From an optimization exercise on the open Yosys and OpenROAD flow, aimed at small area; shortcuts taken in it are not production practice. Function was checked by simulation only, so behaviour that the tests miss may differ from the original. Some runs may be left out. An edit can pass the tests and still lose a function that they never use. No activity file was given, so power comes from the tool's default toggle rates.

`flow/config.mk`:
```
export PLATFORM = sky130hd
export DESIGN_NAME = mbed_tester
export DESIGN_NICKNAME = mbed_tester
export VERILOG_FILES = /design/flow/design.v
export SDC_FILE = /design/flow/constraint.sdc
export NUM_CORES = 8
export LEC_CHECK = 0
export CAP_MARGIN = 20
export CORE_MARGIN = 2
export CORE_UTILIZATION = 40
export SLEW_MARGIN = 20
```
`flow/constraint.sdc`:
```
create_clock -name core_clock -period 12.0 [get_ports {clk}]
set_input_delay 2.4000 -clock core_clock [delete_from_list [all_inputs] [get_ports {clk}]]
set_output_delay 2.4000 -clock core_clock [all_outputs]
set_load 0.01 [all_outputs]
```
`flow/design.v`:
```
module memory_apb2_slave #(
        parameter ADDR_BITS = 4,
        parameter DATA_BITS = 4,
        parameter RW_SIZE = 16,
        parameter RO_SIZE = 16,
        parameter RW_RESET_VAL = 0
    )
    (
        input wire clk,
        input wire rst,
        output reg [RW_SIZE * DATA_BITS - 1:0] mem_rw_values,
        input wire [RO_SIZE * DATA_BITS  - 1:0] mem_ro_values,
        input wire [ADDR_BITS - 1:0] PADDR,
        input wire PSEL,
        input wire PENABLE,
        input wire PWRITE,
        input wire [DATA_BITS - 1:0] PWDATA,
        output reg [DATA_BITS - 1:0] PRDATA
    );
    localparam TOTAL_SIZE = RW_SIZE + RO_SIZE;
    wire [(RW_SIZE + RO_SIZE) * DATA_BITS - 1:0] mem;
    assign mem = {mem_ro_values, mem_rw_values};
    always @(posedge clk) begin
        if (rst) begin
            mem_rw_values <= {RW_SIZE{RW_RESET_VAL[DATA_BITS - 1:0]}};
            PRDATA <= 0;
        end else if (PSEL) begin
            if (PWRITE) begin
                if (PENABLE && (PADDR < RW_SIZE)) begin
                    mem_rw_values[PADDR * DATA_BITS+:DATA_BITS] <= PWDATA;
                end
            end else begin
                PRDATA <= PADDR < TOTAL_SIZE ? mem[PADDR * DATA_BITS+:DATA_BITS] : 0;
            end
        end
    end
endmodule
module pin_mux #(
        parameter IO_PHYSICAL = 50,
        parameter IO_LOGICAL = 6
    )
    (
        input wire [IO_PHYSICAL - 1:0] physical_in,
        output reg [IO_PHYSICAL - 1:0] physical_val,
        output reg [IO_PHYSICAL - 1:0] physical_drive,
        input wire [IO_PHYSICAL * 8 - 1:0] physical_map,
        output reg [IO_LOGICAL - 1:0] logical_in,
        input wire [IO_LOGICAL - 1:0] logical_val,
        input wire [IO_LOGICAL - 1:0] logical_drive,
        input wire [IO_LOGICAL * 8 - 1:0] logical_map
    );
    integer i;
    integer j;
    integer logical_pin;
    integer physical_pin;
    always@(*)begin
        for(i = 0; i < IO_PHYSICAL; i = i + 1)begin
            logical_pin = physical_map[i * 8+:8];
            if(logical_pin >= IO_LOGICAL)begin
                physical_val[i] = 0;
                physical_drive[i] = 0;
            end else begin
                physical_val[i] = logical_val[logical_pin];
                physical_drive[i] = logical_drive[logical_pin];
            end
        end
        for(i = 0; i < IO_LOGICAL; i = i + 1)begin
            physical_pin = logical_map[i * 8 +: 8];
            if(physical_pin >= IO_PHYSICAL)begin
                logical_in[i] = 0;
            end else begin
                logical_in[i] = physical_in[physical_pin];
            end
        end
    end
endmodule
module io_multiplexer_apb2_slave#(
        parameter IO_PHYSICAL = 16,
        parameter IO_LOGICAL = 8
    )
    (
        input wire clk,
        input wire rst,
        input wire [IO_PHYSICAL - 1:0] physical_in,
        output wire [IO_PHYSICAL - 1:0] physical_val,
        output wire [IO_PHYSICAL - 1:0] physical_drive,
        output wire [IO_LOGICAL - 1:0] logical_in,
        input wire [IO_LOGICAL - 1:0] logical_val,
        input wire [IO_LOGICAL - 1:0] logical_drive,
        input wire [ADDR_BITS - 1:0] PADDR,
        input wire PSEL,
        input wire PENABLE,
        input wire PWRITE,
        input wire [DATA_BITS - 1:0] PWDATA,
        output wire [DATA_BITS - 1:0] PRDATA
   );
    localparam DATA_BITS = 8;
    localparam ADDR_BITS = 12;
    wire [(IO_PHYSICAL + IO_LOGICAL) * 8 - 1:0] phy_to_log_map;
    memory_apb2_slave #(.RW_SIZE(IO_PHYSICAL + IO_LOGICAL), .RO_SIZE(1), .ADDR_BITS(ADDR_BITS), .DATA_BITS(DATA_BITS), .RW_RESET_VAL(8'hFF)) memory_apb2_slave(
        .clk(clk),
        .rst(rst),
        .mem_rw_values(phy_to_log_map),
        .mem_ro_values(8'h0),
        .PADDR(PADDR),
        .PSEL(PSEL),
        .PENABLE(PENABLE),
        .PWRITE(PWRITE),
        .PWDATA(PWDATA),
        .PRDATA(PRDATA)
    );
    pin_mux #(.IO_PHYSICAL(IO_PHYSICAL), .IO_LOGICAL(IO_LOGICAL)) pin_mux(
        .physical_in(physical_in),
        .physical_val(physical_val),
        .physical_drive(physical_drive),
        .physical_map(phy_to_log_map[IO_PHYSICAL * 8 - 1:0]),
        .logical_in(logical_in),
        .logical_val(logical_val),
        .logical_drive(logical_drive),
        .logical_map(phy_to_log_map[(IO_PHYSICAL + IO_LOGICAL) * 8 - 1:IO_PHYSICAL * 8])
    );
endmodule
module slave_mux_apb2_slave #(
        parameter SELECTOR_BITS = 4,
        parameter DATA_BITS = 8,
        parameter SLAVES =  2**SELECTOR_BITS
    )
    (
        input wire [SELECTOR_BITS - 1:0] select,
        input wire [SLAVES * DATA_BITS - 1:0] PRDATAs,
        input wire PSEL,
        output wire [DATA_BITS - 1:0] PRDATA,
        output wire [SLAVES - 1:0] PSELs
    );
    assign PSELs = 0 + PSEL << select;
    assign PRDATA = (select < SLAVES) ? PRDATAs[select * DATA_BITS+:DATA_BITS] : 0;
endmodule
module spi_sequence_detector #(
        parameter KEY = 64'h929d9a9b2935a265,
        parameter KEY_SIZE = 64
    )
    (
        input wire clk,
        input wire rst,
        input wire sin,
        input wire sclk,
        output wire match
    );
    reg [KEY_SIZE - 1 - 1:0] bitstream;
    reg sclk_prev;
    reg match_reg;
    wire [KEY_SIZE - 1:0] key;
    wire posedge_sclk, negedge_sclk;
    assign key = {bitstream, sin};
    assign posedge_sclk = (sclk == 1) && (sclk_prev == 0);
    assign negedge_sclk =  (sclk == 0) && (sclk_prev == 1);
    assign match = negedge_sclk && match_reg;
    always @(posedge clk) begin
        if (rst) begin
            bitstream <= 0;
            sclk_prev <= 0;
            match_reg <= 0;
        end else begin
            sclk_prev <= sclk;
            if (posedge_sclk) begin
                bitstream <= (bitstream << 1) | sin;
                match_reg <= key == KEY;
            end else if (negedge_sclk) begin
                match_reg <= 0;
            end
        end
    end
endmodule
module pulse_selector #(
        parameter PULSE_COUNT = 4
    )
    (
        input wire clk,
        input wire rst,
        input wire [PULSE_COUNT - 1:0] pulses,
        output reg [7:0] index,
        output reg trigger
    );
    integer i;
    reg [7:0] msb;
    always @(*) begin
        msb = 0;
        for (i = 0; i < PULSE_COUNT; i = i + 1) begin
            if (pulses[i]) begin
                msb = i;
            end
        end
    end
    always @(posedge clk) begin
        if (rst) begin
            index <= ~0;
            trigger <= 0;
        end else begin
            if (pulses) begin
                index <= msb;
            end
            trigger <= 0 || pulses;
        end
    end
endmodule
module spi_cs_decoder #(
        parameter SELECT_SIZE = 8,
        parameter CYCLES_SIZE = 8
    )
    (
        input wire clk,
        input wire rst,
        input wire start,
        input wire sin,
        input wire sclk,
        output wire scs,
        output reg [SELECT_SIZE - 1:0] sindex
    );
    reg [CYCLES_SIZE + 3 - 1:0] scycles;
    reg [SELECT_SIZE + CYCLES_SIZE - 1 - 1:0] bitstream;
    reg sclk_prev;
    reg started;
    reg [7:0] cycles_until_start;
    reg scs_start_on_falling, scs_stop_on_falling;
    wire running;
    wire [SELECT_SIZE - 1:0] index;
    wire [CYCLES_SIZE - 1:0] cycles;
    wire posedge_sclk, negedge_sclk;
    assign index = bitstream[CYCLES_SIZE - 1 +:SELECT_SIZE];
    assign cycles = {bitstream[0 +:CYCLES_SIZE - 1], sin};  
    assign scs = (started && (!scs_start_on_falling || !sclk)) || (scs_stop_on_falling && sclk);
    assign posedge_sclk =  (sclk == 1) && (sclk_prev == 0);
    assign negedge_sclk =  (sclk == 0) && (sclk_prev == 1);
    assign running = start || started;
    always @(posedge clk) begin
        if (rst || start) begin
            sindex <= ~0;
            scycles <= 0;
            bitstream <= 0;
            sclk_prev <= 0;
            started <= 0;
            cycles_until_start <= rst ? 0 : SELECT_SIZE + CYCLES_SIZE;
            scs_start_on_falling <= 0;
            scs_stop_on_falling <= 0;
        end else begin
            sclk_prev <= sclk;
            if (posedge_sclk) begin
                bitstream <= (bitstream << 1) | sin;
                if (cycles_until_start > 0) begin
                    cycles_until_start <= cycles_until_start - 1;
                end
                if (cycles_until_start == 1) begin
                    sindex <= index;
                    scycles <= cycles << 3;
                    scs_start_on_falling <= 1;
                    started <= 1;
                end
                if (started) begin
                    scycles <= scycles - 1;
                    if (scycles == 1) begin
                        scs_stop_on_falling <= 1;
                        started <= 0;
                    end
                end
            end
            if (negedge_sclk) begin
                scs_start_on_falling <= 0;
                scs_stop_on_falling <= 0;
            end
        end
    end
endmodule
module spi_slave #(
        parameter DATA_BUS_WIDTH = 8
    )
    (
        input wire clk,
        input wire rst,
        output reg sout,
        input wire sin,
        input wire sclk,
        input wire scs,
        input wire [1:0] mode,
        input wire bit_order,
        input wire [5:0] sym_size,
        input wire [DATA_BUS_WIDTH - 1:0] dout,
        output reg [DATA_BUS_WIDTH - 1:0] din,
        output wire start,
        output reg next,
        output wire stop
    );
    localparam SPI_MODE_IDLE_LOW_SAMPLE_FIRST_EDGE   = 2'b00;
    localparam SPI_MODE_IDLE_LOW_SAMPLE_SECOND_EDGE  = 2'b01;
    localparam SPI_MODE_IDLE_HIGH_SAMPLE_FIRST_EDGE  = 2'b10;
    localparam SPI_MODE_IDLE_HIGH_SAMPLE_SECOND_EDGE = 2'b11;
    reg sclk_prev;
    reg scs_prev;
    reg [5:0] count;
    reg [DATA_BUS_WIDTH - 2:0] shift_in;
    reg [DATA_BUS_WIDTH - 1:0] shift_out;
    reg [1:0] mode_reg;
    reg [5:0] sym_size_reg;
    reg [5:0] sym_msb_idx;
    reg [DATA_BUS_WIDTH - 1:0] in_bit_mask;
    wire posedge_sclk;
    wire negedge_sclk;
    wire sample;
    assign start = (scs == 1'b1) && (scs_prev == 1'b0);
    assign stop = (scs == 1'b0) && (scs_prev == 1'b1);
    assign posedge_sclk = (sclk == 1'b1) && (sclk_prev == 1'b0);
    assign negedge_sclk = (sclk == 1'b0) && (sclk_prev == 1'b1);
    always @(posedge clk) begin
        sclk_prev <= sclk;
        scs_prev <= scs;
        if (rst == 1'b1) begin
            sout <= 0;
            din <= 0;
            next <= 0;
            if (mode == SPI_MODE_IDLE_LOW_SAMPLE_FIRST_EDGE ||
                mode == SPI_MODE_IDLE_LOW_SAMPLE_SECOND_EDGE) begin
                sclk_prev <= 0;
            end else
                sclk_prev <= 1;
            scs_prev <= 0;
            count <= 0;
            shift_out <= 0;
            shift_in <= 0;
            in_bit_mask <= 1;
            mode_reg <= mode;
            sym_msb_idx = sym_size - 1;
        end else if (scs == 1'b0) begin
            count <= 0;
            shift_in <= 0;
            next <= 0;
        end else begin
            if (start || next) begin
                shift_out <= dout;
            end
            if ((mode_reg == SPI_MODE_IDLE_LOW_SAMPLE_FIRST_EDGE && posedge_sclk) ||
                (mode_reg == SPI_MODE_IDLE_LOW_SAMPLE_SECOND_EDGE && negedge_sclk)  ||
                (mode_reg == SPI_MODE_IDLE_HIGH_SAMPLE_FIRST_EDGE && negedge_sclk) ||
                (mode_reg == SPI_MODE_IDLE_HIGH_SAMPLE_SECOND_EDGE && posedge_sclk)) begin
                if (count == sym_msb_idx) begin
                    count <= 0;
                    if (bit_order == 0)
                        din <= {shift_in, sin};
                    else begin
                        if (sin == 1)
                            din <= (shift_in | in_bit_mask);
                        else
                            din <= shift_in;
                    end
                    shift_in <= 0;
                    in_bit_mask <= 1;
                    next <= 1;
                end else begin
                    count <= count + 1;
                    if (bit_order == 0)
                        shift_in <= {shift_in, sin};
                    else begin
                        if (sin == 1)
                            shift_in <= (shift_in | in_bit_mask);
                        in_bit_mask <= in_bit_mask << 1;
                    end
                    next <= 0;
                end
            end else begin
                next <= 0;
            end
            if (start && (mode_reg == SPI_MODE_IDLE_LOW_SAMPLE_FIRST_EDGE ||
                          mode_reg == SPI_MODE_IDLE_HIGH_SAMPLE_FIRST_EDGE)) begin
                if (bit_order == 0) begin
                    sout <= dout[sym_msb_idx];
                    shift_out <= dout << 1;
                end else begin
                    sout <= dout[0];
                    shift_out <= dout >> 1;
                end
            end else if ((mode_reg == SPI_MODE_IDLE_LOW_SAMPLE_FIRST_EDGE && negedge_sclk) ||
                         (mode_reg == SPI_MODE_IDLE_LOW_SAMPLE_SECOND_EDGE && posedge_sclk) ||
                         (mode_reg == SPI_MODE_IDLE_HIGH_SAMPLE_FIRST_EDGE && posedge_sclk) ||
                         (mode_reg == SPI_MODE_IDLE_HIGH_SAMPLE_SECOND_EDGE && negedge_sclk)) begin
                if (bit_order == 0) begin
                    sout <= shift_out[sym_msb_idx];
                    shift_out <= shift_out << 1;
                end else begin
                    sout <= shift_out[0];
                    shift_out <= shift_out >> 1;
                end
            end
        end
    end
endmodule
module spi_slave_to_apb2_master #(
        parameter ADDR_BYTES = 1,
        parameter DATA_BUS_WIDTH = 8
    )
    (
        input wire clk,
        input wire rst,
        input wire spi_start,
        input wire spi_next,
        input wire spi_stop,
        input wire [DATA_BUS_WIDTH - 1:0] from_spi,
        output reg [DATA_BUS_WIDTH - 1:0] to_spi,
        output reg [ADDR_BYTES * 8 - 1:0] PADDR,
        output reg PSEL,
        output reg PENABLE,
        output reg PWRITE,
        output reg [7:0] PWDATA,
        input wire [7:0] PRDATA
    );
    reg [2:0] spi_state;
    reg [3:0] spi_addr_pos;
    reg [(ADDR_BYTES - 1) * 8 - 1:0] mem_addr_low;
    reg PWRITE_n_read;
    reg [1:0] mem_state;
    always @(posedge clk) begin
        if (rst) begin
            to_spi <= 0;
            PADDR <= 0;
            PSEL <= 0;
            PENABLE <= 0;
            PWRITE <= 0;
            PWDATA <= 0;
            spi_state <= 0;
            spi_addr_pos <= 0;
            mem_addr_low <= 0;
            mem_state <= 0;
        end else begin
            if (spi_start) begin
                spi_state <= 4;
                spi_addr_pos <= 0;
                to_spi <= 0;
                mem_addr_low <= 0;
            end else if (spi_next) begin
                case (spi_state)
                    4: begin
                        if (spi_addr_pos < ADDR_BYTES - 1) begin
                            mem_addr_low[spi_addr_pos * 8+:8] <= from_spi;
                            spi_addr_pos <= spi_addr_pos + 1;
                        end else begin
                            PADDR <= {from_spi, mem_addr_low};
                            PSEL <= 1;
                            PWRITE <= 0;
                            mem_state <= 2;
                            spi_state <= 3;
                        end
                    end
                    3: begin
                        PWDATA <= 0;
                        if (from_spi[0]) begin
                            PWRITE <= 1;
                            to_spi <= 0;
                        end else begin
                            PADDR <= PADDR + 1;
                            PSEL <= 1;
                            PWRITE <= 0;
                            mem_state <= 2;
                        end
                        spi_state <= 2;
                    end
                    2: begin
                        PADDR <= PWRITE ? PADDR : PADDR + 1;
                        PSEL <= 1;
                        PWDATA <= PWRITE ? from_spi : 0;
                        mem_state <= 2;
                        spi_state <= 1;
                    end
                    1: begin
                        PADDR <= PADDR + 1;
                        PSEL <= 1;
                        PWDATA <= PWRITE ? from_spi : 0;
                        mem_state <= 2;
                    end
                    default:;
                endcase
            end else if (spi_stop) begin
                spi_state <= 0;
            end
            if (mem_state == 2) begin
                mem_state <= 1;
                PENABLE <= 1;
            end else if (mem_state == 1) begin
                mem_state <= 0;
                PSEL <= 0;
                PENABLE <= 0;
                to_spi <= PWRITE ? 0 : PRDATA;
            end
        end
    end
endmodule
module control_manager #(
        parameter SPI_COUNT = 4,
        parameter SOUT_INDEX_WIDTH = 8,
        parameter ADDR_BYTES = 1
    )
    (
        input wire clk,
        input wire rst,
        input wire [SPI_COUNT - 1:0] sclks,
        input wire [SPI_COUNT - 1:0] sins,
        output reg [SOUT_INDEX_WIDTH - 1:0] sout_index,
        output reg sout_enable,
        output reg sout,
        output wire [ADDR_BYTES * 8 - 1:0] PADDR,
        output wire PSEL,
        output wire PENABLE,
        output wire PWRITE,
        output wire [7:0] PWDATA,
        input wire [7:0] PRDATA
    );
    wire [7:0] din;
    wire [7:0] dout;
    wire start, next, stop;
    wire [SPI_COUNT - 1:0] pulses;
    wire [7:0] spi_index;
    wire spi_trigger;
    wire scs;
    wire sin, sclk;
    wire [7:0] sout_index_internal;
    wire sout_internal;
    genvar i_gen;
    wire[1:0] ctrl_clk_mode;
    wire ctrl_bit_order;
    wire ctrl_duplex;
    wire[5:0] ctrl_sym_size;
    wire[7:0] ctrl_sym_cnt;
    assign ctrl_clk_mode = 2'd0;
    assign ctrl_bit_order = 1'b0;
    assign ctrl_duplex = 1'b0;
    assign ctrl_sym_size = 5'd8;
    assign ctrl_sym_cnt = 8'd0;
    assign sin = spi_index < SPI_COUNT ? sins[spi_index] : 0;
    assign sclk = spi_index < SPI_COUNT ? sclks[spi_index] : 0;
    pulse_selector #(.PULSE_COUNT(SPI_COUNT)) pulse_selector(
        .clk(clk),
        .rst(rst),
        .pulses(pulses),
        .index(spi_index),
        .trigger(spi_trigger)
    );
    spi_cs_decoder spi_cs_decoder(
        .clk(clk),
        .rst(rst),
        .start(spi_trigger),
        .sin(sin),
        .sclk(sclk),
        .scs(scs),
        .sindex(sout_index_internal)
    );
    spi_slave spi_slave(
        .clk(clk),
        .rst(rst),
        .sout(sout_internal),
        .sin(sin),
        .sclk(sclk),
        .scs(scs),
        .mode(ctrl_clk_mode),
        .bit_order(ctrl_bit_order),
        .sym_size(ctrl_sym_size),
        .dout(dout),
        .din(din),
        .start(start),
        .next(next),
        .stop(stop)
    );
    spi_slave_to_apb2_master #(.ADDR_BYTES(ADDR_BYTES)) spi_slave_to_apb2_master(
        .clk(clk),
        .rst(rst),
        .spi_start(start),
        .spi_next(next),
        .spi_stop(stop),
        .from_spi(din),
        .to_spi(dout),
        .PADDR(PADDR),
        .PSEL(PSEL),
        .PENABLE(PENABLE),
        .PWRITE(PWRITE),
        .PWDATA(PWDATA),
        .PRDATA(PRDATA)
    );
    for (i_gen = 0; i_gen < SPI_COUNT; i_gen = i_gen + 1) begin
        spi_sequence_detector spi_sequence_detector(
            .clk(clk),
            .rst(rst),
            .sin(sins[i_gen]),
            .sclk(sclks[i_gen]),
            .match(pulses[i_gen])
        );
    end
    always @(posedge clk) begin
        sout_index <= sout_index_internal;
        sout_enable <= scs;
        sout <= sout_internal;
    end
endmodule
module clock_divider
     (
        input wire clk,
        input wire rst,
        output wire clock_out,
        input wire [15:0] divisor,
        input wire clk_polarity,
        input wire sym_delay_request,
        input wire [15:0] sym_delay_ticks
    );
    reg [15:0] counter;
    reg [15:0] delay;
    reg [15:0] divisor_reg;
    reg start_reg;
    reg sym_delay_request_reg;
    assign clock_out = start_reg ? ((counter < (divisor_reg / 2)) ? (clk_polarity ? 1'b0 : 1'b1) : (clk_polarity ? 1'b1 : 1'b0)) : clk_polarity;
    always @(posedge clk) begin
        if (!rst) begin
            if (sym_delay_request) begin
                sym_delay_request_reg <= 1;
            end
            if (delay == 0) begin
                start_reg <= 1;
                if (start_reg) counter <= counter + 16'd1;
                if (counter >= (divisor_reg - 1)) begin
                    counter <= 16'd0;
                    if (sym_delay_request_reg) begin
                        delay <= sym_delay_ticks;  
                        sym_delay_request_reg <= 0;
                        start_reg <= 0;
                    end
                end
            end else begin
                delay <= delay - 1;
            end
        end else begin
            counter <= 0;
            divisor_reg <= divisor;
            delay <= ((divisor / 2) - 1);  
            start_reg <= 0;
            sym_delay_request_reg <= 0;
        end
    end
endmodule
module spi_master #(
        parameter DATA_BUS_WIDTH = 8
    )
    (
        input wire clk,
        input wire rst,
        output reg sout,
        input wire sin,
        output wire sclk,
        output reg scs,
        input wire [1:0] mode,
        input wire bit_order,
        input wire [5:0] sym_size,
        input wire [DATA_BUS_WIDTH - 1:0] dout,
        output reg [DATA_BUS_WIDTH - 1:0] din,
        input wire start,
        output reg next,
        input wire [15:0] divisor,
        input wire [7:0] delay_us,
        input wire [15:0] sym_delay_ticks,
        input wire [15:0] num_of_symbols,
        input wire hd_mode,
        output wire hd_tx_rx_proc
    );
    localparam SPI_MODE_IDLE_LOW_SAMPLE_FIRST_EDGE   = 2'b00;
    localparam SPI_MODE_IDLE_LOW_SAMPLE_SECOND_EDGE  = 2'b01;
    localparam SPI_MODE_IDLE_HIGH_SAMPLE_FIRST_EDGE  = 2'b10;
    localparam SPI_MODE_IDLE_HIGH_SAMPLE_SECOND_EDGE = 2'b11;
    reg sclk_prev;
    reg [5:0] count;
    reg [DATA_BUS_WIDTH - 2:0] shift_in;
    reg [DATA_BUS_WIDTH - 1:0] shift_out;
    reg [1:0] mode_reg;
    reg [5:0] sym_size_reg;
    reg [5:0] sym_msb_idx;
    reg [DATA_BUS_WIDTH - 1:0] in_bit_mask;
    reg [15:0] delay_us_reg;
    reg [15:0] sym_delay_ticks_reg;
    reg [15:0] num_of_symbols_reg;
    reg [15:0] num_of_symbols_hf_reg;
    reg [15:0] cs_deasert_delay;
    reg cs_deasert_request;
    wire posedge_sclk;
    wire negedge_sclk;
    wire clk_polarity;
    reg sclk_start;
    reg sym_delay_request;
    assign posedge_sclk = (sclk == 1'b1) && (sclk_prev == 1'b0);
    assign negedge_sclk = (sclk == 1'b0) && (sclk_prev == 1'b1);
    assign clk_polarity = (mode == SPI_MODE_IDLE_HIGH_SAMPLE_FIRST_EDGE || mode == SPI_MODE_IDLE_HIGH_SAMPLE_SECOND_EDGE);
    assign hd_tx_rx_proc = (hd_mode == 1'b1 && num_of_symbols_reg > num_of_symbols_hf_reg);  
    clock_divider clock_divider(clk, !(sclk_start & !cs_deasert_request), sclk, divisor, clk_polarity, sym_delay_request, sym_delay_ticks_reg);
    always @(posedge clk) begin
        sclk_prev <= sclk;
        if (rst == 1'b1) begin
            sout <= 0;
            din <= 0;
            scs <= 1'b0;
            next <= 0;
            if (mode == SPI_MODE_IDLE_LOW_SAMPLE_FIRST_EDGE ||
                mode == SPI_MODE_IDLE_LOW_SAMPLE_SECOND_EDGE) begin
                sclk_prev <= 0;
            end else
                sclk_prev <= 1;
            count <= 0;
            shift_out <= 0;
            shift_in <= 0;
            in_bit_mask <= 1;
            mode_reg <= mode;
            sym_msb_idx <= sym_size - 1;
            delay_us_reg <= delay_us * 100;
            sclk_start <= 0;
            num_of_symbols_reg <= num_of_symbols;
            num_of_symbols_hf_reg <= (num_of_symbols / 2);
            sym_delay_ticks_reg <= sym_delay_ticks;
            cs_deasert_delay <= divisor - 2;
            cs_deasert_request <= 1'b0;
        end else if (start == 0) begin
            sclk_start <= 0;
            scs <= 1'b0;
            shift_in <= 0;
            din <= 0;
        end else begin
            if (delay_us_reg == 8'd0) begin
                sclk_start <= 1;
                scs <= 1'b1;
                if (cs_deasert_request == 1'b1) begin
                    if (cs_deasert_delay == 0) begin
                        scs <= 1'b0;
                    end else cs_deasert_delay = cs_deasert_delay - 1;
                end
                if (num_of_symbols_reg == 8'd0) begin
                    if ((mode_reg == SPI_MODE_IDLE_LOW_SAMPLE_FIRST_EDGE ||
                        mode_reg == SPI_MODE_IDLE_LOW_SAMPLE_SECOND_EDGE) && sclk == 0) begin
                            cs_deasert_request <= 1'b1;
                    end
                    if ((mode_reg == SPI_MODE_IDLE_HIGH_SAMPLE_FIRST_EDGE ||
                        mode_reg == SPI_MODE_IDLE_HIGH_SAMPLE_SECOND_EDGE) && sclk == 1) begin
                            cs_deasert_request <= 1'b1;
                    end
                end
                if (next) begin
                    shift_out <= dout;
                    num_of_symbols_reg <= num_of_symbols_reg - 1;
                    if (sym_delay_ticks != 0) begin
                        sym_delay_request <= 1;
                    end
                end else begin
                    sym_delay_request <= 0;
                end
                if ((mode_reg == SPI_MODE_IDLE_LOW_SAMPLE_FIRST_EDGE && posedge_sclk) ||
                    (mode_reg == SPI_MODE_IDLE_LOW_SAMPLE_SECOND_EDGE && negedge_sclk)  ||
                    (mode_reg == SPI_MODE_IDLE_HIGH_SAMPLE_FIRST_EDGE && negedge_sclk) ||
                    (mode_reg == SPI_MODE_IDLE_HIGH_SAMPLE_SECOND_EDGE && posedge_sclk)) begin
                    if (count == sym_msb_idx) begin
                        count <= 0;
                        if (hd_mode == 0 || hd_tx_rx_proc == 0) begin
                            if (bit_order == 0)
                                din <= {shift_in, sin};
                            else begin
                                if (sin == 1)
                                    din <= (shift_in | in_bit_mask);
                                else
                                    din <= shift_in;
                            end
                        end
                        shift_in <= 0;
                        in_bit_mask <= 1;
                        next <= 1;
                    end else begin
                        count <= count + 1;
                        if (hd_mode == 0 || hd_tx_rx_proc == 0) begin
                            if (bit_order == 0)
                                shift_in <= {shift_in, sin};
                            else begin
                                if (sin == 1)
                                    shift_in <= (shift_in | in_bit_mask);
                                    in_bit_mask = in_bit_mask << 1;
                            end
                        end
                        next <= 0;
                    end
                end else begin
                    next <= 0;
                end
                if (hd_mode == 0 || hd_tx_rx_proc == 1) begin
                    if (!sclk_start && (mode_reg == SPI_MODE_IDLE_LOW_SAMPLE_FIRST_EDGE ||
                                        mode_reg == SPI_MODE_IDLE_HIGH_SAMPLE_FIRST_EDGE)) begin
                        if (bit_order == 0) begin
                            sout <= dout[sym_msb_idx];
                            shift_out <= dout << 1;
                        end else begin
                            sout <= dout[0];
                            shift_out <= dout >> 1;
                        end
                    end else if ((mode_reg == SPI_MODE_IDLE_LOW_SAMPLE_FIRST_EDGE && negedge_sclk) ||
                                (mode_reg == SPI_MODE_IDLE_LOW_SAMPLE_SECOND_EDGE && posedge_sclk) ||
                                (mode_reg == SPI_MODE_IDLE_HIGH_SAMPLE_FIRST_EDGE && posedge_sclk) ||
                                (mode_reg == SPI_MODE_IDLE_HIGH_SAMPLE_SECOND_EDGE && negedge_sclk)) begin
                        if (bit_order == 0) begin
                            sout <= shift_out[sym_msb_idx];
                            shift_out <= shift_out << 1;
                        end else begin
                            sout <= shift_out[0];
                            shift_out <= shift_out >> 1;
                        end
                     end
                end
            end else begin
                delay_us_reg <= delay_us_reg - 1;
                shift_out <= dout;
            end
        end
    end
endmodule
module spi_master_tester_apb2_slave #(
        parameter IO_LOGICAL = 8
    )
    (
        input wire clk,
        input wire rst,
        input wire [IO_LOGICAL - 1:0] logical_in,
        output wire [IO_LOGICAL - 1:0] logical_val,
        output wire [IO_LOGICAL - 1:0] logical_drive,
        input wire [ADDR_BITS - 1:0] PADDR,
        input wire PSEL,
        input wire PENABLE,
        input wire PWRITE,
        input wire [DATA_BITS - 1:0] PWDATA,
        output reg [DATA_BITS - 1:0] PRDATA,
        input wire sys_rst
    );
    localparam ADDR_BITS = 12;
    localparam DATA_BITS = 8;
    localparam FULL_DUPLEX = 0;
    localparam HALF_DUPLEX = 1;
    localparam HD_PROC_RX = 1;
    localparam HD_PROC_TX = 0;
    reg [7:0] starts;
    reg [7:0] stops;
    reg [15:0] transfers;
    reg start_sclk;  
    reg start_sin;   
    reg stop_sclk;   
    reg stop_sin;    
    reg [31:0] to_slave [0:3];
    reg [31:0] next_from_slave;
    reg [31:0] to_slave_checksum;
    reg [15:0] spi_slave_ctrl;
    reg [15:0] hd_tx_cnt;
    reg [15:0] hd_rx_cnt;
    reg [31:0] cs_to_first_sclk_cnt;
    reg [31:0] last_sclk_to_cs_cnt;
    reg cs_to_first_sclk_active;
    reg cs_to_first_sclk_done;
    reg sclk_prev;
    wire[1:0] ctrl_clk_mode;
    wire ctrl_bit_order;          
    wire ctrl_duplex;             
    wire[5:0] ctrl_sym_size;
    assign ctrl_clk_mode = spi_slave_ctrl[1:0];
    assign ctrl_bit_order = spi_slave_ctrl[2];
    assign ctrl_duplex = spi_slave_ctrl[3];
    assign ctrl_sym_size = spi_slave_ctrl[9:4];
    wire hd_proc_rx_tx = (ctrl_duplex == HALF_DUPLEX && hd_rx_cnt != 0);
    wire hd_prep_tx_buf = (ctrl_duplex == HALF_DUPLEX && hd_rx_cnt == 1);
    wire sin;
    wire sout;
    wire sclk;
    wire scs;
    wire [31:0] dout;
    wire [31:0] din;
    wire start;
    wire next;
    wire stop;
    wire sclk_edge;
    assign sin = (ctrl_duplex == HALF_DUPLEX ? (hd_rx_cnt ? logical_in[0] : 0) : logical_in[0]);
    assign logical_val[0] = (ctrl_duplex == HALF_DUPLEX ? (hd_rx_cnt ? 1'b0 : sout) : 1'b0);
    assign logical_drive[0] = (ctrl_duplex == HALF_DUPLEX ? (hd_rx_cnt ? 0 : 1) : 0);
    assign logical_val[1] = (ctrl_duplex == HALF_DUPLEX ? 1'b0 : sout) ;
    assign logical_drive[1] = scs;
    assign sclk = logical_in[2];
    assign scs = !logical_in[3];
    assign logical_val[IO_LOGICAL - 1:2] = 0;
    assign logical_drive[IO_LOGICAL - 1:2] = 0;
    assign dout = next_from_slave;
    assign sclk_edge = (sclk_prev != sclk);
    spi_slave #(.DATA_BUS_WIDTH(32)) spi_slave (clk, rst, sout, sin, sclk, scs, ctrl_clk_mode, ctrl_bit_order, ctrl_sym_size, dout, din, start, next, stop);
    always @(posedge clk) begin
        sclk_prev <= sclk;
        if (sclk_edge && scs == 1'b1) begin
                last_sclk_to_cs_cnt <= 32'd1;
        end else if (scs == 1'b1) begin
            last_sclk_to_cs_cnt <= last_sclk_to_cs_cnt + 1;
        end
        if (cs_to_first_sclk_done == 1'b0) begin
            if (cs_to_first_sclk_active == 1'b0 && scs == 1'b1) begin
                cs_to_first_sclk_active <= 1'b1;
            end
            if (cs_to_first_sclk_active == 1'b1 && scs == 1'b1) begin
                cs_to_first_sclk_cnt <= cs_to_first_sclk_cnt + 1;
            end
            if (cs_to_first_sclk_active == 1'b1 &&
                ((sclk == 1'b1 && (ctrl_clk_mode == 2'd0 || ctrl_clk_mode == 2'd1)) ||
                 (sclk == 1'b0 && (ctrl_clk_mode == 2'd2 || ctrl_clk_mode == 2'd3)))) begin
                cs_to_first_sclk_active <= 1'b0;
                cs_to_first_sclk_done <= 1'b1;
            end
        end
        if (rst) begin
            starts <= 0;
            stops <= 0;
            transfers <= 0;
            start_sclk <= 0;
            start_sin <= 0;
            stop_sclk <= 0;
            stop_sin <= 0;
            to_slave[0] <= 0;
            to_slave[1] <= 0;
            to_slave[2] <= 0;
            to_slave[3] <= 0;
            next_from_slave <= 0;
            to_slave_checksum <= 0;
            sclk_prev <= sclk;
            cs_to_first_sclk_active <= 1'b0;
            cs_to_first_sclk_done <= 1'b0;
            cs_to_first_sclk_cnt <= 32'd0;
            last_sclk_to_cs_cnt <= 32'd0;
        end else begin
            if (start) begin
                starts <= starts + 1;
                start_sclk <= sclk;
                start_sin <= sin;
                if (ctrl_duplex == FULL_DUPLEX) begin
                    next_from_slave <= next_from_slave + 1;
                end
            end
            if (next) begin
                transfers <= transfers + 1;
                if ((ctrl_duplex == FULL_DUPLEX) || (hd_proc_rx_tx == HD_PROC_TX) || hd_prep_tx_buf) begin
                    next_from_slave <= next_from_slave + 1;
                end
                if ((ctrl_duplex == FULL_DUPLEX) || (hd_proc_rx_tx == HD_PROC_RX)) begin
                    to_slave_checksum <= to_slave_checksum + din;
                    to_slave[0] <= to_slave[1];
                    to_slave[1] <= to_slave[2];
                    to_slave[2] <= to_slave[3];
                    to_slave[3] <= din;
                end
                if (ctrl_duplex == HALF_DUPLEX) begin
                    if (hd_proc_rx_tx == HD_PROC_RX) begin
                        hd_rx_cnt <= hd_rx_cnt - 1;
                    end
                    if (hd_tx_cnt && (hd_proc_rx_tx == HD_PROC_TX)) begin
                        hd_tx_cnt <= hd_tx_cnt - 1;
                    end
                end
            end
            if (stop) begin
                stops <= stops + 1;
                stop_sclk <= sclk;
                stop_sin <= sin;
                if (ctrl_duplex == FULL_DUPLEX) begin
                    next_from_slave <= next_from_slave - 1;
                end
            end
            if (PSEL) begin
                if (PWRITE && PENABLE) begin
                    case (PADDR)
                       17: next_from_slave     <= PWDATA;
                       22: spi_slave_ctrl[DATA_BITS * 0+:DATA_BITS]  <= PWDATA;
                       23: spi_slave_ctrl[DATA_BITS * 1+:DATA_BITS]  <= PWDATA;
                       24: hd_tx_cnt[DATA_BITS * 0+:DATA_BITS] <= PWDATA;
                       25: hd_tx_cnt[DATA_BITS * 1+:DATA_BITS] <= PWDATA;
                       26: hd_rx_cnt[DATA_BITS * 0+:DATA_BITS]  <= PWDATA;
                       27: hd_rx_cnt[DATA_BITS * 1+:DATA_BITS]  <= PWDATA;
                       28: cs_to_first_sclk_cnt[DATA_BITS * 0+:DATA_BITS]  <= PWDATA;
                       29: cs_to_first_sclk_cnt[DATA_BITS * 1+:DATA_BITS]  <= PWDATA;
                       30: cs_to_first_sclk_cnt[DATA_BITS * 2+:DATA_BITS]  <= PWDATA;
                       31: cs_to_first_sclk_cnt[DATA_BITS * 3+:DATA_BITS]  <= PWDATA;
                       32: last_sclk_to_cs_cnt[DATA_BITS * 0+:DATA_BITS]  <= PWDATA;
                       33: last_sclk_to_cs_cnt[DATA_BITS * 1+:DATA_BITS]  <= PWDATA;
                       34: last_sclk_to_cs_cnt[DATA_BITS * 2+:DATA_BITS]  <= PWDATA;
                       35: last_sclk_to_cs_cnt[DATA_BITS * 3+:DATA_BITS]  <= PWDATA;
                        default:;
                    endcase
                end
                if (!PWRITE) begin
                    case (PADDR)
                        8: PRDATA <= starts;
                        9: PRDATA <= stops;
                       10: PRDATA <= transfers[DATA_BITS * 0+:DATA_BITS];
                       11: PRDATA <= transfers[DATA_BITS * 1+:DATA_BITS];
                       12: PRDATA <= {4'h0, stop_sin, stop_sclk, start_sin, start_sclk};
                       13: PRDATA <= to_slave[0][7:0];
                       14: PRDATA <= to_slave[1][7:0];
                       15: PRDATA <= to_slave[2][7:0];
                       16: PRDATA <= to_slave[3][7:0];
                       17: PRDATA <= next_from_slave;
                       18: PRDATA <= to_slave_checksum[DATA_BITS * 0+:DATA_BITS];
                       19: PRDATA <= to_slave_checksum[DATA_BITS * 1+:DATA_BITS];
                       20: PRDATA <= to_slave_checksum[DATA_BITS * 2+:DATA_BITS];
                       21: PRDATA <= to_slave_checksum[DATA_BITS * 3+:DATA_BITS];
                       22: PRDATA <= spi_slave_ctrl[DATA_BITS * 0+:DATA_BITS];
                       23: PRDATA <= spi_slave_ctrl[DATA_BITS * 1+:DATA_BITS];
                       24: PRDATA <= hd_tx_cnt[DATA_BITS * 0+:DATA_BITS];
                       25: PRDATA <= hd_tx_cnt[DATA_BITS * 1+:DATA_BITS];
                       26: PRDATA <= hd_rx_cnt[DATA_BITS * 0+:DATA_BITS];
                       27: PRDATA <= hd_rx_cnt[DATA_BITS * 1+:DATA_BITS];
                       28: PRDATA <= cs_to_first_sclk_cnt[DATA_BITS * 0+:DATA_BITS];
                       29: PRDATA <= cs_to_first_sclk_cnt[DATA_BITS * 1+:DATA_BITS];
                       30: PRDATA <= cs_to_first_sclk_cnt[DATA_BITS * 2+:DATA_BITS];
                       31: PRDATA <= cs_to_first_sclk_cnt[DATA_BITS * 3+:DATA_BITS];
                       32: PRDATA <= last_sclk_to_cs_cnt[DATA_BITS * 0+:DATA_BITS];
                       33: PRDATA <= last_sclk_to_cs_cnt[DATA_BITS * 1+:DATA_BITS];
                       34: PRDATA <= last_sclk_to_cs_cnt[DATA_BITS * 2+:DATA_BITS];
                       35: PRDATA <= last_sclk_to_cs_cnt[DATA_BITS * 3+:DATA_BITS];
                       36: PRDATA <= to_slave[0][DATA_BITS * 0+:DATA_BITS];
                       37: PRDATA <= to_slave[0][DATA_BITS * 1+:DATA_BITS];
                       38: PRDATA <= to_slave[0][DATA_BITS * 2+:DATA_BITS];
                       39: PRDATA <= to_slave[0][DATA_BITS * 3+:DATA_BITS];
                       40: PRDATA <= to_slave[1][DATA_BITS * 0+:DATA_BITS];
                       41: PRDATA <= to_slave[1][DATA_BITS * 1+:DATA_BITS];
                       42: PRDATA <= to_slave[1][DATA_BITS * 2+:DATA_BITS];
                       43: PRDATA <= to_slave[1][DATA_BITS * 3+:DATA_BITS];
                       44: PRDATA <= to_slave[2][DATA_BITS * 0+:DATA_BITS];
                       45: PRDATA <= to_slave[2][DATA_BITS * 1+:DATA_BITS];
                       46: PRDATA <= to_slave[2][DATA_BITS * 2+:DATA_BITS];
                       47: PRDATA <= to_slave[2][DATA_BITS * 3+:DATA_BITS];
                       48: PRDATA <= to_slave[3][DATA_BITS * 0+:DATA_BITS];
                       49: PRDATA <= to_slave[3][DATA_BITS * 1+:DATA_BITS];
                       50: PRDATA <= to_slave[3][DATA_BITS * 2+:DATA_BITS];
                       51: PRDATA <= to_slave[3][DATA_BITS * 3+:DATA_BITS];
                        default: PRDATA <= 0;
                    endcase
                end
            end
        end
        if (sys_rst) begin
            spi_slave_ctrl <= 0;
            hd_tx_cnt <= 0;
            hd_rx_cnt <= 0;
        end
    end
endmodule
module spi_slave_tester_apb2_slave #(
        parameter IO_LOGICAL = 8
    )
    (
        input wire clk,
        input wire rst,
        input wire [IO_LOGICAL - 1:0] logical_in,
        output wire [IO_LOGICAL - 1:0] logical_val,
        output wire [IO_LOGICAL - 1:0] logical_drive,
        input wire [ADDR_BITS - 1:0] PADDR,
        input wire PSEL,
        input wire PENABLE,
        input wire PWRITE,
        input wire [DATA_BITS - 1:0] PWDATA,
        output reg [DATA_BITS - 1:0] PRDATA,
        input wire sys_rst
    );
    localparam ADDR_BITS = 12;
    localparam DATA_BITS = 8;
    localparam FULL_DUPLEX = 0;
    localparam HALF_DUPLEX = 1;
    localparam HD_PROC_RX = 0;
    localparam HD_PROC_TX = 1;
    reg [7:0] starts;
    reg [7:0] stops;
    reg [15:0] transfers;
    reg start_sclk;  
    reg start_sin;   
    reg stop_sclk;   
    reg stop_sin;    
    reg [31:0] to_master [0:3];
    reg [31:0] next_from_master;
    reg [31:0] to_master_checksum;
    reg [15:0] spi_slave_ctrl;
    reg [15:0] hd_tx_cnt;
    reg [15:0] hd_rx_cnt;
    reg [15:0] clk_divisor;
    reg [15:0] num_of_symbols;
    reg [7:0] start_delay_us;
    reg [15:0] sym_delay_ticks;
    reg scs_prev;
    wire[1:0] ctrl_clk_mode;
    wire ctrl_bit_order;          
    wire ctrl_duplex;             
    wire[5:0] ctrl_sym_size;
    wire[7:0] ctrl_start_delay_us;
    wire start_request;
    wire df_mode;
    wire hd_tx_rx;
    wire next;
    wire start;
    wire stop;
    wire sin;
    wire sout;
    wire sclk;
    wire scs;
    wire [31:0] dout;
    wire [31:0] din;
    assign ctrl_clk_mode = spi_slave_ctrl[1:0];
    assign ctrl_bit_order = spi_slave_ctrl[2];
    assign ctrl_duplex = spi_slave_ctrl[3];
    assign ctrl_sym_size = spi_slave_ctrl[9:4];
    assign start_request = spi_slave_ctrl[10];
    assign df_mode = spi_slave_ctrl[3];
    wire hd_proc_tx_rx = (ctrl_duplex == HALF_DUPLEX && hd_tx_rx);
    assign sin = (ctrl_duplex == HALF_DUPLEX ? (hd_tx_rx ? 1'b0 : logical_in[0]) : logical_in[1]);
    assign logical_val[0] = (ctrl_duplex == HALF_DUPLEX ? (hd_tx_rx ? sout : 1'b0) : sout);
    assign logical_drive[0] = (ctrl_duplex == HALF_DUPLEX ? (hd_tx_rx ? 1 : 0) : scs);
    assign logical_val[2] = sclk;
    assign logical_val[3] = !scs;
    assign logical_drive[1] = 0;
    assign logical_drive[2] = 1;
    assign logical_drive[3] = 1;
    assign logical_val[1] = 0;
    assign logical_val[IO_LOGICAL - 1:4] = 0;
    assign logical_drive[IO_LOGICAL - 1:4] = 0;
    assign dout = next_from_master;
    assign start = (scs == 1'b1) && (scs_prev == 1'b0);
    assign stop = (scs == 1'b0) && (scs_prev == 1'b1);
    spi_master #(
        .DATA_BUS_WIDTH(32)
    ) spi_master (
        clk,
        rst,
        sout,
        sin,
        sclk,
        scs,
        ctrl_clk_mode,
        ctrl_bit_order,
        ctrl_sym_size,
        dout,
        din,
        start_request,
        next,
        clk_divisor,
        start_delay_us,
        sym_delay_ticks,
        num_of_symbols,
        df_mode,
        hd_tx_rx
    );
    always @(posedge clk) begin
        scs_prev <= scs;
        if (rst) begin
            starts <= 0;
            stops <= 0;
            transfers <= 0;
            start_sclk <= 0;
            start_sin <= 0;
            stop_sclk <= 0;
            stop_sin <= 0;
            to_master[0] <= 0;
            to_master[1] <= 0;
            to_master[2] <= 0;
            to_master[3] <= 0;
            next_from_master <= 0;
            to_master_checksum <= 0;
        end else begin
            if (start) begin
                starts <= starts + 1;
                start_sclk <= sclk;
                start_sin <= sin;
                next_from_master <= next_from_master + 1;
            end
            if (next) begin
                transfers <= transfers + 1;
                if ((ctrl_duplex == FULL_DUPLEX) || (hd_proc_tx_rx == HD_PROC_TX)) begin
                    next_from_master <= next_from_master + 1;
                end
                if ((ctrl_duplex == FULL_DUPLEX) || (hd_proc_tx_rx == HD_PROC_RX)) begin
                    to_master_checksum <= to_master_checksum + din;
                    to_master[0] <= to_master[1];
                    to_master[1] <= to_master[2];
                    to_master[2] <= to_master[3];
                    to_master[3] <= din;
                end
                if (ctrl_duplex == HALF_DUPLEX) begin
                    if (hd_proc_tx_rx == HD_PROC_RX) begin
                        hd_rx_cnt <= hd_rx_cnt - 1;
                    end
                    if (hd_tx_cnt && (hd_proc_tx_rx == HD_PROC_TX)) begin
                        hd_tx_cnt <= hd_tx_cnt - 1;
                    end
                end
            end
            if (stop) begin
                stops <= stops + 1;
                stop_sclk <= sclk;
                stop_sin <= sin;
                spi_slave_ctrl[10] <= 0;
                if (ctrl_duplex == FULL_DUPLEX) begin
                    next_from_master <= next_from_master - 1;
                end
            end
            if (PSEL) begin
                if (PWRITE && PENABLE) begin
                    case (PADDR)
                       17: next_from_master[DATA_BITS * 0+:DATA_BITS]     <= PWDATA;
                       18: next_from_master[DATA_BITS * 1+:DATA_BITS]     <= PWDATA;
                       19: next_from_master[DATA_BITS * 2+:DATA_BITS]     <= PWDATA;
                       20: next_from_master[DATA_BITS * 3+:DATA_BITS]     <= PWDATA;
                       25: spi_slave_ctrl[DATA_BITS * 0+:DATA_BITS]  <= PWDATA;
                       26: spi_slave_ctrl[DATA_BITS * 1+:DATA_BITS]  <= PWDATA;
                       27: hd_tx_cnt[DATA_BITS * 0+:DATA_BITS] <= PWDATA;
                       28: hd_tx_cnt[DATA_BITS * 1+:DATA_BITS] <= PWDATA;
                       29: hd_rx_cnt[DATA_BITS * 0+:DATA_BITS] <= PWDATA;
                       30: hd_rx_cnt[DATA_BITS * 1+:DATA_BITS] <= PWDATA;
                       31: clk_divisor[DATA_BITS * 0+:DATA_BITS]  <= PWDATA;
                       32: clk_divisor[DATA_BITS * 1+:DATA_BITS]  <= PWDATA;
                       33: num_of_symbols[DATA_BITS * 0+:DATA_BITS]  <= PWDATA;
                       34: num_of_symbols[DATA_BITS * 1+:DATA_BITS]  <= PWDATA;
                       35: start_delay_us  <= PWDATA;
                       36: sym_delay_ticks[DATA_BITS * 0+:DATA_BITS]  <= PWDATA;
                       37: sym_delay_ticks[DATA_BITS * 1+:DATA_BITS]  <= PWDATA;
                        default:;
                    endcase
                end
                if (!PWRITE) begin
                    case (PADDR)
                        8: PRDATA <= starts;
                        9: PRDATA <= stops;
                       10: PRDATA <= transfers[DATA_BITS * 0+:DATA_BITS];
                       11: PRDATA <= transfers[DATA_BITS * 1+:DATA_BITS];
                       12: PRDATA <= {4'h0, stop_sin, stop_sclk, start_sin, start_sclk};
                       13: PRDATA <= to_master[0][7:0];
                       14: PRDATA <= to_master[1][7:0];
                       15: PRDATA <= to_master[2][7:0];
                       16: PRDATA <= to_master[3][7:0];
                       17: PRDATA <= next_from_master[DATA_BITS * 0+:DATA_BITS];
                       18: PRDATA <= next_from_master[DATA_BITS * 1+:DATA_BITS];
                       19: PRDATA <= next_from_master[DATA_BITS * 2+:DATA_BITS];
                       20: PRDATA <= next_from_master[DATA_BITS * 3+:DATA_BITS];
                       21: PRDATA <= to_master_checksum[DATA_BITS * 0+:DATA_BITS];
                       22: PRDATA <= to_master_checksum[DATA_BITS * 1+:DATA_BITS];
                       23: PRDATA <= to_master_checksum[DATA_BITS * 2+:DATA_BITS];
                       24: PRDATA <= to_master_checksum[DATA_BITS * 3+:DATA_BITS];
                       25: PRDATA <= spi_slave_ctrl[DATA_BITS * 0+:DATA_BITS];
                       26: PRDATA <= spi_slave_ctrl[DATA_BITS * 1+:DATA_BITS];
                       27: PRDATA <= hd_tx_cnt[DATA_BITS * 0+:DATA_BITS];
                       28: PRDATA <= hd_tx_cnt[DATA_BITS * 1+:DATA_BITS];
                       29: PRDATA <= hd_rx_cnt[DATA_BITS * 0+:DATA_BITS];
                       30: PRDATA <= hd_rx_cnt[DATA_BITS * 1+:DATA_BITS];
                       31: PRDATA <= clk_divisor[DATA_BITS * 0+:DATA_BITS];
                       32: PRDATA <= clk_divisor[DATA_BITS * 1+:DATA_BITS];
                       33: PRDATA <= num_of_symbols[DATA_BITS * 0+:DATA_BITS];
                       34: PRDATA <= num_of_symbols[DATA_BITS * 1+:DATA_BITS];
                       35: PRDATA <= start_delay_us;
                       36: PRDATA <= sym_delay_ticks[DATA_BITS * 0+:DATA_BITS];
                       37: PRDATA <= sym_delay_ticks[DATA_BITS * 1+:DATA_BITS];
                       40: PRDATA <= to_master[0][DATA_BITS * 0+:DATA_BITS];
                       41: PRDATA <= to_master[0][DATA_BITS * 1+:DATA_BITS];
                       42: PRDATA <= to_master[0][DATA_BITS * 2+:DATA_BITS];
                       43: PRDATA <= to_master[0][DATA_BITS * 3+:DATA_BITS];
                       44: PRDATA <= to_master[1][DATA_BITS * 0+:DATA_BITS];
                       45: PRDATA <= to_master[1][DATA_BITS * 1+:DATA_BITS];
                       46: PRDATA <= to_master[1][DATA_BITS * 2+:DATA_BITS];
                       47: PRDATA <= to_master[1][DATA_BITS * 3+:DATA_BITS];
                       48: PRDATA <= to_master[2][DATA_BITS * 0+:DATA_BITS];
                       49: PRDATA <= to_master[2][DATA_BITS * 1+:DATA_BITS];
                       50: PRDATA <= to_master[2][DATA_BITS * 2+:DATA_BITS];
                       51: PRDATA <= to_master[2][DATA_BITS * 3+:DATA_BITS];
                       52: PRDATA <= to_master[3][DATA_BITS * 0+:DATA_BITS];
                       53: PRDATA <= to_master[3][DATA_BITS * 1+:DATA_BITS];
                       54: PRDATA <= to_master[3][DATA_BITS * 2+:DATA_BITS];
                       55: PRDATA <= to_master[3][DATA_BITS * 3+:DATA_BITS];
                       default: PRDATA <= 0;
                    endcase
                end
            end
        end
        if (sys_rst) begin
            spi_slave_ctrl <= 0;
            hd_tx_cnt <= 0;
            hd_rx_cnt <= 0;
            clk_divisor <= 0;
            num_of_symbols <= 0;
            start_delay_us <= 0;
            sym_delay_ticks <= 0;
        end
    end
endmodule
module io_metrics_apb2_slave #(
        parameter IO_LOGICAL = 8
    )
    (
        input wire clk,
        input wire rst,
        input wire [IO_LOGICAL - 1:0] logical_in,
        output wire [IO_LOGICAL - 1:0] logical_val,
        output wire [IO_LOGICAL - 1:0] logical_drive,
        input wire [ADDR_BITS - 1:0] PADDR,
        input wire PSEL,
        input wire PENABLE,
        input wire PWRITE,
        input wire [DATA_BITS - 1:0] PWDATA,
        output reg [DATA_BITS - 1:0] PRDATA
    );
    localparam ADDR_BITS = 12;
    localparam DATA_BITS = 8;
    reg active;
    reg local_reset;
    reg [31:0] min_pulse_low[0:IO_LOGICAL - 1];
    reg [31:0] min_pulse_high[0:IO_LOGICAL - 1];
    reg [31:0] max_pulse_low[0:IO_LOGICAL - 1];
    reg [31:0] max_pulse_high[0:IO_LOGICAL - 1];
    reg [31:0] rising_edges[0:IO_LOGICAL - 1];
    reg [31:0] falling_edges[0:IO_LOGICAL - 1];
    reg [31:0] cur_pulse_low[0:IO_LOGICAL - 1];
    reg [31:0] cur_pulse_high[0:IO_LOGICAL - 1];
    reg rising_since_active[0:IO_LOGICAL - 1];
    reg falling_since_active[0:IO_LOGICAL - 1];
    reg [IO_LOGICAL - 1:0] prev_logical_in;
    integer i;
    wire [6:0] addr_bank;
    wire [4:0] addr_word;
    wire [2:0] addr_byte;
    assign addr_bank = PADDR[ADDR_BITS - 1:6];
    assign addr_word = PADDR[5:2];
    assign addr_byte = PADDR[1:0];
    assign logical_val = 0;
    assign logical_drive = 0;
    always @(posedge clk) begin
        if (rst || local_reset) begin
            active <= 0;
            local_reset <= 0;
            for (i = 0; i < IO_LOGICAL; i = i + 1) begin
                min_pulse_low[i] <= 32'hffffffff;
                min_pulse_high[i] <= 32'hffffffff;
                max_pulse_low[i] <= 0;
                max_pulse_high[i] <= 0;
                rising_edges[i] <= 0;
                falling_edges[i] <= 0;
                cur_pulse_low[i] <= 0;
                cur_pulse_high[i] <= 0;
                rising_since_active[i] <= 0;
                falling_since_active[i] <= 0;
            end
            prev_logical_in <= logical_in;
        end else begin
            if (active) begin
                for (i = 0; i < IO_LOGICAL; i = i + 1) begin
                    if ((prev_logical_in[i] == 0) && (logical_in[i] == 1)) begin
                        rising_edges[i] <= rising_edges[i] + 1;
                        rising_since_active[i] <= 1;
                        if (falling_since_active[i] && (cur_pulse_low[i] < min_pulse_low[i])) begin
                            min_pulse_low[i] <= cur_pulse_low[i];
                        end
                    end
                    if ((prev_logical_in[i] == 1) && (logical_in[i] == 0)) begin
                        falling_edges[i] <= falling_edges[i] + 1;
                        falling_since_active[i] <= 1;
                        if (rising_since_active[i] && (cur_pulse_high[i] < min_pulse_high[i])) begin
                            min_pulse_high[i] <= cur_pulse_high[i];
                        end
                    end
                    if (logical_in[i] == 0) begin
                        cur_pulse_low[i] <= cur_pulse_low[i] + 1;
                        cur_pulse_high[i] <= 0;
                    end
                    if (cur_pulse_low[i] > max_pulse_low[i]) begin
                        max_pulse_low[i] <= cur_pulse_low[i];
                    end
                    if (logical_in[i] == 1) begin
                        cur_pulse_low[i] <= 0;
                        cur_pulse_high[i] <= cur_pulse_high[i] + 1;
                    end
                    if (cur_pulse_high[i] > max_pulse_high[i]) begin
                        max_pulse_high[i] <= cur_pulse_high[i];
                    end
                end
            end else begin
                for (i = 0; i < IO_LOGICAL; i = i + 1) begin
                    rising_since_active[i] <= 0;
                    falling_since_active[i] <= 0;
                end
            end
            prev_logical_in <= logical_in;
            if (PSEL) begin
                if (PWRITE && PENABLE) begin
                    case (PADDR)
                        0: {local_reset, active} <= PWDATA[1:0];
                        default:;
                    endcase
                end
                if (!PWRITE) begin
                    if (addr_bank == 0) begin
                        PRDATA <= (PADDR == 0) ? active : 0;
                    end else if (addr_bank < IO_LOGICAL + 1) begin
                        case ({addr_word, 2'b00})
                             0: PRDATA <= min_pulse_low[addr_bank - 1][addr_byte * DATA_BITS+:DATA_BITS];
                             4: PRDATA <= min_pulse_high[addr_bank - 1][addr_byte * DATA_BITS+:DATA_BITS];
                             8: PRDATA <= max_pulse_low[addr_bank - 1][addr_byte * DATA_BITS+:DATA_BITS];
                            12: PRDATA <= max_pulse_high[addr_bank - 1][addr_byte * DATA_BITS+:DATA_BITS];
                            16: PRDATA <= rising_edges[addr_bank - 1][addr_byte * DATA_BITS+:DATA_BITS];
                            20: PRDATA <= falling_edges[addr_bank - 1][addr_byte * DATA_BITS+:DATA_BITS];
                            default: PRDATA <= 0;
                        endcase
                    end else begin
                        PRDATA <= 0;
                    end
                end
            end
        end
    end
endmodule
module uart_tx(
        input wire clk,
        input wire rst,
        input wire[15:0] div,
        input wire parity_enable,
        input wire parity_odd_n_even,
        input wire [3:0] bit_count,
        input wire [3:0] stop_count,
        input wire[15:0] data,
        input wire send,
        output wire tx,
        output wire ready,
        output wire strobe_started
    );
    reg [15:0] reg_div;
    reg [15:0] reg_div_count;
    reg reg_parity_enable;
    reg reg_parity_odd_n_even;
    reg [3:0] reg_bit_count;
    reg [3:0] reg_stop_count;
    reg [15:0] reg_data_shift;
    reg reg_tx;
    reg reg_ready;
    reg reg_strobe_started;
    reg [2:0] reg_state;
    assign tx = reg_tx;
    assign ready = reg_ready;
    assign strobe_started = reg_strobe_started;
    always @(posedge clk) begin
        if (rst) begin
            reg_div <= 'hFFFF;
            reg_div_count <= 'hFFFE;
            reg_parity_enable <= 0;
            reg_parity_odd_n_even <= 0;
            reg_bit_count <= 8;
            reg_stop_count <= 1;
            reg_data_shift <= 0;
            reg_tx <= 1;
            reg_ready <= 1;
            reg_strobe_started <= 0;
            reg_state <= 0;
        end else begin
            reg_strobe_started <= 0;
            if (reg_state != 0) begin
                if (reg_div_count > 0) begin
                    reg_div_count <= reg_div_count - 1;
                end else begin
                    reg_div_count <= reg_div - 1;
                end
            end
            if ((reg_state == 0) && send) begin
                reg_state <= 1;
                reg_ready <= 0;
                reg_div <= div;
                reg_div_count <= div - 1;
                reg_parity_enable <= parity_enable;
                reg_parity_odd_n_even <= parity_odd_n_even;
                reg_bit_count <= bit_count - 1;
                reg_stop_count <= stop_count - 1;
                reg_data_shift <= data;
                reg_strobe_started <= 1;
                reg_tx <= 0;
            end
            if (reg_div_count == 0) begin
                if (reg_state == 1) begin
                    reg_state <= 2;
                    reg_data_shift <= reg_data_shift >> 1;
                    reg_parity_odd_n_even <= reg_parity_odd_n_even ^ reg_data_shift[0];
                    reg_tx <= reg_data_shift[0];
                end else if (reg_state == 2) begin
                    if (reg_bit_count > 0) begin
                        reg_bit_count <= reg_bit_count - 1;
                        reg_data_shift <= reg_data_shift >> 1;
                        reg_parity_odd_n_even <= reg_parity_odd_n_even ^ reg_data_shift[0];
                        reg_tx <= reg_data_shift[0];
                    end else begin
                        if (reg_parity_enable) begin
                            reg_state <= 3;
                            reg_tx <= reg_parity_odd_n_even;
                        end else begin
                            reg_state <= 4;
                            reg_tx <= 1;
                        end
                    end
                end else if (reg_state == 3) begin
                    reg_state <= 4;
                    reg_tx <= 1;
                end else if (reg_state == 4) begin
                    if (reg_stop_count > 0) begin
                        reg_stop_count <= reg_stop_count - 1;
                        reg_tx <= 1;
                    end else begin
                        if (send) begin
                            reg_state <= 1;
                            reg_div <= div;
                            reg_div_count <= div - 1;
                            reg_parity_enable <= parity_enable;
                            reg_parity_odd_n_even <= parity_odd_n_even;
                            reg_bit_count <= bit_count - 1;
                            reg_stop_count <= stop_count - 1;
                            reg_data_shift <= data;
                            reg_strobe_started <= 1;
                            reg_tx <= 0;
                        end else begin
                            reg_state <= 0;
                            reg_ready <= 1;
                            reg_tx <= 1;
                        end
                    end
                end
            end
        end
    end
endmodule
module uart_rx(
        input wire clk,
        input wire rst,
        input wire enable,
        input wire[15:0] div,
        input wire parity_enable,
        input wire parity_odd_n_even,
        input wire [3:0] bit_count,
        input wire [3:0] stop_count,
        input wire rx,
        output wire strobe_done,
        output wire[15:0] data,
        output wire parity_error,
        output wire stop_error,
        output wire other_error
    );
    wire strobe_start;
    wire strobe_sample;
    wire strobe_transition;
    reg rx_prev;
    reg [15:0] div_count;
    reg [3:0] bit_count_reg;
    reg [3:0] stop_count_reg;
    reg strobe_done_reg;
    reg [15:0] data_reg;
    reg data_parity;
    reg parity_error_reg;
    reg stop_error_reg;
    reg other_error_reg;
    reg [2:0] state;
    integer i;
    assign strobe_start = enable && (state == 0) && (rx_prev == 1'b1) && (rx == 1'b0);
    assign strobe_sample = (state != 0) && (div_count == div[15:1]);
    assign strobe_transition = (state != 0) && (div_count == 0);
    assign strobe_done = strobe_done_reg;
    assign data = data_reg;
    assign parity_error = parity_error_reg;
    assign stop_error = stop_error_reg;
    assign other_error = other_error_reg;
    always @(posedge clk) begin
        rx_prev <= rx;
        strobe_done_reg <= 0;
        if ((rst == 1'b1) || (enable == 0)) begin
            div_count <= 0;
            bit_count_reg <= 0;
            stop_count_reg <= 0;
            strobe_done_reg <= 0;
            data_reg <= 0;
            data_parity <= 0;
            parity_error_reg <= 0;
            stop_error_reg <= 0;
            other_error_reg <= 0;
            state <= 0;
        end else begin
            if (strobe_start) begin
                div_count <= 1;
                bit_count_reg <= 0;
                stop_count_reg <= 0;
                data_reg <= 0;
                data_parity <= 0;
                parity_error_reg <= 0;
                stop_error_reg <= 0;
                other_error_reg <= 0;
                state <= 1;
            end
            if (state != 0) begin
                if (div_count + 1 >= div) begin
                    div_count <= 0;
                end else begin
                    div_count <= div_count + 1;
                end
            end
            if (strobe_sample) begin
                if (state == 1) begin
                    if (rx == 0) begin
                        state <= 2;
                    end else begin
                        data_reg <= 0;
                        other_error_reg <= 1;
                        strobe_done_reg <= 1;
                        state <= 0;
                    end
                end else if (state == 2) begin
                    data_reg[bit_count_reg] <= rx;
                    data_parity <= data_parity ^ rx;
                    if (bit_count_reg + 1 >= bit_count) begin
                        bit_count_reg <= 0;
                        state <= parity_enable ? 3 : 4;
                    end else begin
                        bit_count_reg <= bit_count_reg + 1;
                    end
                end else if (state == 3) begin
                    parity_error_reg <= (rx ^ data_parity) == parity_odd_n_even ? 0 : 1;
                    state <= 4;
                end else if (state == 4) begin
                    if (rx == 1) begin
                        if (stop_count_reg + 1 >= stop_count) begin
                            stop_count_reg <= 0;
                            strobe_done_reg <= 1;
                            state <= 0;
                        end else begin
                            stop_count_reg <= stop_count_reg + 1;
                        end
                    end else begin
                        stop_error_reg <= 1;
                        strobe_done_reg <= 1;
                        state <= 0;
                    end
                end
            end
        end
    end
endmodule
module uart_tester_apb2_slave #(
        parameter IO_LOGICAL = 8
    )
    (
        input wire clk,
        input wire rst,
        input wire [IO_LOGICAL - 1:0] logical_in,
        output wire [IO_LOGICAL - 1:0] logical_val,
        output wire [IO_LOGICAL - 1:0] logical_drive,
        input wire [ADDR_BITS - 1:0] PADDR,
        input wire PSEL,
        input wire PENABLE,
        input wire PWRITE,
        input wire [DATA_BITS - 1:0] PWDATA,
        output reg [DATA_BITS - 1:0] PRDATA
    );
    localparam ADDR_BITS = 12;
    localparam DATA_BITS = 8;
    wire tx;
    wire rx;
    wire cts;
    wire cts_delayed;
    wire [15:0] rx_data;
    wire rx_done;
    wire rx_parity_error;
    wire rx_stop_error;
    wire rx_framing_error;
    wire tx_strobe_started;
    wire tx_send;
    reg [15:0] baud_divisor;
    reg [3:0] bit_count;
    reg [3:0] stop_count;
    reg parity_enable;
    reg parity_odd_n_even;
    reg rx_enable;
    reg rx_reset;
    reg [31:0] rx_checksum;
    reg [31:0] rx_count;
    reg [31:0] rx_parity_errors;
    reg [31:0] rx_stop_errors;
    reg [31:0] rx_framing_errors;
    reg [15:0] rx_prev[0:4];
    reg tx_enable;
    reg tx_reset;
    reg cts_enable;
    reg [31:0] tx_count;
    reg [15:0] tx_next;
    reg [31:0] cts_deactivate_delay;
    reg [31:0] cts_deactivate_delay_cur;
    reg [31:0] tx_delay;
    reg [31:0] tx_delay_cur;
    assign logical_val[0] = tx;
    assign logical_drive[0] = 1;
    assign rx = logical_in[1];
    assign logical_val[1] = 0;
    assign logical_drive[1] = 0;
    assign cts = logical_in[2];
    assign logical_val[2] = 0;
    assign logical_drive[2] = 0;
    assign logical_val[3] = 0;
    assign logical_drive[3] = 1;
    assign logical_val[IO_LOGICAL - 1:4] = 0;
    assign logical_drive[IO_LOGICAL - 1:4] = 0;
    assign cts_delayed = cts_deactivate_delay_cur == 0 ? cts : 0;
    assign tx_send = (tx_count > 0) && tx_enable && (tx_delay_cur == 0) && (!cts_enable || !cts_delayed);
    uart_rx uart_rx(
        .clk(clk),
        .rst(rst),
        .enable(rx_enable),
        .div(baud_divisor),
        .parity_enable(parity_enable),
        .parity_odd_n_even(parity_odd_n_even),
        .bit_count(bit_count),
        .stop_count(stop_count),
        .rx(rx),
        .strobe_done(rx_done),
        .data(rx_data),
        .parity_error(rx_parity_error),
        .stop_error(rx_stop_error),
        .other_error(rx_framing_error)
    );
    uart_tx uart_tx(
        .clk(clk),
        .rst(rst),
        .div(baud_divisor),
        .parity_enable(parity_enable),
        .parity_odd_n_even(parity_odd_n_even),
        .bit_count(bit_count),
        .stop_count(stop_count),
        .data(tx_next),
        .send(tx_send),
        .tx(tx),
        .ready(),
        .strobe_started(tx_strobe_started)
    );
    always @(posedge clk) begin
        if (rst) begin
            baud_divisor <= 16'hFFFF;
            bit_count <= 8;
            stop_count <= 1;
            parity_enable <= 0;
            parity_odd_n_even <= 0;
            rx_enable <= 0;
            rx_reset <= 0;
            rx_checksum <= 0;
            rx_count <= 0;
            rx_parity_errors <= 0;
            rx_stop_errors <= 0;
            rx_framing_errors <= 0;
            rx_prev[0] <= 0;
            rx_prev[1] <= 0;
            rx_prev[2] <= 0;
            rx_prev[3] <= 0;
            tx_enable <= 0;
            tx_reset <= 0;
            cts_enable <= 0;
            tx_count <= 0;
            tx_next <= 0;
            cts_deactivate_delay <= 0;
            cts_deactivate_delay_cur <= 0;
            tx_delay <= 0;
            tx_delay_cur <= 0;
        end else begin
            if (rx_done) begin
                rx_checksum <= rx_checksum + rx_data;
                rx_count <= rx_count + 1;
                rx_prev[0] <= rx_prev[1];
                rx_prev[1] <= rx_prev[2];
                rx_prev[2] <= rx_prev[3];
                rx_prev[3] <= rx_data;
                if (rx_parity_error) begin
                    rx_parity_errors <= rx_parity_errors + 1;
                end
                if (rx_stop_error) begin
                    rx_stop_errors <= rx_stop_errors + 1;
                end
                if (rx_framing_error) begin
                    rx_framing_errors <= rx_framing_errors + 1;
                end
            end
            if (tx_strobe_started) begin
                if (tx_count > 0) begin
                    tx_count <= tx_count - 1;
                end
                tx_next <= tx_next + 1;
            end
            if (tx_enable) begin
                if (tx_delay_cur > 0) begin
                    tx_delay_cur <= tx_delay_cur - 1;
                end
            end else begin
                tx_delay_cur <= tx_delay;
            end
            if (cts_enable) begin
                if (cts) begin
                    if (cts_deactivate_delay_cur > 0) begin
                        cts_deactivate_delay_cur <= cts_deactivate_delay_cur - 1;
                    end
                end else begin
                    cts_deactivate_delay_cur <= cts_deactivate_delay;
                end
            end else begin
                cts_deactivate_delay_cur <= 0;
            end
            if (rx_reset) begin
                rx_enable <= 0;
                rx_reset <= 0;
                rx_checksum <= 0;
                rx_count <= 0;
                rx_parity_errors <= 0;
                rx_stop_errors <= 0;
                rx_framing_errors <= 0;
                rx_prev[0] <= 0;
                rx_prev[1] <= 0;
                rx_prev[2] <= 0;
                rx_prev[3] <= 0;
            end
            if (tx_reset) begin
                tx_enable <= 0;
                tx_reset <= 0;
                cts_enable <= 0;
                tx_count <= 0;
                tx_next <= 0;
                cts_deactivate_delay <= 0;
                cts_deactivate_delay_cur <= 0;
                tx_delay <= 0;
                tx_delay_cur <= 0;
            end
            if (PSEL) begin
                if (PWRITE && PENABLE) begin
                    case (PADDR)
                        'h004: baud_divisor[DATA_BITS * 0+:DATA_BITS] <= PWDATA;
                        'h005: baud_divisor[DATA_BITS * 1+:DATA_BITS] <= PWDATA;
                        'h010: bit_count <= PWDATA[3:0] > 0 ? PWDATA[3:0] : 1;
                        'h011: stop_count <= PWDATA[3:0] > 0 ? PWDATA[3:0] : 1;
                        'h012: {parity_odd_n_even, parity_enable} <= PWDATA[1:0];
                        'h100: {rx_reset, rx_enable} <= PWDATA[1:0];
                        'h200: {cts_enable, tx_reset, tx_enable} <= PWDATA[2:0];
                        'h204: tx_count[DATA_BITS * 0+:DATA_BITS] <= PWDATA;
                        'h205: tx_count[DATA_BITS * 1+:DATA_BITS] <= PWDATA;
                        'h206: tx_count[DATA_BITS * 2+:DATA_BITS] <= PWDATA;
                        'h207: tx_count[DATA_BITS * 3+:DATA_BITS] <= PWDATA;
                        'h208: tx_next[DATA_BITS * 0+:DATA_BITS] <= PWDATA;
                        'h209: tx_next[DATA_BITS * 1+:DATA_BITS] <= PWDATA;
                        'h210: cts_deactivate_delay[DATA_BITS * 0+:DATA_BITS] <= PWDATA;
                        'h211: cts_deactivate_delay[DATA_BITS * 1+:DATA_BITS] <= PWDATA;
                        'h212: cts_deactivate_delay[DATA_BITS * 2+:DATA_BITS] <= PWDATA;
                        'h213: cts_deactivate_delay[DATA_BITS * 3+:DATA_BITS] <= PWDATA;
                        'h214: tx_delay[DATA_BITS * 0+:DATA_BITS] <= PWDATA;
                        'h215: tx_delay[DATA_BITS * 1+:DATA_BITS] <= PWDATA;
                        'h216: tx_delay[DATA_BITS * 2+:DATA_BITS] <= PWDATA;
                        'h217: tx_delay[DATA_BITS * 3+:DATA_BITS] <= PWDATA;
                        default:;
                    endcase
                end
                if (!PWRITE) begin
                    case (PADDR)
                        'h004: PRDATA <= baud_divisor[DATA_BITS * 0+:DATA_BITS];
                        'h005: PRDATA <= baud_divisor[DATA_BITS * 1+:DATA_BITS];
                        'h010: PRDATA <= bit_count;
                        'h011: PRDATA <= stop_count;
                        'h012: PRDATA <= {6'h0, parity_odd_n_even, parity_enable};
                        'h100: PRDATA <= {7'h0, rx_enable};
                        'h104: PRDATA <= rx_checksum[DATA_BITS * 0+:DATA_BITS];
                        'h105: PRDATA <= rx_checksum[DATA_BITS * 1+:DATA_BITS];
                        'h106: PRDATA <= rx_checksum[DATA_BITS * 2+:DATA_BITS];
                        'h107: PRDATA <= rx_checksum[DATA_BITS * 3+:DATA_BITS];
                        'h108: PRDATA <= rx_count[DATA_BITS * 0+:DATA_BITS];
                        'h109: PRDATA <= rx_count[DATA_BITS * 1+:DATA_BITS];
                        'h10A: PRDATA <= rx_count[DATA_BITS * 2+:DATA_BITS];
                        'h10B: PRDATA <= rx_count[DATA_BITS * 3+:DATA_BITS];
                        'h10C: PRDATA <= rx_parity_errors[DATA_BITS * 0+:DATA_BITS];
                        'h10D: PRDATA <= rx_parity_errors[DATA_BITS * 1+:DATA_BITS];
                        'h10E: PRDATA <= rx_parity_errors[DATA_BITS * 2+:DATA_BITS];
                        'h10F: PRDATA <= rx_parity_errors[DATA_BITS * 3+:DATA_BITS];
                        'h110: PRDATA <= rx_stop_errors[DATA_BITS * 0+:DATA_BITS];
                        'h111: PRDATA <= rx_stop_errors[DATA_BITS * 1+:DATA_BITS];
                        'h112: PRDATA <= rx_stop_errors[DATA_BITS * 2+:DATA_BITS];
                        'h113: PRDATA <= rx_stop_errors[DATA_BITS * 3+:DATA_BITS];
                        'h114: PRDATA <= rx_framing_errors[DATA_BITS * 0+:DATA_BITS];
                        'h115: PRDATA <= rx_framing_errors[DATA_BITS * 1+:DATA_BITS];
                        'h116: PRDATA <= rx_framing_errors[DATA_BITS * 2+:DATA_BITS];
                        'h117: PRDATA <= rx_framing_errors[DATA_BITS * 3+:DATA_BITS];
                        'h118: PRDATA <= rx_prev[0][DATA_BITS * 0+:DATA_BITS];
                        'h119: PRDATA <= rx_prev[0][DATA_BITS * 1+:DATA_BITS];
                        'h11A: PRDATA <= rx_prev[1][DATA_BITS * 0+:DATA_BITS];
                        'h11B: PRDATA <= rx_prev[1][DATA_BITS * 1+:DATA_BITS];
                        'h11C: PRDATA <= rx_prev[2][DATA_BITS * 0+:DATA_BITS];
                        'h11D: PRDATA <= rx_prev[2][DATA_BITS * 1+:DATA_BITS];
                        'h11E: PRDATA <= rx_prev[3][DATA_BITS * 0+:DATA_BITS];
                        'h11F: PRDATA <= rx_prev[3][DATA_BITS * 1+:DATA_BITS];
                        'h200: PRDATA <= {7'h0, tx_enable};
                        'h204: PRDATA <= tx_count[DATA_BITS * 0+:DATA_BITS];
                        'h205: PRDATA <= tx_count[DATA_BITS * 1+:DATA_BITS];
                        'h206: PRDATA <= tx_count[DATA_BITS * 2+:DATA_BITS];
                        'h207: PRDATA <= tx_count[DATA_BITS * 3+:DATA_BITS];
                        'h208: PRDATA <= tx_next[DATA_BITS * 0+:DATA_BITS];
                        'h209: PRDATA <= tx_next[DATA_BITS * 1+:DATA_BITS];
                        'h210: PRDATA <= cts_deactivate_delay[DATA_BITS * 0+:DATA_BITS];
                        'h211: PRDATA <= cts_deactivate_delay[DATA_BITS * 1+:DATA_BITS];
                        'h212: PRDATA <= cts_deactivate_delay[DATA_BITS * 2+:DATA_BITS];
                        'h213: PRDATA <= cts_deactivate_delay[DATA_BITS * 3+:DATA_BITS];
                        'h214: PRDATA <= tx_delay[DATA_BITS * 0+:DATA_BITS];
                        'h215: PRDATA <= tx_delay[DATA_BITS * 1+:DATA_BITS];
                        'h216: PRDATA <= tx_delay[DATA_BITS * 2+:DATA_BITS];
                        'h217: PRDATA <= tx_delay[DATA_BITS * 3+:DATA_BITS];
                        default: PRDATA <= 0;
                    endcase
                end
            end
        end
    end
endmodule
module i2c_slave(
    input wire clk,
    input wire rst,
    input wire sda_in,
    output reg sda_out,
    output reg sda_drive,
    input wire scl,
    output reg ack,
    output reg nack,
    input wire [15:0] dev_addr,
    output reg transfer_complete,
    output reg dev_addr_match,
    output reg dev_addr_mismatch,
    output reg [3 - 1:0] state,
    output reg read,
    output reg write,
    output reg [7:0] din,
    output reg [7:0] dout,
    output reg start_cond,
    output reg stop_cond,
    input wire [7:0] send_data
    );
    reg [3 - 1:0] state_w;
    reg read_w;
    reg write_w;
    reg [7:0] din_w;
    reg [7:0] dout_w;
    reg [3 - 1:0] next_state;
    reg [3 - 1:0] next_state_w;
    reg [3:0] data_counter;
    reg [3:0] data_counter_w;
    reg [7:0] dev_addr_in;
    reg [7:0] dev_addr_in_w;
    reg [7:0] data_in;
    reg [7:0] data_in_w;
    reg [2:0] ack_edges;
    reg [2:0] ack_edges_w;
    reg sda_rising_edge;
    reg sda_falling_edge;
    reg scl_rising_edge;
    reg scl_falling_edge;
    reg [3:0] sda_stream;
    reg [3:0] scl_stream;
    always @(*) begin
        sda_out = 0;
        sda_drive = 0;
        ack = 0;
        nack = 0;
        transfer_complete = 0;
        dev_addr_match = 0;
        dev_addr_mismatch = 0;
        state_w = state;
        read_w = read;
        write_w = write;
        din_w = din;
        dout_w = dout;
        next_state_w = next_state;
        data_counter_w = data_counter;
        dev_addr_in_w = dev_addr_in;
        data_in_w = data_in;
        ack_edges_w = ack_edges;
        if (rst == 0) begin
            if (state == 0) begin
                transfer_complete = 0;
                ack = 0;
                nack = 0;
                if (start_cond == 1) begin
                    data_counter_w = 0;
                    state_w = 1;
                end
                else begin
                    state_w = 0;
                end
            end
            else if (state == 1) begin
                read_w = 0;
                write_w = 0;
                if (data_counter == 8) begin
                    if ((dev_addr_in & 16'hfffe) != dev_addr) begin
                        state_w = 5;
                        dev_addr_mismatch = 1;
                    end
                    else if (dev_addr_in[0] == 1) begin
                        state_w = 4;
                        next_state_w = 3;
                        dev_addr_match = 1;
                        din_w = dev_addr_in;
                    end
                    else begin
                        state_w = 4;
                        next_state_w = 2;
                        dev_addr_match = 1;
                        din_w = dev_addr_in;
                    end
                    data_counter_w = 0;
                end
                else if (scl_rising_edge == 1) begin
                    dev_addr_in_w[7-data_counter] = sda_in;
                    data_counter_w = data_counter + 1;
                end
            end
            else if (state == 2) begin
                ack = 0;
                nack = 0;
                transfer_complete = 0;
                read_w = 0;
                write_w = 1;
                if (start_cond == 1) begin
                    data_counter_w = 0;
                    state_w = 1;
                end
                else if (stop_cond == 1) begin
                    data_counter_w = 0;
                    state_w = 0;
                end
                else if (data_counter == 8) begin
                    state_w = 4;
                    next_state_w = 2;
                    data_counter_w = 0;
                    din_w = data_in;
                end
                else if (scl_rising_edge == 1) begin
                    data_in_w[7-data_counter] = sda_in;
                    data_counter_w = data_counter + 1;
                end
            end
            else if (state == 3) begin
                ack = 0;
                nack = 0;
                transfer_complete = 0;
                write_w = 0;
                read_w = 1;
                sda_drive = ~send_data[7-data_counter];
                if (scl_falling_edge == 1) begin
                    if (data_counter == 7) begin
                        state_w = 6;
                        data_counter_w = 0;
                        dout_w = send_data;
                    end
                    else begin
                        data_counter_w = data_counter + 1;
                    end
                end
            end
            else if (state == 4) begin
                dev_addr_match = 0;
                if (ack_edges >= 1) begin
                    sda_drive = 1;
                end
                if ((scl_rising_edge == 1) || (scl_falling_edge == 1)) begin
                    ack_edges_w = ack_edges + 1;
                    if (ack_edges == 2) begin
                        ack_edges_w = 0;
                        state_w = next_state;
                        ack = 1;
                        transfer_complete = 1;
                    end
                    else begin
                        ack = 0;
                        transfer_complete = 0;
                    end
                end
            end
            else if (state == 5) begin
                if ((scl_rising_edge == 1) || (scl_falling_edge == 1)) begin
                    ack_edges_w = ack_edges + 1;
                    if (ack_edges == 2) begin
                        ack_edges_w = 0;
                        state_w = 0;
                        nack = 1;
                        transfer_complete = 1;
                    end
                    else begin
                        nack = 0;
                        transfer_complete = 0;
                    end
                end
            end
            else if (state == 6) begin
                if (scl_rising_edge == 1) begin
                    if (sda_in == 1) begin 
                        next_state_w = 0;
                        transfer_complete = 1;
                        nack = 1;
                    end
                    else if (sda_in == 0) begin 
                        next_state_w = 3;
                        transfer_complete = 1;
                        data_counter_w = 0;
                        ack = 1;
                    end
                end
                else if (scl_falling_edge == 1) begin
                    state_w = next_state;
                end
            end
        end
        else begin
            state_w = 0;
            next_state_w = 0;
            ack_edges_w = 0;
            data_counter_w = 0;
            dev_addr_in_w = 0;
            data_in_w = 0;
            sda_out = 0;
            sda_drive = 0;
            ack = 0;
            nack = 0;
            transfer_complete = 0;
            dev_addr_match = 0;
            dev_addr_mismatch = 0;
            read_w = 0;
            write_w = 0;
            din_w = 0 ;
            dout_w = 0;
        end
    end
    always @(*) begin
        if (rst == 0) begin
            if ((sda_falling_edge == 1) && (scl_stream == 4'b1111)) begin
                start_cond = 1;
            end
            else begin
                start_cond = 0;
            end
            if ((sda_rising_edge == 1) && (scl_stream == 4'b1111)) begin
                stop_cond = 1;
            end
            else begin
                stop_cond = 0;
            end
        end
        else begin
            start_cond = 0;
            stop_cond = 0;
        end
    end
    always @(*) begin
        if (rst == 0) begin
            if (sda_stream == 4'b0011) begin
                sda_rising_edge = 1;
            end
            else begin
                sda_rising_edge = 0;
            end
            if (sda_stream == 4'b1100) begin
                sda_falling_edge = 1;
            end
            else begin
                sda_falling_edge = 0;
            end
            if (scl_stream == 4'b0011) begin
                scl_rising_edge = 1;
            end
            else begin
                scl_rising_edge = 0;
            end
            if (scl_stream == 4'b1100) begin
                scl_falling_edge = 1;
            end
            else begin
                scl_falling_edge = 0;
            end
        end
        else begin
            sda_rising_edge = 0;
            sda_falling_edge = 0;
            scl_rising_edge = 0;
            scl_falling_edge = 0;
        end
    end
    always @(posedge clk) begin
        state <= state_w;
        next_state <= next_state_w;
        sda_stream <= {sda_stream[2:0],sda_in};
        scl_stream <= {scl_stream[2:0],scl};
        ack_edges <= ack_edges_w;
        data_counter <= data_counter_w;
        dev_addr_in <= dev_addr_in_w;
        data_in <= data_in_w;
        read <= read_w;
        write <= write_w;
        din <= din_w;
        dout <= dout_w;
    end
endmodule
module i2c_master_tester_apb2_slave #(
        parameter IO_LOGICAL = 8
    )
    (
        input wire clk,
        input wire rst,
        input wire [IO_LOGICAL - 1:0] logical_in,
        output wire [IO_LOGICAL - 1:0] logical_val,
        output wire [IO_LOGICAL - 1:0] logical_drive,
        input wire [ADDR_BITS - 1:0] PADDR,
        input wire PSEL,
        input wire PENABLE,
        input wire PWRITE,
        input wire [DATA_BITS - 1:0] PWDATA,
        output reg [DATA_BITS - 1:0] PRDATA
    );
    localparam ADDR_BITS = 12;
    localparam DATA_BITS = 8;
    reg [7:0] starts;
    reg [7:0] starts_w;
    reg [7:0] stops;
    reg [7:0] stops_w;
    reg [15:0] acks;
    reg [15:0] acks_w;
    reg [15:0] nacks;
    reg [15:0] nacks_w;
    reg [15:0] transfers;
    reg [15:0] transfers_w;
    reg [31:0] checksum_to_slave;
    reg [31:0] checksum_to_slave_w;
    reg [2:0] state_num;
    wire [2:0] state_num_w;
    reg [7:0] dev_addr_matches;
    reg [7:0] dev_addr_matches_w;
    reg [15:0] dev_addr;
    wire [15:0] dev_addr_w;
    assign dev_addr_w = dev_addr;
    reg test_mode; 
    reg [7:0] prev_to_slave_4;
    reg [7:0] prev_to_slave_4_w;
    reg [7:0] prev_to_slave_3;
    reg [7:0] prev_to_slave_3_w;
    reg [7:0] prev_to_slave_2;
    reg [7:0] prev_to_slave_2_w;
    reg [7:0] prev_to_slave_1;
    reg [7:0] prev_to_slave_1_w;
    reg [7:0] next_from_slave;
    wire [7:0] next_from_slave_w;
    assign next_from_slave_w = next_from_slave;
    reg [15:0] num_writes;
    reg [15:0] num_writes_w;
    reg [15:0] num_reads;
    reg [15:0] num_reads_w;
    reg [31:0] checksum_from_slave;
    reg [31:0] checksum_from_slave_w;
    reg [7:0] dev_addr_mismatches;
    reg [7:0] dev_addr_mismatches_w;
    assign logical_val[IO_LOGICAL - 1:1] = 0;
    assign logical_drive[IO_LOGICAL - 1:1] = 0;
    wire logical_drive_sda;
    wire logical_val_sda;
    assign logical_drive[0] = logical_drive_sda | ~test_mode;
    assign logical_val[0] = test_mode ? logical_val_sda : 0;
    wire [3:0] sda_stream, scl_stream;
    reg ack;
    wire ack_w;
    reg nack;
    wire nack_w;
    reg transfer_complete;
    wire transfer_complete_w;
    reg dev_addr_match;
    wire dev_addr_match_w;
    reg dev_addr_mismatch;
    wire dev_addr_mismatch_w;
    wire read_w;
    wire write_w;
    wire [7:0] din_w;
    wire [7:0] dout_w;
    reg start;
    wire start_w;
    reg stop;
    wire stop_w;
    reg incrmt_send_data;
    i2c_slave i2c_slave(
        .clk(clk),
        .rst(rst),
        .sda_in(logical_in[0]),
        .sda_out(logical_val_sda),
        .sda_drive(logical_drive_sda),
        .scl(logical_in[1]),
        .ack(ack_w),
        .nack(nack_w),
        .dev_addr(dev_addr_w),
        .transfer_complete(transfer_complete_w),
        .dev_addr_match(dev_addr_match_w),
        .dev_addr_mismatch(dev_addr_mismatch_w),
        .state(state_num_w),
        .read(read_w),
        .write(write_w),
        .din(din_w),
        .dout(dout_w),
        .start_cond(start_w),
        .stop_cond(stop_w),
        .send_data(next_from_slave_w)
    );
    always @(*) begin
        starts_w = starts;
        stops_w = stops;
        acks_w = acks;
        nacks_w = nacks;
        transfers_w = transfers;
        dev_addr_matches_w = dev_addr_matches;
        dev_addr_mismatches_w = dev_addr_mismatches;
        prev_to_slave_4_w = prev_to_slave_4;
        prev_to_slave_3_w = prev_to_slave_3;
        prev_to_slave_2_w = prev_to_slave_2;
        prev_to_slave_1_w = prev_to_slave_1;
        num_writes_w = num_writes;
        num_reads_w = num_reads;
        checksum_to_slave_w = checksum_to_slave;
        checksum_from_slave_w = checksum_from_slave;
        incrmt_send_data = 0;
        if (rst == 0) begin
            if (start == 1) begin
                starts_w = starts + 1;
            end
            if (stop == 1) begin
                stops_w = stops + 1;
            end
            if (ack == 1) begin
                acks_w = acks + 1;
            end
            if (nack == 1) begin
                nacks_w = nacks + 1;
            end
            if (transfer_complete == 1) begin
                transfers_w = transfers + 1;
                if (read_w == 1) begin
                    num_reads_w = num_reads + 1;
                    checksum_from_slave_w = checksum_from_slave + dout_w;
                    incrmt_send_data = 1;
                end
                if (write_w == 1) begin
                    num_writes_w = num_writes + 1;
                    checksum_to_slave_w = checksum_to_slave + din_w;
                    prev_to_slave_1_w = din_w;
                    prev_to_slave_2_w = prev_to_slave_1;
                    prev_to_slave_3_w = prev_to_slave_2;
                    prev_to_slave_4_w = prev_to_slave_3;
                end
            end
            if (dev_addr_match == 1) begin
                dev_addr_matches_w = dev_addr_matches + 1;
            end
            if (dev_addr_mismatch == 1) begin
                dev_addr_mismatches_w = dev_addr_mismatches + 1;
            end
        end
        else begin
            starts_w = 0;
            stops_w = 0;
            acks_w = 0;
            nacks_w = 0;
            transfers_w = 0;
            dev_addr_matches_w = 0;
            dev_addr_mismatches_w = 0;
            prev_to_slave_4_w = 0;
            prev_to_slave_3_w = 0;
            prev_to_slave_2_w = 0;
            prev_to_slave_1_w = 0;
            num_writes_w = 0;
            num_reads_w = 0;
            checksum_to_slave_w = 0;
            checksum_from_slave_w = 0;
            incrmt_send_data = 0;
        end
    end
    always @(posedge clk) begin
        starts <= starts_w;
        stops <= stops_w;
        acks <= acks_w;
        nacks <= nacks_w;
        transfers <= transfers_w;
        checksum_to_slave <= checksum_to_slave_w;
        checksum_from_slave <= checksum_from_slave_w;
        state_num <= state_num_w;
        dev_addr_matches <= dev_addr_matches_w;
        dev_addr_mismatches <= dev_addr_mismatches_w;
        ack <= ack_w;
        nack <= nack_w;
        transfer_complete <= transfer_complete_w;
        dev_addr_match <= dev_addr_match_w;
        dev_addr_mismatch <= dev_addr_mismatch_w;
        prev_to_slave_4 <= prev_to_slave_4_w;
        prev_to_slave_3 <= prev_to_slave_3_w;
        prev_to_slave_2 <= prev_to_slave_2_w;
        prev_to_slave_1 <= prev_to_slave_1_w;
        num_writes <= num_writes_w;
        num_reads <= num_reads_w;
        start <= start_w;
        stop <= stop_w;
        if (rst == 1) begin
            dev_addr <= 16'h0098;
            test_mode <= 1;
            next_from_slave <= 1;
        end
        if (incrmt_send_data == 1) begin
            next_from_slave <= (next_from_slave + 1) & 8'hff;
        end
        if (PSEL) begin
            if (PWRITE && PENABLE) begin
                case (PADDR)
                    14: dev_addr[DATA_BITS * 0+:DATA_BITS] <= PWDATA;
                    15: dev_addr[DATA_BITS * 1+:DATA_BITS] <= PWDATA;
                    16: test_mode <= PWDATA;
                    21: next_from_slave <= PWDATA;
                    default:;
                endcase
            end
            if (!PWRITE) begin
                case (PADDR)
                    0:  PRDATA <= starts;
                    1:  PRDATA <= stops;
                    2:  PRDATA <= acks[DATA_BITS * 0+:DATA_BITS];
                    3:  PRDATA <= acks[DATA_BITS * 1+:DATA_BITS];
                    4:  PRDATA <= nacks[DATA_BITS * 0+:DATA_BITS];
                    5:  PRDATA <= nacks[DATA_BITS * 1+:DATA_BITS];
                    6:  PRDATA <= transfers[DATA_BITS * 0+:DATA_BITS];
                    7:  PRDATA <= transfers[DATA_BITS * 1+:DATA_BITS];
                    8:  PRDATA <= checksum_to_slave[DATA_BITS * 0+:DATA_BITS];
                    9:  PRDATA <= checksum_to_slave[DATA_BITS * 1+:DATA_BITS];
                    10: PRDATA <= checksum_to_slave[DATA_BITS * 2+:DATA_BITS];
                    11: PRDATA <= checksum_to_slave[DATA_BITS * 3+:DATA_BITS];
                    12: PRDATA <= {5'h0, state_num};
                    13: PRDATA <= dev_addr_matches;
                    14: PRDATA <= dev_addr[DATA_BITS * 0+:DATA_BITS];
                    15: PRDATA <= dev_addr[DATA_BITS * 1+:DATA_BITS];
                    17: PRDATA <= prev_to_slave_4;
                    18: PRDATA <= prev_to_slave_3;
                    19: PRDATA <= prev_to_slave_2;
                    20: PRDATA <= prev_to_slave_1;
                    21: PRDATA <= next_from_slave;
                    22: PRDATA <= num_writes[DATA_BITS * 0+:DATA_BITS];
                    23: PRDATA <= num_writes[DATA_BITS * 1+:DATA_BITS];
                    24: PRDATA <= num_reads[DATA_BITS * 0+:DATA_BITS];
                    25: PRDATA <= num_reads[DATA_BITS * 1+:DATA_BITS];
                    26: PRDATA <= checksum_from_slave[DATA_BITS * 0+:DATA_BITS];
                    27: PRDATA <= checksum_from_slave[DATA_BITS * 1+:DATA_BITS];
                    28: PRDATA <= checksum_from_slave[DATA_BITS * 2+:DATA_BITS];
                    29: PRDATA <= checksum_from_slave[DATA_BITS * 3+:DATA_BITS];
                    30: PRDATA <= dev_addr_mismatches;
                    default: PRDATA <= 0;
                endcase
            end
        end
    end
endmodule
module timer
    (
        input wire clk,
        input wire rst,
        input wire enable,
        input wire mode,
        input wire count_once,
        input wire[63:0] count_down_value,
        output reg[63:0] counter,
        output wire delay_pending
    );
    localparam MODE_TIMER              = 2'b00;   
    localparam MODE_COUNT_DOWN_TIMER   = 2'b01;   
    reg counting_enabled;
    reg enable_prev;
    wire negedge_enable;
    assign delay_pending = (mode == MODE_TIMER ? 0 : (counter == 0 ? 0 : 1));
    assign negedge_enable = (enable == 1'b0) && (enable_prev == 1'b1);
    always @(posedge clk) begin
        enable_prev <= enable;
        if (rst == 1'b1) begin
            if (mode == MODE_TIMER) begin
                counter <= 0;
                counting_enabled <= 1;
            end else begin
                counter <= count_down_value;
            end
        end else begin
            if (mode == MODE_TIMER) begin
                if (enable == 1'b1 && counting_enabled == 1'b1) begin
                    counter <= counter + 1;
                end
                if (count_once == 1'b1 && negedge_enable == 1'b1) begin
                    counting_enabled <= 1'b0;
                end
            end else begin
                if (enable == 1'b1 && counter > 0) begin
                    counter <= counter - 1;
                end
            end
        end
    end
endmodule
module timer_apb2_slave #(
        parameter IO_LOGICAL = 8
    )
    (
        input wire clk,
        input wire rst,
        input wire [IO_LOGICAL - 1:0] logical_in,
        output wire [IO_LOGICAL - 1:0] logical_val,
        output wire [IO_LOGICAL - 1:0] logical_drive,
        input wire [ADDR_BITS - 1:0] PADDR,
        input wire PSEL,
        input wire PENABLE,
        input wire PWRITE,
        input wire [DATA_BITS - 1:0] PWDATA,
        output reg [DATA_BITS - 1:0] PRDATA,
        input wire sys_rst
    );
    localparam ADDR_BITS = 12;
    localparam DATA_BITS = 8;
    wire [63:0] counter;
    reg [63:0] count_down_value;
    reg [7:0] ctrl;
    reg [7:0] reset_request;
    reg [63:0] counter_reg;
    wire enable;
    wire delay_pending;
    wire reset;
    assign enable = logical_in[0];
    assign logical_val[0] = 1'b0;
    assign logical_drive[0] = 0;
    assign logical_val[1] = delay_pending;
    assign logical_drive[1] = 1;
    assign logical_val[IO_LOGICAL - 1:2] = 0;
    assign logical_drive[IO_LOGICAL - 1:2] = 0;
    assign reset = ((rst == 1'b1) || (reset_request[0] == 1'b1));
    timer timer (
        clk,
        reset,
        enable,
        ctrl[0],
        ctrl[1],
        count_down_value,
        counter,
        delay_pending
    );
    wire negedge_enable;
    reg enable_prev;
    assign negedge_enable = (enable == 1'b0) && (enable_prev == 1'b1);
    always @(posedge clk) begin
        enable_prev <= enable;
        if (reset) begin
            counter_reg <= 0;
            reset_request <= 0;
        end else if (negedge_enable) begin
            counter_reg <= counter;
        end
        if (PSEL) begin
            if (PWRITE && PENABLE) begin
                case (PADDR)
                    0: counter_reg[DATA_BITS * 0+:DATA_BITS] <= PWDATA;
                    1: counter_reg[DATA_BITS * 1+:DATA_BITS] <= PWDATA;
                    2: counter_reg[DATA_BITS * 2+:DATA_BITS] <= PWDATA;
                    3: counter_reg[DATA_BITS * 3+:DATA_BITS] <= PWDATA;
                    4: counter_reg[DATA_BITS * 4+:DATA_BITS] <= PWDATA;
                    5: counter_reg[DATA_BITS * 5+:DATA_BITS] <= PWDATA;
                    6: counter_reg[DATA_BITS * 6+:DATA_BITS] <= PWDATA;
                    7: counter_reg[DATA_BITS * 7+:DATA_BITS] <= PWDATA;
                    8: count_down_value[DATA_BITS * 0+:DATA_BITS] <= PWDATA;
                    9: count_down_value[DATA_BITS * 1+:DATA_BITS] <= PWDATA;
                    10: count_down_value[DATA_BITS * 2+:DATA_BITS] <= PWDATA;
                    11: count_down_value[DATA_BITS * 3+:DATA_BITS] <= PWDATA;
                    12: count_down_value[DATA_BITS * 4+:DATA_BITS] <= PWDATA;
                    13: count_down_value[DATA_BITS * 5+:DATA_BITS] <= PWDATA;
                    14: count_down_value[DATA_BITS * 6+:DATA_BITS] <= PWDATA;
                    15: count_down_value[DATA_BITS * 7+:DATA_BITS] <= PWDATA;
                    16: ctrl <= PWDATA;
                    17: reset_request <= PWDATA;
                    default:;
                endcase
            end
            if (!PWRITE) begin
                case (PADDR)
                    0: PRDATA <= counter_reg[DATA_BITS * 0+:DATA_BITS];
                    1: PRDATA <= counter_reg[DATA_BITS * 1+:DATA_BITS];
                    2: PRDATA <= counter_reg[DATA_BITS * 2+:DATA_BITS];
                    3: PRDATA <= counter_reg[DATA_BITS * 3+:DATA_BITS];
                    4: PRDATA <= counter_reg[DATA_BITS * 4+:DATA_BITS];
                    5: PRDATA <= counter_reg[DATA_BITS * 5+:DATA_BITS];
                    6: PRDATA <= counter_reg[DATA_BITS * 6+:DATA_BITS];
                    7: PRDATA <= counter_reg[DATA_BITS * 7+:DATA_BITS];
                    8: PRDATA <= count_down_value[DATA_BITS * 0+:DATA_BITS];
                    9: PRDATA <= count_down_value[DATA_BITS * 1+:DATA_BITS];
                    10: PRDATA <= count_down_value[DATA_BITS * 2+:DATA_BITS];
                    11: PRDATA <= count_down_value[DATA_BITS * 3+:DATA_BITS];
                    12: PRDATA <= count_down_value[DATA_BITS * 4+:DATA_BITS];
                    13: PRDATA <= count_down_value[DATA_BITS * 5+:DATA_BITS];
                    14: PRDATA <= count_down_value[DATA_BITS * 6+:DATA_BITS];
                    15: PRDATA <= count_down_value[DATA_BITS * 7+:DATA_BITS];
                    default: PRDATA <= 0;
                endcase
            end
        end
        if (sys_rst) begin
            ctrl <= 0;
            count_down_value <= 0;
        end
    end
endmodule
module mbed_tester_peripherals_apb2_slave #(
        parameter IO_LOGICAL = 8
    )
    (
        input wire clk,
        input wire rst,
        input wire [IO_LOGICAL - 1:0] logical_in,
        output wire [IO_LOGICAL - 1:0] logical_val,
        output wire [IO_LOGICAL - 1:0] logical_drive,
        input wire [ADDR_BITS - 1:0] PADDR,
        input wire PSEL,
        input wire PENABLE,
        input wire PWRITE,
        input wire [DATA_BITS - 1:0] PWDATA,
        output wire [DATA_BITS - 1:0] PRDATA,
        input wire sys_rst
    );
    localparam DATA_BITS = 8;
    localparam ADDR_BITS = 20;
    localparam ADDR_LOW_BITS = 12;
    localparam ADDR_HIGH_BITS = ADDR_BITS - ADDR_LOW_BITS;
    localparam PERIPHERALS = 8;
    wire [PERIPHERALS * DATA_BITS - 1:0] PRDATAs;
    wire [PERIPHERALS - 1:0] PSELs;
    wire [ADDR_LOW_BITS - 1:0] paddr_low;
    wire [ADDR_HIGH_BITS - 1:0] paddr_high;
    wire [IO_LOGICAL - 1:0] logical_val_peripherals [0:PERIPHERALS - 1];
    wire [IO_LOGICAL - 1:0] logical_drive_peripherals [0:PERIPHERALS - 1];
    wire config_psel;
    reg [DATA_BITS - 1:0] config_prdata;
    reg [8 - 1:0] current_peripheral;
    wire gpio_psel;
    reg [DATA_BITS - 1:0] gpio_prdata;
    reg [IO_LOGICAL - 1:0] gpio_val;
    reg [IO_LOGICAL - 1:0] gpio_drive;
    wire spi_master_psel;
    wire [DATA_BITS - 1:0] spi_master_prdata;
    wire [IO_LOGICAL - 1:0] spi_master_val;
    wire [IO_LOGICAL - 1:0] spi_master_drive;
    wire io_metrics_psel;
    wire [DATA_BITS - 1:0] io_metrics_prdata;
    wire [IO_LOGICAL - 1:0] io_metrics_val;
    wire [IO_LOGICAL - 1:0] io_metrics_drive;
    wire uart_psel;
    wire [DATA_BITS - 1:0] uart_prdata;
    wire [IO_LOGICAL - 1:0] uart_val;
    wire [IO_LOGICAL - 1:0] uart_drive;
    wire i2c_master_psel;
    wire [DATA_BITS - 1:0] i2c_master_prdata;
    wire [IO_LOGICAL - 1:0] i2c_master_val;
    wire [IO_LOGICAL - 1:0] i2c_master_drive;
    wire spi_slave_psel;
    wire [DATA_BITS - 1:0] spi_slave_prdata;
    wire [IO_LOGICAL - 1:0] spi_slave_val;
    wire [IO_LOGICAL - 1:0] spi_slave_drive;
    wire timer_psel;
    wire [DATA_BITS - 1:0] timer_prdata;
    wire [IO_LOGICAL - 1:0] timer_val;
    wire [IO_LOGICAL - 1:0] timer_drive;
    genvar i_gen;
    assign paddr_low = PADDR[ADDR_LOW_BITS - 1:0];
    assign paddr_high = PADDR[ADDR_LOW_BITS + ADDR_HIGH_BITS - 1:ADDR_LOW_BITS];
    assign config_psel = PSELs[0];       
    assign gpio_psel = PSELs[1];         
    assign spi_master_psel = PSELs[2];   
    assign io_metrics_psel = PSELs[3];   
    assign uart_psel = PSELs[4];         
    assign i2c_master_psel = PSELs[5];   
    assign spi_slave_psel = PSELs[6];    
    assign timer_psel = PSELs[7];        
    assign PRDATAs[0 * DATA_BITS+:DATA_BITS] = config_prdata;
    assign PRDATAs[1 * DATA_BITS+:DATA_BITS] = gpio_prdata;
    assign PRDATAs[2 * DATA_BITS+:DATA_BITS] = spi_master_prdata;
    assign PRDATAs[3 * DATA_BITS+:DATA_BITS] = io_metrics_prdata;
    assign PRDATAs[4 * DATA_BITS+:DATA_BITS] = uart_prdata;
    assign PRDATAs[5 * DATA_BITS+:DATA_BITS] = i2c_master_prdata;
    assign PRDATAs[6 * DATA_BITS+:DATA_BITS] = spi_slave_prdata;
    assign PRDATAs[7 * DATA_BITS+:DATA_BITS] = timer_prdata;
    assign logical_val_peripherals[0] = 0;
    assign logical_val_peripherals[1] = gpio_val;
    assign logical_val_peripherals[2] = spi_master_val;
    assign logical_val_peripherals[3] = io_metrics_val;
    assign logical_val_peripherals[4] = uart_val;
    assign logical_val_peripherals[5] = i2c_master_val;
    assign logical_val_peripherals[6] = spi_slave_val;
    assign logical_val_peripherals[7] = timer_val;
    assign logical_drive_peripherals[0] = 0;
    assign logical_drive_peripherals[1] = gpio_drive;
    assign logical_drive_peripherals[2] = spi_master_drive;
    assign logical_drive_peripherals[3] = io_metrics_drive;
    assign logical_drive_peripherals[4] = uart_drive;
    assign logical_drive_peripherals[5] = i2c_master_drive;
    assign logical_drive_peripherals[6] = spi_slave_drive;
    assign logical_drive_peripherals[7] = timer_drive;
    slave_mux_apb2_slave #(.SELECTOR_BITS(ADDR_HIGH_BITS), .DATA_BITS(DATA_BITS), .SLAVES(PERIPHERALS)) slave_mux_apb2_slave(
        .select(paddr_high),
        .PSEL(PSEL),
        .PRDATA(PRDATA),
        .PSELs(PSELs),
        .PRDATAs(PRDATAs)
    );
    assign logical_val = current_peripheral < PERIPHERALS ? logical_val_peripherals[current_peripheral] : 0;
    assign logical_drive = current_peripheral < PERIPHERALS ? logical_drive_peripherals[current_peripheral] : 0;
    always @(posedge clk) begin
        if (rst) begin
            current_peripheral <= 0;
            config_prdata <= 0;
        end begin
            if (config_psel) begin
                if (PWRITE && PENABLE) begin
                    case (paddr_low)
                        0: current_peripheral <= PWDATA;
                        default:;
                    endcase
                end
                if (!PWRITE) begin
                    case (paddr_low)
                        0:  config_prdata <= current_peripheral;
                        default: config_prdata <= 0;
                    endcase
                end
            end
        end
    end
    always @(posedge clk) begin
        if (rst) begin
            gpio_val <= 0;
            gpio_drive <= 0;
            gpio_prdata <= 0;
        end begin
            if (gpio_psel) begin
                if (PWRITE && PENABLE) begin
                    if (paddr_low < IO_LOGICAL) begin
                        gpio_val[paddr_low] <= PWDATA[0];
                        gpio_drive[paddr_low] <= PWDATA[1];
                    end
                end
                if (!PWRITE) begin
                    if (paddr_low < IO_LOGICAL) begin
                        gpio_prdata <= logical_in[paddr_low];
                    end else begin
                        gpio_prdata <= 0;
                    end
                end
            end
        end
    end
    spi_master_tester_apb2_slave #(.IO_LOGICAL(IO_LOGICAL)) spi_master_tester_apb2_slave (
        clk,
        rst,
        logical_in,
        spi_master_val,
        spi_master_drive,
        paddr_low,
        spi_master_psel,
        PENABLE,
        PWRITE,
        PWDATA,
        spi_master_prdata,
        sys_rst
        );
    io_metrics_apb2_slave #(.IO_LOGICAL(IO_LOGICAL)) io_metrics_apb2_slave (
        clk,
        rst,
        logical_in,
        io_metrics_val,
        io_metrics_drive,
        paddr_low,
        io_metrics_psel,
        PENABLE,
        PWRITE,
        PWDATA,
        io_metrics_prdata
    );
    uart_tester_apb2_slave #(.IO_LOGICAL(IO_LOGICAL)) uart_tester_apb2_slave (
        clk,
        rst,
        logical_in,
        uart_val,
        uart_drive,
        paddr_low,
        uart_psel,
        PENABLE,
        PWRITE,
        PWDATA,
        uart_prdata
    );
    i2c_master_tester_apb2_slave #(.IO_LOGICAL(IO_LOGICAL)) i2c_master_tester_apb2_slave (
        clk,
        rst,
        logical_in,
        i2c_master_val,
        i2c_master_drive,
        paddr_low,
        i2c_master_psel,
        PENABLE,
        PWRITE,
        PWDATA,
        i2c_master_prdata
    );
    spi_slave_tester_apb2_slave #(.IO_LOGICAL(IO_LOGICAL)) spi_slave_tester_apb2_slave (
        clk,
        rst,
        logical_in,
        spi_slave_val,
        spi_slave_drive,
        paddr_low,
        spi_slave_psel,
        PENABLE,
        PWRITE,
        PWDATA,
        spi_slave_prdata,
        sys_rst
        );
    timer_apb2_slave #(.IO_LOGICAL(IO_LOGICAL)) timer_apb2_slave (
        clk,
        rst,
        logical_in,
        timer_val,
        timer_drive,
        paddr_low,
        timer_psel,
        PENABLE,
        PWRITE,
        PWDATA,
        timer_prdata,
        sys_rst
        );
endmodule
module mbed_tester #(
        parameter IO_PHYSICAL = 16,
        parameter IO_LOGICAL_PER_BANK = 8,
        parameter IO_BANKS = 2,
        parameter DIGITAL_ID_COUNT = 3,
        parameter LED_COUNT = 4,
        parameter I2C_COUNT = 3,
        parameter AN_MUX_WIDTH = 8,
        parameter ANALOG_COUNT = 4
    )
    (
        input wire clk,
        input wire rst,
        output wire reset_req,
        output wire reprogram_req,
        input wire [IO_PHYSICAL - 1:0] io_in,
        output wire [IO_PHYSICAL - 1:0] io_val,
        output wire [IO_PHYSICAL - 1:0] io_drive,
        input wire reset_btn_in,
        output wire reset_btn_val,
        output wire reset_btn_drive,
        input wire reprogram_in,
        output wire reprogram_val,
        output wire reprogram_drive,
        input wire [DIGITAL_ID_COUNT - 1:0] digital_id_in,
        output wire [DIGITAL_ID_COUNT - 1:0] digital_id_val,
        output wire [DIGITAL_ID_COUNT - 1:0] digital_id_drive,
        input wire [LED_COUNT - 1:0] leds_in,
        output wire [LED_COUNT - 1:0] leds_val,
        output wire [LED_COUNT - 1:0] leds_drive,
        input wire [3:0] spi_io_in,
        output reg [3:0] spi_io_val,
        output reg [3:0] spi_io_drive,
        input wire spi_clk_in,
        output reg spi_clk_val,
        output reg spi_clk_drive,
        input wire spi_cs_in,
        output reg spi_cs_val,
        output reg spi_cs_drive,
        input wire i2c_reset_in,
        output wire i2c_reset_val,
        output wire i2c_reset_drive,
        input wire [I2C_COUNT - 1:0] i2c_sda_in,
        output reg [I2C_COUNT - 1:0] i2c_sda_val,
        output reg [I2C_COUNT - 1:0] i2c_sda_drive,
        input wire [I2C_COUNT - 1:0] i2c_scl_in,
        output reg [I2C_COUNT - 1:0] i2c_scl_val,
        output reg [I2C_COUNT - 1:0] i2c_scl_drive,
        input wire an_mux_enable_in,
        output wire an_mux_enable_val,
        output wire an_mux_enable_drive,
        input wire an_mux_pwmout_in,
        output reg an_mux_pwmout_val,
        output reg an_mux_pwmout_drive,
        input wire an_mux_analogin_in,
        output wire an_mux_analogin_val,
        output wire an_mux_analogin_drive,
        input wire [AN_MUX_WIDTH - 1:0] an_mux_addr_in,
        output wire [AN_MUX_WIDTH - 1:0] an_mux_addr_val,
        output wire [AN_MUX_WIDTH - 1:0] an_mux_addr_drive,
        input wire [ANALOG_COUNT - 1:0] aninp_in,
        output wire [ANALOG_COUNT - 1:0] aninp_val,
        output wire [ANALOG_COUNT - 1:0] aninp_drive,
        input wire [ANALOG_COUNT - 1:0] aninn_in,
        output wire [ANALOG_COUNT - 1:0] aninn_val,
        output wire [ANALOG_COUNT - 1:0] aninn_drive,
        input wire [11:0] an_mux_analogin_measurement_in,
        input wire [(ANALOG_COUNT * 12) - 1:0] anin_measurements_in,
        input wire an_mux_analogin_updated,
        input wire [ANALOG_COUNT - 1:0] anin_updated,
        output reg sample_adc
    );
    localparam IO_LOGICAL_TOTAL = IO_LOGICAL_PER_BANK * (IO_BANKS + 1);
    localparam ADDR_BYTES = 4;
    localparam ADDR_BITS = ADDR_BYTES * 8;
    localparam ADDR_LOW_BITS = 20;
    localparam ADDR_HIGH_BITS = ADDR_BITS - ADDR_LOW_BITS;
    localparam CONTROL_LINES = IO_PHYSICAL / 2;
    localparam APB_SLAVE_COUNT = 3;
    localparam DATA_BITS = 8;
    localparam MBED_TESTER_VERSION = 'h00000001;
    reg reset_all;
    wire [IO_PHYSICAL - 1:0] physical_in;
    wire [IO_PHYSICAL - 1:0] physical_val;
    wire [IO_PHYSICAL - 1:0] physical_drive;
    wire [IO_PHYSICAL - 1:0] physical_override;
    wire [IO_PHYSICAL - 1:0] physical_mux_val;
    wire [IO_PHYSICAL - 1:0] physical_mux_drive;
    wire [IO_LOGICAL_TOTAL - 1:0] logical_in;
    wire [IO_LOGICAL_TOTAL - 1:0] logical_val;
    wire [IO_LOGICAL_TOTAL - 1:0] logical_drive;
    wire [CONTROL_LINES - 1:0] control_sclks;
    wire [CONTROL_LINES - 1:0] control_sins;
    wire [7:0] control_sout_index;
    wire control_sout_enable;
    wire control_sout;
    wire spi_start, spi_next, spi_stop;
    wire [7:0] from_spi;
    wire [7:0] to_spi;
    wire [ADDR_BITS - 1:0] PADDR;
    wire PSEL;
    wire PENABLE;
    wire PWRITE;
    wire [DATA_BITS - 1:0] PWDATA;
    wire [DATA_BITS - 1:0] PRDATA;
    wire [ADDR_LOW_BITS - 1:0] paddr_low;
    wire [ADDR_HIGH_BITS - 1:0] paddr_high;
    wire [APB_SLAVE_COUNT * DATA_BITS - 1:0] PRDATAs;
    wire [APB_SLAVE_COUNT - 1:0] PSELs;
    wire mbed_tester_control_psel;
    wire [DATA_BITS - 1:0] mbed_tester_control_prdata;
    wire mbed_tester_peripherals_a_psel;
    wire [DATA_BITS - 1:0] mbed_tester_peripherals_a_prdata;
    wire mbed_tester_peripherals_b_psel;
    wire [DATA_BITS - 1:0] mbed_tester_peripherals_b_prdata;
    genvar i_gen;
    assign physical_in = io_in;
    assign io_val = physical_val;
    assign io_drive = physical_drive;
    assign paddr_low = PADDR[ADDR_LOW_BITS - 1:0];
    assign paddr_high = PADDR[ADDR_HIGH_BITS + ADDR_LOW_BITS - 1:ADDR_LOW_BITS];
    assign mbed_tester_control_psel = PSELs[0];          
    assign mbed_tester_peripherals_a_psel = PSELs[1];    
    assign mbed_tester_peripherals_b_psel = PSELs[2];    
    assign PRDATAs[0 * DATA_BITS+:DATA_BITS] = mbed_tester_control_prdata;
    assign PRDATAs[1 * DATA_BITS+:DATA_BITS] = mbed_tester_peripherals_a_prdata;
    assign PRDATAs[2 * DATA_BITS+:DATA_BITS] = mbed_tester_peripherals_b_prdata;
    for (i_gen = 0; i_gen < IO_PHYSICAL; i_gen = i_gen + 1) begin
        assign physical_override[i_gen] = control_sout_enable && (i_gen == control_sout_index);
        assign physical_val[i_gen] = physical_override[i_gen] ? control_sout : physical_mux_val[i_gen];
        assign physical_drive[i_gen] = physical_override[i_gen] ? 1 : physical_mux_drive[i_gen];
    end
    for (i_gen = 0; i_gen < CONTROL_LINES; i_gen = i_gen + 1) begin
        assign control_sclks[i_gen] = physical_in[i_gen * 2];
        assign control_sins[i_gen] = physical_in[i_gen * 2 + 1];
    end
    control_manager #(.SPI_COUNT(CONTROL_LINES), .ADDR_BYTES(ADDR_BYTES)) control_manager(
        .clk(clk),
        .rst(rst),
        .sclks(control_sclks),
        .sins(control_sins),
        .sout_index(control_sout_index),
        .sout_enable(control_sout_enable),
        .sout(control_sout),
        .PADDR(PADDR),
        .PSEL(PSEL),
        .PENABLE(PENABLE),
        .PWRITE(PWRITE),
        .PWDATA(PWDATA),
        .PRDATA(PRDATA)
    );
    slave_mux_apb2_slave #(.SELECTOR_BITS(ADDR_HIGH_BITS), .DATA_BITS(DATA_BITS), .SLAVES(APB_SLAVE_COUNT)) slave_mux_apb2_slave (
        .select(paddr_high),
        .PSEL(PSEL),
        .PRDATA(PRDATA),
        .PSELs(PSELs),
        .PRDATAs(PRDATAs)
    );
    mbed_tester_peripherals_apb2_slave #(.IO_LOGICAL(IO_LOGICAL_PER_BANK)) mbed_tester_peripherals_apb2_slave_a(
        .clk(clk),
        .rst(rst || reset_all),
        .logical_in(logical_in[0 * IO_LOGICAL_PER_BANK+: IO_LOGICAL_PER_BANK]),
        .logical_val(logical_val[0 * IO_LOGICAL_PER_BANK+: IO_LOGICAL_PER_BANK]),
        .logical_drive(logical_drive[0 * IO_LOGICAL_PER_BANK+: IO_LOGICAL_PER_BANK]),
        .PADDR(paddr_low),
        .PSEL(mbed_tester_peripherals_a_psel),
        .PENABLE(PENABLE),
        .PWRITE(PWRITE),
        .PWDATA(PWDATA),
        .PRDATA(mbed_tester_peripherals_a_prdata),
        .sys_rst(rst)
    );
    mbed_tester_peripherals_apb2_slave #(.IO_LOGICAL(IO_LOGICAL_PER_BANK)) mbed_tester_peripherals_apb2_slave_b(
        .clk(clk),
        .rst(rst || reset_all),
        .logical_in(logical_in[1 * IO_LOGICAL_PER_BANK+: IO_LOGICAL_PER_BANK]),
        .logical_val(logical_val[1 * IO_LOGICAL_PER_BANK+: IO_LOGICAL_PER_BANK]),
        .logical_drive(logical_drive[1 * IO_LOGICAL_PER_BANK+: IO_LOGICAL_PER_BANK]),
        .PADDR(paddr_low),
        .PSEL(mbed_tester_peripherals_b_psel),
        .PENABLE(PENABLE),
        .PWRITE(PWRITE),
        .PWDATA(PWDATA),
        .PRDATA(mbed_tester_peripherals_b_prdata),
        .sys_rst(rst)
    );
    localparam LOCAL_SLAVE_COUNT = 3;
    wire control_psel;
    wire multiplexer_psel;
    wire sys_io_psel;
    assign control_psel = LOCAL_PSELs[0];        
    assign multiplexer_psel = LOCAL_PSELs[1];    
    assign sys_io_psel = LOCAL_PSELs[2];         
    reg [DATA_BITS - 1:0] control_prdata;
    wire [DATA_BITS - 1:0] multiplexer_prdata;
    reg [DATA_BITS - 1:0] sys_io_prdata;
    assign LOCAL_PRDATAs[0 * DATA_BITS+:DATA_BITS] = control_prdata;
    assign LOCAL_PRDATAs[1 * DATA_BITS+:DATA_BITS] = multiplexer_prdata;
    assign LOCAL_PRDATAs[2 * DATA_BITS+:DATA_BITS] = sys_io_prdata;
    localparam ADDR_LOW_BOTTOM_BITS = 12;
    localparam ADDR_LOW_TOP_BITS = ADDR_LOW_BITS - ADDR_LOW_BOTTOM_BITS;
    wire [ADDR_LOW_TOP_BITS - 1:0] paddr_low_top;
    wire [ADDR_LOW_BOTTOM_BITS - 1:0] paddr_low_bottom;
    assign paddr_low_top = paddr_low[ADDR_LOW_TOP_BITS + ADDR_LOW_BOTTOM_BITS - 1:ADDR_LOW_BOTTOM_BITS];
    assign paddr_low_bottom = paddr_low[ADDR_LOW_BOTTOM_BITS - 1:0];
    wire [LOCAL_SLAVE_COUNT * DATA_BITS - 1:0] LOCAL_PRDATAs;
    wire [LOCAL_SLAVE_COUNT - 1:0] LOCAL_PSELs;
    slave_mux_apb2_slave #(.SELECTOR_BITS(ADDR_LOW_TOP_BITS), .DATA_BITS(DATA_BITS), .SLAVES(LOCAL_SLAVE_COUNT)) slave_mux_apb2_slave_low (
        .select(paddr_low_top),
        .PSEL(mbed_tester_control_psel),
        .PRDATA(mbed_tester_control_prdata),
        .PSELs(LOCAL_PSELs),
        .PRDATAs(LOCAL_PRDATAs)
    );
    reg reset_req_reg;
    reg reprogram_req_reg;
    assign reset_req = reset_req_reg || !reset_btn_in;
    assign reprogram_req = reprogram_req_reg;
    always @(posedge clk) begin
        if (rst) begin
            control_prdata <= 0;
            reset_req_reg <= 0;
            reprogram_req_reg <= 0;
            reset_all <= 0;
        end else begin
            reset_all <= 0;
            if (control_psel) begin
                if (PWRITE && PENABLE) begin
                    case (paddr_low_bottom)
                        0: {reprogram_req_reg, reset_req_reg, reset_all} <= PWDATA[2:0];
                        default:;
                    endcase
                end
                if (!PWRITE) begin
                    case (paddr_low_bottom)
                        12'h000: control_prdata <= "m";
                        12'h001: control_prdata <= "b";
                        12'h002: control_prdata <= "e";
                        12'h003: control_prdata <= "d";
                        12'h010: control_prdata <= MBED_TESTER_VERSION[0 * DATA_BITS+:DATA_BITS];
                        12'h011: control_prdata <= MBED_TESTER_VERSION[1 * DATA_BITS+:DATA_BITS];
                        12'h012: control_prdata <= MBED_TESTER_VERSION[2 * DATA_BITS+:DATA_BITS];
                        12'h013: control_prdata <= MBED_TESTER_VERSION[3 * DATA_BITS+:DATA_BITS];
                        12'h014: control_prdata <= digital_id_in;
                        12'h020: control_prdata <= IO_PHYSICAL;
                        12'h021: control_prdata <= IO_LOGICAL_PER_BANK;
                        12'h022: control_prdata <= IO_BANKS;
                        12'h030: control_prdata <= DIGITAL_ID_COUNT;
                        12'h031: control_prdata <= LED_COUNT;
                        12'h032: control_prdata <= I2C_COUNT;
                        12'h033: control_prdata <= AN_MUX_WIDTH;
                        12'h034: control_prdata <= ANALOG_COUNT;
                        default: control_prdata <= 0;
                    endcase
                end
            end
        end
    end
    io_multiplexer_apb2_slave #(.IO_PHYSICAL(IO_PHYSICAL), .IO_LOGICAL(IO_LOGICAL_TOTAL)) io_multiplexer_apb2_slave(
        .clk(clk),
        .rst(rst),
        .physical_in(physical_in),
        .physical_val(physical_mux_val),
        .physical_drive(physical_mux_drive),
        .logical_in(logical_in),
        .logical_val(logical_val),
        .logical_drive(logical_drive),
        .PADDR(paddr_low_bottom),
        .PSEL(multiplexer_psel),
        .PENABLE(PENABLE),
        .PWRITE(PWRITE),
        .PWDATA(PWDATA),
        .PRDATA(multiplexer_prdata)
    );
    localparam SYS_IO_COUNT = 12 + ANALOG_COUNT * 2 + AN_MUX_WIDTH + I2C_COUNT * 2 + LED_COUNT + DIGITAL_ID_COUNT;
    localparam SYS_IO_MODE_DISABLED = 0;
    localparam SYS_IO_MODE_SPI_SERIAL_FLASH = 1;
    localparam SYS_IO_MODE_I2C_IO_EXPANDER = 2;
    wire [SYS_IO_COUNT - 1:0] sys_io_in;
    reg [SYS_IO_COUNT - 1:0] sys_io_val;
    reg [SYS_IO_COUNT - 1:0] sys_io_drive;
    reg [7:0] sys_io_mode;
    wire [IO_LOGICAL_PER_BANK - 1:0] sys_logical_in;
    reg [IO_LOGICAL_PER_BANK - 1:0] sys_logical_val;
    reg [IO_LOGICAL_PER_BANK - 1:0] sys_logical_drive;
    assign sys_logical_in = logical_in[2 * IO_LOGICAL_PER_BANK+: IO_LOGICAL_PER_BANK];
    assign logical_val[2 * IO_LOGICAL_PER_BANK+: IO_LOGICAL_PER_BANK] = sys_logical_val;
    assign logical_drive[2 * IO_LOGICAL_PER_BANK+: IO_LOGICAL_PER_BANK] = sys_logical_drive;
    wire [3:0] sys_io_spi_io_val;
    wire [3:0] sys_io_spi_io_drive;
    wire sys_io_spi_clk_val;
    wire sys_io_spi_clk_drive;
    wire sys_io_spi_cs_val;
    wire sys_io_spi_cs_drive;
    wire [I2C_COUNT - 1:0] sys_io_i2c_sda_val;
    wire [I2C_COUNT - 1:0] sys_io_i2c_sda_drive;
    wire [I2C_COUNT - 1:0] sys_io_i2c_scl_val;
    wire [I2C_COUNT - 1:0] sys_io_i2c_scl_drive;
    wire sys_io_an_mux_pwmout_val;
    wire sys_io_an_mux_pwmout_drive;
    always @(*) begin: io_modes
        integer i;
        for (i = 0; i < IO_LOGICAL_PER_BANK; i = i + 1) begin
            sys_logical_val[i] = 0;
            sys_logical_drive[i] = 0;
        end
        spi_io_val = sys_io_spi_io_val;
        spi_io_drive = sys_io_spi_io_drive;
        spi_clk_val = sys_io_spi_clk_val;
        spi_clk_drive = sys_io_spi_clk_drive;
        spi_cs_val = sys_io_spi_cs_val;
        spi_cs_drive = sys_io_spi_cs_drive;
        i2c_scl_val = sys_io_i2c_scl_val;
        i2c_scl_drive = sys_io_i2c_scl_drive;
        i2c_sda_val = sys_io_i2c_sda_val;
        i2c_sda_drive = sys_io_i2c_sda_drive;
        if (sys_io_mode == SYS_IO_MODE_SPI_SERIAL_FLASH) begin
            sys_logical_val[0] = 0;
            sys_logical_drive[0] = 0;
            spi_io_val[0] = sys_logical_in[0];
            spi_io_drive[0] = 1;
            sys_logical_val[1] = spi_io_in[1];
            sys_logical_drive[1] = 1;
            spi_io_val[1] = 0;
            spi_io_drive[1] = 0;
            sys_logical_val[2] = 0;
            sys_logical_drive[2] = 0;
            spi_clk_val = sys_logical_in[2];
            spi_clk_drive = 1;
            sys_logical_val[3] = 0;
            sys_logical_drive[3] = 0;
            spi_cs_val = sys_logical_in[3];
            spi_cs_drive = 1;
            spi_io_val[2] = 1;
            spi_io_drive[2] = 1;
            spi_io_val[3] = 1;
            spi_io_drive[3] = 1;
        end
        if ((sys_io_mode >= SYS_IO_MODE_I2C_IO_EXPANDER) && (sys_io_mode < SYS_IO_MODE_I2C_IO_EXPANDER + I2C_COUNT)) begin
            i = sys_io_mode - SYS_IO_MODE_I2C_IO_EXPANDER;
            sys_logical_val[0] = i2c_sda_in[i];
            sys_logical_drive[0] = 1;
            sys_logical_val[1] = 0;
            sys_logical_drive[1] = 0;
            i2c_sda_val[i] = 0;
            i2c_sda_drive[i] = !sys_logical_in[1];
            sys_logical_val[2] = i2c_scl_in[i];
            sys_logical_drive[2] = 1;
            sys_logical_val[3] = 0;
            sys_logical_drive[3] = 0;
            i2c_scl_val[i] = 0;
            i2c_scl_drive[i] = !sys_logical_in[3];
        end
    end
    reg pwm_enable;
    reg [31:0] pwm_period;
    reg [31:0] pwm_cycles_high;
    reg [31:0] pwm_count;
    reg [31:0] pwm_count_reg;
    always @(*) begin
        pwm_count = pwm_count_reg;
        an_mux_pwmout_val = sys_io_an_mux_pwmout_val;
        an_mux_pwmout_drive = sys_io_an_mux_pwmout_drive;
        if (rst == 0) begin
            if (pwm_enable) begin
                an_mux_pwmout_drive = 1;
                if (pwm_count < pwm_cycles_high) begin
                    an_mux_pwmout_val = 1;
                end else begin
                    an_mux_pwmout_val = 0;
                end
                if (pwm_count < pwm_period) begin
                    pwm_count = pwm_count_reg + 1;
                end else begin
                    pwm_count = 0;
                end
            end else begin
                pwm_count = 0;
            end
        end else begin  
            pwm_count = 0;
        end
    end
    always @(posedge clk) begin
        pwm_count_reg <= pwm_count;
    end
    reg [15:0] an_mux_analogin_measurement_snapshot;
    reg [31:0] num_power_samples_snapshot;
    reg [63:0] num_power_cycles_snapshot;
    reg [15:0] anin_measurement_snapshot [3:0];
    reg [63:0] anin_measurements_sum_snapshot [3:0];
    reg adc_snapshot;
    reg [15:0] an_mux_analogin_measurement_reg;
    reg [31:0] num_power_samples_reg;
    reg [63:0] num_power_cycles_reg;
    reg [15:0] anin_measurement_reg [3:0];
    reg [63:0] anin_measurements_sum_reg [3:0];
    reg [7:0] num_conversions_reg;
    reg [15:0] an_mux_analogin_measurement;
    reg [31:0] num_power_samples;
    reg [63:0] num_power_cycles;
    reg [15:0] anin_measurement [3:0];
    reg [63:0] anin_measurements_sum [3:0];
    reg [7:0] num_conversions;
    reg [15:0] an_mux_analogin_measurement_sync;
    reg [15:0] an_mux_analogin_measurement_sync_reg;
    reg [15:0] anin_measurement_sync [3:0];
    reg [15:0] anin_measurement_sync_reg [3:0];
    always @(*) begin: adc_combinational
        integer i;
        if (rst == 0) begin
            an_mux_analogin_measurement = an_mux_analogin_measurement_reg;
            num_power_samples = num_power_samples_reg;
            num_power_cycles  = num_power_cycles_reg;
            for (i = 0; i < ANALOG_COUNT; i = i + 1) begin
                anin_measurement[i] = anin_measurement_reg[i];
            end
            for (i = 0; i < ANALOG_COUNT; i = i + 1) begin
                anin_measurements_sum[i] = anin_measurements_sum_reg[i];
            end
            num_conversions = num_conversions_reg;
            an_mux_analogin_measurement_sync = an_mux_analogin_measurement_sync_reg;
            for (i = 0; i < ANALOG_COUNT; i = i + 1) begin
                anin_measurement_sync[i] = anin_measurement_sync_reg[i];
            end
            if (sample_adc) begin
                num_power_cycles = num_power_cycles_reg + 1;
                if (an_mux_analogin_updated) begin
                    an_mux_analogin_measurement = {4'b0000,an_mux_analogin_measurement_in[11:0]};
                    num_conversions = num_conversions_reg + 1;
                end
                for (i = 0; i < ANALOG_COUNT; i = i + 1) begin
                    if (anin_updated[i]) begin 
                        anin_measurement[i] = {4'b0000,anin_measurements_in[(i * 12)+:12]};
                        anin_measurements_sum[i] = anin_measurements_sum_reg[i] + anin_measurements_in[(i * 12)+:12];
                        num_conversions = num_conversions_reg + 1;
                    end
                end
                if (num_conversions == (ANALOG_COUNT + 1)) begin
                    num_power_samples = num_power_samples_reg + 1;
                    an_mux_analogin_measurement_sync = an_mux_analogin_measurement_reg;
                    for (i = 0; i < ANALOG_COUNT; i = i + 1) begin
                        anin_measurement_sync[i] = anin_measurement_reg[i];
                    end
                    num_conversions = 0;
                end
            end
        end else begin 
            an_mux_analogin_measurement = 0;
            num_power_samples = 0;
            num_power_cycles = 0;
            for (i = 0; i < ANALOG_COUNT; i = i + 1) begin
                anin_measurement[i] = 0;
            end
            for (i = 0; i < ANALOG_COUNT; i = i + 1) begin
                anin_measurements_sum[i] = 0;
            end
            num_conversions = 0;
            an_mux_analogin_measurement_sync = 0;
            for (i = 0; i < ANALOG_COUNT; i = i + 1) begin
                anin_measurement_sync[i] = 0;
            end
        end
    end
    always @(posedge clk) begin: adc_sequential
        integer i;
        an_mux_analogin_measurement_reg <= an_mux_analogin_measurement;
        num_power_samples_reg <= num_power_samples;
        num_power_cycles_reg <= num_power_cycles;
        for (i = 0; i < ANALOG_COUNT; i = i + 1) begin
            anin_measurement_reg[i] <= anin_measurement[i];
        end
        for (i = 0; i < ANALOG_COUNT; i = i + 1) begin
            anin_measurements_sum_reg[i] <= anin_measurements_sum[i];
        end
        num_conversions_reg <= num_conversions;
        an_mux_analogin_measurement_sync_reg <= an_mux_analogin_measurement_sync;
        for (i = 0; i < ANALOG_COUNT; i = i + 1) begin
            anin_measurement_sync_reg[i] <= anin_measurement_sync[i];
        end
    end
    assign sys_io_in = {
        aninn_in,                
        aninp_in,                
        an_mux_addr_in,          
        an_mux_analogin_in,      
        an_mux_pwmout_in,        
        an_mux_enable_in,        
        i2c_scl_in,              
        i2c_sda_in,              
        i2c_reset_in,            
        spi_cs_in,               
        spi_clk_in,              
        spi_io_in,               
        leds_in,                 
        digital_id_in,           
        reprogram_in,            
        reset_btn_in             
    };
    assign {
        aninn_val,
        aninp_val,
        an_mux_addr_val,
        an_mux_analogin_val,
        sys_io_an_mux_pwmout_val,
        an_mux_enable_val,
        sys_io_i2c_scl_val,
        sys_io_i2c_sda_val,
        i2c_reset_val,
        sys_io_spi_cs_val,
        sys_io_spi_clk_val,
        sys_io_spi_io_val,
        leds_val,
        digital_id_val,
        reprogram_val,
        reset_btn_val
    } = sys_io_val;
    assign {
        aninn_drive,
        aninp_drive,
        an_mux_addr_drive,
        an_mux_analogin_drive,
        sys_io_an_mux_pwmout_drive,
        an_mux_enable_drive,
        sys_io_i2c_scl_drive,
        sys_io_i2c_sda_drive,
        i2c_reset_drive,
        sys_io_spi_cs_drive,
        sys_io_spi_clk_drive,
        sys_io_spi_io_drive,
        leds_drive,
        digital_id_drive,
        reprogram_drive,
        reset_btn_drive
    } = sys_io_drive;
    always @(posedge clk) begin: mbed_tester_registers
        integer i;
        integer j;
        if (rst) begin
            sys_io_val <= 0;
            sys_io_drive <= 0;
            sys_io_prdata <= 0;
            sys_io_mode <= SYS_IO_MODE_DISABLED;
            pwm_enable <= 0;
            pwm_period <= 0;
            pwm_cycles_high <= 0;
            an_mux_analogin_measurement_snapshot <= 0;
            for (i = 0; i < ANALOG_COUNT; i = i + 1) begin
                anin_measurement_snapshot[i] <= 0;
            end
            num_power_samples_snapshot <= 0;
            num_power_cycles_snapshot <= 0;
            for (i = 0; i < ANALOG_COUNT; i = i + 1) begin
                anin_measurements_sum_snapshot[i] <= 0;
            end
            adc_snapshot <= 0;
            sample_adc <= 0;
        end else begin
            if (adc_snapshot) begin
                an_mux_analogin_measurement_snapshot <= an_mux_analogin_measurement_sync;
                num_power_samples_snapshot <= num_power_samples;
                num_power_cycles_snapshot <= num_power_cycles;
                for (i = 0; i < ANALOG_COUNT; i = i + 1) begin
                    anin_measurement_snapshot[i] <= anin_measurement_sync[i];
                end
                for (i = 0; i < ANALOG_COUNT; i = i + 1) begin
                    anin_measurements_sum_snapshot[i] <= anin_measurements_sum[i];
                end
                adc_snapshot <= 0;
            end
            if (sys_io_psel) begin
                if (PWRITE && PENABLE) begin
                    if (paddr_low_bottom < SYS_IO_COUNT) begin
                        sys_io_val[paddr_low_bottom] <= PWDATA[0];
                        sys_io_drive[paddr_low_bottom] <= PWDATA[1];
                    end
                    if (paddr_low_bottom == 12'hC00) begin
                        sys_io_mode <=  PWDATA;
                    end
                    if (paddr_low_bottom == 12'hC01) begin
                        pwm_enable <= PWDATA[0];
                    end
                    if (paddr_low_bottom == 12'hC02) begin
                        pwm_period[DATA_BITS * 0+:DATA_BITS] <= PWDATA;
                    end
                    if (paddr_low_bottom == 12'hC03) begin
                        pwm_period[DATA_BITS * 1+:DATA_BITS] <= PWDATA;
                    end
                    if (paddr_low_bottom == 12'hC04) begin
                        pwm_period[DATA_BITS * 2+:DATA_BITS] <= PWDATA;
                    end
                    if (paddr_low_bottom == 12'hC05) begin
                        pwm_period[DATA_BITS * 3+:DATA_BITS] <= PWDATA;
                    end
                    if (paddr_low_bottom == 12'hC06) begin
                        pwm_cycles_high[DATA_BITS * 0+:DATA_BITS] <= PWDATA;
                    end
                    if (paddr_low_bottom == 12'hC07) begin
                        pwm_cycles_high[DATA_BITS * 1+:DATA_BITS] <= PWDATA;
                    end
                    if (paddr_low_bottom == 12'hC08) begin
                        pwm_cycles_high[DATA_BITS * 2+:DATA_BITS] <= PWDATA;
                    end
                    if (paddr_low_bottom == 12'hC09) begin
                        pwm_cycles_high[DATA_BITS * 3+:DATA_BITS] <= PWDATA;
                    end
                    if (paddr_low_bottom == 12'hC18) begin
                        adc_snapshot <= PWDATA[0];
                    end
                    if (paddr_low_bottom == 12'hC19) begin
                        sample_adc <= PWDATA[0];
                    end
                end
                if (!PWRITE) begin
                    if (paddr_low_bottom < SYS_IO_COUNT) begin
                        sys_io_prdata <= sys_io_in[paddr_low_bottom];
                    end else begin
                        sys_io_prdata <= 0;
                    end
                    if (paddr_low_bottom == 12'hC00) begin
                        sys_io_prdata <= sys_io_mode;
                    end
                    if (paddr_low_bottom == 12'hC01) begin
                        sys_io_prdata <= {7'h00, pwm_enable};
                    end
                    if (paddr_low_bottom == 12'hC02) begin
                        sys_io_prdata <= pwm_period[DATA_BITS * 0+:DATA_BITS];
                    end
                    if (paddr_low_bottom == 12'hC03) begin
                        sys_io_prdata <= pwm_period[DATA_BITS * 1+:DATA_BITS];
                    end
                    if (paddr_low_bottom == 12'hC04) begin
                        sys_io_prdata <= pwm_period[DATA_BITS * 2+:DATA_BITS];
                    end
                    if (paddr_low_bottom == 12'hC05) begin
                        sys_io_prdata <= pwm_period[DATA_BITS * 3+:DATA_BITS];
                    end
                    if (paddr_low_bottom == 12'hC06) begin
                        sys_io_prdata <= pwm_cycles_high[DATA_BITS * 0+:DATA_BITS];
                    end
                    if (paddr_low_bottom == 12'hC07) begin
                        sys_io_prdata <= pwm_cycles_high[DATA_BITS * 1+:DATA_BITS];
                    end
                    if (paddr_low_bottom == 12'hC08) begin
                        sys_io_prdata <= pwm_cycles_high[DATA_BITS * 2+:DATA_BITS];
                    end
                    if (paddr_low_bottom == 12'hC09) begin
                        sys_io_prdata <= pwm_cycles_high[DATA_BITS * 3+:DATA_BITS];
                    end
                    if (paddr_low_bottom == 12'hC0A) begin
                        sys_io_prdata <= an_mux_analogin_measurement_snapshot[DATA_BITS * 0+:DATA_BITS];
                    end
                    if (paddr_low_bottom == 12'hC0B) begin
                        sys_io_prdata <= an_mux_analogin_measurement_snapshot[DATA_BITS * 1+:DATA_BITS];
                    end
                    if (paddr_low_bottom == 12'hC0C) begin
                        sys_io_prdata <= num_power_samples_snapshot[DATA_BITS * 0+:DATA_BITS];
                    end
                    if (paddr_low_bottom == 12'hC0D) begin
                        sys_io_prdata <= num_power_samples_snapshot[DATA_BITS * 1+:DATA_BITS];
                    end
                    if (paddr_low_bottom == 12'hC0E) begin
                        sys_io_prdata <= num_power_samples_snapshot[DATA_BITS * 2+:DATA_BITS];
                    end
                    if (paddr_low_bottom == 12'hC0F) begin
                        sys_io_prdata <= num_power_samples_snapshot[DATA_BITS * 3+:DATA_BITS];
                    end
                    if (paddr_low_bottom == 12'hC10) begin
                        sys_io_prdata <= num_power_cycles_snapshot[DATA_BITS * 0+:DATA_BITS];
                    end
                    if (paddr_low_bottom == 12'hC11) begin
                        sys_io_prdata <= num_power_cycles_snapshot[DATA_BITS * 1+:DATA_BITS];
                    end
                    if (paddr_low_bottom == 12'hC12) begin
                        sys_io_prdata <= num_power_cycles_snapshot[DATA_BITS * 2+:DATA_BITS];
                    end
                    if (paddr_low_bottom == 12'hC13) begin
                        sys_io_prdata <= num_power_cycles_snapshot[DATA_BITS * 3+:DATA_BITS];
                    end
                    if (paddr_low_bottom == 12'hC14) begin
                        sys_io_prdata <= num_power_cycles_snapshot[DATA_BITS * 4+:DATA_BITS];
                    end
                    if (paddr_low_bottom == 12'hC15) begin
                        sys_io_prdata <= num_power_cycles_snapshot[DATA_BITS * 5+:DATA_BITS];
                    end
                    if (paddr_low_bottom == 12'hC16) begin
                        sys_io_prdata <= num_power_cycles_snapshot[DATA_BITS * 6+:DATA_BITS];
                    end
                    if (paddr_low_bottom == 12'hC17) begin
                        sys_io_prdata <= num_power_cycles_snapshot[DATA_BITS * 7+:DATA_BITS];
                    end
                    for (i = 0; i < ANALOG_COUNT; i = i + 1) begin
                        for (j = 0; j < 2; j = j + 1) begin
                            if (paddr_low_bottom == (12'hC30 + ((i * (2 + 8)) + j))) begin
                                sys_io_prdata <= anin_measurement_snapshot[i][DATA_BITS * j+:DATA_BITS];
                            end
                        end
                        for (j = 0; j < 8; j = j + 1) begin
                            if (paddr_low_bottom == (12'hC30 + ((i * (2 + 8)) + 2 + j))) begin
                                sys_io_prdata <= anin_measurements_sum_snapshot[i][DATA_BITS * j+:DATA_BITS];
                            end
                        end
                    end
                end
            end
        end
    end
endmodule
```
`flow/run.sh`:
```
#!/bin/bash
# synth_recipe.tcl (not shown) runs the flow's synth.tcl, then flattens the netlist and writes it again
# the make line also repeats each setting of config.mk as NAME=value (left out here)
make -C /OpenROAD-flow-scripts/flow DESIGN_CONFIG=/design/flow/config.mk WORK_HOME=/design/flow/orfs CLKGATE_MAP_FILE= SYNTH_SCRIPT=/design/flow/synth_recipe.tcl finish
```
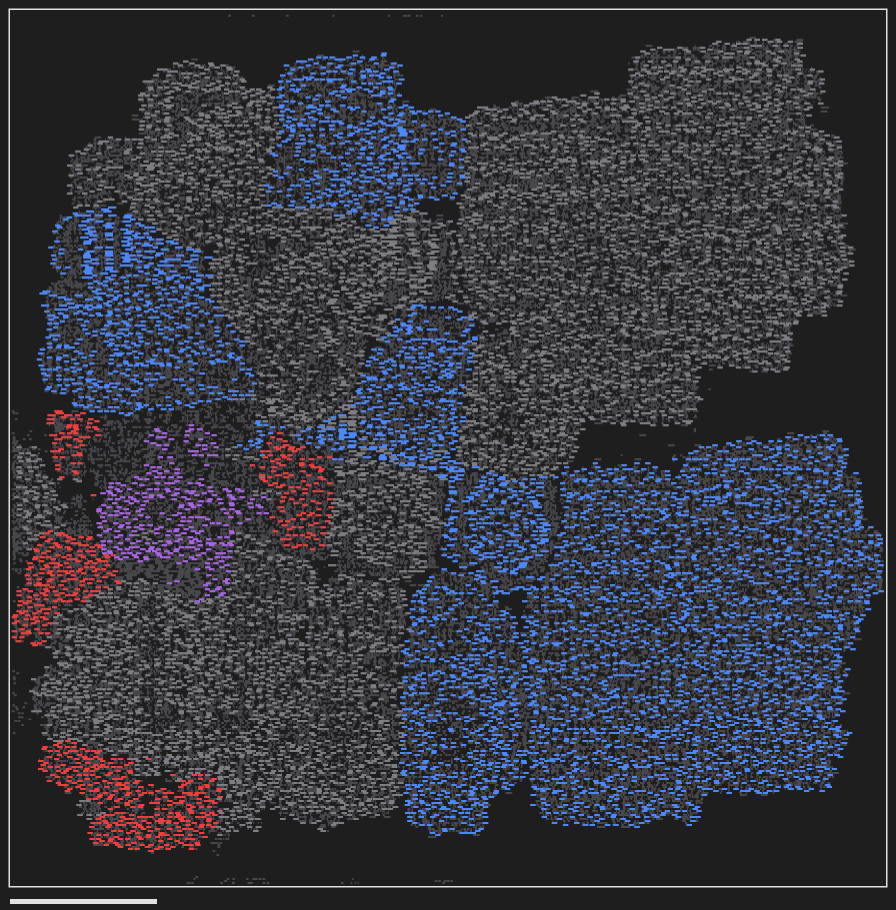
run_1/hierarchy.png
Scale bar: 200 microns.
io_multiplexer_apb2_slave: in purple, placed flops 328, where west. control_manager: in red, placed flops 698. mbed_tester_peripherals_apb2_slave_a: in blue, placed flops 4,292, where widely spread.
Another 5,430 sequential cells are not colored.

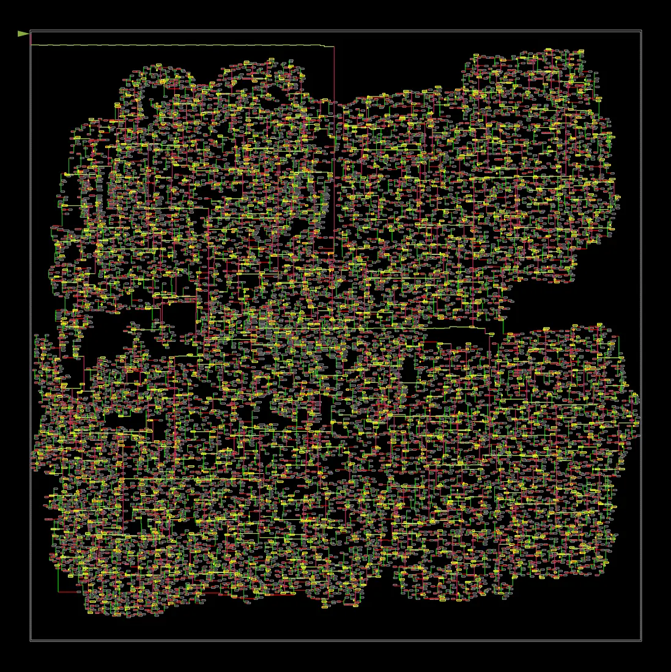
run_1/final_clocks.png
Worst Clk Skew: 0.1402 ns
clock latency (worst-skew pair): 1.38 ns
clock sink count: 10,750
FFs & Latches: 10,750
number of clock-tree buffers in the layout: 1,847

==> flow_summary_export.csv, run 1 <==
group,metric,value,unit
status,status,"timing/DRC/antenna clean",
synthesis,yosysMostFrequentCell,"dfxtp_1",
global_routing,grt_start_max_net_pins,233,
detailed_routing,viasPerCell,5.890,
sta,hold_violations,0,
floorplanning,fp.coreArea,1409000,sq um
setup_path,crit_type,"in -> out",
setup_path,crit_chain,"clkdlybuf4s50_1 > mux4_1 > mux4_2 > nand2_2 > a221oi_1 > a21oi_1 > nand2_1 > o211ai_1 > o2111ai_1 > o211ai_1 > nand4_1 > nand2_1 > buf_4 > clkdlybuf4s50_1",
global_routing,overflow,0,
clock_tree,cts_root_buf,"clkbuf_16",
setup_path,required,9.60,ns
synthesis,yosys.area.top_type,"dfxtp_1",
placement,io_buffers,240,
clock_tree,h-tree-depth,7,
clock_tree,cts_inserted_buffers,1285,
synthesis,yosys-top-cells-area,"dfxtp_1 (36%), ha_1 (6.4%), nor2_1 (5.7%)",
clock_tree,post-cts-setup-buffers,0,
synthesis,synth_commonest_cells,"dfxtp_1 (10,260), nor2_1 (8,546), nand2_1 (8,275), a21oi_1 (3,767), clkbuf_1 (3,656)",
finish,utilization,44.60,%
sta,worstMarginPinSlew,1.324,ns
sta,max_freq,95.74,MHz
synthesis,avgSynthCellArea,8.341,sq um
sta,fin_crit_sh,87.04,%
global_routing,grt_usage,28.98,%
detailed_routing,vias,506300,
placement,dpl.cell_count,83600,
setup_path,critPathMaxFanout,7,
setup_path,critPathMaxStageDelay,0.97,ns
sta,setup_viol,0,
setup_path,startpoint_type,"input port",
synthesis,syn_nets,70750,
detailed_routing,antenna_left,0,
setup_path,r2r_cells,17,
placement,dp_hpwl,1555000,microns
pwr,leakagePower,243.8,nW
setup_path,end_kind,"primary output",
synthesis,synthCells,67710,
synthesis,ys_ff_latch,10750,
setup_path,worstPathArrival,8.04,ns
floorplanning,die_h,1192,microns
pwr,powerDensity,122.6,nW/um^2
setup_path,cp_slowest_cell,"clkdlybuf4s50_1",
finish,design_area,628200,sq um
floorplanning,row_count,436,
detailed_routing,drc_errors,0,
finish,fin_cells,85960,
placement,gp_congestion,0.9830,
clock_tree,path_clk_slew,0.06,ns
synthesis,synth-edff-count,486,
synthesis,syn_area,564800,sq um
detailed_routing,routedWlPerCell,25.19,microns
floorplanning,pin_count,241,
setup_path,reg2reg_setup_slack,4.08,ns
clock_tree,cts_buffer_depth,6,
sta,min_period,10.44,ns
pwr,ir_drop,0.0001240,V
synthesis,yosysSeqAreaShare,38.96,%
synthesis,synth_async_sr_flop_share,0,%
clock_tree,cts.repair.resized,0,
sta,grt_setup_unrepaired,"no",
synthesis,ys_warn_count,44,
clock_tree,cts_tree,"done",
synthesis,synth_top_area_share,36.37,%
setup_path,worstSetupPathDepth,14,
pwr,power,0.07700,W
global_routing,grt_pass1_vias,457300,
global_routing,antenna_found_initial,204,
floorplanning,dieWidth,1192,microns
setup_path,path_delay_family,"buffers and inverters",
sta,slew_violations,0,
detailed_routing,wl,2166000,microns
flow_run,maxCapViolations,0,
finish,drive_gt1_share,6.274,%
sta,maxSlewHeadroom,11.44,%
global_routing,grt_pass1_wl,3137000,microns
synthesis,ys.flop_type,"dfxtp_1",
clock_tree,cts_hold_buf,0,
finish,areaGrowthSynthToFinish,11.22,%
detailed_routing,drt_iter0_markers,60020,
detailed_routing,dr.pass1.iters,13,
floorplanning,dieArea,1421000,sq um
sta,finalSetupTns,0,ns
min_path,hp-class,"reg -> reg",
finish,nNetsFinal,69100,
min_path,min_path_cells,0,
floorplanning,start_util,40.10,%
placement,dpl-instance-area,585900,sq um
synthesis,yosys.cell_types.count,118,
setup_path,critPathBufInv,3,
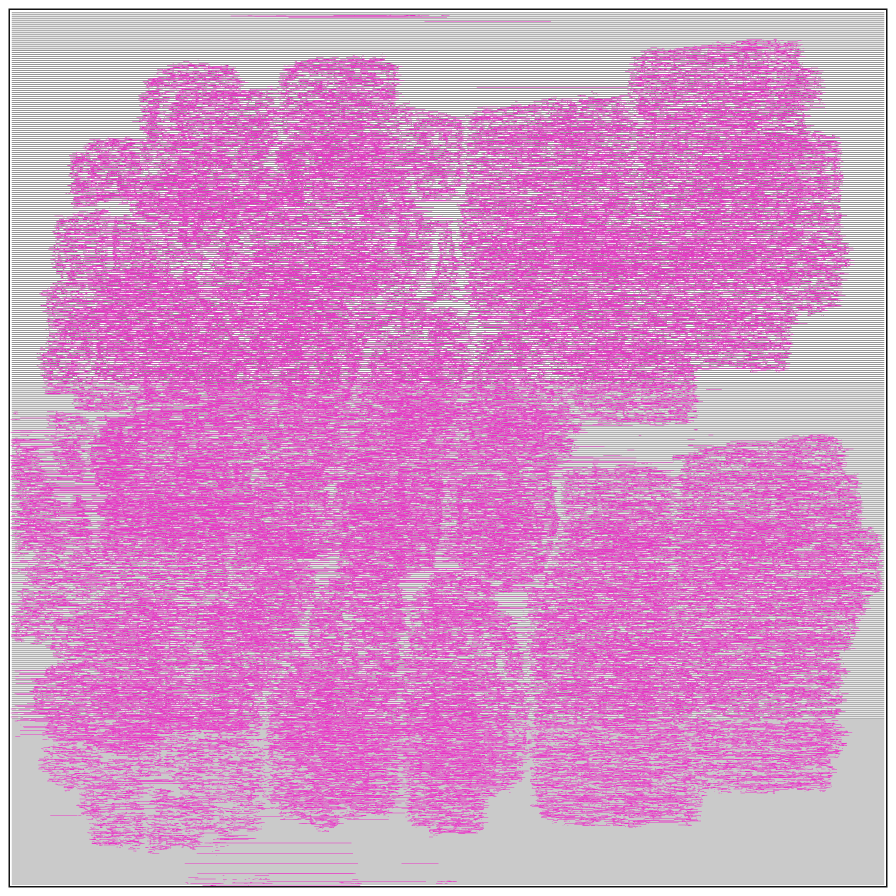
run_1/met1.png
Supply wires on this layer in gray.
65,957 nets have wire on it. The wires run mostly horizontal. The layer holds 41% of the routed length. The longest straight run is 236 microns. The layer carries 893 mm of wire.

[run 1: worst max-delay path by stage]
stage	start	endpoint	slack [ns]
after CTS	io_in[13]	io_drive[9]	1.68
after global placement	io_in[13]	io_drive[9]	1.65
final	io_in[13]	io_drive[9]	1.56
after floorplan	io_in[6]	register	3.22
after global routing	io_in[13]	io_drive[9]	1.60
after detailed placement	io_in[13]	io_drive[9]	1.68
[run 1: cell families (layout without fill, tap and decap cells)]
kind of cell / Yosys count / in the layout / share of synthesized area [%]
buffers and inverters: 7181 / 6449 / 4.821
DFF: 10750 / 10750 / 38.96
and+or+nand+nor: 25300 / 25300 / 20.14
muxes: 3604 / 3604 / 7.342
xor gates and xnor gates: 3756 / 3756 / 5.825
AOI/OAI and AO/OA: 14210 / 14210 / 16.43
other: 0 / 150 / 0
adders and majority gates: 2913 / 2913 / 6.483
[run 1: metrics by stage]
stage               setup slack, ns  hold WS [ns]
finish                        1.555        0.3423
global route                  1.605        0.3601
CTS                           1.676        0.3511
detailed placement            1.683        0.3414
global placement              1.649        0.3375
floorplan                     3.223        0.3290
[run 1: power by group]
group          switching, W  total [W]  internal (W)
sequential         0.000109     0.0361        0.0360
combinational       0.00102    0.00137      0.000346
clock                0.0162     0.0395        0.0233
[run 1: cell usage in the layout, fill, tap and decap left out, types with 867 or more instances in the layout]
cell type / count
dfxtp_1: 10230
nor2_1: 8408
nand2_1: 8229
a21oi_1: 3743
mux2i_1: 3119
inv_1: 2929
ha_1: 2879
o21ai_0: 2773
nand3_1: 2600
xor2_1: 2451
clkbuf_16: 1323
xnor2_1: 1305
nand4_1: 1293
a22oi_1: 1160
buf_4: 997
o211ai_1: 948
a21o_1: 890
and3_1: 867
[run 1: area by class of cell]
class | instances | area, sq um
fillers | 139000 | 780400
multi-input cells | 49780 | 320500
flip-flops and latches | 10750 | 220100
clock buffers | 1847 | 37600
well taps | 18830 | 23570
inverters | 2960 | 11150
repair buffers | 1281 | 10810
clock inverters | 361 | 4051
diodes | 150 | 375.4
[run 1: layer usage]
layer	wire length [microns]	up-vias	global-route usage [%]
li1	-	236500	-
met4	153500	128	17.38
met5	870	-	0
met1	892600	241900	38.48
met3	212600	5284	6.488
met2	906100	22540	42.94
run_1/clock_map.png
Scale bar: 200 microns.
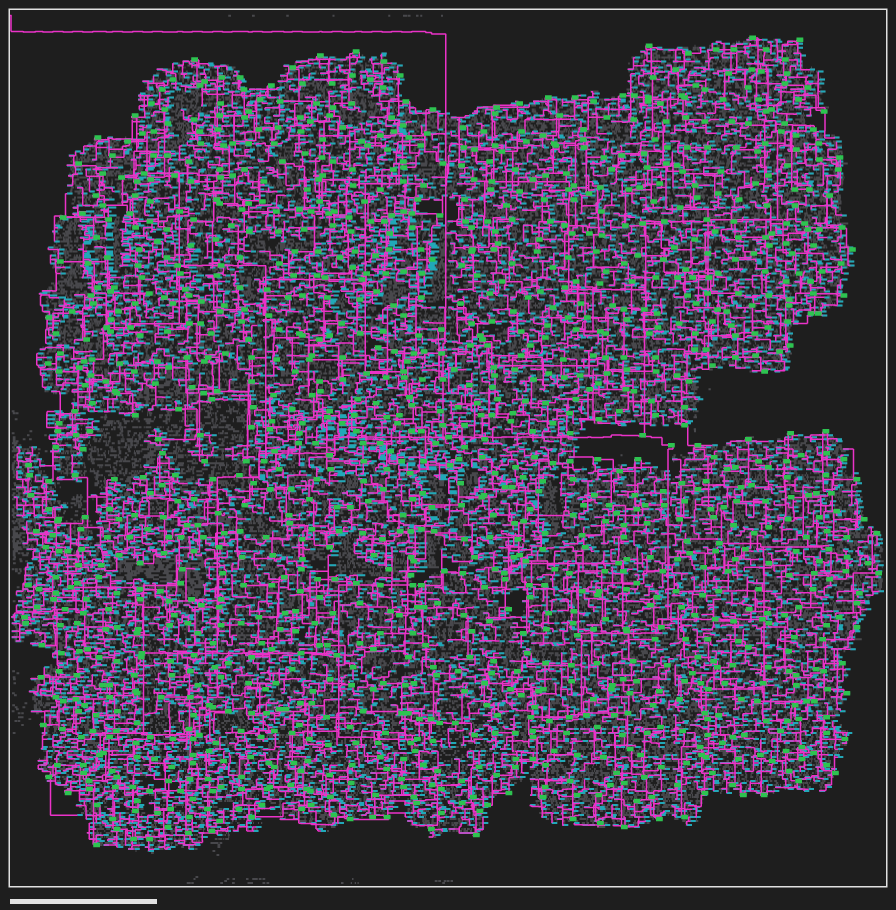

## Run 2: large edit since run 1, in outline
flow/design.v: 3543 -> 3627 lines; modules unchanged: 13
  spi_slave: edited, 121 -> 131 lines
  spi_master: edited, 175 -> 184 lines
  spi_master_tester_apb2_slave: edited, 230 -> 267 lines
  spi_slave_tester_apb2_slave: edited, 242 -> 268 lines
  io_metrics_apb2_slave: edited, 124 -> 159 lines
  uart_tx: edited, 114 -> 115 lines
  uart_tester_apb2_slave: edited, 273 -> 297 lines
  i2c_master_tester_apb2_slave: edited, 257 -> 263 lines
  timer: edited, 43 -> 56 lines
  timer_apb2_slave: edited, 108 -> 100 lines
  mbed_tester: edited, 708 -> 639 lines
==> module uart_tx as of run 2 <==
module uart_tx(
        input wire clk,
        input wire rst,
        input wire[15:0] div,
        input wire parity_enable,
        input wire parity_odd_n_even,
        input wire [3:0] bit_count,
        input wire [3:0] stop_count,
        input wire[15:0] data,
        input wire send,
        output wire tx,
        output wire ready,
        output wire strobe_started
    );
    reg [15:0] reg_div_m1;    
    reg [15:0] reg_div_count;
    reg reg_parity_enable;
    reg reg_parity_odd_n_even;
    reg [3:0] reg_bit_count;
    reg [3:0] reg_stop_count;
    reg [15:0] reg_data_shift;
    reg reg_tx;
    reg reg_ready;
    reg reg_strobe_started;
    reg [2:0] reg_state;
    wire [15:0] div_m1 = div - 1;
    assign tx = reg_tx;
    assign ready = reg_ready;
    assign strobe_started = reg_strobe_started;
    always @(posedge clk) begin
        if (rst) begin
            reg_div_m1 <= 'hFFFE;
            reg_div_count <= 'hFFFE;
            reg_parity_enable <= 0;
            reg_parity_odd_n_even <= 0;
            reg_bit_count <= 8;
            reg_stop_count <= 1;
            reg_data_shift <= 0;
            reg_tx <= 1;
            reg_ready <= 1;
            reg_strobe_started <= 0;
            reg_state <= 0;
        end else begin
            reg_strobe_started <= 0;
            if (reg_state != 0) begin
                if (reg_div_count > 0) begin
                    reg_div_count <= reg_div_count - 1;
                end else begin
                    reg_div_count <= reg_div_m1;
                end
            end
            if ((reg_state == 0) && send) begin
                reg_state <= 1;
                reg_ready <= 0;
                reg_div_m1 <= div_m1;
                reg_div_count <= div_m1;
                reg_parity_enable <= parity_enable;
                reg_parity_odd_n_even <= parity_odd_n_even;
                reg_bit_count <= bit_count - 1;
                reg_stop_count <= stop_count - 1;
                reg_data_shift <= data;
                reg_strobe_started <= 1;
                reg_tx <= 0;
            end
            if (reg_div_count == 0) begin
                if (reg_state == 1) begin
                    reg_state <= 2;
                    reg_data_shift <= reg_data_shift >> 1;
                    reg_parity_odd_n_even <= reg_parity_odd_n_even ^ reg_data_shift[0];
                    reg_tx <= reg_data_shift[0];
                end else if (reg_state == 2) begin
                    if (reg_bit_count > 0) begin
                        reg_bit_count <= reg_bit_count - 1;
                        reg_data_shift <= reg_data_shift >> 1;
                        reg_parity_odd_n_even <= reg_parity_odd_n_even ^ reg_data_shift[0];
                        reg_tx <= reg_data_shift[0];
                    end else begin
                        if (reg_parity_enable) begin
                            reg_state <= 3;
                            reg_tx <= reg_parity_odd_n_even;
                        end else begin
                            reg_state <= 4;
                            reg_tx <= 1;
                        end
                    end
                end else if (reg_state == 3) begin
                    reg_state <= 4;
                    reg_tx <= 1;
                end else if (reg_state == 4) begin
                    if (reg_stop_count > 0) begin
                        reg_stop_count <= reg_stop_count - 1;
                        reg_tx <= 1;
                    end else begin
                        if (send) begin
                            reg_state <= 1;
                            reg_div_m1 <= div_m1;
                            reg_div_count <= div_m1;
                            reg_parity_enable <= parity_enable;
                            reg_parity_odd_n_even <= parity_odd_n_even;
                            reg_bit_count <= bit_count - 1;
                            reg_stop_count <= stop_count - 1;
                            reg_data_shift <= data;
                            reg_strobe_started <= 1;
                            reg_tx <= 0;
                        end else begin
                            reg_state <= 0;
                            reg_ready <= 1;
                            reg_tx <= 1;
                        end
                    end
                end
            end
        end
    end
endmodule
==> module i2c_master_tester_apb2_slave as of run 2 <==
module i2c_master_tester_apb2_slave #(
        parameter IO_LOGICAL = 8
    )
    (
        input wire clk,
        input wire rst,
        input wire [IO_LOGICAL - 1:0] logical_in,
        output wire [IO_LOGICAL - 1:0] logical_val,
        output wire [IO_LOGICAL - 1:0] logical_drive,
        input wire [ADDR_BITS - 1:0] PADDR,
        input wire PSEL,
        input wire PENABLE,
        input wire PWRITE,
        input wire [DATA_BITS - 1:0] PWDATA,
        output reg [DATA_BITS - 1:0] PRDATA
    );
    localparam ADDR_BITS = 12;
    localparam DATA_BITS = 8;
    reg [7:0] starts;
    reg [7:0] starts_w;
    reg [7:0] stops;
    reg [7:0] stops_w;
    reg [15:0] acks;
    reg [15:0] acks_w;
    reg [15:0] nacks;
    reg [15:0] nacks_w;
    reg [15:0] transfers;
    reg [15:0] transfers_w;
    reg [31:0] checksum_to_slave;
    reg [31:0] checksum_to_slave_w;
    reg [2:0] state_num;
    wire [2:0] state_num_w;
    reg [7:0] dev_addr_matches;
    reg [7:0] dev_addr_matches_w;
    reg [15:0] dev_addr;
    wire [15:0] dev_addr_w;
    assign dev_addr_w = dev_addr;
    reg test_mode; 
    reg [7:0] prev_to_slave_4;
    reg [7:0] prev_to_slave_4_w;
    reg [7:0] prev_to_slave_3;
    reg [7:0] prev_to_slave_3_w;
    reg [7:0] prev_to_slave_2;
    reg [7:0] prev_to_slave_2_w;
    reg [7:0] prev_to_slave_1;
    reg [7:0] prev_to_slave_1_w;
    reg [7:0] next_from_slave;
    wire [7:0] next_from_slave_w;
    assign next_from_slave_w = next_from_slave;
    reg [15:0] num_writes;
    reg [15:0] num_writes_w;
    reg [15:0] num_reads;
    reg [15:0] num_reads_w;
    reg [31:0] checksum_from_slave;
    reg [31:0] checksum_from_slave_w;
    reg [7:0] dev_addr_mismatches;
    reg [7:0] dev_addr_mismatches_w;
    assign logical_val[IO_LOGICAL - 1:1] = 0;
    assign logical_drive[IO_LOGICAL - 1:1] = 0;
    wire logical_drive_sda;
    wire logical_val_sda;
    assign logical_drive[0] = logical_drive_sda | ~test_mode;
    assign logical_val[0] = test_mode ? logical_val_sda : 0;
    wire [3:0] sda_stream, scl_stream;
    reg ack;
    wire ack_w;
    reg nack;
    wire nack_w;
    reg transfer_complete;
    wire transfer_complete_w;
    reg dev_addr_match;
    wire dev_addr_match_w;
    reg dev_addr_mismatch;
    wire dev_addr_mismatch_w;
    wire read_w;
    wire write_w;
    wire [7:0] din_w;
    wire [7:0] dout_w;
    reg start;
    wire start_w;
    reg stop;
    wire stop_w;
    reg incrmt_send_data;
    i2c_slave i2c_slave(
        .clk(clk),
        .rst(rst),
        .sda_in(logical_in[0]),
        .sda_out(logical_val_sda),
        .sda_drive(logical_drive_sda),
        .scl(logical_in[1]),
        .ack(ack_w),
        .nack(nack_w),
        .dev_addr(dev_addr_w),
        .transfer_complete(transfer_complete_w),
        .dev_addr_match(dev_addr_match_w),
        .dev_addr_mismatch(dev_addr_mismatch_w),
        .state(state_num_w),
        .read(read_w),
        .write(write_w),
        .din(din_w),
        .dout(dout_w),
        .start_cond(start_w),
        .stop_cond(stop_w),
        .send_data(next_from_slave_w)
    );
    function [15:0] inc16(input [15:0] a, input c0);
        integer k;
        reg c;
        begin
            c = c0;
            for (k = 0; k < 16; k = k + 1) begin
                inc16[k] = a[k] ^ c;
                c = a[k] & c;
            end
        end
    endfunction
    function [7:0] inc8(input [7:0] a, input c0);
        integer k;
        reg c;
        begin
            c = c0;
            for (k = 0; k < 8; k = k + 1) begin
                inc8[k] = a[k] ^ c;
                c = a[k] & c;
            end
        end
    endfunction
    function [31:0] add32_8(input [31:0] a, input [7:0] b);
        integer k;
        reg c;
        begin
            c = 1'b0;
            for (k = 0; k < 8; k = k + 1) begin
                add32_8[k] = a[k] ^ b[k] ^ c;
                c = (a[k] & b[k]) | (a[k] & c) | (b[k] & c);
            end
            for (k = 8; k < 32; k = k + 1) begin
                add32_8[k] = a[k] ^ c;
                c = a[k] & c;
            end
        end
    endfunction
    wire do_read = transfer_complete && read_w;
    wire do_write = transfer_complete && write_w;
    always @(*) begin
        starts_w = inc8(starts, start);
        stops_w = inc8(stops, stop);
        acks_w = inc16(acks, ack);
        nacks_w = inc16(nacks, nack);
        transfers_w = inc16(transfers, transfer_complete);
        dev_addr_matches_w = inc8(dev_addr_matches, dev_addr_match);
        dev_addr_mismatches_w = inc8(dev_addr_mismatches, dev_addr_mismatch);
        num_reads_w = inc16(num_reads, do_read);
        num_writes_w = inc16(num_writes, do_write);
        checksum_from_slave_w = add32_8(checksum_from_slave, dout_w & {8{do_read}});
        checksum_to_slave_w = add32_8(checksum_to_slave, din_w & {8{do_write}});
        prev_to_slave_4_w = prev_to_slave_4;
        prev_to_slave_3_w = prev_to_slave_3;
        prev_to_slave_2_w = prev_to_slave_2;
        prev_to_slave_1_w = prev_to_slave_1;
        if (do_write) begin
            prev_to_slave_1_w = din_w;
            prev_to_slave_2_w = prev_to_slave_1;
            prev_to_slave_3_w = prev_to_slave_2;
            prev_to_slave_4_w = prev_to_slave_3;
        end
        incrmt_send_data = do_read && !rst;
        if (rst) begin
            starts_w = 0;
            stops_w = 0;
            acks_w = 0;
            nacks_w = 0;
            transfers_w = 0;
            dev_addr_matches_w = 0;
            dev_addr_mismatches_w = 0;
            prev_to_slave_4_w = 0;
            prev_to_slave_3_w = 0;
            prev_to_slave_2_w = 0;
            prev_to_slave_1_w = 0;
            num_writes_w = 0;
            num_reads_w = 0;
            checksum_to_slave_w = 0;
            checksum_from_slave_w = 0;
        end
    end
    reg [DATA_BITS - 1:0] rd_byte;
    always @(*) begin: rd_mux
        integer k;
        rd_byte = 0;
        rd_byte = rd_byte
            | (starts & {8{PADDR == 0}})
            | (stops & {8{PADDR == 1}})
            | ({5'h0, state_num} & {8{PADDR == 12}})
            | (dev_addr_matches & {8{PADDR == 13}})
            | (prev_to_slave_4 & {8{PADDR == 17}})
            | (prev_to_slave_3 & {8{PADDR == 18}})
            | (prev_to_slave_2 & {8{PADDR == 19}})
            | (prev_to_slave_1 & {8{PADDR == 20}})
            | (next_from_slave & {8{PADDR == 21}})
            | (dev_addr_mismatches & {8{PADDR == 30}});
        for (k = 0; k < 2; k = k + 1) begin
            rd_byte = rd_byte
                | (acks[k * 8+:8] & {8{PADDR == 2 + k}})
                | (nacks[k * 8+:8] & {8{PADDR == 4 + k}})
                | (transfers[k * 8+:8] & {8{PADDR == 6 + k}})
                | (dev_addr[k * 8+:8] & {8{PADDR == 14 + k}})
                | (num_writes[k * 8+:8] & {8{PADDR == 22 + k}})
                | (num_reads[k * 8+:8] & {8{PADDR == 24 + k}});
        end
        for (k = 0; k < 4; k = k + 1) begin
            rd_byte = rd_byte
                | (checksum_to_slave[k * 8+:8] & {8{PADDR == 8 + k}})
                | (checksum_from_slave[k * 8+:8] & {8{PADDR == 26 + k}});
        end
    end
    always @(posedge clk) begin
        starts <= starts_w;
        stops <= stops_w;
        acks <= acks_w;
        nacks <= nacks_w;
        transfers <= transfers_w;
        checksum_to_slave <= checksum_to_slave_w;
        checksum_from_slave <= checksum_from_slave_w;
        state_num <= state_num_w;
        dev_addr_matches <= dev_addr_matches_w;
        dev_addr_mismatches <= dev_addr_mismatches_w;
        ack <= ack_w;
        nack <= nack_w;
        transfer_complete <= transfer_complete_w;
        dev_addr_match <= dev_addr_match_w;
        dev_addr_mismatch <= dev_addr_mismatch_w;
        prev_to_slave_4 <= prev_to_slave_4_w;
        prev_to_slave_3 <= prev_to_slave_3_w;
        prev_to_slave_2 <= prev_to_slave_2_w;
        prev_to_slave_1 <= prev_to_slave_1_w;
        num_writes <= num_writes_w;
        num_reads <= num_reads_w;
        start <= start_w;
        stop <= stop_w;
        if (rst == 1) begin
            dev_addr <= 16'h0098;
            test_mode <= 1;
            next_from_slave <= 1;
        end
        if (incrmt_send_data == 1) begin
            next_from_slave <= inc8(next_from_slave, 1'b1);
        end
        if (PSEL) begin
            if (PWRITE && PENABLE) begin
                case (PADDR)
                    14: dev_addr[DATA_BITS * 0+:DATA_BITS] <= PWDATA;
                    15: dev_addr[DATA_BITS * 1+:DATA_BITS] <= PWDATA;
                    16: test_mode <= PWDATA;
                    21: next_from_slave <= PWDATA;
                    default:;
                endcase
            end
            if (!PWRITE) begin
                PRDATA <= rd_byte;
            end
        end
    end
endmodule
==> module io_metrics_apb2_slave as of run 2 <==
module io_metrics_apb2_slave #(
        parameter IO_LOGICAL = 8
    )
    (
        input wire clk,
        input wire rst,
        input wire [IO_LOGICAL - 1:0] logical_in,
        output wire [IO_LOGICAL - 1:0] logical_val,
        output wire [IO_LOGICAL - 1:0] logical_drive,
        input wire [ADDR_BITS - 1:0] PADDR,
        input wire PSEL,
        input wire PENABLE,
        input wire PWRITE,
        input wire [DATA_BITS - 1:0] PWDATA,
        output reg [DATA_BITS - 1:0] PRDATA
    );
    localparam ADDR_BITS = 12;
    localparam DATA_BITS = 8;
    reg active;
    reg local_reset;
    reg [31:0] min_pulse_low[0:IO_LOGICAL - 1];
    reg [31:0] min_pulse_high[0:IO_LOGICAL - 1];
    reg [31:0] max_pulse_low[0:IO_LOGICAL - 1];
    reg [31:0] max_pulse_high[0:IO_LOGICAL - 1];
    reg [31:0] rising_edges[0:IO_LOGICAL - 1];
    reg [31:0] falling_edges[0:IO_LOGICAL - 1];
    reg [31:0] cur_pulse[0:IO_LOGICAL - 1];
    reg [IO_LOGICAL - 1:0] cur_level;
    reg [IO_LOGICAL - 1:0] rising_since_active;
    reg [IO_LOGICAL - 1:0] falling_since_active;
    reg [IO_LOGICAL - 1:0] prev_logical_in;
    wire clear = rst || local_reset;
    function [31:0] inc32(input [31:0] a, input c0);
        integer k;
        reg c;
        begin
            c = c0;
            for (k = 0; k < 32; k = k + 1) begin
                inc32[k] = a[k] ^ c;
                c = c & a[k];
            end
        end
    endfunction
    function lt32(input [31:0] a, input [31:0] b);
        integer k;
        reg l;
        begin
            l = 1'b0;
            for (k = 0; k < 32; k = k + 1) begin
                l = (a[k] ^ b[k]) ? b[k] : l;
            end
            lt32 = l;
        end
    endfunction
    assign logical_val = 0;
    assign logical_drive = 0;
    genvar g;
    generate
        for (g = 0; g < IO_LOGICAL; g = g + 1) begin : pin
            wire in = logical_in[g];
            wire prev = prev_logical_in[g];
            wire lvl = cur_level[g];
            wire [31:0] cnt = cur_pulse[g];
            wire rise = !prev && in;
            wire fall = prev && !in;
            wire [31:0] rising_next = inc32(rising_edges[g], active && rise);
            wire [31:0] falling_next = inc32(falling_edges[g], active && fall);
            wire [31:0] closed = (lvl == prev) ? cnt : 32'd0;
            wire [31:0] min_sel = prev ? min_pulse_high[g] : min_pulse_low[g];
            wire min_lt = lt32(closed, min_sel);
            wire [31:0] max_sel = lvl ? max_pulse_high[g] : max_pulse_low[g];
            wire max_gt = lt32(max_sel, cnt);
            wire [31:0] cnt_next = inc32((!active || lvl == in) ? cnt : 32'd0, active);
            always @(posedge clk) begin
                if (clear) begin
                    min_pulse_low[g] <= 32'hffffffff;
                    min_pulse_high[g] <= 32'hffffffff;
                    max_pulse_low[g] <= 0;
                    max_pulse_high[g] <= 0;
                    rising_edges[g] <= 0;
                    falling_edges[g] <= 0;
                    cur_pulse[g] <= 0;
                    cur_level[g] <= 0;
                    rising_since_active[g] <= 0;
                    falling_since_active[g] <= 0;
                end else begin
                    rising_edges[g] <= rising_next;
                    falling_edges[g] <= falling_next;
                    cur_pulse[g] <= cnt_next;
                end
                if (!clear && active) begin
                    if (rise) begin
                        rising_since_active[g] <= 1;
                        if (falling_since_active[g] && min_lt) begin
                            min_pulse_low[g] <= closed;
                        end
                    end
                    if (fall) begin
                        falling_since_active[g] <= 1;
                        if (rising_since_active[g] && min_lt) begin
                            min_pulse_high[g] <= closed;
                        end
                    end
                    if (max_gt) begin
                        if (lvl) begin
                            max_pulse_high[g] <= cnt;
                        end else begin
                            max_pulse_low[g] <= cnt;
                        end
                    end
                    cur_level[g] <= in;
                end else if (!clear) begin
                    rising_since_active[g] <= 0;
                    falling_since_active[g] <= 0;
                end
            end
        end
    endgenerate
    wire [6:0] addr_bank = PADDR[ADDR_BITS - 1:6];
    wire [3:0] addr_word = PADDR[5:2];
    wire [1:0] addr_byte = PADDR[1:0];
    reg [DATA_BITS - 1:0] rd_byte;
    always @(*) begin: rd_mux
        integer p, b;
        rd_byte = 0;
        for (p = 0; p < IO_LOGICAL; p = p + 1) begin
            for (b = 0; b < 4; b = b + 1) begin
                if (addr_bank == p + 1 && addr_byte == b) begin
                    rd_byte = rd_byte
                        | (min_pulse_low[p][b * 8+:8] & {8{addr_word == 0}})
                        | (min_pulse_high[p][b * 8+:8] & {8{addr_word == 1}})
                        | (max_pulse_low[p][b * 8+:8] & {8{addr_word == 2}})
                        | (max_pulse_high[p][b * 8+:8] & {8{addr_word == 3}})
                        | (rising_edges[p][b * 8+:8] & {8{addr_word == 4}})
                        | (falling_edges[p][b * 8+:8] & {8{addr_word == 5}});
                end
            end
        end
    end
    always @(posedge clk) begin
        if (clear) begin
            active <= 0;
            local_reset <= 0;
            prev_logical_in <= logical_in;
        end else begin
            prev_logical_in <= logical_in;
            if (PSEL) begin
                if (PWRITE && PENABLE) begin
                    if (PADDR == 0) begin
                        {local_reset, active} <= PWDATA[1:0];
                    end
                end
                if (!PWRITE) begin
                    PRDATA <= rd_byte | ((PADDR == 0) ? active : 0);
                end
            end
        end
    end
endmodule
--- a/flow/config.mk
+++ b/flow/config.mk
@@ -9,3 +9,4 @@
 export CORE_MARGIN = 2
 export CORE_UTILIZATION = 40
+export CTS_BUF_LIST = sky130_fd_sc_hd__clkbuf_4
 export SLEW_MARGIN = 20
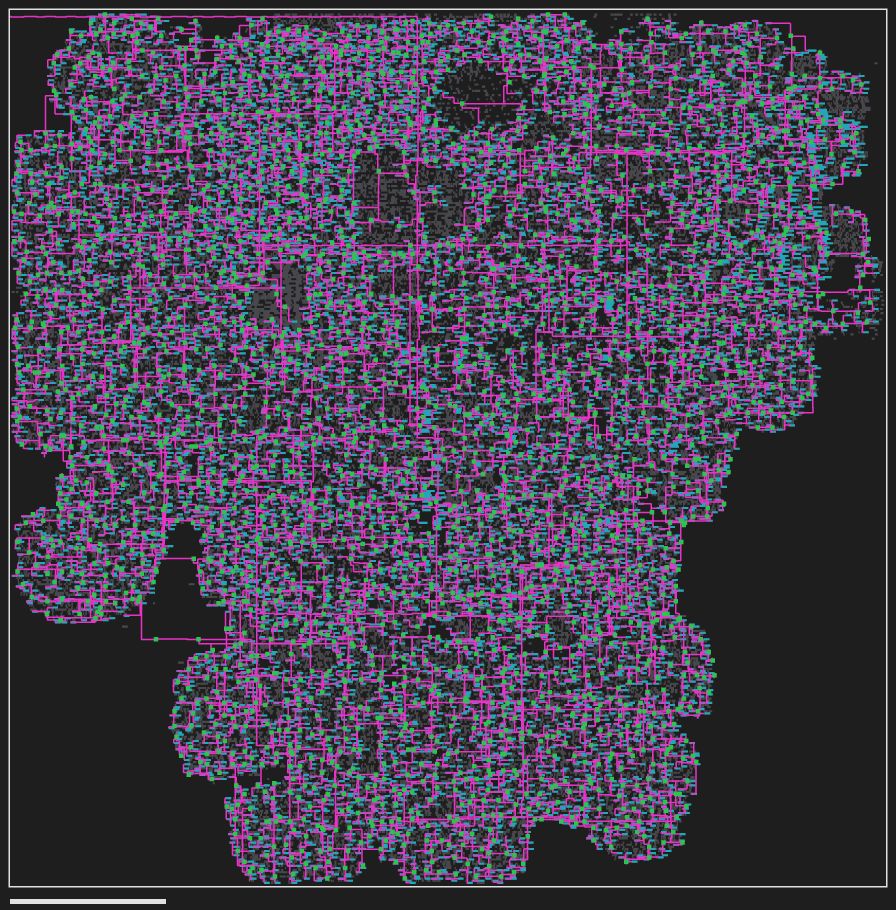
run_2/clock_map.png
Scale bar: 200 microns.
flip-flops: in cyan, count 10,039. clock wires: in magenta, length 155 mm. cells driving clock nets: in green, count 2,814.
Position of the flops: widely spread. There are 2,815 routed clock nets.

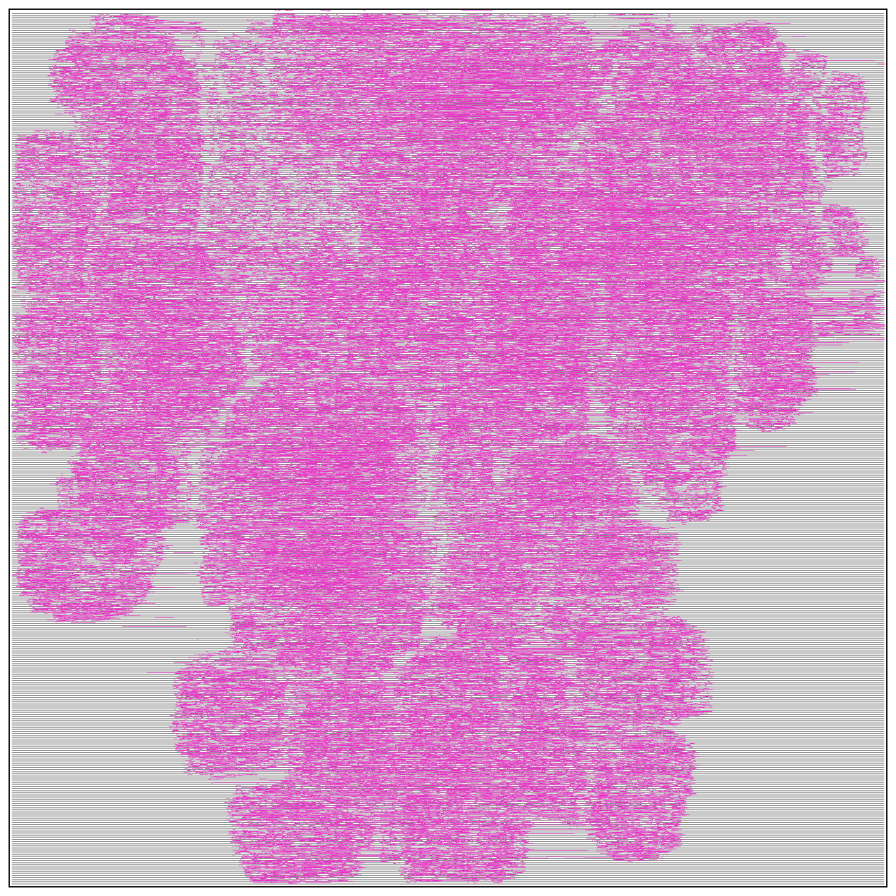
run_2/met1.png
Supply wires on this layer in gray.
57,528 nets have wire on it. The layer carries 821 mm of wire. The longest straight run is 339 microns.

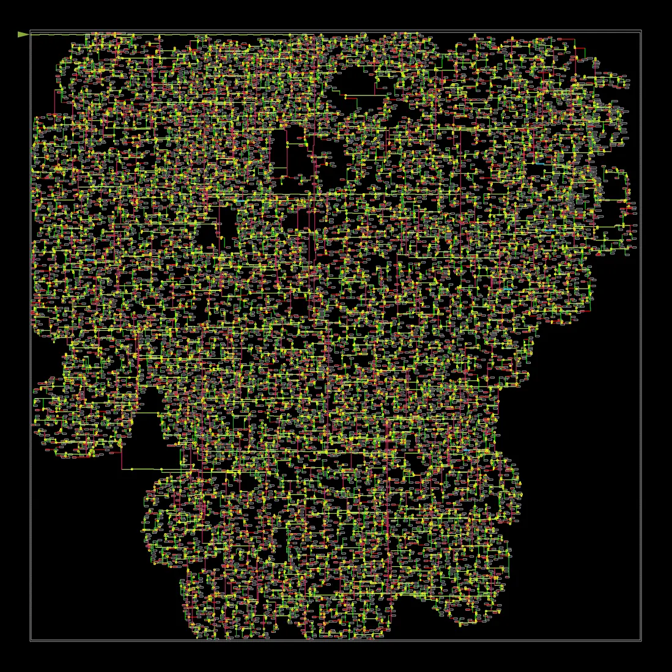
run_2/final_clocks.png
clock latency (worst-skew pair): 2.14 ns
clock sink count: 10,040
number of clock-tree buffers in the layout: 4,169
Clock Power: 0.0320 W
Inserted Clock Buffers: 2,814

==> flow_summary_export.csv, run 2 <==
group,metric,value,unit
pwr,p_int,0.05038,W
synthesis,synth-edff-count,374,
clock_tree,cts_tree,"done",
synthesis,yosys.area.top_type,"dfxtp_1",
synthesis,syn_nets,60150,
sta,clock-skew-final,0.3857,ns
finish,final_common_cell,"dfxtp_1",
finish,utilization,44.42,%
clock_tree,h-tree-depth,8,
floorplanning,start_util,40.14,%
synthesis,avgSynthCellArea,8.924,sq um
pwr,comb_power_share,2.0,%
detailed_routing,wl,2004000,microns
min_path,hp-class,"reg -> reg",
clock_tree,cts_root_buf,"clkbuf_4",
sta,finalSetupTns,0,ns
clock_tree,cts.repair.resized,0,
global_routing,grt_usage,30.03,%
detailed_routing,drt_iter0_markers,54070,
floorplanning,pin_count,241,
sta,slew_violations,0,
setup_path,critPathMaxStageDelay,0.64,ns
sta,setup_viol,0,
pwr,power.switching,0.01655,W
placement,dpl.cell_count,70020,
pwr,sequentialPowerShare,50.3,%
synthesis,ys_warn_count,41,
detailed_routing,vias,447100,
flow_run,maxCapViolations,0,
status,status,"timing/DRC/antenna clean",
floorplanning,dieWidth,1125,microns
detailed_routing,drc_errors,0,
pwr,ir_drop,0.00009433,V
finish,areaGrowthSynthToFinish,10.65,%
synthesis,yosysMostFrequentCell,"dfxtp_1",
synthesis,synth_commonest_cells,"dfxtp_1 (9,665), nand2_1 (5,670), nor2_1 (4,829), clkbuf_1 (3,614), ha_1 (3,511)",
detailed_routing,viasPerCell,5.961,
synthesis,yosys-top-cells-area,"dfxtp_1 (38%), ha_1 (8.7%), mux2i_1 (6.1%)",
placement,dp_hpwl,1396000,microns
setup_path,startpoint_type,"register",
setup_path,end_kind,"register",
global_routing,grt_start_max_net_pins,221,
synthesis,ys_ff_latch,10040,
setup_path,worstPathArrival,13.21,ns
floorplanning,dieArea,1266000,sq um
pwr,powerDensity,120.3,nW/um^2
synthesis,synth_async_sr_flop_share,0,%
synthesis,yosys.cell_types.count,110,
pwr,p_sw_share,24.72,%
setup_path,crit_type,"reg -> reg",
sta,hold_violations,0,
synthesis,synthCells,56350,
finish,drive_gt1_share,11.50,%
sta,maxSlewHeadroom,8.536,%
synthesis,synth_top_area_share,38.48,%
detailed_routing,routedWlPerCell,26.71,microns
placement,gp_congestion,0.9984,
sta,worstMarginPinSlew,1.366,ns
finish,layout_common_cells,"dfxtp_1 (9,616), nand2_1 (5,601), nor2_1 (4,688), clkbuf_4 (4,169), ha_1 (3,498)",
sta,fin_crit_sh,93.49,%
global_routing,grt_pass1_wl,2883000,microns
clock_tree,path_clk_slew,0.07,ns
global_routing,antenna_found_initial,205,
clock_tree,cts_hold_buf,0,
finish,nNetsFinal,59920,
setup_path,critPathBufInv,2,
setup_path,required,13.99,ns
setup_path,critPathMaxFanout,44,
pwr,clkPwrFrac,47.8,%
detailed_routing,antenna_left,0,
synthesis,syn_area,502800,sq um
pwr,leakagePower,221.6,nW
synthesis,yosysSeqAreaShare,40.71,%
global_routing,overflow,0,
setup_path,critPathMostFrequentCell,"fa_1",
floorplanning,fp.coreArea,1253000,sq um
setup_path,path_delay_family,"adder cells",
floorplanning,die_h,1125,microns
floorplanning,row_count,411,
sta,max_freq,89.14,MHz
finish,fin_cells,75010,
detailed_routing,dr.pass1.iters,10,
sta,whs,0.2828,ns
finish,num-fill-cells,124100,
clock_tree,post-cts-setup-buffers,0,
sta,min_period,11.22,ns
synthesis,ys.flop_type,"dfxtp_1",
setup_path,cp_slowest_cell,"a2111oi_2",
sta,grt_setup_unrepaired,"no",
placement,io_buffers,240,
clock_tree,cts_buffer_depth,6,
global_routing,grt_pass1_vias,413200,
==> run 2: changes by cell type in the layout (fill, tap and decap cells not counted), sizes merged, moves of 1356 or more <==
cell / previous run / this run
nor2: 8555 / 4860
and2: 244 / 2888
nand2: 8277 / 5671
clkbuf: 1847 / 4169
inv: 2972 / 1056
xor2: 2451 / 549
a22oi: 1160 / 2516
==> run 2: cell families after synthesis <==
| family | Yosys count | synth area share, % |
|---|---|---|
| and+or+nand+nor | 19020 | 17.99 |
| AOI/OAI and AO/OA | 13350 | 17.38 |
| DFF | 10040 | 40.71 |
| buffers and inverters | 5453 | 4.240 |
| adders and majority gates | 3839 | 9.726 |
| muxes | 3507 | 7.963 |
| xor gates and xnor gates | 1139 | 1.987 |
==> run 2: worst paths after layout <==
check / cells after the start / from / endpoint / slack, ns
max: 33 / register / register / 0.78
min: 2 / register / register / 0.28
max reg2reg: 33 / register / register / 0.78
min reg2reg: 2 / register / register / 0.28
==> run 2: stage by stage <==
step | area (sq um) | setup WS (ns) | total power [W]
after floorplan | 502800 | 0.9105 | 0.03524
after global placement | 520600 | 0.3207 | 0.03569
after detailed placement | 520700 | 0.3012 | 0.03569
after CTS | 555700 | 0.7739 | 0.06741
after global routing | 556100 | 0.1837 | 0.06932
final | 556400 | 0.7814 | 0.06693
==> run 2: layout make-up <==
class	count	area, sq um	area share [%]
well taps	16730	20930	3.761
clock buffers	4169	31300	5.625
repair buffers	1383	11960	2.150
multi-input cells	40860	279400	50.22
flip-flops and latches	10040	204800	36.82
diodes	160	400.4	0.07196
inverters	1025	3865	0.6947
clock inverters	655	3666	0.6589
==> run 2: routing by layer <==
layer  global-route usage, %  part of all wire [%]  wire length, microns
met1                   39.77                    41                821200
met2                   43.18                    41                824800
met3                   8.756                    11                224900
met4                   17.89                   6.6                131900
met5                       0                 0.053                  1057
==> run 2: power by group through the flow <==
stage | combinational [W] | sequential [W] | clock (W)
floorplan | 0.000896 | 0.0343 | 0
global placement | 0.00130 | 0.0344 | 0
detailed placement | 0.00130 | 0.0344 | 0
CTS | 0.00131 | 0.0336 | 0.0325
global route | 0.00140 | 0.0336 | 0.0343
finish | 0.00133 | 0.0336 | 0.0320
==> run 2: worst min-delay path, stage by stage, from the launching register on <==
cell     delay, ns
dfxtp_1       0.34
nand2_1       0.10
a21oi_1       0.06
run_2/hierarchy.png
Scale bar: 200 microns.
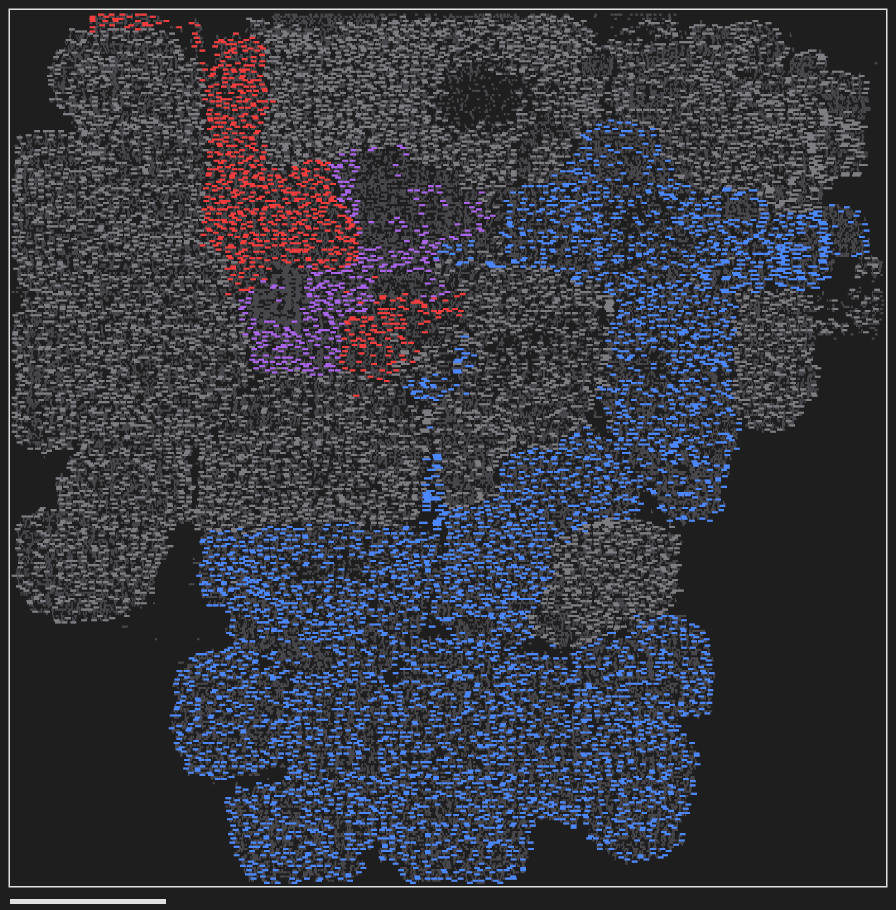

--- run 3 (diff from run 2) ---
--- a/flow/design.v
+++ b/flow/design.v
@@ -17,3 +17,3 @@
         input wire [DATA_BITS - 1:0] PWDATA,
-        output reg [DATA_BITS - 1:0] PRDATA
+        output wire [DATA_BITS - 1:0] PRDATA
     );
@@ -22,2 +22,3 @@
     assign mem = {mem_ro_values, mem_rw_values};
+    assign PRDATA = PADDR < TOTAL_SIZE ? mem[PADDR * DATA_BITS+:DATA_BITS] : 0;
     always @(posedge clk) begin
@@ -25,3 +26,2 @@
             mem_rw_values <= {RW_SIZE{RW_RESET_VAL[DATA_BITS - 1:0]}};
-            PRDATA <= 0;
         end else if (PSEL) begin
@@ -31,4 +31,2 @@
                 end
-            end else begin
-                PRDATA <= PADDR < TOTAL_SIZE ? mem[PADDR * DATA_BITS+:DATA_BITS] : 0;
             end
@@ -148,8 +146,97 @@
     );
-    reg [KEY_SIZE - 1 - 1:0] bitstream;
+    localparam STATE_BITS = 7;
+    function key_bit(input integer p);
+        begin
+            key_bit = KEY[KEY_SIZE - 1 - p];
+        end
+    endfunction
+    function [STATE_BITS * (KEY_SIZE + 1) - 1:0] transitions(input integer which);
+        reg [STATE_BITS * KEY_SIZE - 1:0] pi;     
+        reg [STATE_BITS * (KEY_SIZE + 1) - 1:0] d0, d1;
+        integer i, j, n, k;
+        reg done;
+        begin
+            pi = 0;
+            for (i = 1; i < KEY_SIZE; i = i + 1) begin
+                j = pi[STATE_BITS * (i - 1)+:STATE_BITS];
+                done = 1'b0;
+                for (n = 0; n < KEY_SIZE; n = n + 1) begin
+                    if (!done) begin
+                        if (j > 0 && key_bit(i) != key_bit(j)) begin
+                            j = pi[STATE_BITS * (j - 1)+:STATE_BITS];
+                        end else begin
+                            done = 1'b1;
+                        end
+                    end
+                end
+                if (key_bit(i) == key_bit(j)) j = j + 1;
+                pi[STATE_BITS * i+:STATE_BITS] = j;
+            end
+            d0 = 0;
+            d1 = 0;
+            for (k = 0; k <= KEY_SIZE; k = k + 1) begin
+                if (k == 0) begin
+                    d0[0+:STATE_BITS] = (key_bit(0) == 0) ? 1 : 0;
+                    d1[0+:STATE_BITS] = (key_bit(0) == 1) ? 1 : 0;
+                end else begin
+                    j = pi[STATE_BITS * (k - 1)+:STATE_BITS];
+                    d0[STATE_BITS * k+:STATE_BITS] = d0[STATE_BITS * j+:STATE_BITS];
+                    d1[STATE_BITS * k+:STATE_BITS] = d1[STATE_BITS * j+:STATE_BITS];
+                    if (k < KEY_SIZE) begin
+                        if (key_bit(k) == 0) d0[STATE_BITS * k+:STATE_BITS] = k + 1;
+                        else d1[STATE_BITS * k+:STATE_BITS] = k + 1;
+                    end
+                end
+            end
+            transitions = 0;
+            if (which == 0) begin
+                for (k = 0; k < KEY_SIZE; k = k + 1) begin
+                    transitions[STATE_BITS * k+:STATE_BITS] = key_bit(k) ?
+                        d0[STATE_BITS * k+:STATE_BITS] : d1[STATE_BITS * k+:STATE_BITS];
+                end
+            end else begin
+                transitions[0+:STATE_BITS] = d0[STATE_BITS * KEY_SIZE+:STATE_BITS];
+                transitions[STATE_BITS+:STATE_BITS] = d1[STATE_BITS * KEY_SIZE+:STATE_BITS];
+            end
+        end
+    endfunction
+    function [KEY_SIZE - 1:0] key_order(input integer dummy);
+        integer p;
+        begin
+            for (p = 0; p < KEY_SIZE; p = p + 1) key_order[p] = key_bit(p);
+        end
+    endfunction
+    localparam [KEY_SIZE - 1:0] KEY_BITS = key_order(0);
+    localparam [STATE_BITS * (KEY_SIZE + 1) - 1:0] MISMATCH = transitions(0);
+    localparam [STATE_BITS * (KEY_SIZE + 1) - 1:0] FULL = transitions(1);
+    function [STATE_BITS - 1:0] reset_state(input integer dummy);
+        integer i;
+        begin
+            reset_state = 0;
+            for (i = 0; i < KEY_SIZE - 1; i = i + 1) begin
+                if (reset_state == KEY_SIZE)
+                    reset_state = FULL[0+:STATE_BITS];
+                else if (KEY_BITS[reset_state] == 0)
+                    reset_state = reset_state + 1;
+                else
+                    reset_state = MISMATCH[STATE_BITS * reset_state+:STATE_BITS];
+            end
+        end
+    endfunction
+    localparam [STATE_BITS - 1:0] RESET_STATE = reset_state(0);
+    reg [STATE_BITS - 1:0] state;
     reg sclk_prev;
     reg match_reg;
-    wire [KEY_SIZE - 1:0] key;
     wire posedge_sclk, negedge_sclk;
-    assign key = {bitstream, sin};
+    wire full = (state == KEY_SIZE);
+    wire expected = KEY_BITS[state[STATE_BITS - 2:0]];
+    reg [STATE_BITS - 1:0] state_next;
+    always @(*) begin
+        if (full)
+            state_next = sin ? FULL[STATE_BITS+:STATE_BITS] : FULL[0+:STATE_BITS];
+        else if (sin == expected)
+            state_next = state + 1;
+        else
+            state_next = MISMATCH[STATE_BITS * state+:STATE_BITS];
+    end
     assign posedge_sclk = (sclk == 1) && (sclk_prev == 0);
@@ -159,3 +246,3 @@
         if (rst) begin
-            bitstream <= 0;
+            state <= RESET_STATE;
             sclk_prev <= 0;
@@ -165,4 +252,4 @@
             if (posedge_sclk) begin
-                bitstream <= (bitstream << 1) | sin;
-                match_reg <= key == KEY;
+                state <= state_next;
+                match_reg <= state_next == KEY_SIZE;
             end else if (negedge_sclk) begin
@@ -427,2 +514,8 @@
     reg [1:0] mem_state;
+    reg [7:0] prdata_q;
+    always @(posedge clk) begin
+        if (mem_state == 2) begin
+            prdata_q <= PRDATA;
+        end
+    end
     always @(posedge clk) begin
@@ -497,3 +590,3 @@
                 PENABLE <= 0;
-                to_spi <= PWRITE ? 0 : PRDATA;
+                to_spi <= PWRITE ? 0 : prdata_q;
             end
@@ -849,3 +942,3 @@
         input wire [DATA_BITS - 1:0] PWDATA,
-        output reg [DATA_BITS - 1:0] PRDATA,
+        output wire [DATA_BITS - 1:0] PRDATA,
         input wire sys_rst
@@ -980,2 +1073,3 @@
     wire [31:0] last_sclk_to_cs_cnt_inc = inc32(last_sclk_to_cs_cnt, 1'b1);
+    assign PRDATA = rd_byte;
     reg [DATA_BITS - 1:0] rd_byte;
@@ -1091,5 +1185,2 @@
             end
-            if (PSEL && !PWRITE) begin
-                PRDATA <= rd_byte;
-            end
         end
@@ -1116,3 +1207,3 @@
         input wire [DATA_BITS - 1:0] PWDATA,
-        output reg [DATA_BITS - 1:0] PRDATA,
+        output wire [DATA_BITS - 1:0] PRDATA,
         input wire sys_rst
@@ -1261,2 +1352,3 @@
     wire [15:0] hd_tx_cnt_dec = dec16(hd_tx_cnt, hd_next && (hd_tx_cnt != 0) && (hd_proc_tx_rx == HD_PROC_TX));
+    assign PRDATA = rd_byte;
     reg [DATA_BITS - 1:0] rd_byte;
@@ -1355,5 +1447,2 @@
             end
-            if (PSEL && !PWRITE) begin
-                PRDATA <= rd_byte;
-            end
         end
@@ -1384,3 +1473,3 @@
         input wire [DATA_BITS - 1:0] PWDATA,
-        output reg [DATA_BITS - 1:0] PRDATA
+        output wire [DATA_BITS - 1:0] PRDATA
     );
@@ -1509,2 +1598,3 @@
     end
+    assign PRDATA = rd_byte | ((PADDR == 0) ? active : 0);
     always @(posedge clk) begin
@@ -1522,5 +1612,2 @@
                 end
-                if (!PWRITE) begin
-                    PRDATA <= rd_byte | ((PADDR == 0) ? active : 0);
-                end
             end
@@ -1771,3 +1858,3 @@
         input wire [DATA_BITS - 1:0] PWDATA,
-        output reg [DATA_BITS - 1:0] PRDATA
+        output wire [DATA_BITS - 1:0] PRDATA
     );
@@ -1911,2 +1998,3 @@
     wire [31:0] cts_deactivate_delay_cur_n_inc = inc32(cts_deactivate_delay_cur_n, !cts_deactivate_delay_cur_zero);
+    assign PRDATA = rd_byte;
     reg [DATA_BITS - 1:0] rd_byte;
@@ -2048,5 +2136,2 @@
             end
-            if (PSEL && !PWRITE) begin
-                PRDATA <= rd_byte;
-            end
         end
@@ -2354,3 +2439,3 @@
         input wire [DATA_BITS - 1:0] PWDATA,
-        output reg [DATA_BITS - 1:0] PRDATA
+        output wire [DATA_BITS - 1:0] PRDATA
     );
@@ -2525,2 +2610,3 @@
     end
+    assign PRDATA = rd_byte;
     reg [DATA_BITS - 1:0] rd_byte;
@@ -2597,5 +2683,2 @@
             end
-            if (!PWRITE) begin
-                PRDATA <= rd_byte;
-            end
         end
@@ -2673,3 +2756,3 @@
         input wire [DATA_BITS - 1:0] PWDATA,
-        output reg [DATA_BITS - 1:0] PRDATA,
+        output wire [DATA_BITS - 1:0] PRDATA,
         input wire sys_rst
@@ -2707,2 +2790,3 @@
     assign negedge_enable = (enable == 1'b0) && (enable_prev == 1'b1);
+    assign PRDATA = rd_byte;
     reg [DATA_BITS - 1:0] rd_byte;
@@ -2749,5 +2833,2 @@
             end
-            if (!PWRITE) begin
-                PRDATA <= rd_byte;
-            end
         end
@@ -2788,6 +2869,6 @@
     wire config_psel;
-    reg [DATA_BITS - 1:0] config_prdata;
+    wire [DATA_BITS - 1:0] config_prdata;
     reg [8 - 1:0] current_peripheral;
     wire gpio_psel;
-    reg [DATA_BITS - 1:0] gpio_prdata;
+    wire [DATA_BITS - 1:0] gpio_prdata;
     reg [IO_LOGICAL - 1:0] gpio_val;
@@ -2862,2 +2943,4 @@
     assign logical_drive = current_peripheral < PERIPHERALS ? logical_drive_peripherals[current_peripheral] : 0;
+    assign config_prdata = (paddr_low == 0) ? current_peripheral : 0;
+    assign gpio_prdata = (paddr_low < IO_LOGICAL) ? logical_in[paddr_low] : 0;
     always @(posedge clk) begin
@@ -2865,3 +2948,2 @@
             current_peripheral <= 0;
-            config_prdata <= 0;
         end begin
@@ -2874,8 +2956,2 @@
                 end
-                if (!PWRITE) begin
-                    case (paddr_low)
-                        0:  config_prdata <= current_peripheral;
-                        default: config_prdata <= 0;
-                    endcase
-                end
             end
@@ -2887,3 +2963,2 @@
             gpio_drive <= 0;
-            gpio_prdata <= 0;
         end begin
@@ -2896,9 +2971,2 @@
                 end
-                if (!PWRITE) begin
-                    if (paddr_low < IO_LOGICAL) begin
-                        gpio_prdata <= logical_in[paddr_low];
-                    end else begin
-                        gpio_prdata <= 0;
-                    end
-                end
             end
@@ -3181,5 +3249,5 @@
     assign sys_io_psel = LOCAL_PSELs[2];         
-    reg [DATA_BITS - 1:0] control_prdata;
+    reg [DATA_BITS - 1:0] control_prdata;   
     wire [DATA_BITS - 1:0] multiplexer_prdata;
-    reg [DATA_BITS - 1:0] sys_io_prdata;
+    wire [DATA_BITS - 1:0] sys_io_prdata;   
     assign LOCAL_PRDATAs[0 * DATA_BITS+:DATA_BITS] = control_prdata;
@@ -3206,5 +3274,26 @@
     assign reprogram_req = reprogram_req_reg;
+    always @(*) begin
+        case (paddr_low_bottom)
+            12'h000: control_prdata = "m";
+            12'h001: control_prdata = "b";
+            12'h002: control_prdata = "e";
+            12'h003: control_prdata = "d";
+            12'h010: control_prdata = MBED_TESTER_VERSION[0 * DATA_BITS+:DATA_BITS];
+            12'h011: control_prdata = MBED_TESTER_VERSION[1 * DATA_BITS+:DATA_BITS];
+            12'h012: control_prdata = MBED_TESTER_VERSION[2 * DATA_BITS+:DATA_BITS];
+            12'h013: control_prdata = MBED_TESTER_VERSION[3 * DATA_BITS+:DATA_BITS];
+            12'h014: control_prdata = digital_id_in;
+            12'h020: control_prdata = IO_PHYSICAL;
+            12'h021: control_prdata = IO_LOGICAL_PER_BANK;
+            12'h022: control_prdata = IO_BANKS;
+            12'h030: control_prdata = DIGITAL_ID_COUNT;
+            12'h031: control_prdata = LED_COUNT;
+            12'h032: control_prdata = I2C_COUNT;
+            12'h033: control_prdata = AN_MUX_WIDTH;
+            12'h034: control_prdata = ANALOG_COUNT;
+            default: control_prdata = 0;
+        endcase
+    end
     always @(posedge clk) begin
         if (rst) begin
-            control_prdata <= 0;
             reset_req_reg <= 0;
@@ -3221,24 +3310,2 @@
                 end
-                if (!PWRITE) begin
-                    case (paddr_low_bottom)
-                        12'h000: control_prdata <= "m";
-                        12'h001: control_prdata <= "b";
-                        12'h002: control_prdata <= "e";
-                        12'h003: control_prdata <= "d";
-                        12'h010: control_prdata <= MBED_TESTER_VERSION[0 * DATA_BITS+:DATA_BITS];
-                        12'h011: control_prdata <= MBED_TESTER_VERSION[1 * DATA_BITS+:DATA_BITS];
-                        12'h012: control_prdata <= MBED_TESTER_VERSION[2 * DATA_BITS+:DATA_BITS];
-                        12'h013: control_prdata <= MBED_TESTER_VERSION[3 * DATA_BITS+:DATA_BITS];
-                        12'h014: control_prdata <= digital_id_in;
-                        12'h020: control_prdata <= IO_PHYSICAL;
-                        12'h021: control_prdata <= IO_LOGICAL_PER_BANK;
-                        12'h022: control_prdata <= IO_BANKS;
-                        12'h030: control_prdata <= DIGITAL_ID_COUNT;
-                        12'h031: control_prdata <= LED_COUNT;
-                        12'h032: control_prdata <= I2C_COUNT;
-                        12'h033: control_prdata <= AN_MUX_WIDTH;
-                        12'h034: control_prdata <= ANALOG_COUNT;
-                        default: control_prdata <= 0;
-                    endcase
-                end
             end
@@ -3410,3 +3477,3 @@
     reg [63:0] anin_measurements_sum_reg [3:0];
-    reg [7:0] num_conversions_reg;
+    reg [2:0] num_conversions_reg;     
     reg [11:0] an_mux_analogin_measurement;
@@ -3416,3 +3483,3 @@
     reg [63:0] anin_measurements_sum [3:0];
-    reg [7:0] num_conversions;
+    reg [2:0] num_conversions;
     reg [11:0] an_mux_analogin_measurement_sync;
@@ -3422,3 +3489,3 @@
     wire adc_any_update = an_mux_analogin_updated || (|anin_updated);
-    wire [7:0] num_conversions_inc = inc64({56'd0, num_conversions_reg}, sample_adc && adc_any_update);
+    wire [2:0] num_conversions_inc = inc64({61'd0, num_conversions_reg}, sample_adc && adc_any_update);
     wire adc_sequence_done = sample_adc && (num_conversions_inc == (ANALOG_COUNT + 1));
@@ -3430,3 +3497,3 @@
         num_power_cycles = inc64(num_power_cycles_reg, sample_adc);
-        num_conversions = adc_sequence_done ? 8'd0 : num_conversions_inc;
+        num_conversions = adc_sequence_done ? 3'd0 : num_conversions_inc;
         an_mux_analogin_measurement_sync = adc_sequence_done ?
@@ -3557,2 +3624,3 @@
     end
+    assign sys_io_prdata = sys_io_rd_byte;
     always @(posedge clk) begin: mbed_tester_registers
@@ -3562,3 +3630,2 @@
             sys_io_drive <= 0;
-            sys_io_prdata <= 0;
             sys_io_mode <= SYS_IO_MODE_DISABLED;
@@ -3620,5 +3687,2 @@
                 end
-                if (!PWRITE) begin
-                    sys_io_prdata <= sys_io_rd_byte;
-                end
             end
==> flow/flow/run.sh (new file) <==
#!/bin/bash
# Layout flow: the standard flow (standard.sh: ORFS with the standard flow's synthesis,
# floorplan, power grid, placement and routing) with one change at clock tree
# synthesis: the tree is built from clkbuf_4 buffers and without the dummy
# loads TritonCTS adds to balance it. Everything else, synthesis included, is
# the standard flow.
set -euo pipefail
cd "$(dirname "$0")/.."
CTS="-sink_clustering_enable -repair_clock_nets -dont_use_dummy_load -buf_list sky130_fd_sc_hd__clkbuf_4"
bash standard.sh "CTS_ARGS=$CTS" finish > flow_make.log 2>&1
==> flow/standard.sh (new file) <==
#!/bin/bash
# synth_recipe.tcl (not shown) runs the flow's synth.tcl, then flattens the netlist and writes it again
# the make line also repeats each setting of config.mk as NAME=value (left out here)
make -C /OpenROAD-flow-scripts/flow DESIGN_CONFIG=/design/flow/config.mk WORK_HOME=/design/flow/orfs CLKGATE_MAP_FILE= SYNTH_SCRIPT=/design/flow/synth_recipe.tcl "${@:-finish}"
--- a/flow/config.mk
+++ b/flow/config.mk
@@ -10,3 +10,2 @@
 export CORE_UTILIZATION = 40
-export CTS_BUF_LIST = sky130_fd_sc_hd__clkbuf_4
 export SLEW_MARGIN = 20
removed: flow/run.sh
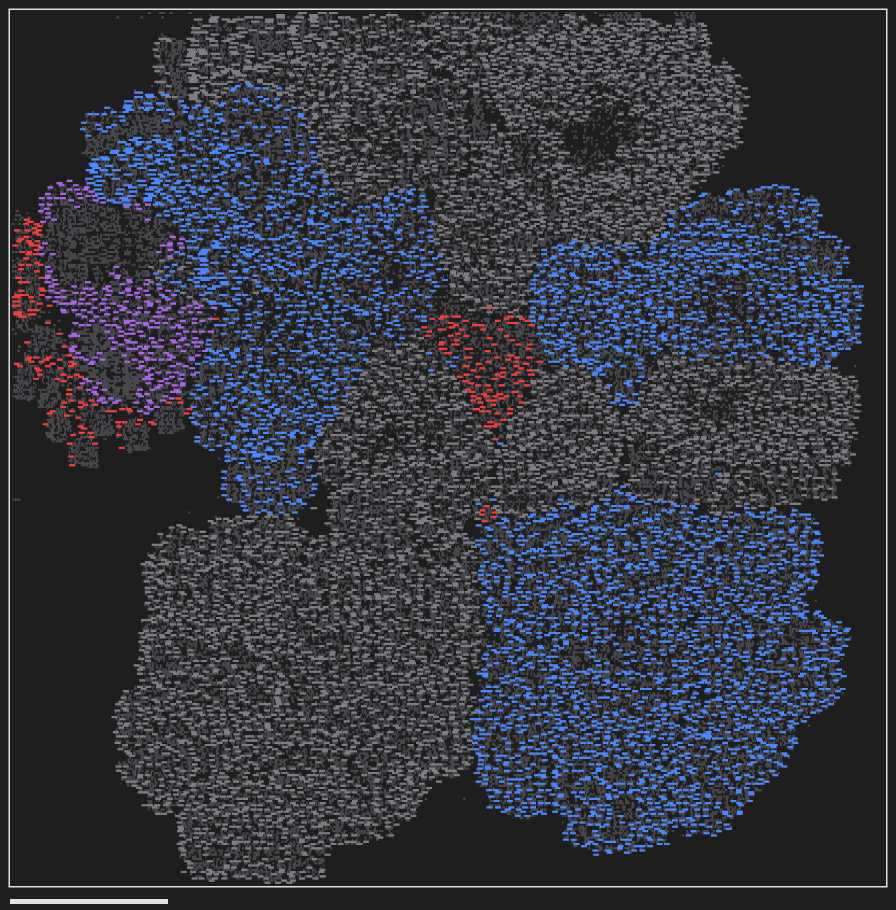
run_3/hierarchy.png
Scale bar: 200 microns.
io_multiplexer_apb2_slave: in purple, placed flops 320. mbed_tester_peripherals_apb2_slave_a: in blue, placed flops 3,897, where widely spread. control_manager: in red, placed flops 251.
Another 4,976 sequential cells are not colored.

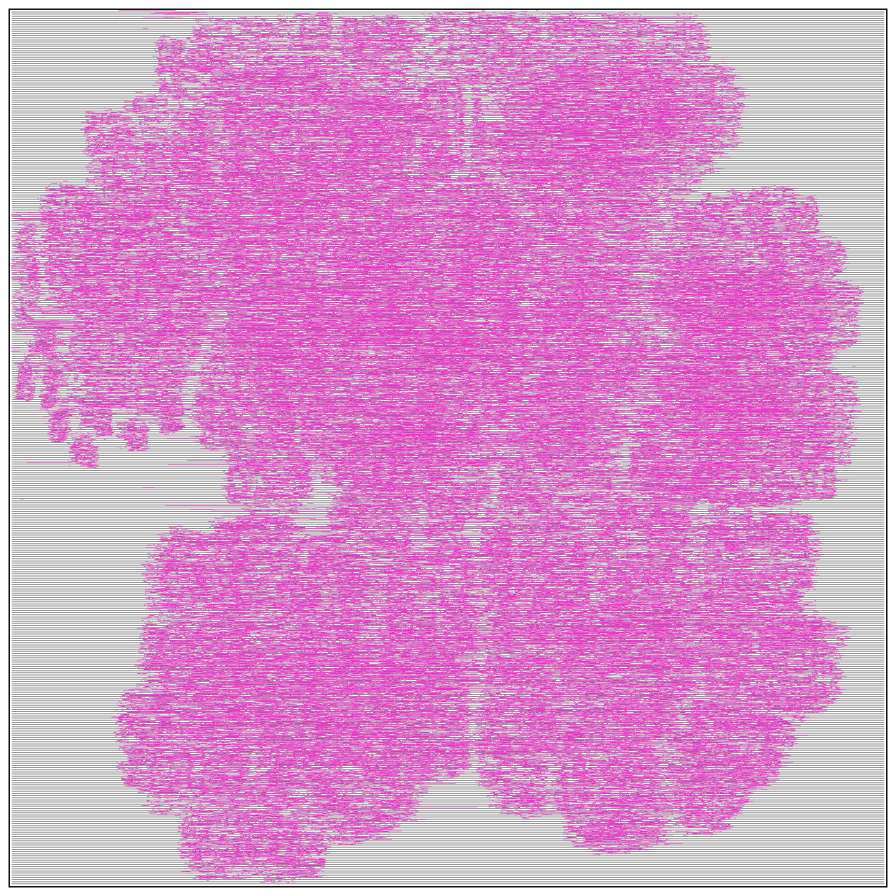
run_3/met1.png
Supply wires on this layer in gray.
55,915 nets have wire on it. The longest straight run is 321 microns. The layer carries 840 mm of wire. The wires run mostly horizontal.

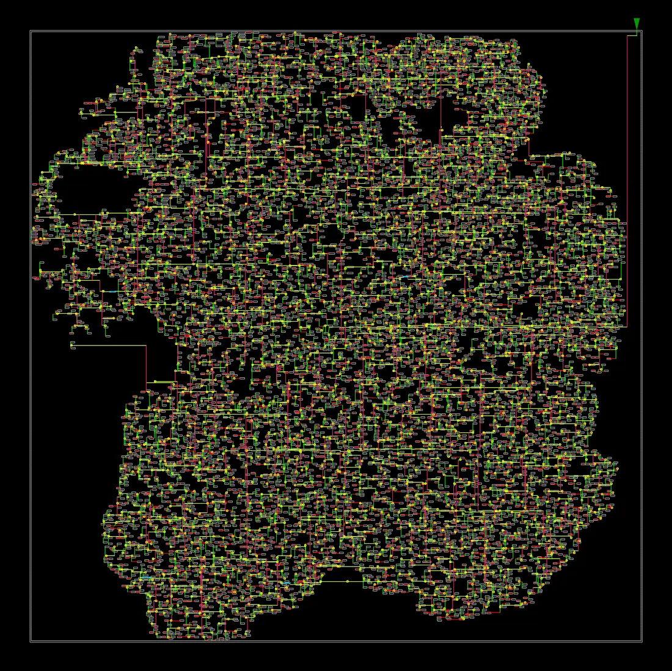
run_3/final_clocks.png
Clock Power: 0.0232 W
Worst Clk Skew: 0.2744 ns
number of clock-tree buffers in the layout: 2,678
clock latency (worst-skew pair): 2.15 ns

==> flow_summary_export.csv, run 3 <==
group,metric,value,unit
floorplanning,dieArea,1225000,sq um
synthesis,syn_nets,58460,
placement,io_buffers,240,
placement,dpl.cell_count,67880,
min_path,hp-class,"reg -> reg",
synthesis,yosysSeqAreaShare,39.46,%
synthesis,synth_top_area_share,37.69,%
finish,design_area,525600,sq um
synthesis,synth_async_sr_flop_share,0,%
clock_tree,path_clk_slew,0.06,ns
floorplanning,die_h,1107,microns
global_routing,grt_pass1_vias,405700,
synthesis,ys_warn_count,41,
global_routing,busiest_layer,"met2",
synthesis,synth_commonest_cells,"dfxtp_1 (9,158), nand2_1 (6,042), nor2_1 (4,746), ha_1 (3,588), a21oi_1 (3,426)",
floorplanning,row_count,405,
sta,finalSetupTns,0,ns
setup_path,startpoint_type,"register",
detailed_routing,drc_errors,0,
setup_path,worstPathArrival,13.27,ns
sta,slew_violations,0,
global_routing,grt_pass1_wl,2960000,microns
sta,maxSlewHeadroom,8.128,%
status,status,"timing/DRC/antenna clean",
detailed_routing,viasPerCell,6.257,
floorplanning,pin_count,241,
finish,fin_cells,70710,
clock_tree,cts.repair.resized,0,
global_routing,grt_start_max_net_pins,231,
pwr,powerDensity,107.3,nW/um^2
detailed_routing,wl,2094000,microns
sta,grt_setup_unrepaired,"no",
synthesis,yosys.area.top_type,"dfxtp_1",
placement,dpl-instance-area,504900,sq um
finish,areaGrowthSynthToFinish,8.054,%
sta,fin_crit_sh,94.38,%
detailed_routing,antenna_left,0,
finish,num-fill-cells,120300,
sta,min_period,11.33,ns
synthesis,synthCells,54580,
synthesis,yosysMostFrequentCell,"dfxtp_1",
detailed_routing,drt_iter0_markers,61110,
setup_path,cp_slowest_cell,"or4_1",
sta,worst_slack,0.6749,ns
setup_path,critPathMaxStageDelay,0.53,ns
floorplanning,start_util,40.06,%
detailed_routing,wl_met1,840000,microns
global_routing,grt_use_met3,10.14,%
synthesis,ys_ff_latch,9444,
sta,worstMarginPinSlew,1.368,ns
flow_run,maxCapViolations,0,
synthesis,yosys-top-cells-area,"dfxtp_1 (38%), ha_1 (9.2%), mux2i_1 (6.1%)",
detailed_routing,maxUsedRoutingLayer,"met5",
finish,final_common_cell,"dfxtp_1",
synthesis,syn_area,486400,sq um
global_routing,antenna_found_initial,221,
setup_path,critPathMostFrequentCell,"fa_1",
sta,hold_violations,0,
synthesis,avgSynthCellArea,8.912,sq um
detailed_routing,dr.pass1.iters,14,
pwr,power,0.05637,W
setup_path,required,13.95,ns
global_routing,use_met1,43.38,%
synthesis,ys.flop_type,"dfxtp_1",
detailed_routing,wl_met3,269100,microns
placement,gp_congestion,1.017,
synthesis,yosys.cell_types.count,119,
floorplanning,dieWidth,1107,microns
placement,pre_cts_ws,0.2016,ns
## run 3: cell types whose count changed in the layout (fill, tap and decap cells not counted), sizes merged, moves of 174 or more
cell     change
dfxtp      -507
a22oi      -366
a22o       +433
a2bb2oi    +299
nand2      +373
nor3       +174
o21ai      -611
nand3     -1096
clkbuf    -1490
clkinv     -535
## run 3: area by class of cell
cell class	instances	area (sq um)	area share [%]
antenna	142	355.3	0.06761
clock buffer	2678	20100	3.825
inverter	1036	3920	0.7458
multi-input combinational	39830	276200	52.56
sequential	9444	192100	36.54
tap	16080	20110	3.827
timing repair buffer	1504	12790	2.434
## run 3: final timing paths
check | startpoint | end | slack [ns] | depth (start not counted)
hold reg to reg | control_manager.spi_cs_decoder.sindex[5] | control_manager.sout_index[5] | 0.33 | 0
hold / removal | control_manager.spi_cs_decoder.sindex[5] | control_manager.sout_index[5] | 0.33 | 0
setup / recovery | register | register | 0.67 | 33
setup reg to reg | register | register | 0.67 | 33
## run 3: per-stage QoR
step	hold slack [ns]	utilization [%]
4_1_cts	0.3335	43.24
3_5_place_dp	0.3378	41.58
3_3_place_gp	0.3366	41.58
2_1_floorplan	0.3258	-
5_1_grt	0.3547	43.27
6_report	0.3348	43.29
## run 3: critical path, delay by kind of cell (launching register included)
| family | cells | cell delay [ns] |
|---|---|---|
| AOI/OAI and AO/OA | 8 | 2.11 |
| adders and majority gates | 16 | 6.63 |
| buffers and inverters | 1 | 0.05 |
| DFF | 1 | 0.35 |
| muxes | 1 | 0.38 |
| and+or+nand+nor | 7 | 1.65 |
## run 3: where the power goes
| part | total [W] | internal (W) | switching (W) |
|---|---|---|---|
| clock network | 0.0232 | 0.0101 | 0.0131 |
| logic | 0.00147 | 0.000397 | 0.00108 |
| registers | 0.0317 | 0.0316 | 0.000103 |
| total | 0.0564 | 0.0421 | 0.0143 |
## run 3: logic make-up (layout without fill, tap and decap cells)
| kind of cell | count (synthesis) | after routing | synth area share [%] |
|---|---|---|---|
| buffers and inverters | 5309 | 5218 | 4.314 |
| flip-flops | 9444 | 9444 | 39.46 |
| adder cells (fa/ha/maj) | 3916 | 3916 | 10.25 |
| XOR/XNOR | 1162 | 1162 | 2.092 |
| multiplexers | 3467 | 3467 | 8.152 |
| AND/OR/NAND/NOR | 17950 | 17950 | 17.29 |
| AO/OA/AOI/OAI | 13330 | 13330 | 18.44 |
| other | 0 | 142 | 0 |
run_3/clock_map.png
Scale bar: 200 microns.
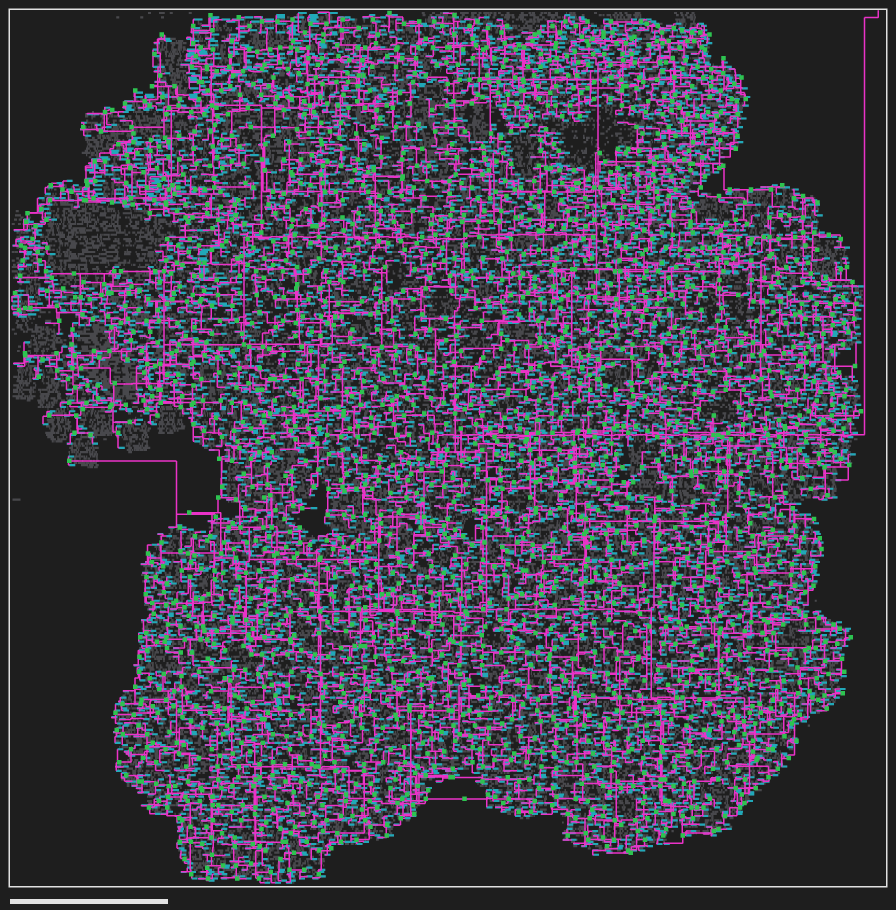

--- run 4 (diff from run 3) ---
==> flow/flow/run.sh (replaced) <==
#!/bin/bash
# Layout flow: the standard flow (standard.sh: ORFS with the standard flow's synthesis,
# floorplan, power grid, placement and routing) with one change at clock tree
# synthesis: the tree is built from clkbuf_4 buffers, with sinks clustered
# at most 7 to a leaf buffer within 40 um, and without the dummy
# loads TritonCTS adds to balance it. Everything else, synthesis included, is
# the standard flow.
set -euo pipefail
cd "$(dirname "$0")/.."
CTS="-sink_clustering_enable -repair_clock_nets -dont_use_dummy_load -buf_list sky130_fd_sc_hd__clkbuf_4 -sink_clustering_size 7 -sink_clustering_max_diameter 40"
bash standard.sh "CTS_ARGS=$CTS" finish > flow_make.log 2>&1
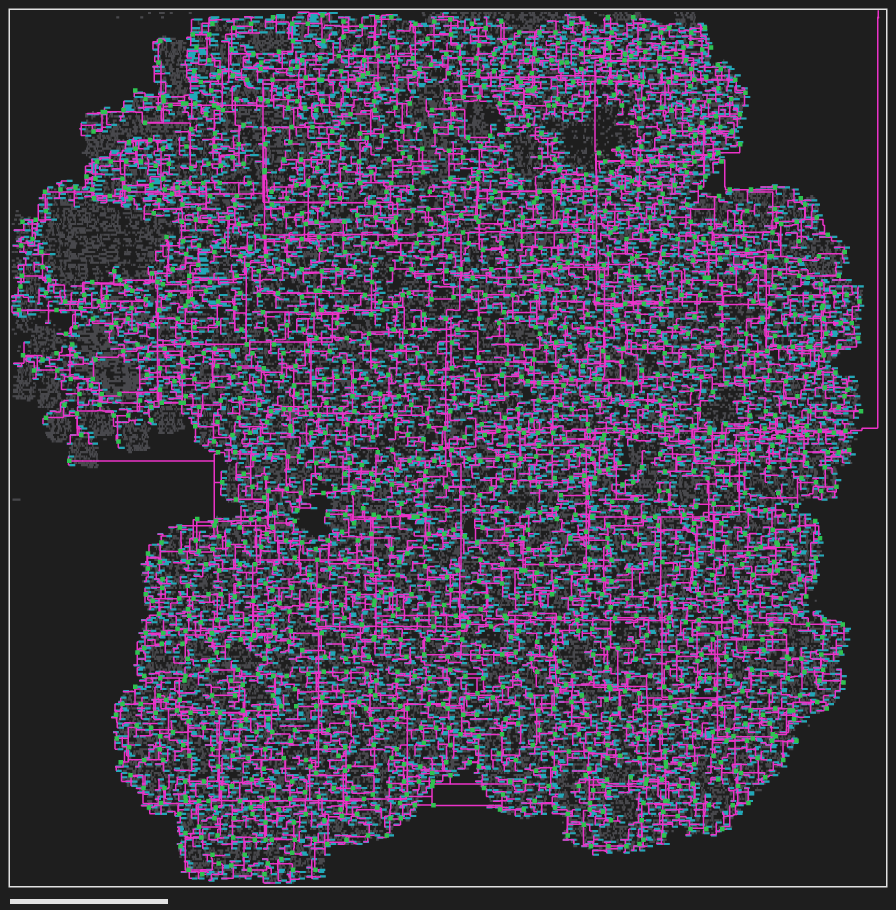
run_4/clock_map.png
Scale bar: 200 microns.
flip-flops: in cyan, count 9,444. cells driving clock nets: in green, count 1,802. clock wires: in magenta, length 135 mm.
Position of the flops: widely spread.

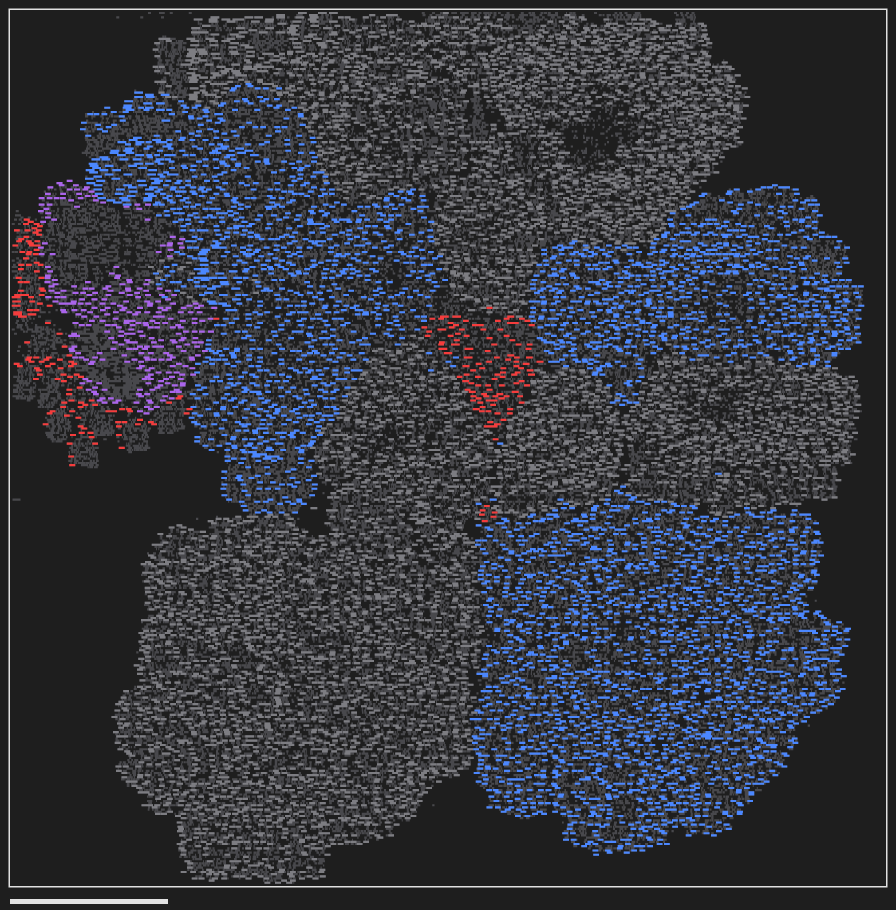
run_4/hierarchy.png
Scale bar: 200 microns.
mbed_tester_peripherals_apb2_slave_a: in blue, placed flops 3,897, where widely spread. control_manager: in red, placed flops 251. io_multiplexer_apb2_slave: in purple, placed flops 320.
Another 4,976 sequential cells are not colored.

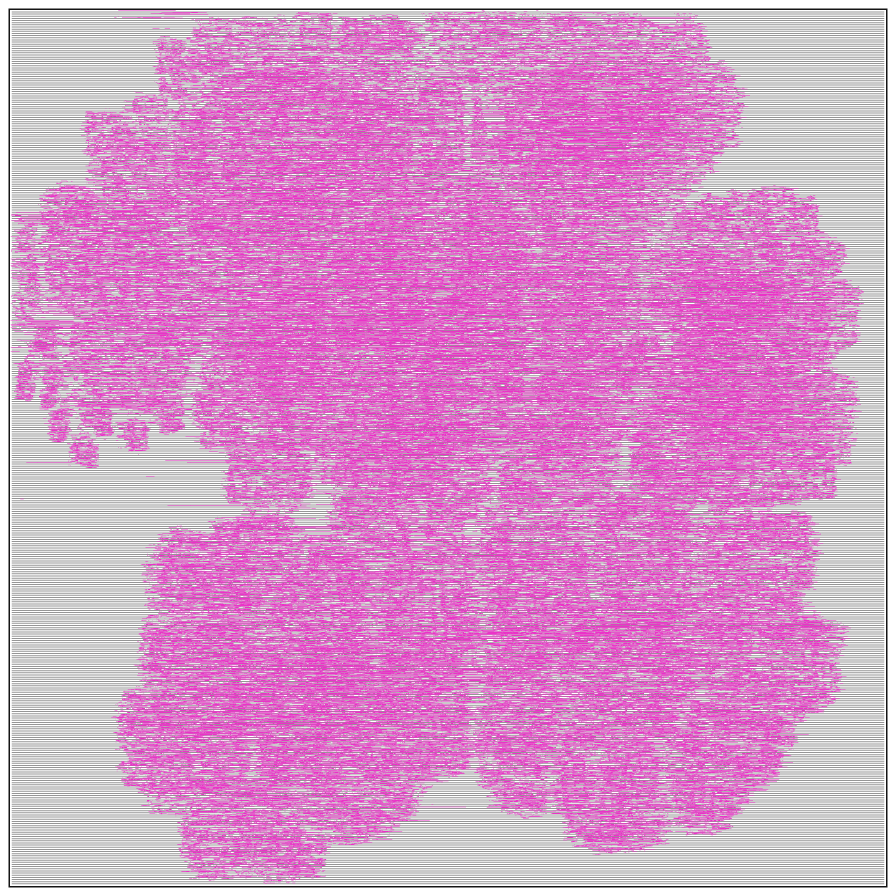
run_4/met1.png
Supply wires on this layer in gray.
55,009 nets have wire on it. The longest straight run is 225 microns. The layer holds 40% of the routed length. The wires run mostly horizontal. The layer carries 839 mm of wire.

==> flow_summary_export.csv, run 4 <==
group,metric,value,unit
global_routing,grt_pass1_wl,2946000,microns
clock_tree,cts_hold_buf,0,
placement,pre_cts_ws,0.2016,ns
synthesis,synth_commonest_cells,"dfxtp_1 (9,158), nand2_1 (6,042), nor2_1 (4,746), ha_1 (3,588), a21oi_1 (3,426)",
floorplanning,die_h,1107,microns
synthesis,yosys.area.top_type,"dfxtp_1",
clock_tree,cts.repair.resized,0,
global_routing,grt_pass1_vias,399900,
sta,slew_violations,0,
sta,whs,0.3221,ns
floorplanning,dieWidth,1107,microns
floorplanning,row_count,405,
finish,design_area,519100,sq um
placement,io_buffers,240,
setup_path,critPathBufInv,1,
finish,areaGrowthSynthToFinish,6.715,%
finish,num-fill-cells,120500,
flow_run,maxCapViolations,0,
synthesis,synth-edff-count,286,
synthesis,synth_async_sr_flop_share,0,%
sta,clock-skew-final,0.3411,ns
global_routing,grt_use_met3,10.29,%
sta,hold_violations,0,
synthesis,ys.flop_type,"dfxtp_1",
pwr,powerDensity,100.3,nW/um^2
min_path,hp-class,"reg -> reg",
setup_path,reg2reg_setup_slack,0.59,ns
clock_tree,h-tree-depth,7,
setup_path,critPathMaxStageDelay,0.57,ns
synthesis,yosysMostFrequentCell,"dfxtp_1",
clock_tree,cts_tree,"done",
setup_path,cp_slowest_cell,"a211oi_1",
floorplanning,pin_count,241,
clock_tree,post-cts-setup-buffers,0,
global_routing,antenna_found_initial,239,
setup_path,worstPathArrival,13.33,ns
detailed_routing,viasPerCell,6.261,
floorplanning,start_util,40.06,%
synthesis,avgSynthCellArea,8.912,sq um
floorplanning,dieArea,1225000,sq um
clock_tree,clk_latency,2.22,ns
synthesis,syn_nets,58460,
setup_path,required,13.92,ns
synthesis,yosys-top-cells-area,"dfxtp_1 (38%), ha_1 (9.2%), mux2i_1 (6.1%)",
synthesis,ys_warn_count,41,
synthesis,ys_ff_latch,9444,
clock_tree,cts_inserted_buffers,1802,
synthesis,yosys.cell_types.count,119,
setup_path,startpoint_type,"register",
synthesis,synthCells,54580,
synthesis,synth_top_area_share,37.69,%
setup_path,worstSetupPathDepth,33,
pwr,leakagePower,205.9,nW
finish,nNetsFinal,57500,
sta,fin_crit_sh,95.10,%
setup_path,r2r_cells,33,
setup_path,path_delay_family,"adder cells",
detailed_routing,wl,2086000,microns
min_path,hold_path.startpoint,"control_manager.spi_cs_decoder.sindex[5]",
status,status,"timing/DRC/antenna clean",
finish,final_common_cell,"dfxtp_1",
detailed_routing,antenna_left,0,
synthesis,syn_area,486400,sq um
global_routing,busiest_layer,"met2",
placement,gp_congestion,1.017,
global_routing,grt_start_max_net_pins,231,
sta,worstMarginPinSlew,1.388,ns
placement,dpl-instance-area,504900,sq um
detailed_routing,drt_iter0_markers,60760,
detailed_routing,dr.pass1.iters,10,
sta,finalSetupTns,0,ns
sta,worst_slack,0.5886,ns
global_routing,use_met1,43.17,%
synthesis,yosysSeqAreaShare,39.46,%
detailed_routing,drc_errors,0,
sta,min_period,11.41,ns
global_routing,met2_usage,45.54,%
finish,layout_common_cells,"dfxtp_1 (9,107), nand2_1 (5,988), nor2_1 (4,619), ha_1 (3,584), a21oi_1 (3,416)",
clock_tree,path_clk_slew,0.08,ns
sta,grt_setup_unrepaired,"no",
sta,maxSlewHeadroom,6.767,%
setup_path,critPathMostFrequentCell,"fa_1",
==> run 4: cell types whose count changed in the layout (fill, tap and decap cells not counted), sizes merged <==
cell	previous run	this run
dlymetal6s2s	1	0
buf	1263	1264
diode	142	174
clkbuf	2679	1804
==> run 4: how the worst min path moves through the flow <==
stage / endpoint / slack [ns] / cells past startpoint
finish: control_manager.sout_index[5] / 0.32 / 0
global route: control_manager.sout_index[3] / 0.34 / 0
CTS: control_manager.sout_index[3] / 0.33 / 0
detailed placement: control_manager.sout_index[1] / 0.34 / 0
global placement: control_manager.sout_index[0] / 0.34 / 0
floorplan: register / 0.33 / 0
==> run 4: through the flow <==
stage / cells / power (W) / utilization [%]
after detailed placement: 67880 / 0.03379 / 41.58
after CTS: 69680 / 0.05221 / 42.70
final: 69870 / 0.05207 / 42.75
after global routing: 69730 / 0.05363 / 42.73
after global placement: 67880 / 0.03379 / 41.58
after floorplan: 54580 / 0.03328 / -
==> run 4: layout make-up <==
class | instances | area (sq um) | area share [%]
antenna | 174 | 435.4 | 0.08388
clock buffer | 1802 | 13530 | 2.606
inverter | 1036 | 3920 | 0.7552
multi-input combinational | 39830 | 276200 | 53.22
sequential | 9444 | 192100 | 37.00
tap | 16080 | 20110 | 3.875
timing repair buffer | 1505 | 12780 | 2.461
==> run 4: logic make-up after synthesis <==
kind of cell               count (synthesis)  synth area share (%)
buffers and inverters                   5309                 4.314
and+or+nand+nor                        17950                 17.29
AOI/OAI and AO/OA                      13330                 18.44
adders and majority gates               3916                 10.25
xor gates and xnor gates                1162                 2.092
muxes                                   3467                 8.152
DFF                                     9444                 39.46
==> run 4: layer usage <==
layer / wire length, microns / vias to the layer above
met4: 142700 / 142
met2: 834600 / 26210
li1: - / 194500
met1: 838600 / 210600
met5: 1281 / -
met3: 268500 / 5921
==> run 4: power by group <==
| group | switching [W] | internal (W) |
|---|---|---|
| combinational | 0.00108 | 0.000397 |
| clock | 0.0122 | 0.00681 |
| sequential | 0.000103 | 0.0315 |
run_4/final_clocks.png
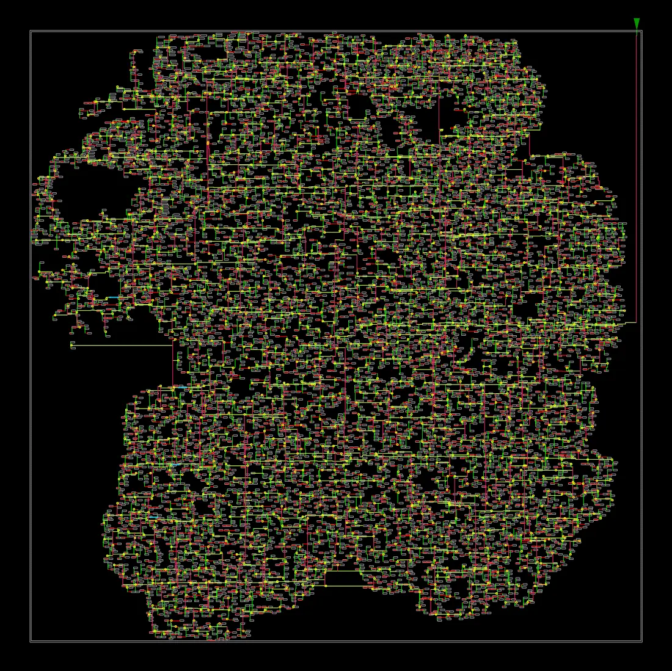

--- run 5 (diff from run 4) ---
--- a/flow/design.v
+++ b/flow/design.v
@@ -1526,3 +1526,3 @@
             wire [31:0] falling_next = inc32(falling_edges[g], active && fall);
-            wire [31:0] closed = (lvl == prev) ? cnt : 32'd0;
+            wire [31:0] closed = cnt;
             wire [31:0] min_sel = prev ? min_pulse_high[g] : min_pulse_low[g];
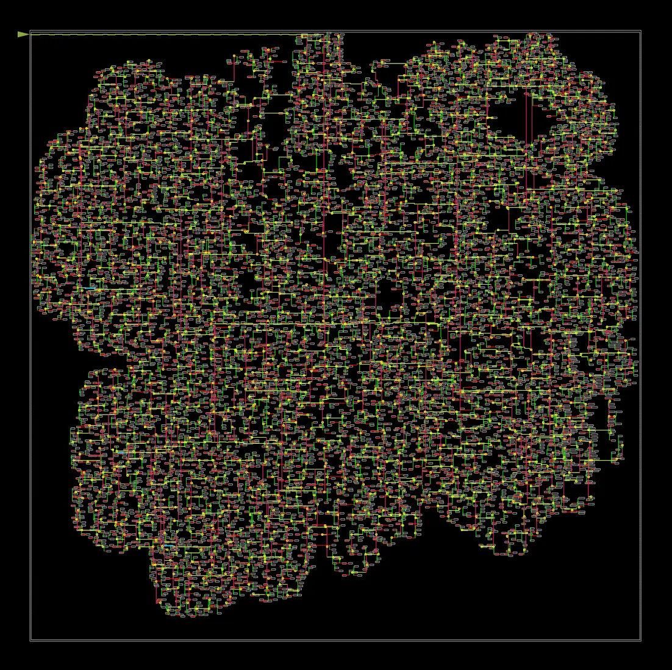
run_5/final_clocks.png
clock sink count: 9,444
Clock Power: 0.0187 W
FFs & Latches: 9,444
Worst Clk Skew: 0.3178 ns
number of clock-tree buffers in the layout: 1,787

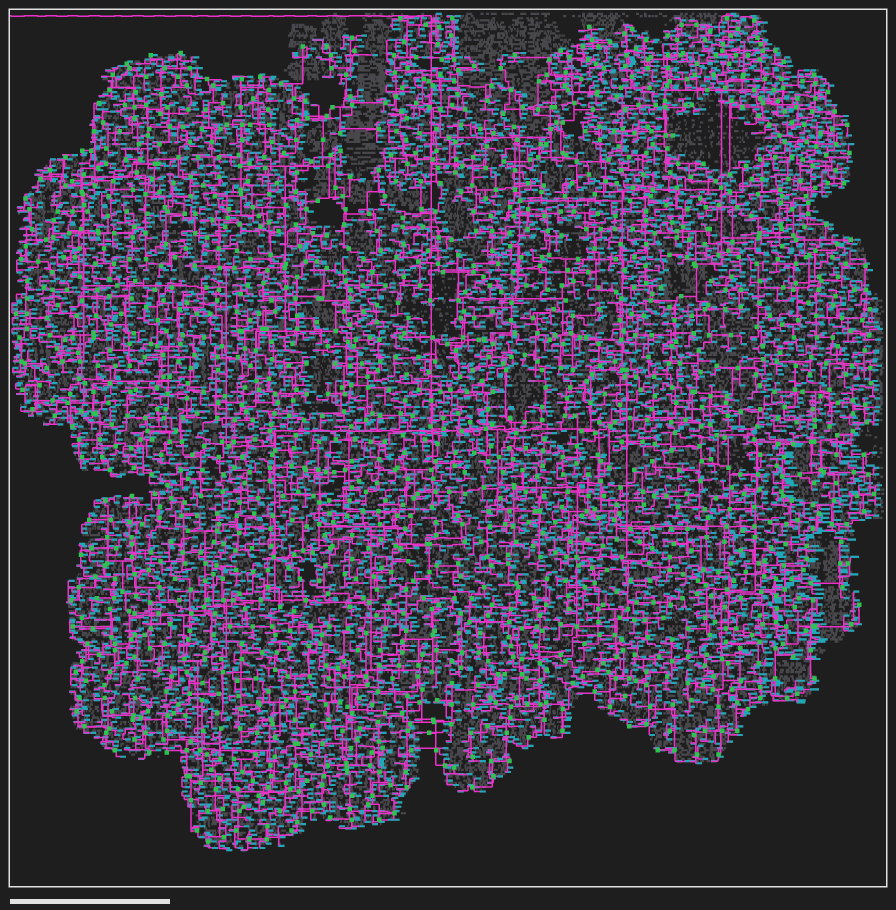
run_5/clock_map.png
Scale bar: 200 microns.
cells driving clock nets: in green, count 1,787. flip-flops: in cyan, count 9,444. clock wires: in magenta, length 132 mm.
There are 1,788 routed clock nets. Position of the flops: widely spread.

==> flow_summary_export.csv, run 5 <==
group,metric,value,unit
status,status,"timing/DRC/antenna clean",
synthesis,synth_top_family_by_area,"compound AO/OA/AOI/OAI gates",
global_routing,grt_usage,31.94,%
synthesis,yosys-top-cells-area,"dfxtp_1 (38%), ha_1 (9.4%), mux2i_1 (5.5%)",
placement,io_buffers,240,
setup_path,startpoint_type,"register",
synthesis,synthSimpleGateAreaFrac,17.02,%
synthesis,synth_async_sr_flop_share,0,%
synthesis,synth_xor_area_share,2.073,%
sta,slew_violations,0,
synthesis,synth-edff-count,286,
sta,maxSlewHeadroom,7.862,%
finish,layout_common_cells,"dfxtp_1 (9,105), nand2_1 (5,281), nor2_1 (4,190), ha_1 (3,581), a21oi_1 (3,084)",
setup_path,critPathMostFrequentCell,"fa_1",
synthesis,synth_top_area_share,38.37,%
floorplanning,dieArea,1203000,sq um
placement,dp_hpwl,1426000,microns
synthesis,ys_warn_count,41,
clock_tree,path_clk_slew,0.08,ns
clock_tree,clk_latency,2.14,ns
finish,utilization,42.82,%
floorplanning,fp.coreArea,1192000,sq um
sta,worstMarginPinSlew,1.379,ns
clock_tree,post-cts-setup-buffers,0,
synthesis,ys_ff_latch,9444,
synthesis,yosys.area.top_type,"dfxtp_1",
placement,dpl-instance-area,496200,sq um
detailed_routing,drc_errors,0,
finish,final_common_cell,"dfxtp_1",
pwr,ir_drop,0.00007746,V
global_routing,grt_pass1_wl,2849000,microns
finish,areaGrowthSynthToFinish,6.795,%
setup_path,crit_type,"reg -> reg",
clock_tree,h-tree-depth,7,
clock_tree,cts.repair.resized,0,
synthesis,synth_commonest_cells,"dfxtp_1 (9,158), nand2_1 (5,333), nor2_1 (4,265), ha_1 (3,585), clkbuf_1 (3,297)",
pwr,power,0.05182,W
clock_tree,cts_inserted_buffers,1787,
global_routing,overflow,0,
global_routing,antenna_found_initial,209,
synthesis,synth_adder_area_share,10.42,%
sta,max_freq,87.90,MHz
clock_tree,cts_hold_buf,0,
clock_tree,cts_buffer_depth,6,
sta,finalSetupTns,0,ns
setup_path,worstPathArrival,13.34,ns
setup_path,end_kind,"register",
setup_path,critPathMaxStageDelay,0.57,ns
global_routing,grt_start_max_net_pins,191,
synthesis,avgSynthCellArea,9.021,sq um
sta,setup_viol,0,
floorplanning,start_util,40.10,%
clock_tree,cts_tree,"done",
floorplanning,dieWidth,1097,microns
sta,grt_setup_unrepaired,"no",
min_path,hp-class,"reg -> reg",
synthesis,ys.flop_type,"dfxtp_1",
detailed_routing,viasPerCell,6.203,
setup_path,required,13.96,ns
placement,gp_congestion,1.025,
pwr,leakagePower,201.2,nW
finish,drive_gt1_share,8.125,%
synthesis,synthCells,52970,
finish,design_area,510300,sq um
floorplanning,die_h,1097,microns
detailed_routing,dr.pass1.iters,14,
detailed_routing,vias,422100,
setup_path,cp_slowest_cell,"a211oi_1",
synthesis,yosysMostFrequentCell,"dfxtp_1",
pwr,powerDensity,101.6,nW/um^2
synthesis,synth_compound_gate_area_share,18.35,%
synthesis,syn_area,477800,sq um
sta,fin_crit_sh,94.80,%
clock_tree,cts_root_buf,"clkbuf_4",
sta,min_period,11.38,ns
detailed_routing,wl,2013000,microns
sta,hold_violations,0,
synthesis,yosysSeqAreaShare,40.17,%
global_routing,grt_pass1_vias,386300,
floorplanning,row_count,401,
detailed_routing,drt_iter0_markers,55080,
synthesis,syn_nets,56840,
placement,pre_cts_ws,0.2703,ns
synthesis,yosys.cell_types.count,111,
detailed_routing,routedWlPerCell,29.58,microns
floorplanning,pin_count,241,
setup_path,critPathMaxFanout,5,
finish,nNetsFinal,55850,
sta,worst_slack,0.6239,ns
synthesis,synth.mux.area_fraction,7.629,%
flow_run,maxCapViolations,0,
detailed_routing,antenna_left,0,
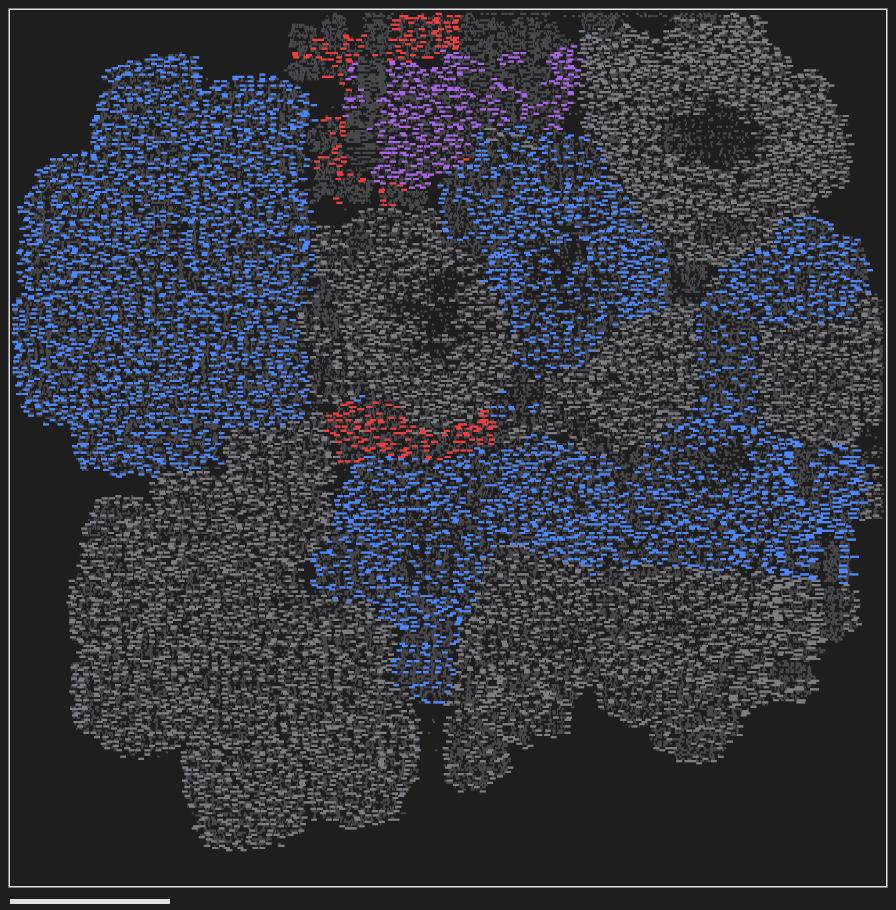
run_5/hierarchy.png
Scale bar: 200 microns.
io_multiplexer_apb2_slave: in purple, placed flops 320, where north. control_manager: in red, placed flops 251. mbed_tester_peripherals_apb2_slave_a: in blue, placed flops 3,897.

run 5: cell types whose count changed after synthesis, sizes merged, moves of 297 or more:
cell     change
mux2i      -308
nand2      -706
a2bb2oi    -297
o22a       +429
a21oi      -327
nor2       -481
run 5: per-layer routing:
metal  part of all wire, %  vias up  GRT usage (%)
met2                    42    23830          47.01
li1                      -   189200              -
met1                    40   203100          41.50
met5                 0.072        -              0
met3                    11     5848          7.867
met4                   7.9      118          21.14
run 5: stage by stage:
step	hold slack [ns]	instances
2_1_floorplan	0.3258	52970
3_3_place_gp	0.3357	66090
3_5_place_dp	0.3373	66090
4_1_cts	0.3474	67880
5_1_grt	0.3474	67910
6_report	0.3490	68050
run 5: final timing paths:
path,depth (start not counted),start,slack (ns),end
max,33,register,0.62,register
min,0,register,0.35,register
max reg2reg,33,register,0.62,register
min reg2reg,0,register,0.35,register
run 5: final cells by class:
class | count | area [sq um]
fill | 118100 | 681300
multi-input combinational | 38190 | 267900
sequential | 9444 | 192100
tap | 15920 | 19920
clock buffer | 1787 | 13420
timing repair buffer | 1476 | 12490
inverter | 1074 | 4053
antenna | 169 | 422.9
run 5: worst max-delay path: cells and delay by family, from the launching register on:
family | cells | cell delay [ns]
adder cells (fa/ha/maj) | 17 | 7.05
AO/OA/AOI/OAI | 6 | 1.99
AND/OR/NAND/NOR | 7 | 1.19
flip-flops | 1 | 0.46
multiplexers | 1 | 0.34
buffers and inverters | 2 | 0.24
run 5: report_power, final:
| part | internal [W] | total [W] | switching, W |
|---|---|---|---|
| clock | 0.00676 | 0.0187 | 0.0120 |
| sequential | 0.0315 | 0.0316 | 0.000114 |
| combinational | 0.000388 | 0.00146 | 0.00107 |
| total | 0.0387 | 0.0518 | 0.0132 |
run 5: logic make-up after synthesis:
family,count (synthesis)
xor gates and xnor gates,1131
DFF,9444
AOI/OAI and AO/OA,12910
buffers and inverters,5337
adders and majority gates,3910
muxes,3133
and+or+nand+nor,17100
run_5/met1.png
Supply wires on this layer in gray.
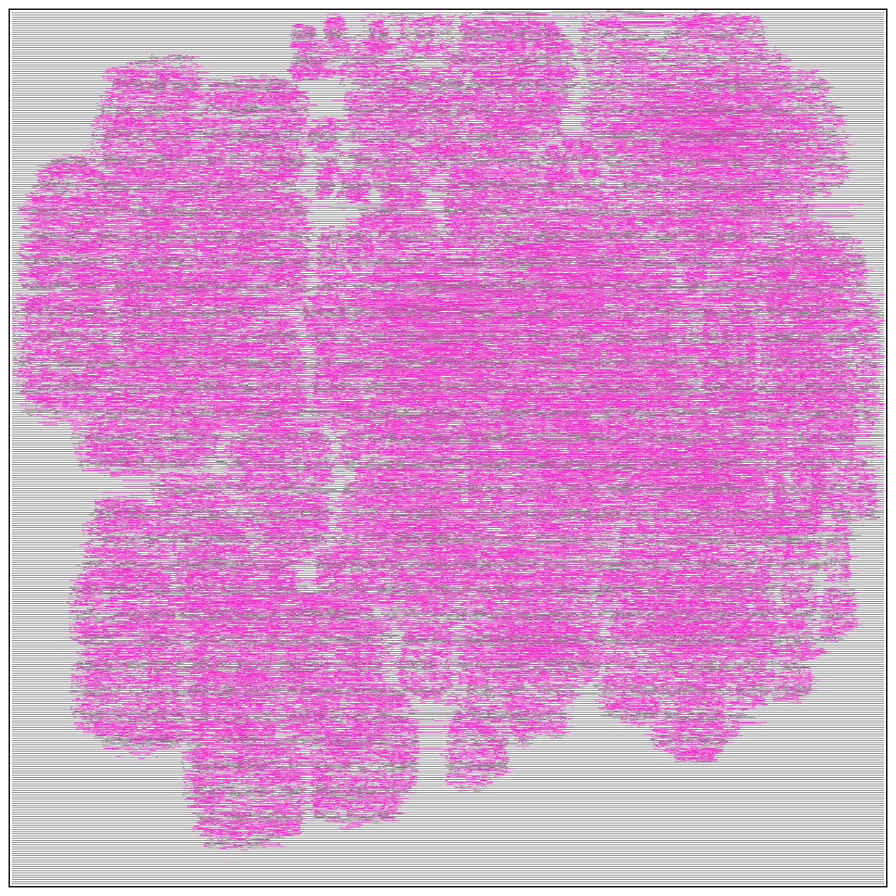

--- run 6 (diff from run 5) ---
--- a/flow/design.v
+++ b/flow/design.v
@@ -1066,3 +1066,3 @@
     wire [31:0] next_from_slave_step = step32(next_from_slave, nfs_down || nfs_up, nfs_down);
-    wire [31:0] to_slave_checksum_next = add32(to_slave_checksum, din & {32{rx_symbol}});
+    wire [31:0] to_slave_checksum_next = add32(to_slave_checksum, din);
     wire hd_next = next && (ctrl_duplex == HALF_DUPLEX);
@@ -1151,4 +1151,4 @@
             next_from_slave <= next_from_slave_step;
-            to_slave_checksum <= to_slave_checksum_next;
             if (rx_symbol) begin
+                to_slave_checksum <= to_slave_checksum_next;
                 to_slave[0] <= to_slave[1];
@@ -1348,3 +1348,3 @@
     wire [31:0] next_from_master_step = step32(next_from_master, nfm_down || nfm_up, nfm_down);
-    wire [31:0] to_master_checksum_next = add32(to_master_checksum, din & {32{rx_symbol}});
+    wire [31:0] to_master_checksum_next = add32(to_master_checksum, din);
     wire hd_next = next && (ctrl_duplex == HALF_DUPLEX);
@@ -1410,4 +1410,4 @@
             next_from_master <= next_from_master_step;
-            to_master_checksum <= to_master_checksum_next;
             if (rx_symbol) begin
+                to_master_checksum <= to_master_checksum_next;
                 to_master[0] <= to_master[1];
@@ -3439,9 +3439,11 @@
         integer k;
-        reg l;
+        reg l_lo, l_hi;
         begin
-            l = 1'b0;
-            for (k = 0; k < 32; k = k + 1) begin
-                l = (a[k] ^ b[k]) ? b[k] : l;
+            l_lo = 1'b0;
+            l_hi = 1'b0;
+            for (k = 0; k < 16; k = k + 1) begin
+                l_lo = (a[k] ^ b[k]) ? b[k] : l_lo;
+                l_hi = (a[k + 16] ^ b[k + 16]) ? b[k + 16] : l_hi;
             end
-            lt32 = l;
+            lt32 = l_hi | ((a[31:16] == b[31:16]) & l_lo);
         end
==> flow/flow/run.sh (replaced) <==
#!/bin/bash
# Layout flow: the standard flow (standard.sh) with two changes.
# 1. Synthesis maps the logic with flow/abc.script, an area-oriented ABC
#    script (flow/synth.tcl; otherwise the standard flow's synthesis unchanged).
# 2. Clock tree synthesis builds the tree from clkbuf_4 buffers, with sinks
#    clustered at most 7 to a leaf buffer within 40 um, and without the dummy
#    loads TritonCTS adds to balance the tree.
# Floorplan, power grid, placement, timing repair and routing are the
# standard flow's. make's output goes to flow_make.log; each ORFS step logs
# to orfs/logs/.
set -euo pipefail
cd "$(dirname "$0")/.."
WORK=$(pwd)
export FLOW_FLOW_ABC_SCRIPT="$WORK/flow/abc.script"
CTS="-sink_clustering_enable -repair_clock_nets -dont_use_dummy_load -buf_list sky130_fd_sc_hd__clkbuf_4 -sink_clustering_size 7 -sink_clustering_max_diameter 40"
bash standard.sh "SYNTH_SCRIPT=$WORK/flow/synth.tcl" "CTS_ARGS=$CTS" finish > flow_make.log 2>&1
==> flow/flow/abc.script (new file) <==
&get -n
&st
&dch
&nf -R 1000
&st
&syn2
&dch
&nf -R 1000
&put
topo
stime -c
buffer -c
upsize -c
dnsize -c
==> flow/flow/synth.tcl (new file) <==
proc synth {args} { yosys synth -nofsm -noshare {*}$args }
proc abc {args} {
  set i [lsearch -exact $args -script]
  if { $i >= 0 } {
    lset args [expr { $i + 1 }] $::env(FLOW_FLOW_ABC_SCRIPT)
  }
  yosys abc {*}$args
}
source $::env(SCRIPTS_DIR)/synth.tcl
# left out here: clear keep_hierarchy, flatten, clean up, hide names made inside functions, write 1_2_yosys.v
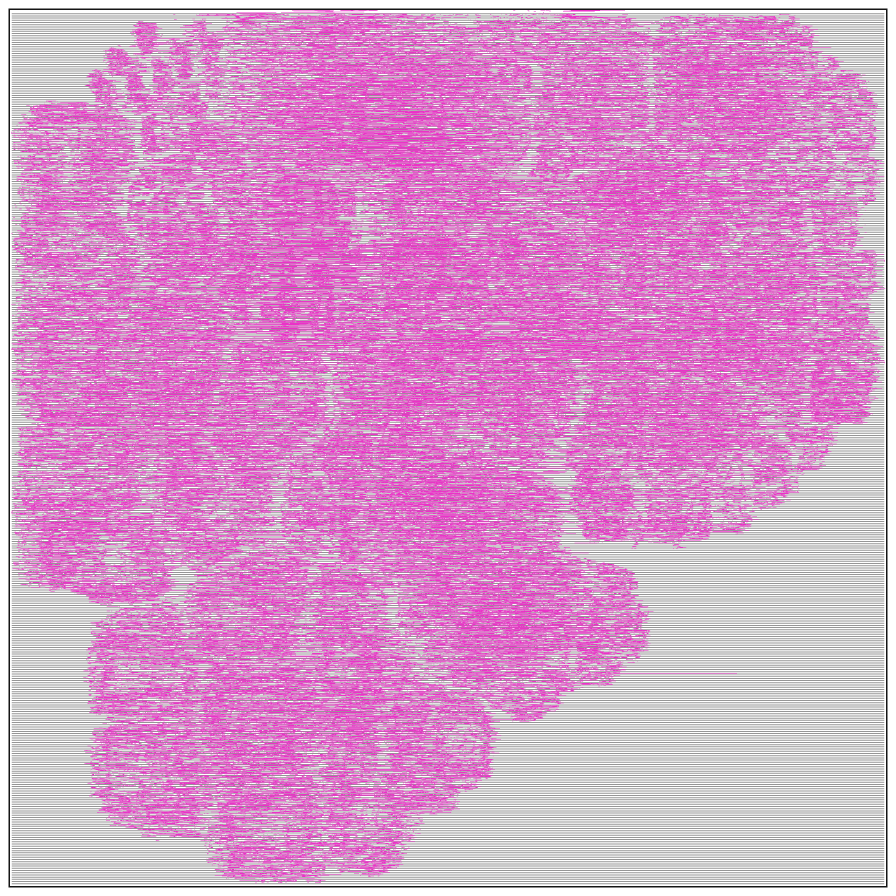
run_6/met1.png
Supply wires on this layer in gray.
The wires run mostly horizontal. The layer holds 41% of the routed length. 52,563 nets have wire on it.

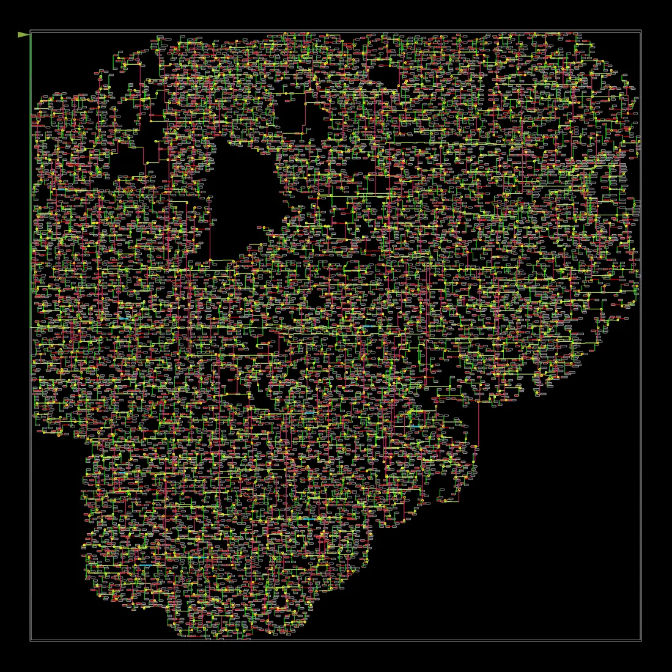
run_6/final_clocks.png
Inserted Clock Buffers: 1,768
clock latency (worst-skew pair): 2.23 ns
number of clock-tree buffers in the layout: 1,768
Worst Clk Skew: 0.4455 ns

==> flow_summary_export.csv, run 6 <==
group,metric,value,unit
status,status,"timing/DRC/antenna clean",
global_routing,antenna_found_initial,176,
placement,dpl.cell_count,64340,
clock_tree,cts_buffer_depth,6,
detailed_routing,viasPerCell,6.189,
setup_path,end_kind,"primary output",
clock_tree,post-cts-setup-buffers,0,
min_path,min_to,"control_manager.sout_index[2]",
synthesis,synth_adder_area_share,10.50,%
finish,fin_cells,66260,
pwr,ir_drop,0.00006674,V
flow_run,maxCapViolations,0,
setup_path,required,9.60,ns
synthesis,yosys.area.top_type,"dfxtp_1",
sta,slew_violations,0,
pwr,powerDensity,104.6,nW/um^2
synthesis,syn_nets,55720,
floorplanning,die_h,1079,microns
synthesis,yosysMostFrequentCell,"dfxtp_1",
setup_path,critPathMaxStageDelay,0.90,ns
floorplanning,start_util,40.14,%
floorplanning,pin_count,241,
setup_path,worstPathArrival,8.83,ns
clock_tree,path_clk_slew,0.08,ns
setup_path,reg2reg_setup_slack,0.81,ns
min_path,min_path_cells,0,
sta,maxSlewHeadroom,3.604,%
pwr,sequentialPowerShare,61.3,%
synthesis,synth_top_family_by_area,"compound AO/OA/AOI/OAI gates",
placement,gp_congestion,1.019,
setup_path,startpoint_type,"register",
pwr,power,0.05162,W
pwr,clkPwrFrac,35.9,%
synthesis,synth_compound_gate_area_share,20.22,%
setup_path,crit_type,"reg -> out",
sta,worst_slack,0.7689,ns
setup_path,critPathMostFrequentCell,"a21oi_1",
finish,drive_gt1_share,7.459,%
pwr,leakagePower,201.0,nW
synthesis,ys_ff_latch,9444,
placement,dp_hpwl,1333000,microns
detailed_routing,drt_iter0_markers,56590,
finish,final_common_cell,"dfxtp_1",
setup_path,critPathBufInv,1,
pwr,power.switching,0.01301,W
synthesis,yosys-top-cells-area,"dfxtp_1 (40%), ha_1 (9.7%), nor2_1 (5.0%)",
clock_tree,cts_hold_buf,0,
detailed_routing,vias,410100,
pwr,p_sw_share,25.21,%
setup_path,critPathMaxFanout,8,
placement,pre_cts_ws,0.09171,ns
synthesis,synth.mux.area_fraction,5.319,%
floorplanning,dieWidth,1079,microns
sta,whs,0.2153,ns
clock_tree,h-tree-depth,7,
synthesis,yosysSeqAreaShare,41.52,%
synthesis,yosys.cell_types.count,95,
synthesis,synth_xor_area_share,1.867,%
global_routing,grt_pass1_wl,2700000,microns
global_routing,grt_usage,30.78,%
clock_tree,cts_tree,"done",
global_routing,grt_pass1_vias,375500,
global_routing,grt_start_max_net_pins,236,
sta,max_freq,89.04,MHz
sta,min_period,11.23,ns
placement,io_buffers,240,
detailed_routing,wl,1887000,microns
clock_tree,clock-sinks,9444,
finish,layout_common_cells,"dfxtp_1 (9,112), nor2_1 (5,990), ha_1 (3,584), o21ai_0 (3,492), nand2_1 (3,400)",
sta,setup_viol,0,
clock_tree,cts_root_buf,"clkbuf_4",
finish,areaGrowthSynthToFinish,6.757,%
synthesis,ys_warn_count,41,
pwr,p_int,0.03861,W
min_path,hp-class,"reg -> reg",
sta,fin_crit_sh,93.59,%
synthesis,avgSynthCellArea,8.915,sq um
global_routing,overflow,0,
finish,nNetsFinal,54750,
sta,hold_violations,0,
synthesis,synth_async_sr_flop_share,0,%
setup_path,r2r_cells,48,
floorplanning,row_count,394,
setup_path,worstSetupPathDepth,19,
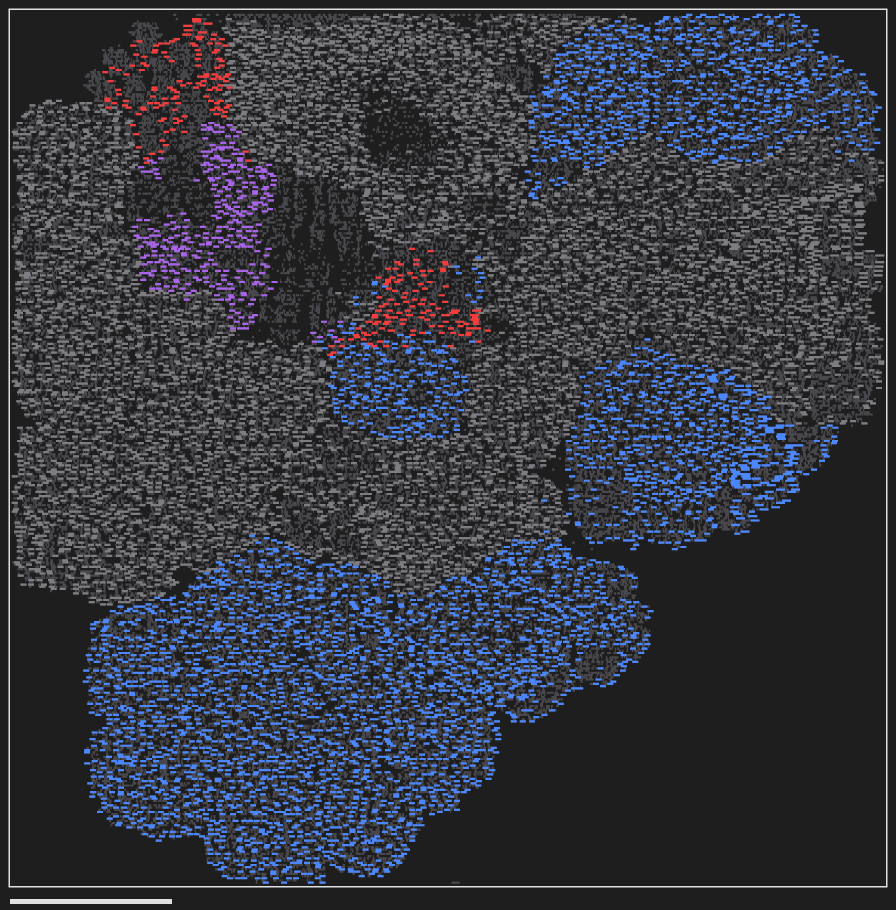
run_6/hierarchy.png
Scale bar: 200 microns.
control_manager: in red, placed flops 251. io_multiplexer_apb2_slave: in purple, placed flops 320, where north-west. mbed_tester_peripherals_apb2_slave_a: in blue, placed flops 3,897, where widely spread.

run 6: cell types whose count changed after synthesis, sizes merged, moves of 294 or more:
| cell | before | now |
|---|---|---|
| o22a | 474 | 168 |
| nand3 | 1322 | 669 |
| nor2 | 4278 | 6156 |
| buf | 961 | 559 |
| mux2i | 2649 | 2007 |
| a222oi | 86 | 1027 |
| inv | 1067 | 773 |
| nand2 | 5338 | 3468 |
| o21ai | 1792 | 3859 |
| a22oi | 2386 | 1495 |
| and2 | 2809 | 2493 |
run 6: worst max-delay path by stage:
stage	endpoint	from	slack, ns
floorplan	register	io_in[13]	1.07
global placement	register	io_in[3]	0.11
detailed placement	register	io_in[3]	0.09
CTS	register	register	0.62
global route	register	register	-0.009
finish	io_val[12]	register	0.77
run 6: per-stage QoR:
stage	util, %	setup TNS, ns	instance area [sq um]
after floorplan	-	0	462200
after global placement	41.63	0	479400
after detailed placement	41.64	0	479500
after CTS	42.79	0	492800
after global routing	42.83	-0.01416	493200
final	42.85	0	493400
run 6: area by class of cell:
cell class	count	area [sq um]	share of cell area [%]
antenna	142	355.3	0.07202
inverter	791	3032	0.6144
multi-input combinational	37480	253700	51.41
sequential	9444	192000	38.92
timing repair buffer	1382	11970	2.426
clock buffer	1768	13270	2.690
tap	15250	19080	3.866
run 6: power by group through the flow:
stage / Combinational, W / Sequential (W) / Clock (W)
2_1_floorplan: 0.000972 / 0.0323 / 0
3_3_place_gp: 0.00143 / 0.0324 / 0
5_1_grt: 0.00156 / 0.0317 / 0.0200
6_report: 0.00145 / 0.0316 / 0.0185
4_1_cts: 0.00143 / 0.0316 / 0.0188
3_5_place_dp: 0.00143 / 0.0324 / 0
run 6: metal layers:
| layer | vias up | part of all wire, % | track usage (%) | wire length [microns] |
|---|---|---|---|---|
| met3 | 4890 | 11 | 7.312 | 208400 |
| met1 | 196500 | 41 | 41.31 | 768500 |
| li1 | 186100 | - | - | - |
| met5 | - | 0.043 | 0 | 815 |
| met2 | 22430 | 41 | 45.07 | 780100 |
| met4 | 118 | 6.8 | 17.93 | 128900 |
run 6: cells by family after synthesis:
logic type / Yosys count
flip-flops: 9444
XOR/XNOR: 985
AND/OR/NAND/NOR: 16310
buffers and inverters: 4915
adder cells (fa/ha/maj): 3781
multiplexers: 2255
AO/OA/AOI/OAI: 14150
run_6/clock_map.png
Scale bar: 200 microns.
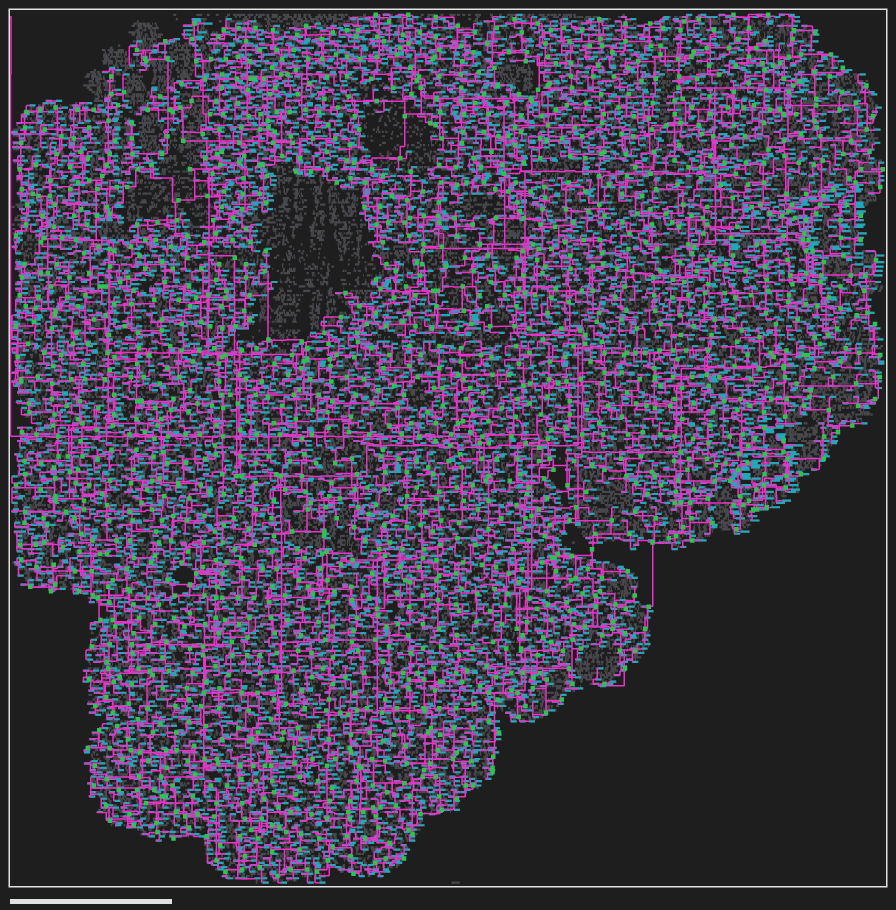

--- run 7 (diff from run 6) ---
--- a/flow/config.mk
+++ b/flow/config.mk
@@ -7,5 +7,5 @@
 export LEC_CHECK = 0
-export CAP_MARGIN = 20
+export CAP_MARGIN = 35
 export CORE_MARGIN = 2
 export CORE_UTILIZATION = 40
-export SLEW_MARGIN = 20
+export SLEW_MARGIN = 35
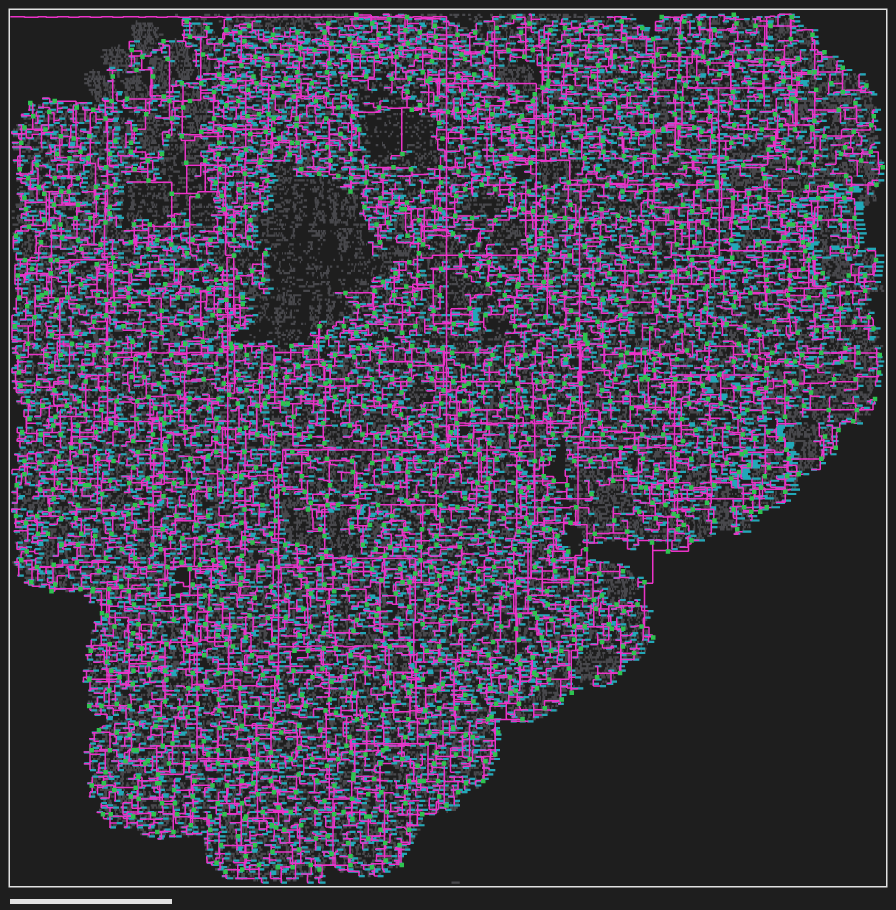
run_7/clock_map.png
Scale bar: 200 microns.
flip-flops: in cyan, count 9,444. clock wires: in magenta, length 131 mm. cells driving clock nets: in green, count 1,771.
Position of the flops: widely spread.

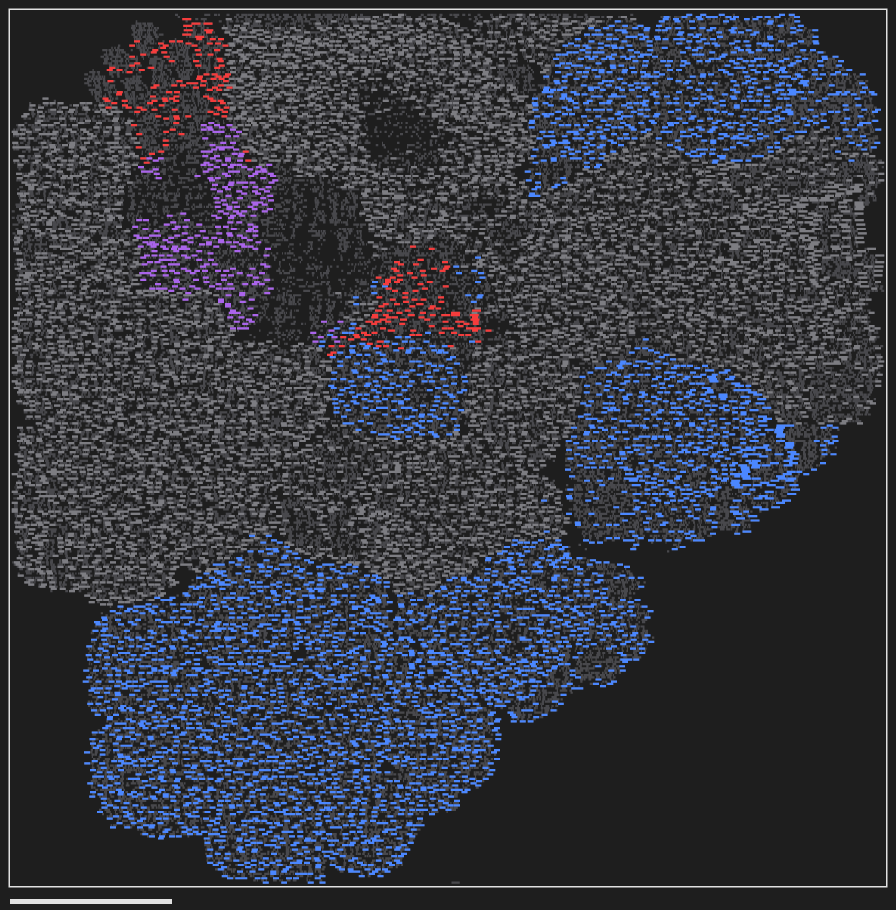
run_7/hierarchy.png
Scale bar: 200 microns.
io_multiplexer_apb2_slave: in purple, placed flops 320, where north-west. control_manager: in red, placed flops 251. mbed_tester_peripherals_apb2_slave_a: in blue, placed flops 3,897, where widely spread.
Another 4,976 sequential cells are not colored.

==> flow_summary_export.csv, run 7 <==
group,metric,value,unit
sta,max_freq,89.15,MHz
clock_tree,clk_latency,2.06,ns
sta,hold_violations,0,
pwr,power.switching,0.01301,W
synthesis,ys.flop_type,"dfxtp_1",
pwr,ir_drop,0.00007786,V
synthesis,synth_async_sr_flop_share,0,%
synthesis,synth_commonest_cells,"dfxtp_1 (9,158), nor2_1 (6,156), ha_1 (3,590), clkbuf_1 (3,563), o21ai_0 (3,517)",
sta,maxSlewHeadroom,17.79,%
setup_path,cp_slowest_cell,"fa_1",
detailed_routing,viasPerCell,6.187,
synthesis,yosys.cell_types.count,95,
setup_path,end_kind,"register",
status,status,"timing/DRC/antenna clean",
floorplanning,dieWidth,1079,microns
synthesis,yosysMostFrequentCell,"dfxtp_1",
setup_path,worstPathArrival,13.13,ns
global_routing,grt_usage,30.77,%
placement,io_buffers,240,
pwr,powerDensity,104.3,nW/um^2
clock_tree,cts_buffer_depth,6,
finish,final_common_cell,"dfxtp_1",
global_routing,grt_pass1_vias,375500,
sta,worstMarginPinSlew,1.233,ns
global_routing,overflow,0,
global_routing,grt_pass1_wl,2699000,microns
pwr,leakagePower,201.5,nW
synthesis,yosys.area.top_type,"dfxtp_1",
synthesis,ys_ff_latch,9444,
finish,areaGrowthSynthToFinish,7.109,%
clock_tree,cts_root_buf,"clkbuf_4",
setup_path,crit_type,"reg -> reg",
sta,slew_violations,0,
sta,min_period,11.22,ns
sta,fin_crit_sh,93.48,%
pwr,p_sw_share,25.19,%
setup_path,critPathMaxFanout,4,
synthesis,ys_warn_count,41,
pwr,power,0.05164,W
synthesis,yosys-top-cells-area,"dfxtp_1 (40%), ha_1 (9.7%), nor2_1 (5.0%)",
setup_path,required,13.92,ns
synthesis,syn_nets,55720,
detailed_routing,vias,410100,
pwr,sequentialPowerShare,61.3,%
placement,gp_congestion,1.019,
setup_path,r2r_cells,48,
flow_run,maxCapViolations,0,
floorplanning,row_count,394,
clock_tree,path_clk_slew,0.08,ns
pwr,p_int,0.03863,W
synthesis,yosysSeqAreaShare,41.52,%
detailed_routing,drt_iter0_markers,56140,
setup_path,critPathMaxStageDelay,0.49,ns
finish,layout_common_cells,"dfxtp_1 (9,109), nor2_1 (5,959), ha_1 (3,584), o21ai_0 (3,487), nand2_1 (3,390)",
finish,nNetsFinal,54790,
detailed_routing,wl,1886000,microns
floorplanning,die_h,1079,microns
min_path,min_path_cells,2,
sta,grt_setup_unrepaired,"no",
global_routing,grt_start_max_net_pins,236,
placement,dp_hpwl,1335000,microns
sta,setup_viol,0,
floorplanning,pin_count,241,
synthesis,syn_area,462200,sq um
clock_tree,cts_tree,"done",
floorplanning,fp.coreArea,1152000,sq um
setup_path,startpoint_type,"register",
setup_path,critPathMostFrequentCell,"nor2_1",
clock_tree,cts_hold_buf,0,
detailed_routing,drc_errors,0,
pwr,clkPwrFrac,35.9,%
finish,drive_gt1_share,7.830,%
synthesis,avgSynthCellArea,8.915,sq um
floorplanning,dieArea,1164000,sq um
global_routing,antenna_found_initial,153,
finish,utilization,42.99,%
sta,whs,0.2688,ns
clock_tree,h-tree-depth,7,
sta,finalSetupTns,0,ns
min_path,hp-class,"reg -> reg",
floorplanning,start_util,40.14,%
clock_tree,clock-sinks,9444,
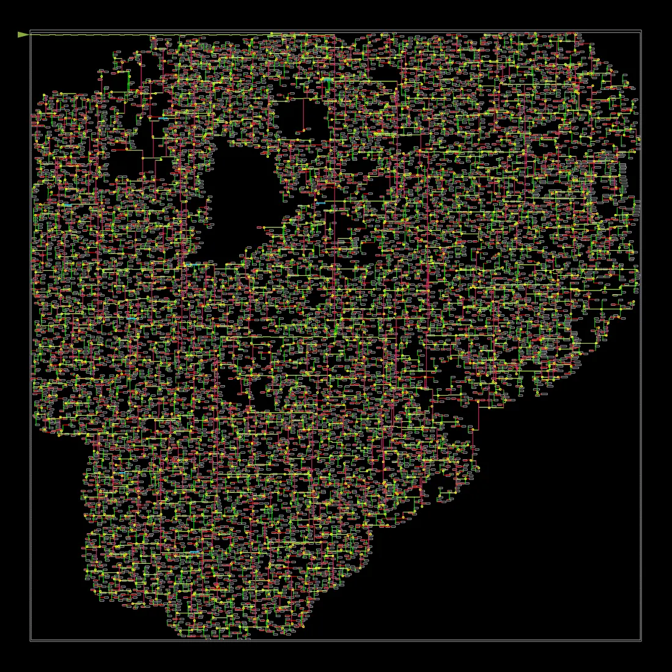
run_7/final_clocks.png
Inserted Clock Buffers: 1,771
Clock Power: 0.0185 W
Worst Clk Skew: 0.3866 ns
number of clock-tree buffers in the layout: 1,771

## run 7: cell count changes in the layout (fill, tap and decap cells not counted), sizes merged
cell,delta
diode,-9
buf,+39
clkbuf,+2
## run 7: layout make-up
| class | instances | area [sq um] |
|---|---|---|
| Fill cell | 114300 | 656500 |
| Multi-Input combinational cell | 37480 | 254600 |
| Sequential cell | 9444 | 192000 |
| Tap cell | 15250 | 19080 |
| Clock buffer | 1771 | 13300 |
| Timing Repair Buffer | 1420 | 12690 |
| Inverter | 791 | 3032 |
| Antenna cell | 133 | 332.8 |
## run 7: per-stage QoR
step                instance area (sq um)  setup slack (ns)  cells
global route                       494800          0.008159  66200
CTS                                494100            0.6476  66140
finish                             495100            0.7829  66290
detailed placement                 480800           0.06829  64370
floorplan                          462200             1.071  51840
global placement                   479400            0.1096  64330
## run 7: worst paths after layout
| path | to | start | slack [ns] |
|---|---|---|---|
| worst max-delay path | register | register | 0.78 |
| worst min-delay path | register | register | 0.27 |
| worst max register to register | register | register | 0.78 |
| worst min register to register | register | register | 0.27 |
## run 7: cells by family (layout without fill, tap and decap cells)
group	count (synthesis)	after routing	synth area share (%)
muxes	2255	2255	5.319
buffers and inverters	4915	3982	4.026
DFF	9444	9444	41.52
AOI/OAI and AO/OA	14150	14150	20.22
other	0	133	0
and+or+nand+nor	16310	16310	16.55
adders and majority gates	3781	3781	10.50
xor gates and xnor gates	985	985	1.867
## run 7: critical path: cells and delay by family (launching register included)
kind | cells | cell delay, ns
simple gates | 25 | 2.67
flops | 1 | 0.34
fa+ha+maj | 16 | 7.19
compound gates | 7 | 0.85
## run 7: timing repair
action / CTS / global route
setup buffers: 0 / 0
endpoints found under the setup margin: 0 / 3
gates resized for setup: 0 / 10
## run 7: power groups by stage
stage,clock network [W],logic [W],registers (W)
after floorplan,0,0.000972,0.0323
after global placement,0,0.00143,0.0324
after detailed placement,0,0.00143,0.0324
after CTS,0.0188,0.00144,0.0316
after global routing,0.0201,0.00158,0.0317
final,0.0185,0.00147,0.0316
## run 7: per-layer routing
layer  track usage, %  up-vias  wire length (microns)
met5          0.08927        -                    570
met4            17.85       84                 127500
met3            7.467     4753                 207300
met2            45.08    22360                 780700
met1            41.20   196800                 769700
li1                 -   186100                      -

==> what the ideal ports hide <==
The results above use ideal ports. As a check the final layouts listed here were re-extracted and re-timed, cells and wires unchanged. Step 1 sets driving cells, clkbuf_16 on the clock port and buf_2 on the other inputs (assumed; they add their load-dependent delay and slew). Step 2 times the ports against the registers' clock, not the clock port: input delays grow and output delays shrink by t, the midpoint of the rising clock arrivals with the driver on. Three values: ideal, step 1, step 2; two values: the first two.
run	shift t [ns]	setup slack, ns	hold WS [ns]	slew at the worst register clock pin (ns)	cell pins on the clock port's net
run 1	1.492	1.555 / 1.526 / 1.526	0.342 / 0.342 / 0.342	0.07 / 0.07	1
run 2	2.163	0.781 / 0.781 / 0.033	0.283 / 0.283 / 0.283	0.09 / 0.09	1
run 3	2.212	0.675 / 0.675 / 0.067	0.335 / 0.335 / 0.335	0.08 / 0.08	1
run 4	2.272	0.589 / 0.589 / 0.034	0.322 / 0.322 / 0.322	0.11 / 0.11	1
run 5	2.178	0.624 / 0.624 / 0.144	0.349 / 0.349 / 0.349	0.10 / 0.10	1
run 6	2.101	0.769 / 0.643 / 0.142	0.215 / 0.215 / 0.215	0.10 / 0.10	1
run 7	2.102	0.783 / 0.760 / 0.053	0.269 / 0.269 / 0.269	0.10 / 0.10	1
After both steps every run listed still meets setup and hold. For run 2, which loses most, drivers alone change the setup slack by 0.000 ns; drivers and shift together by -0.748 ns.
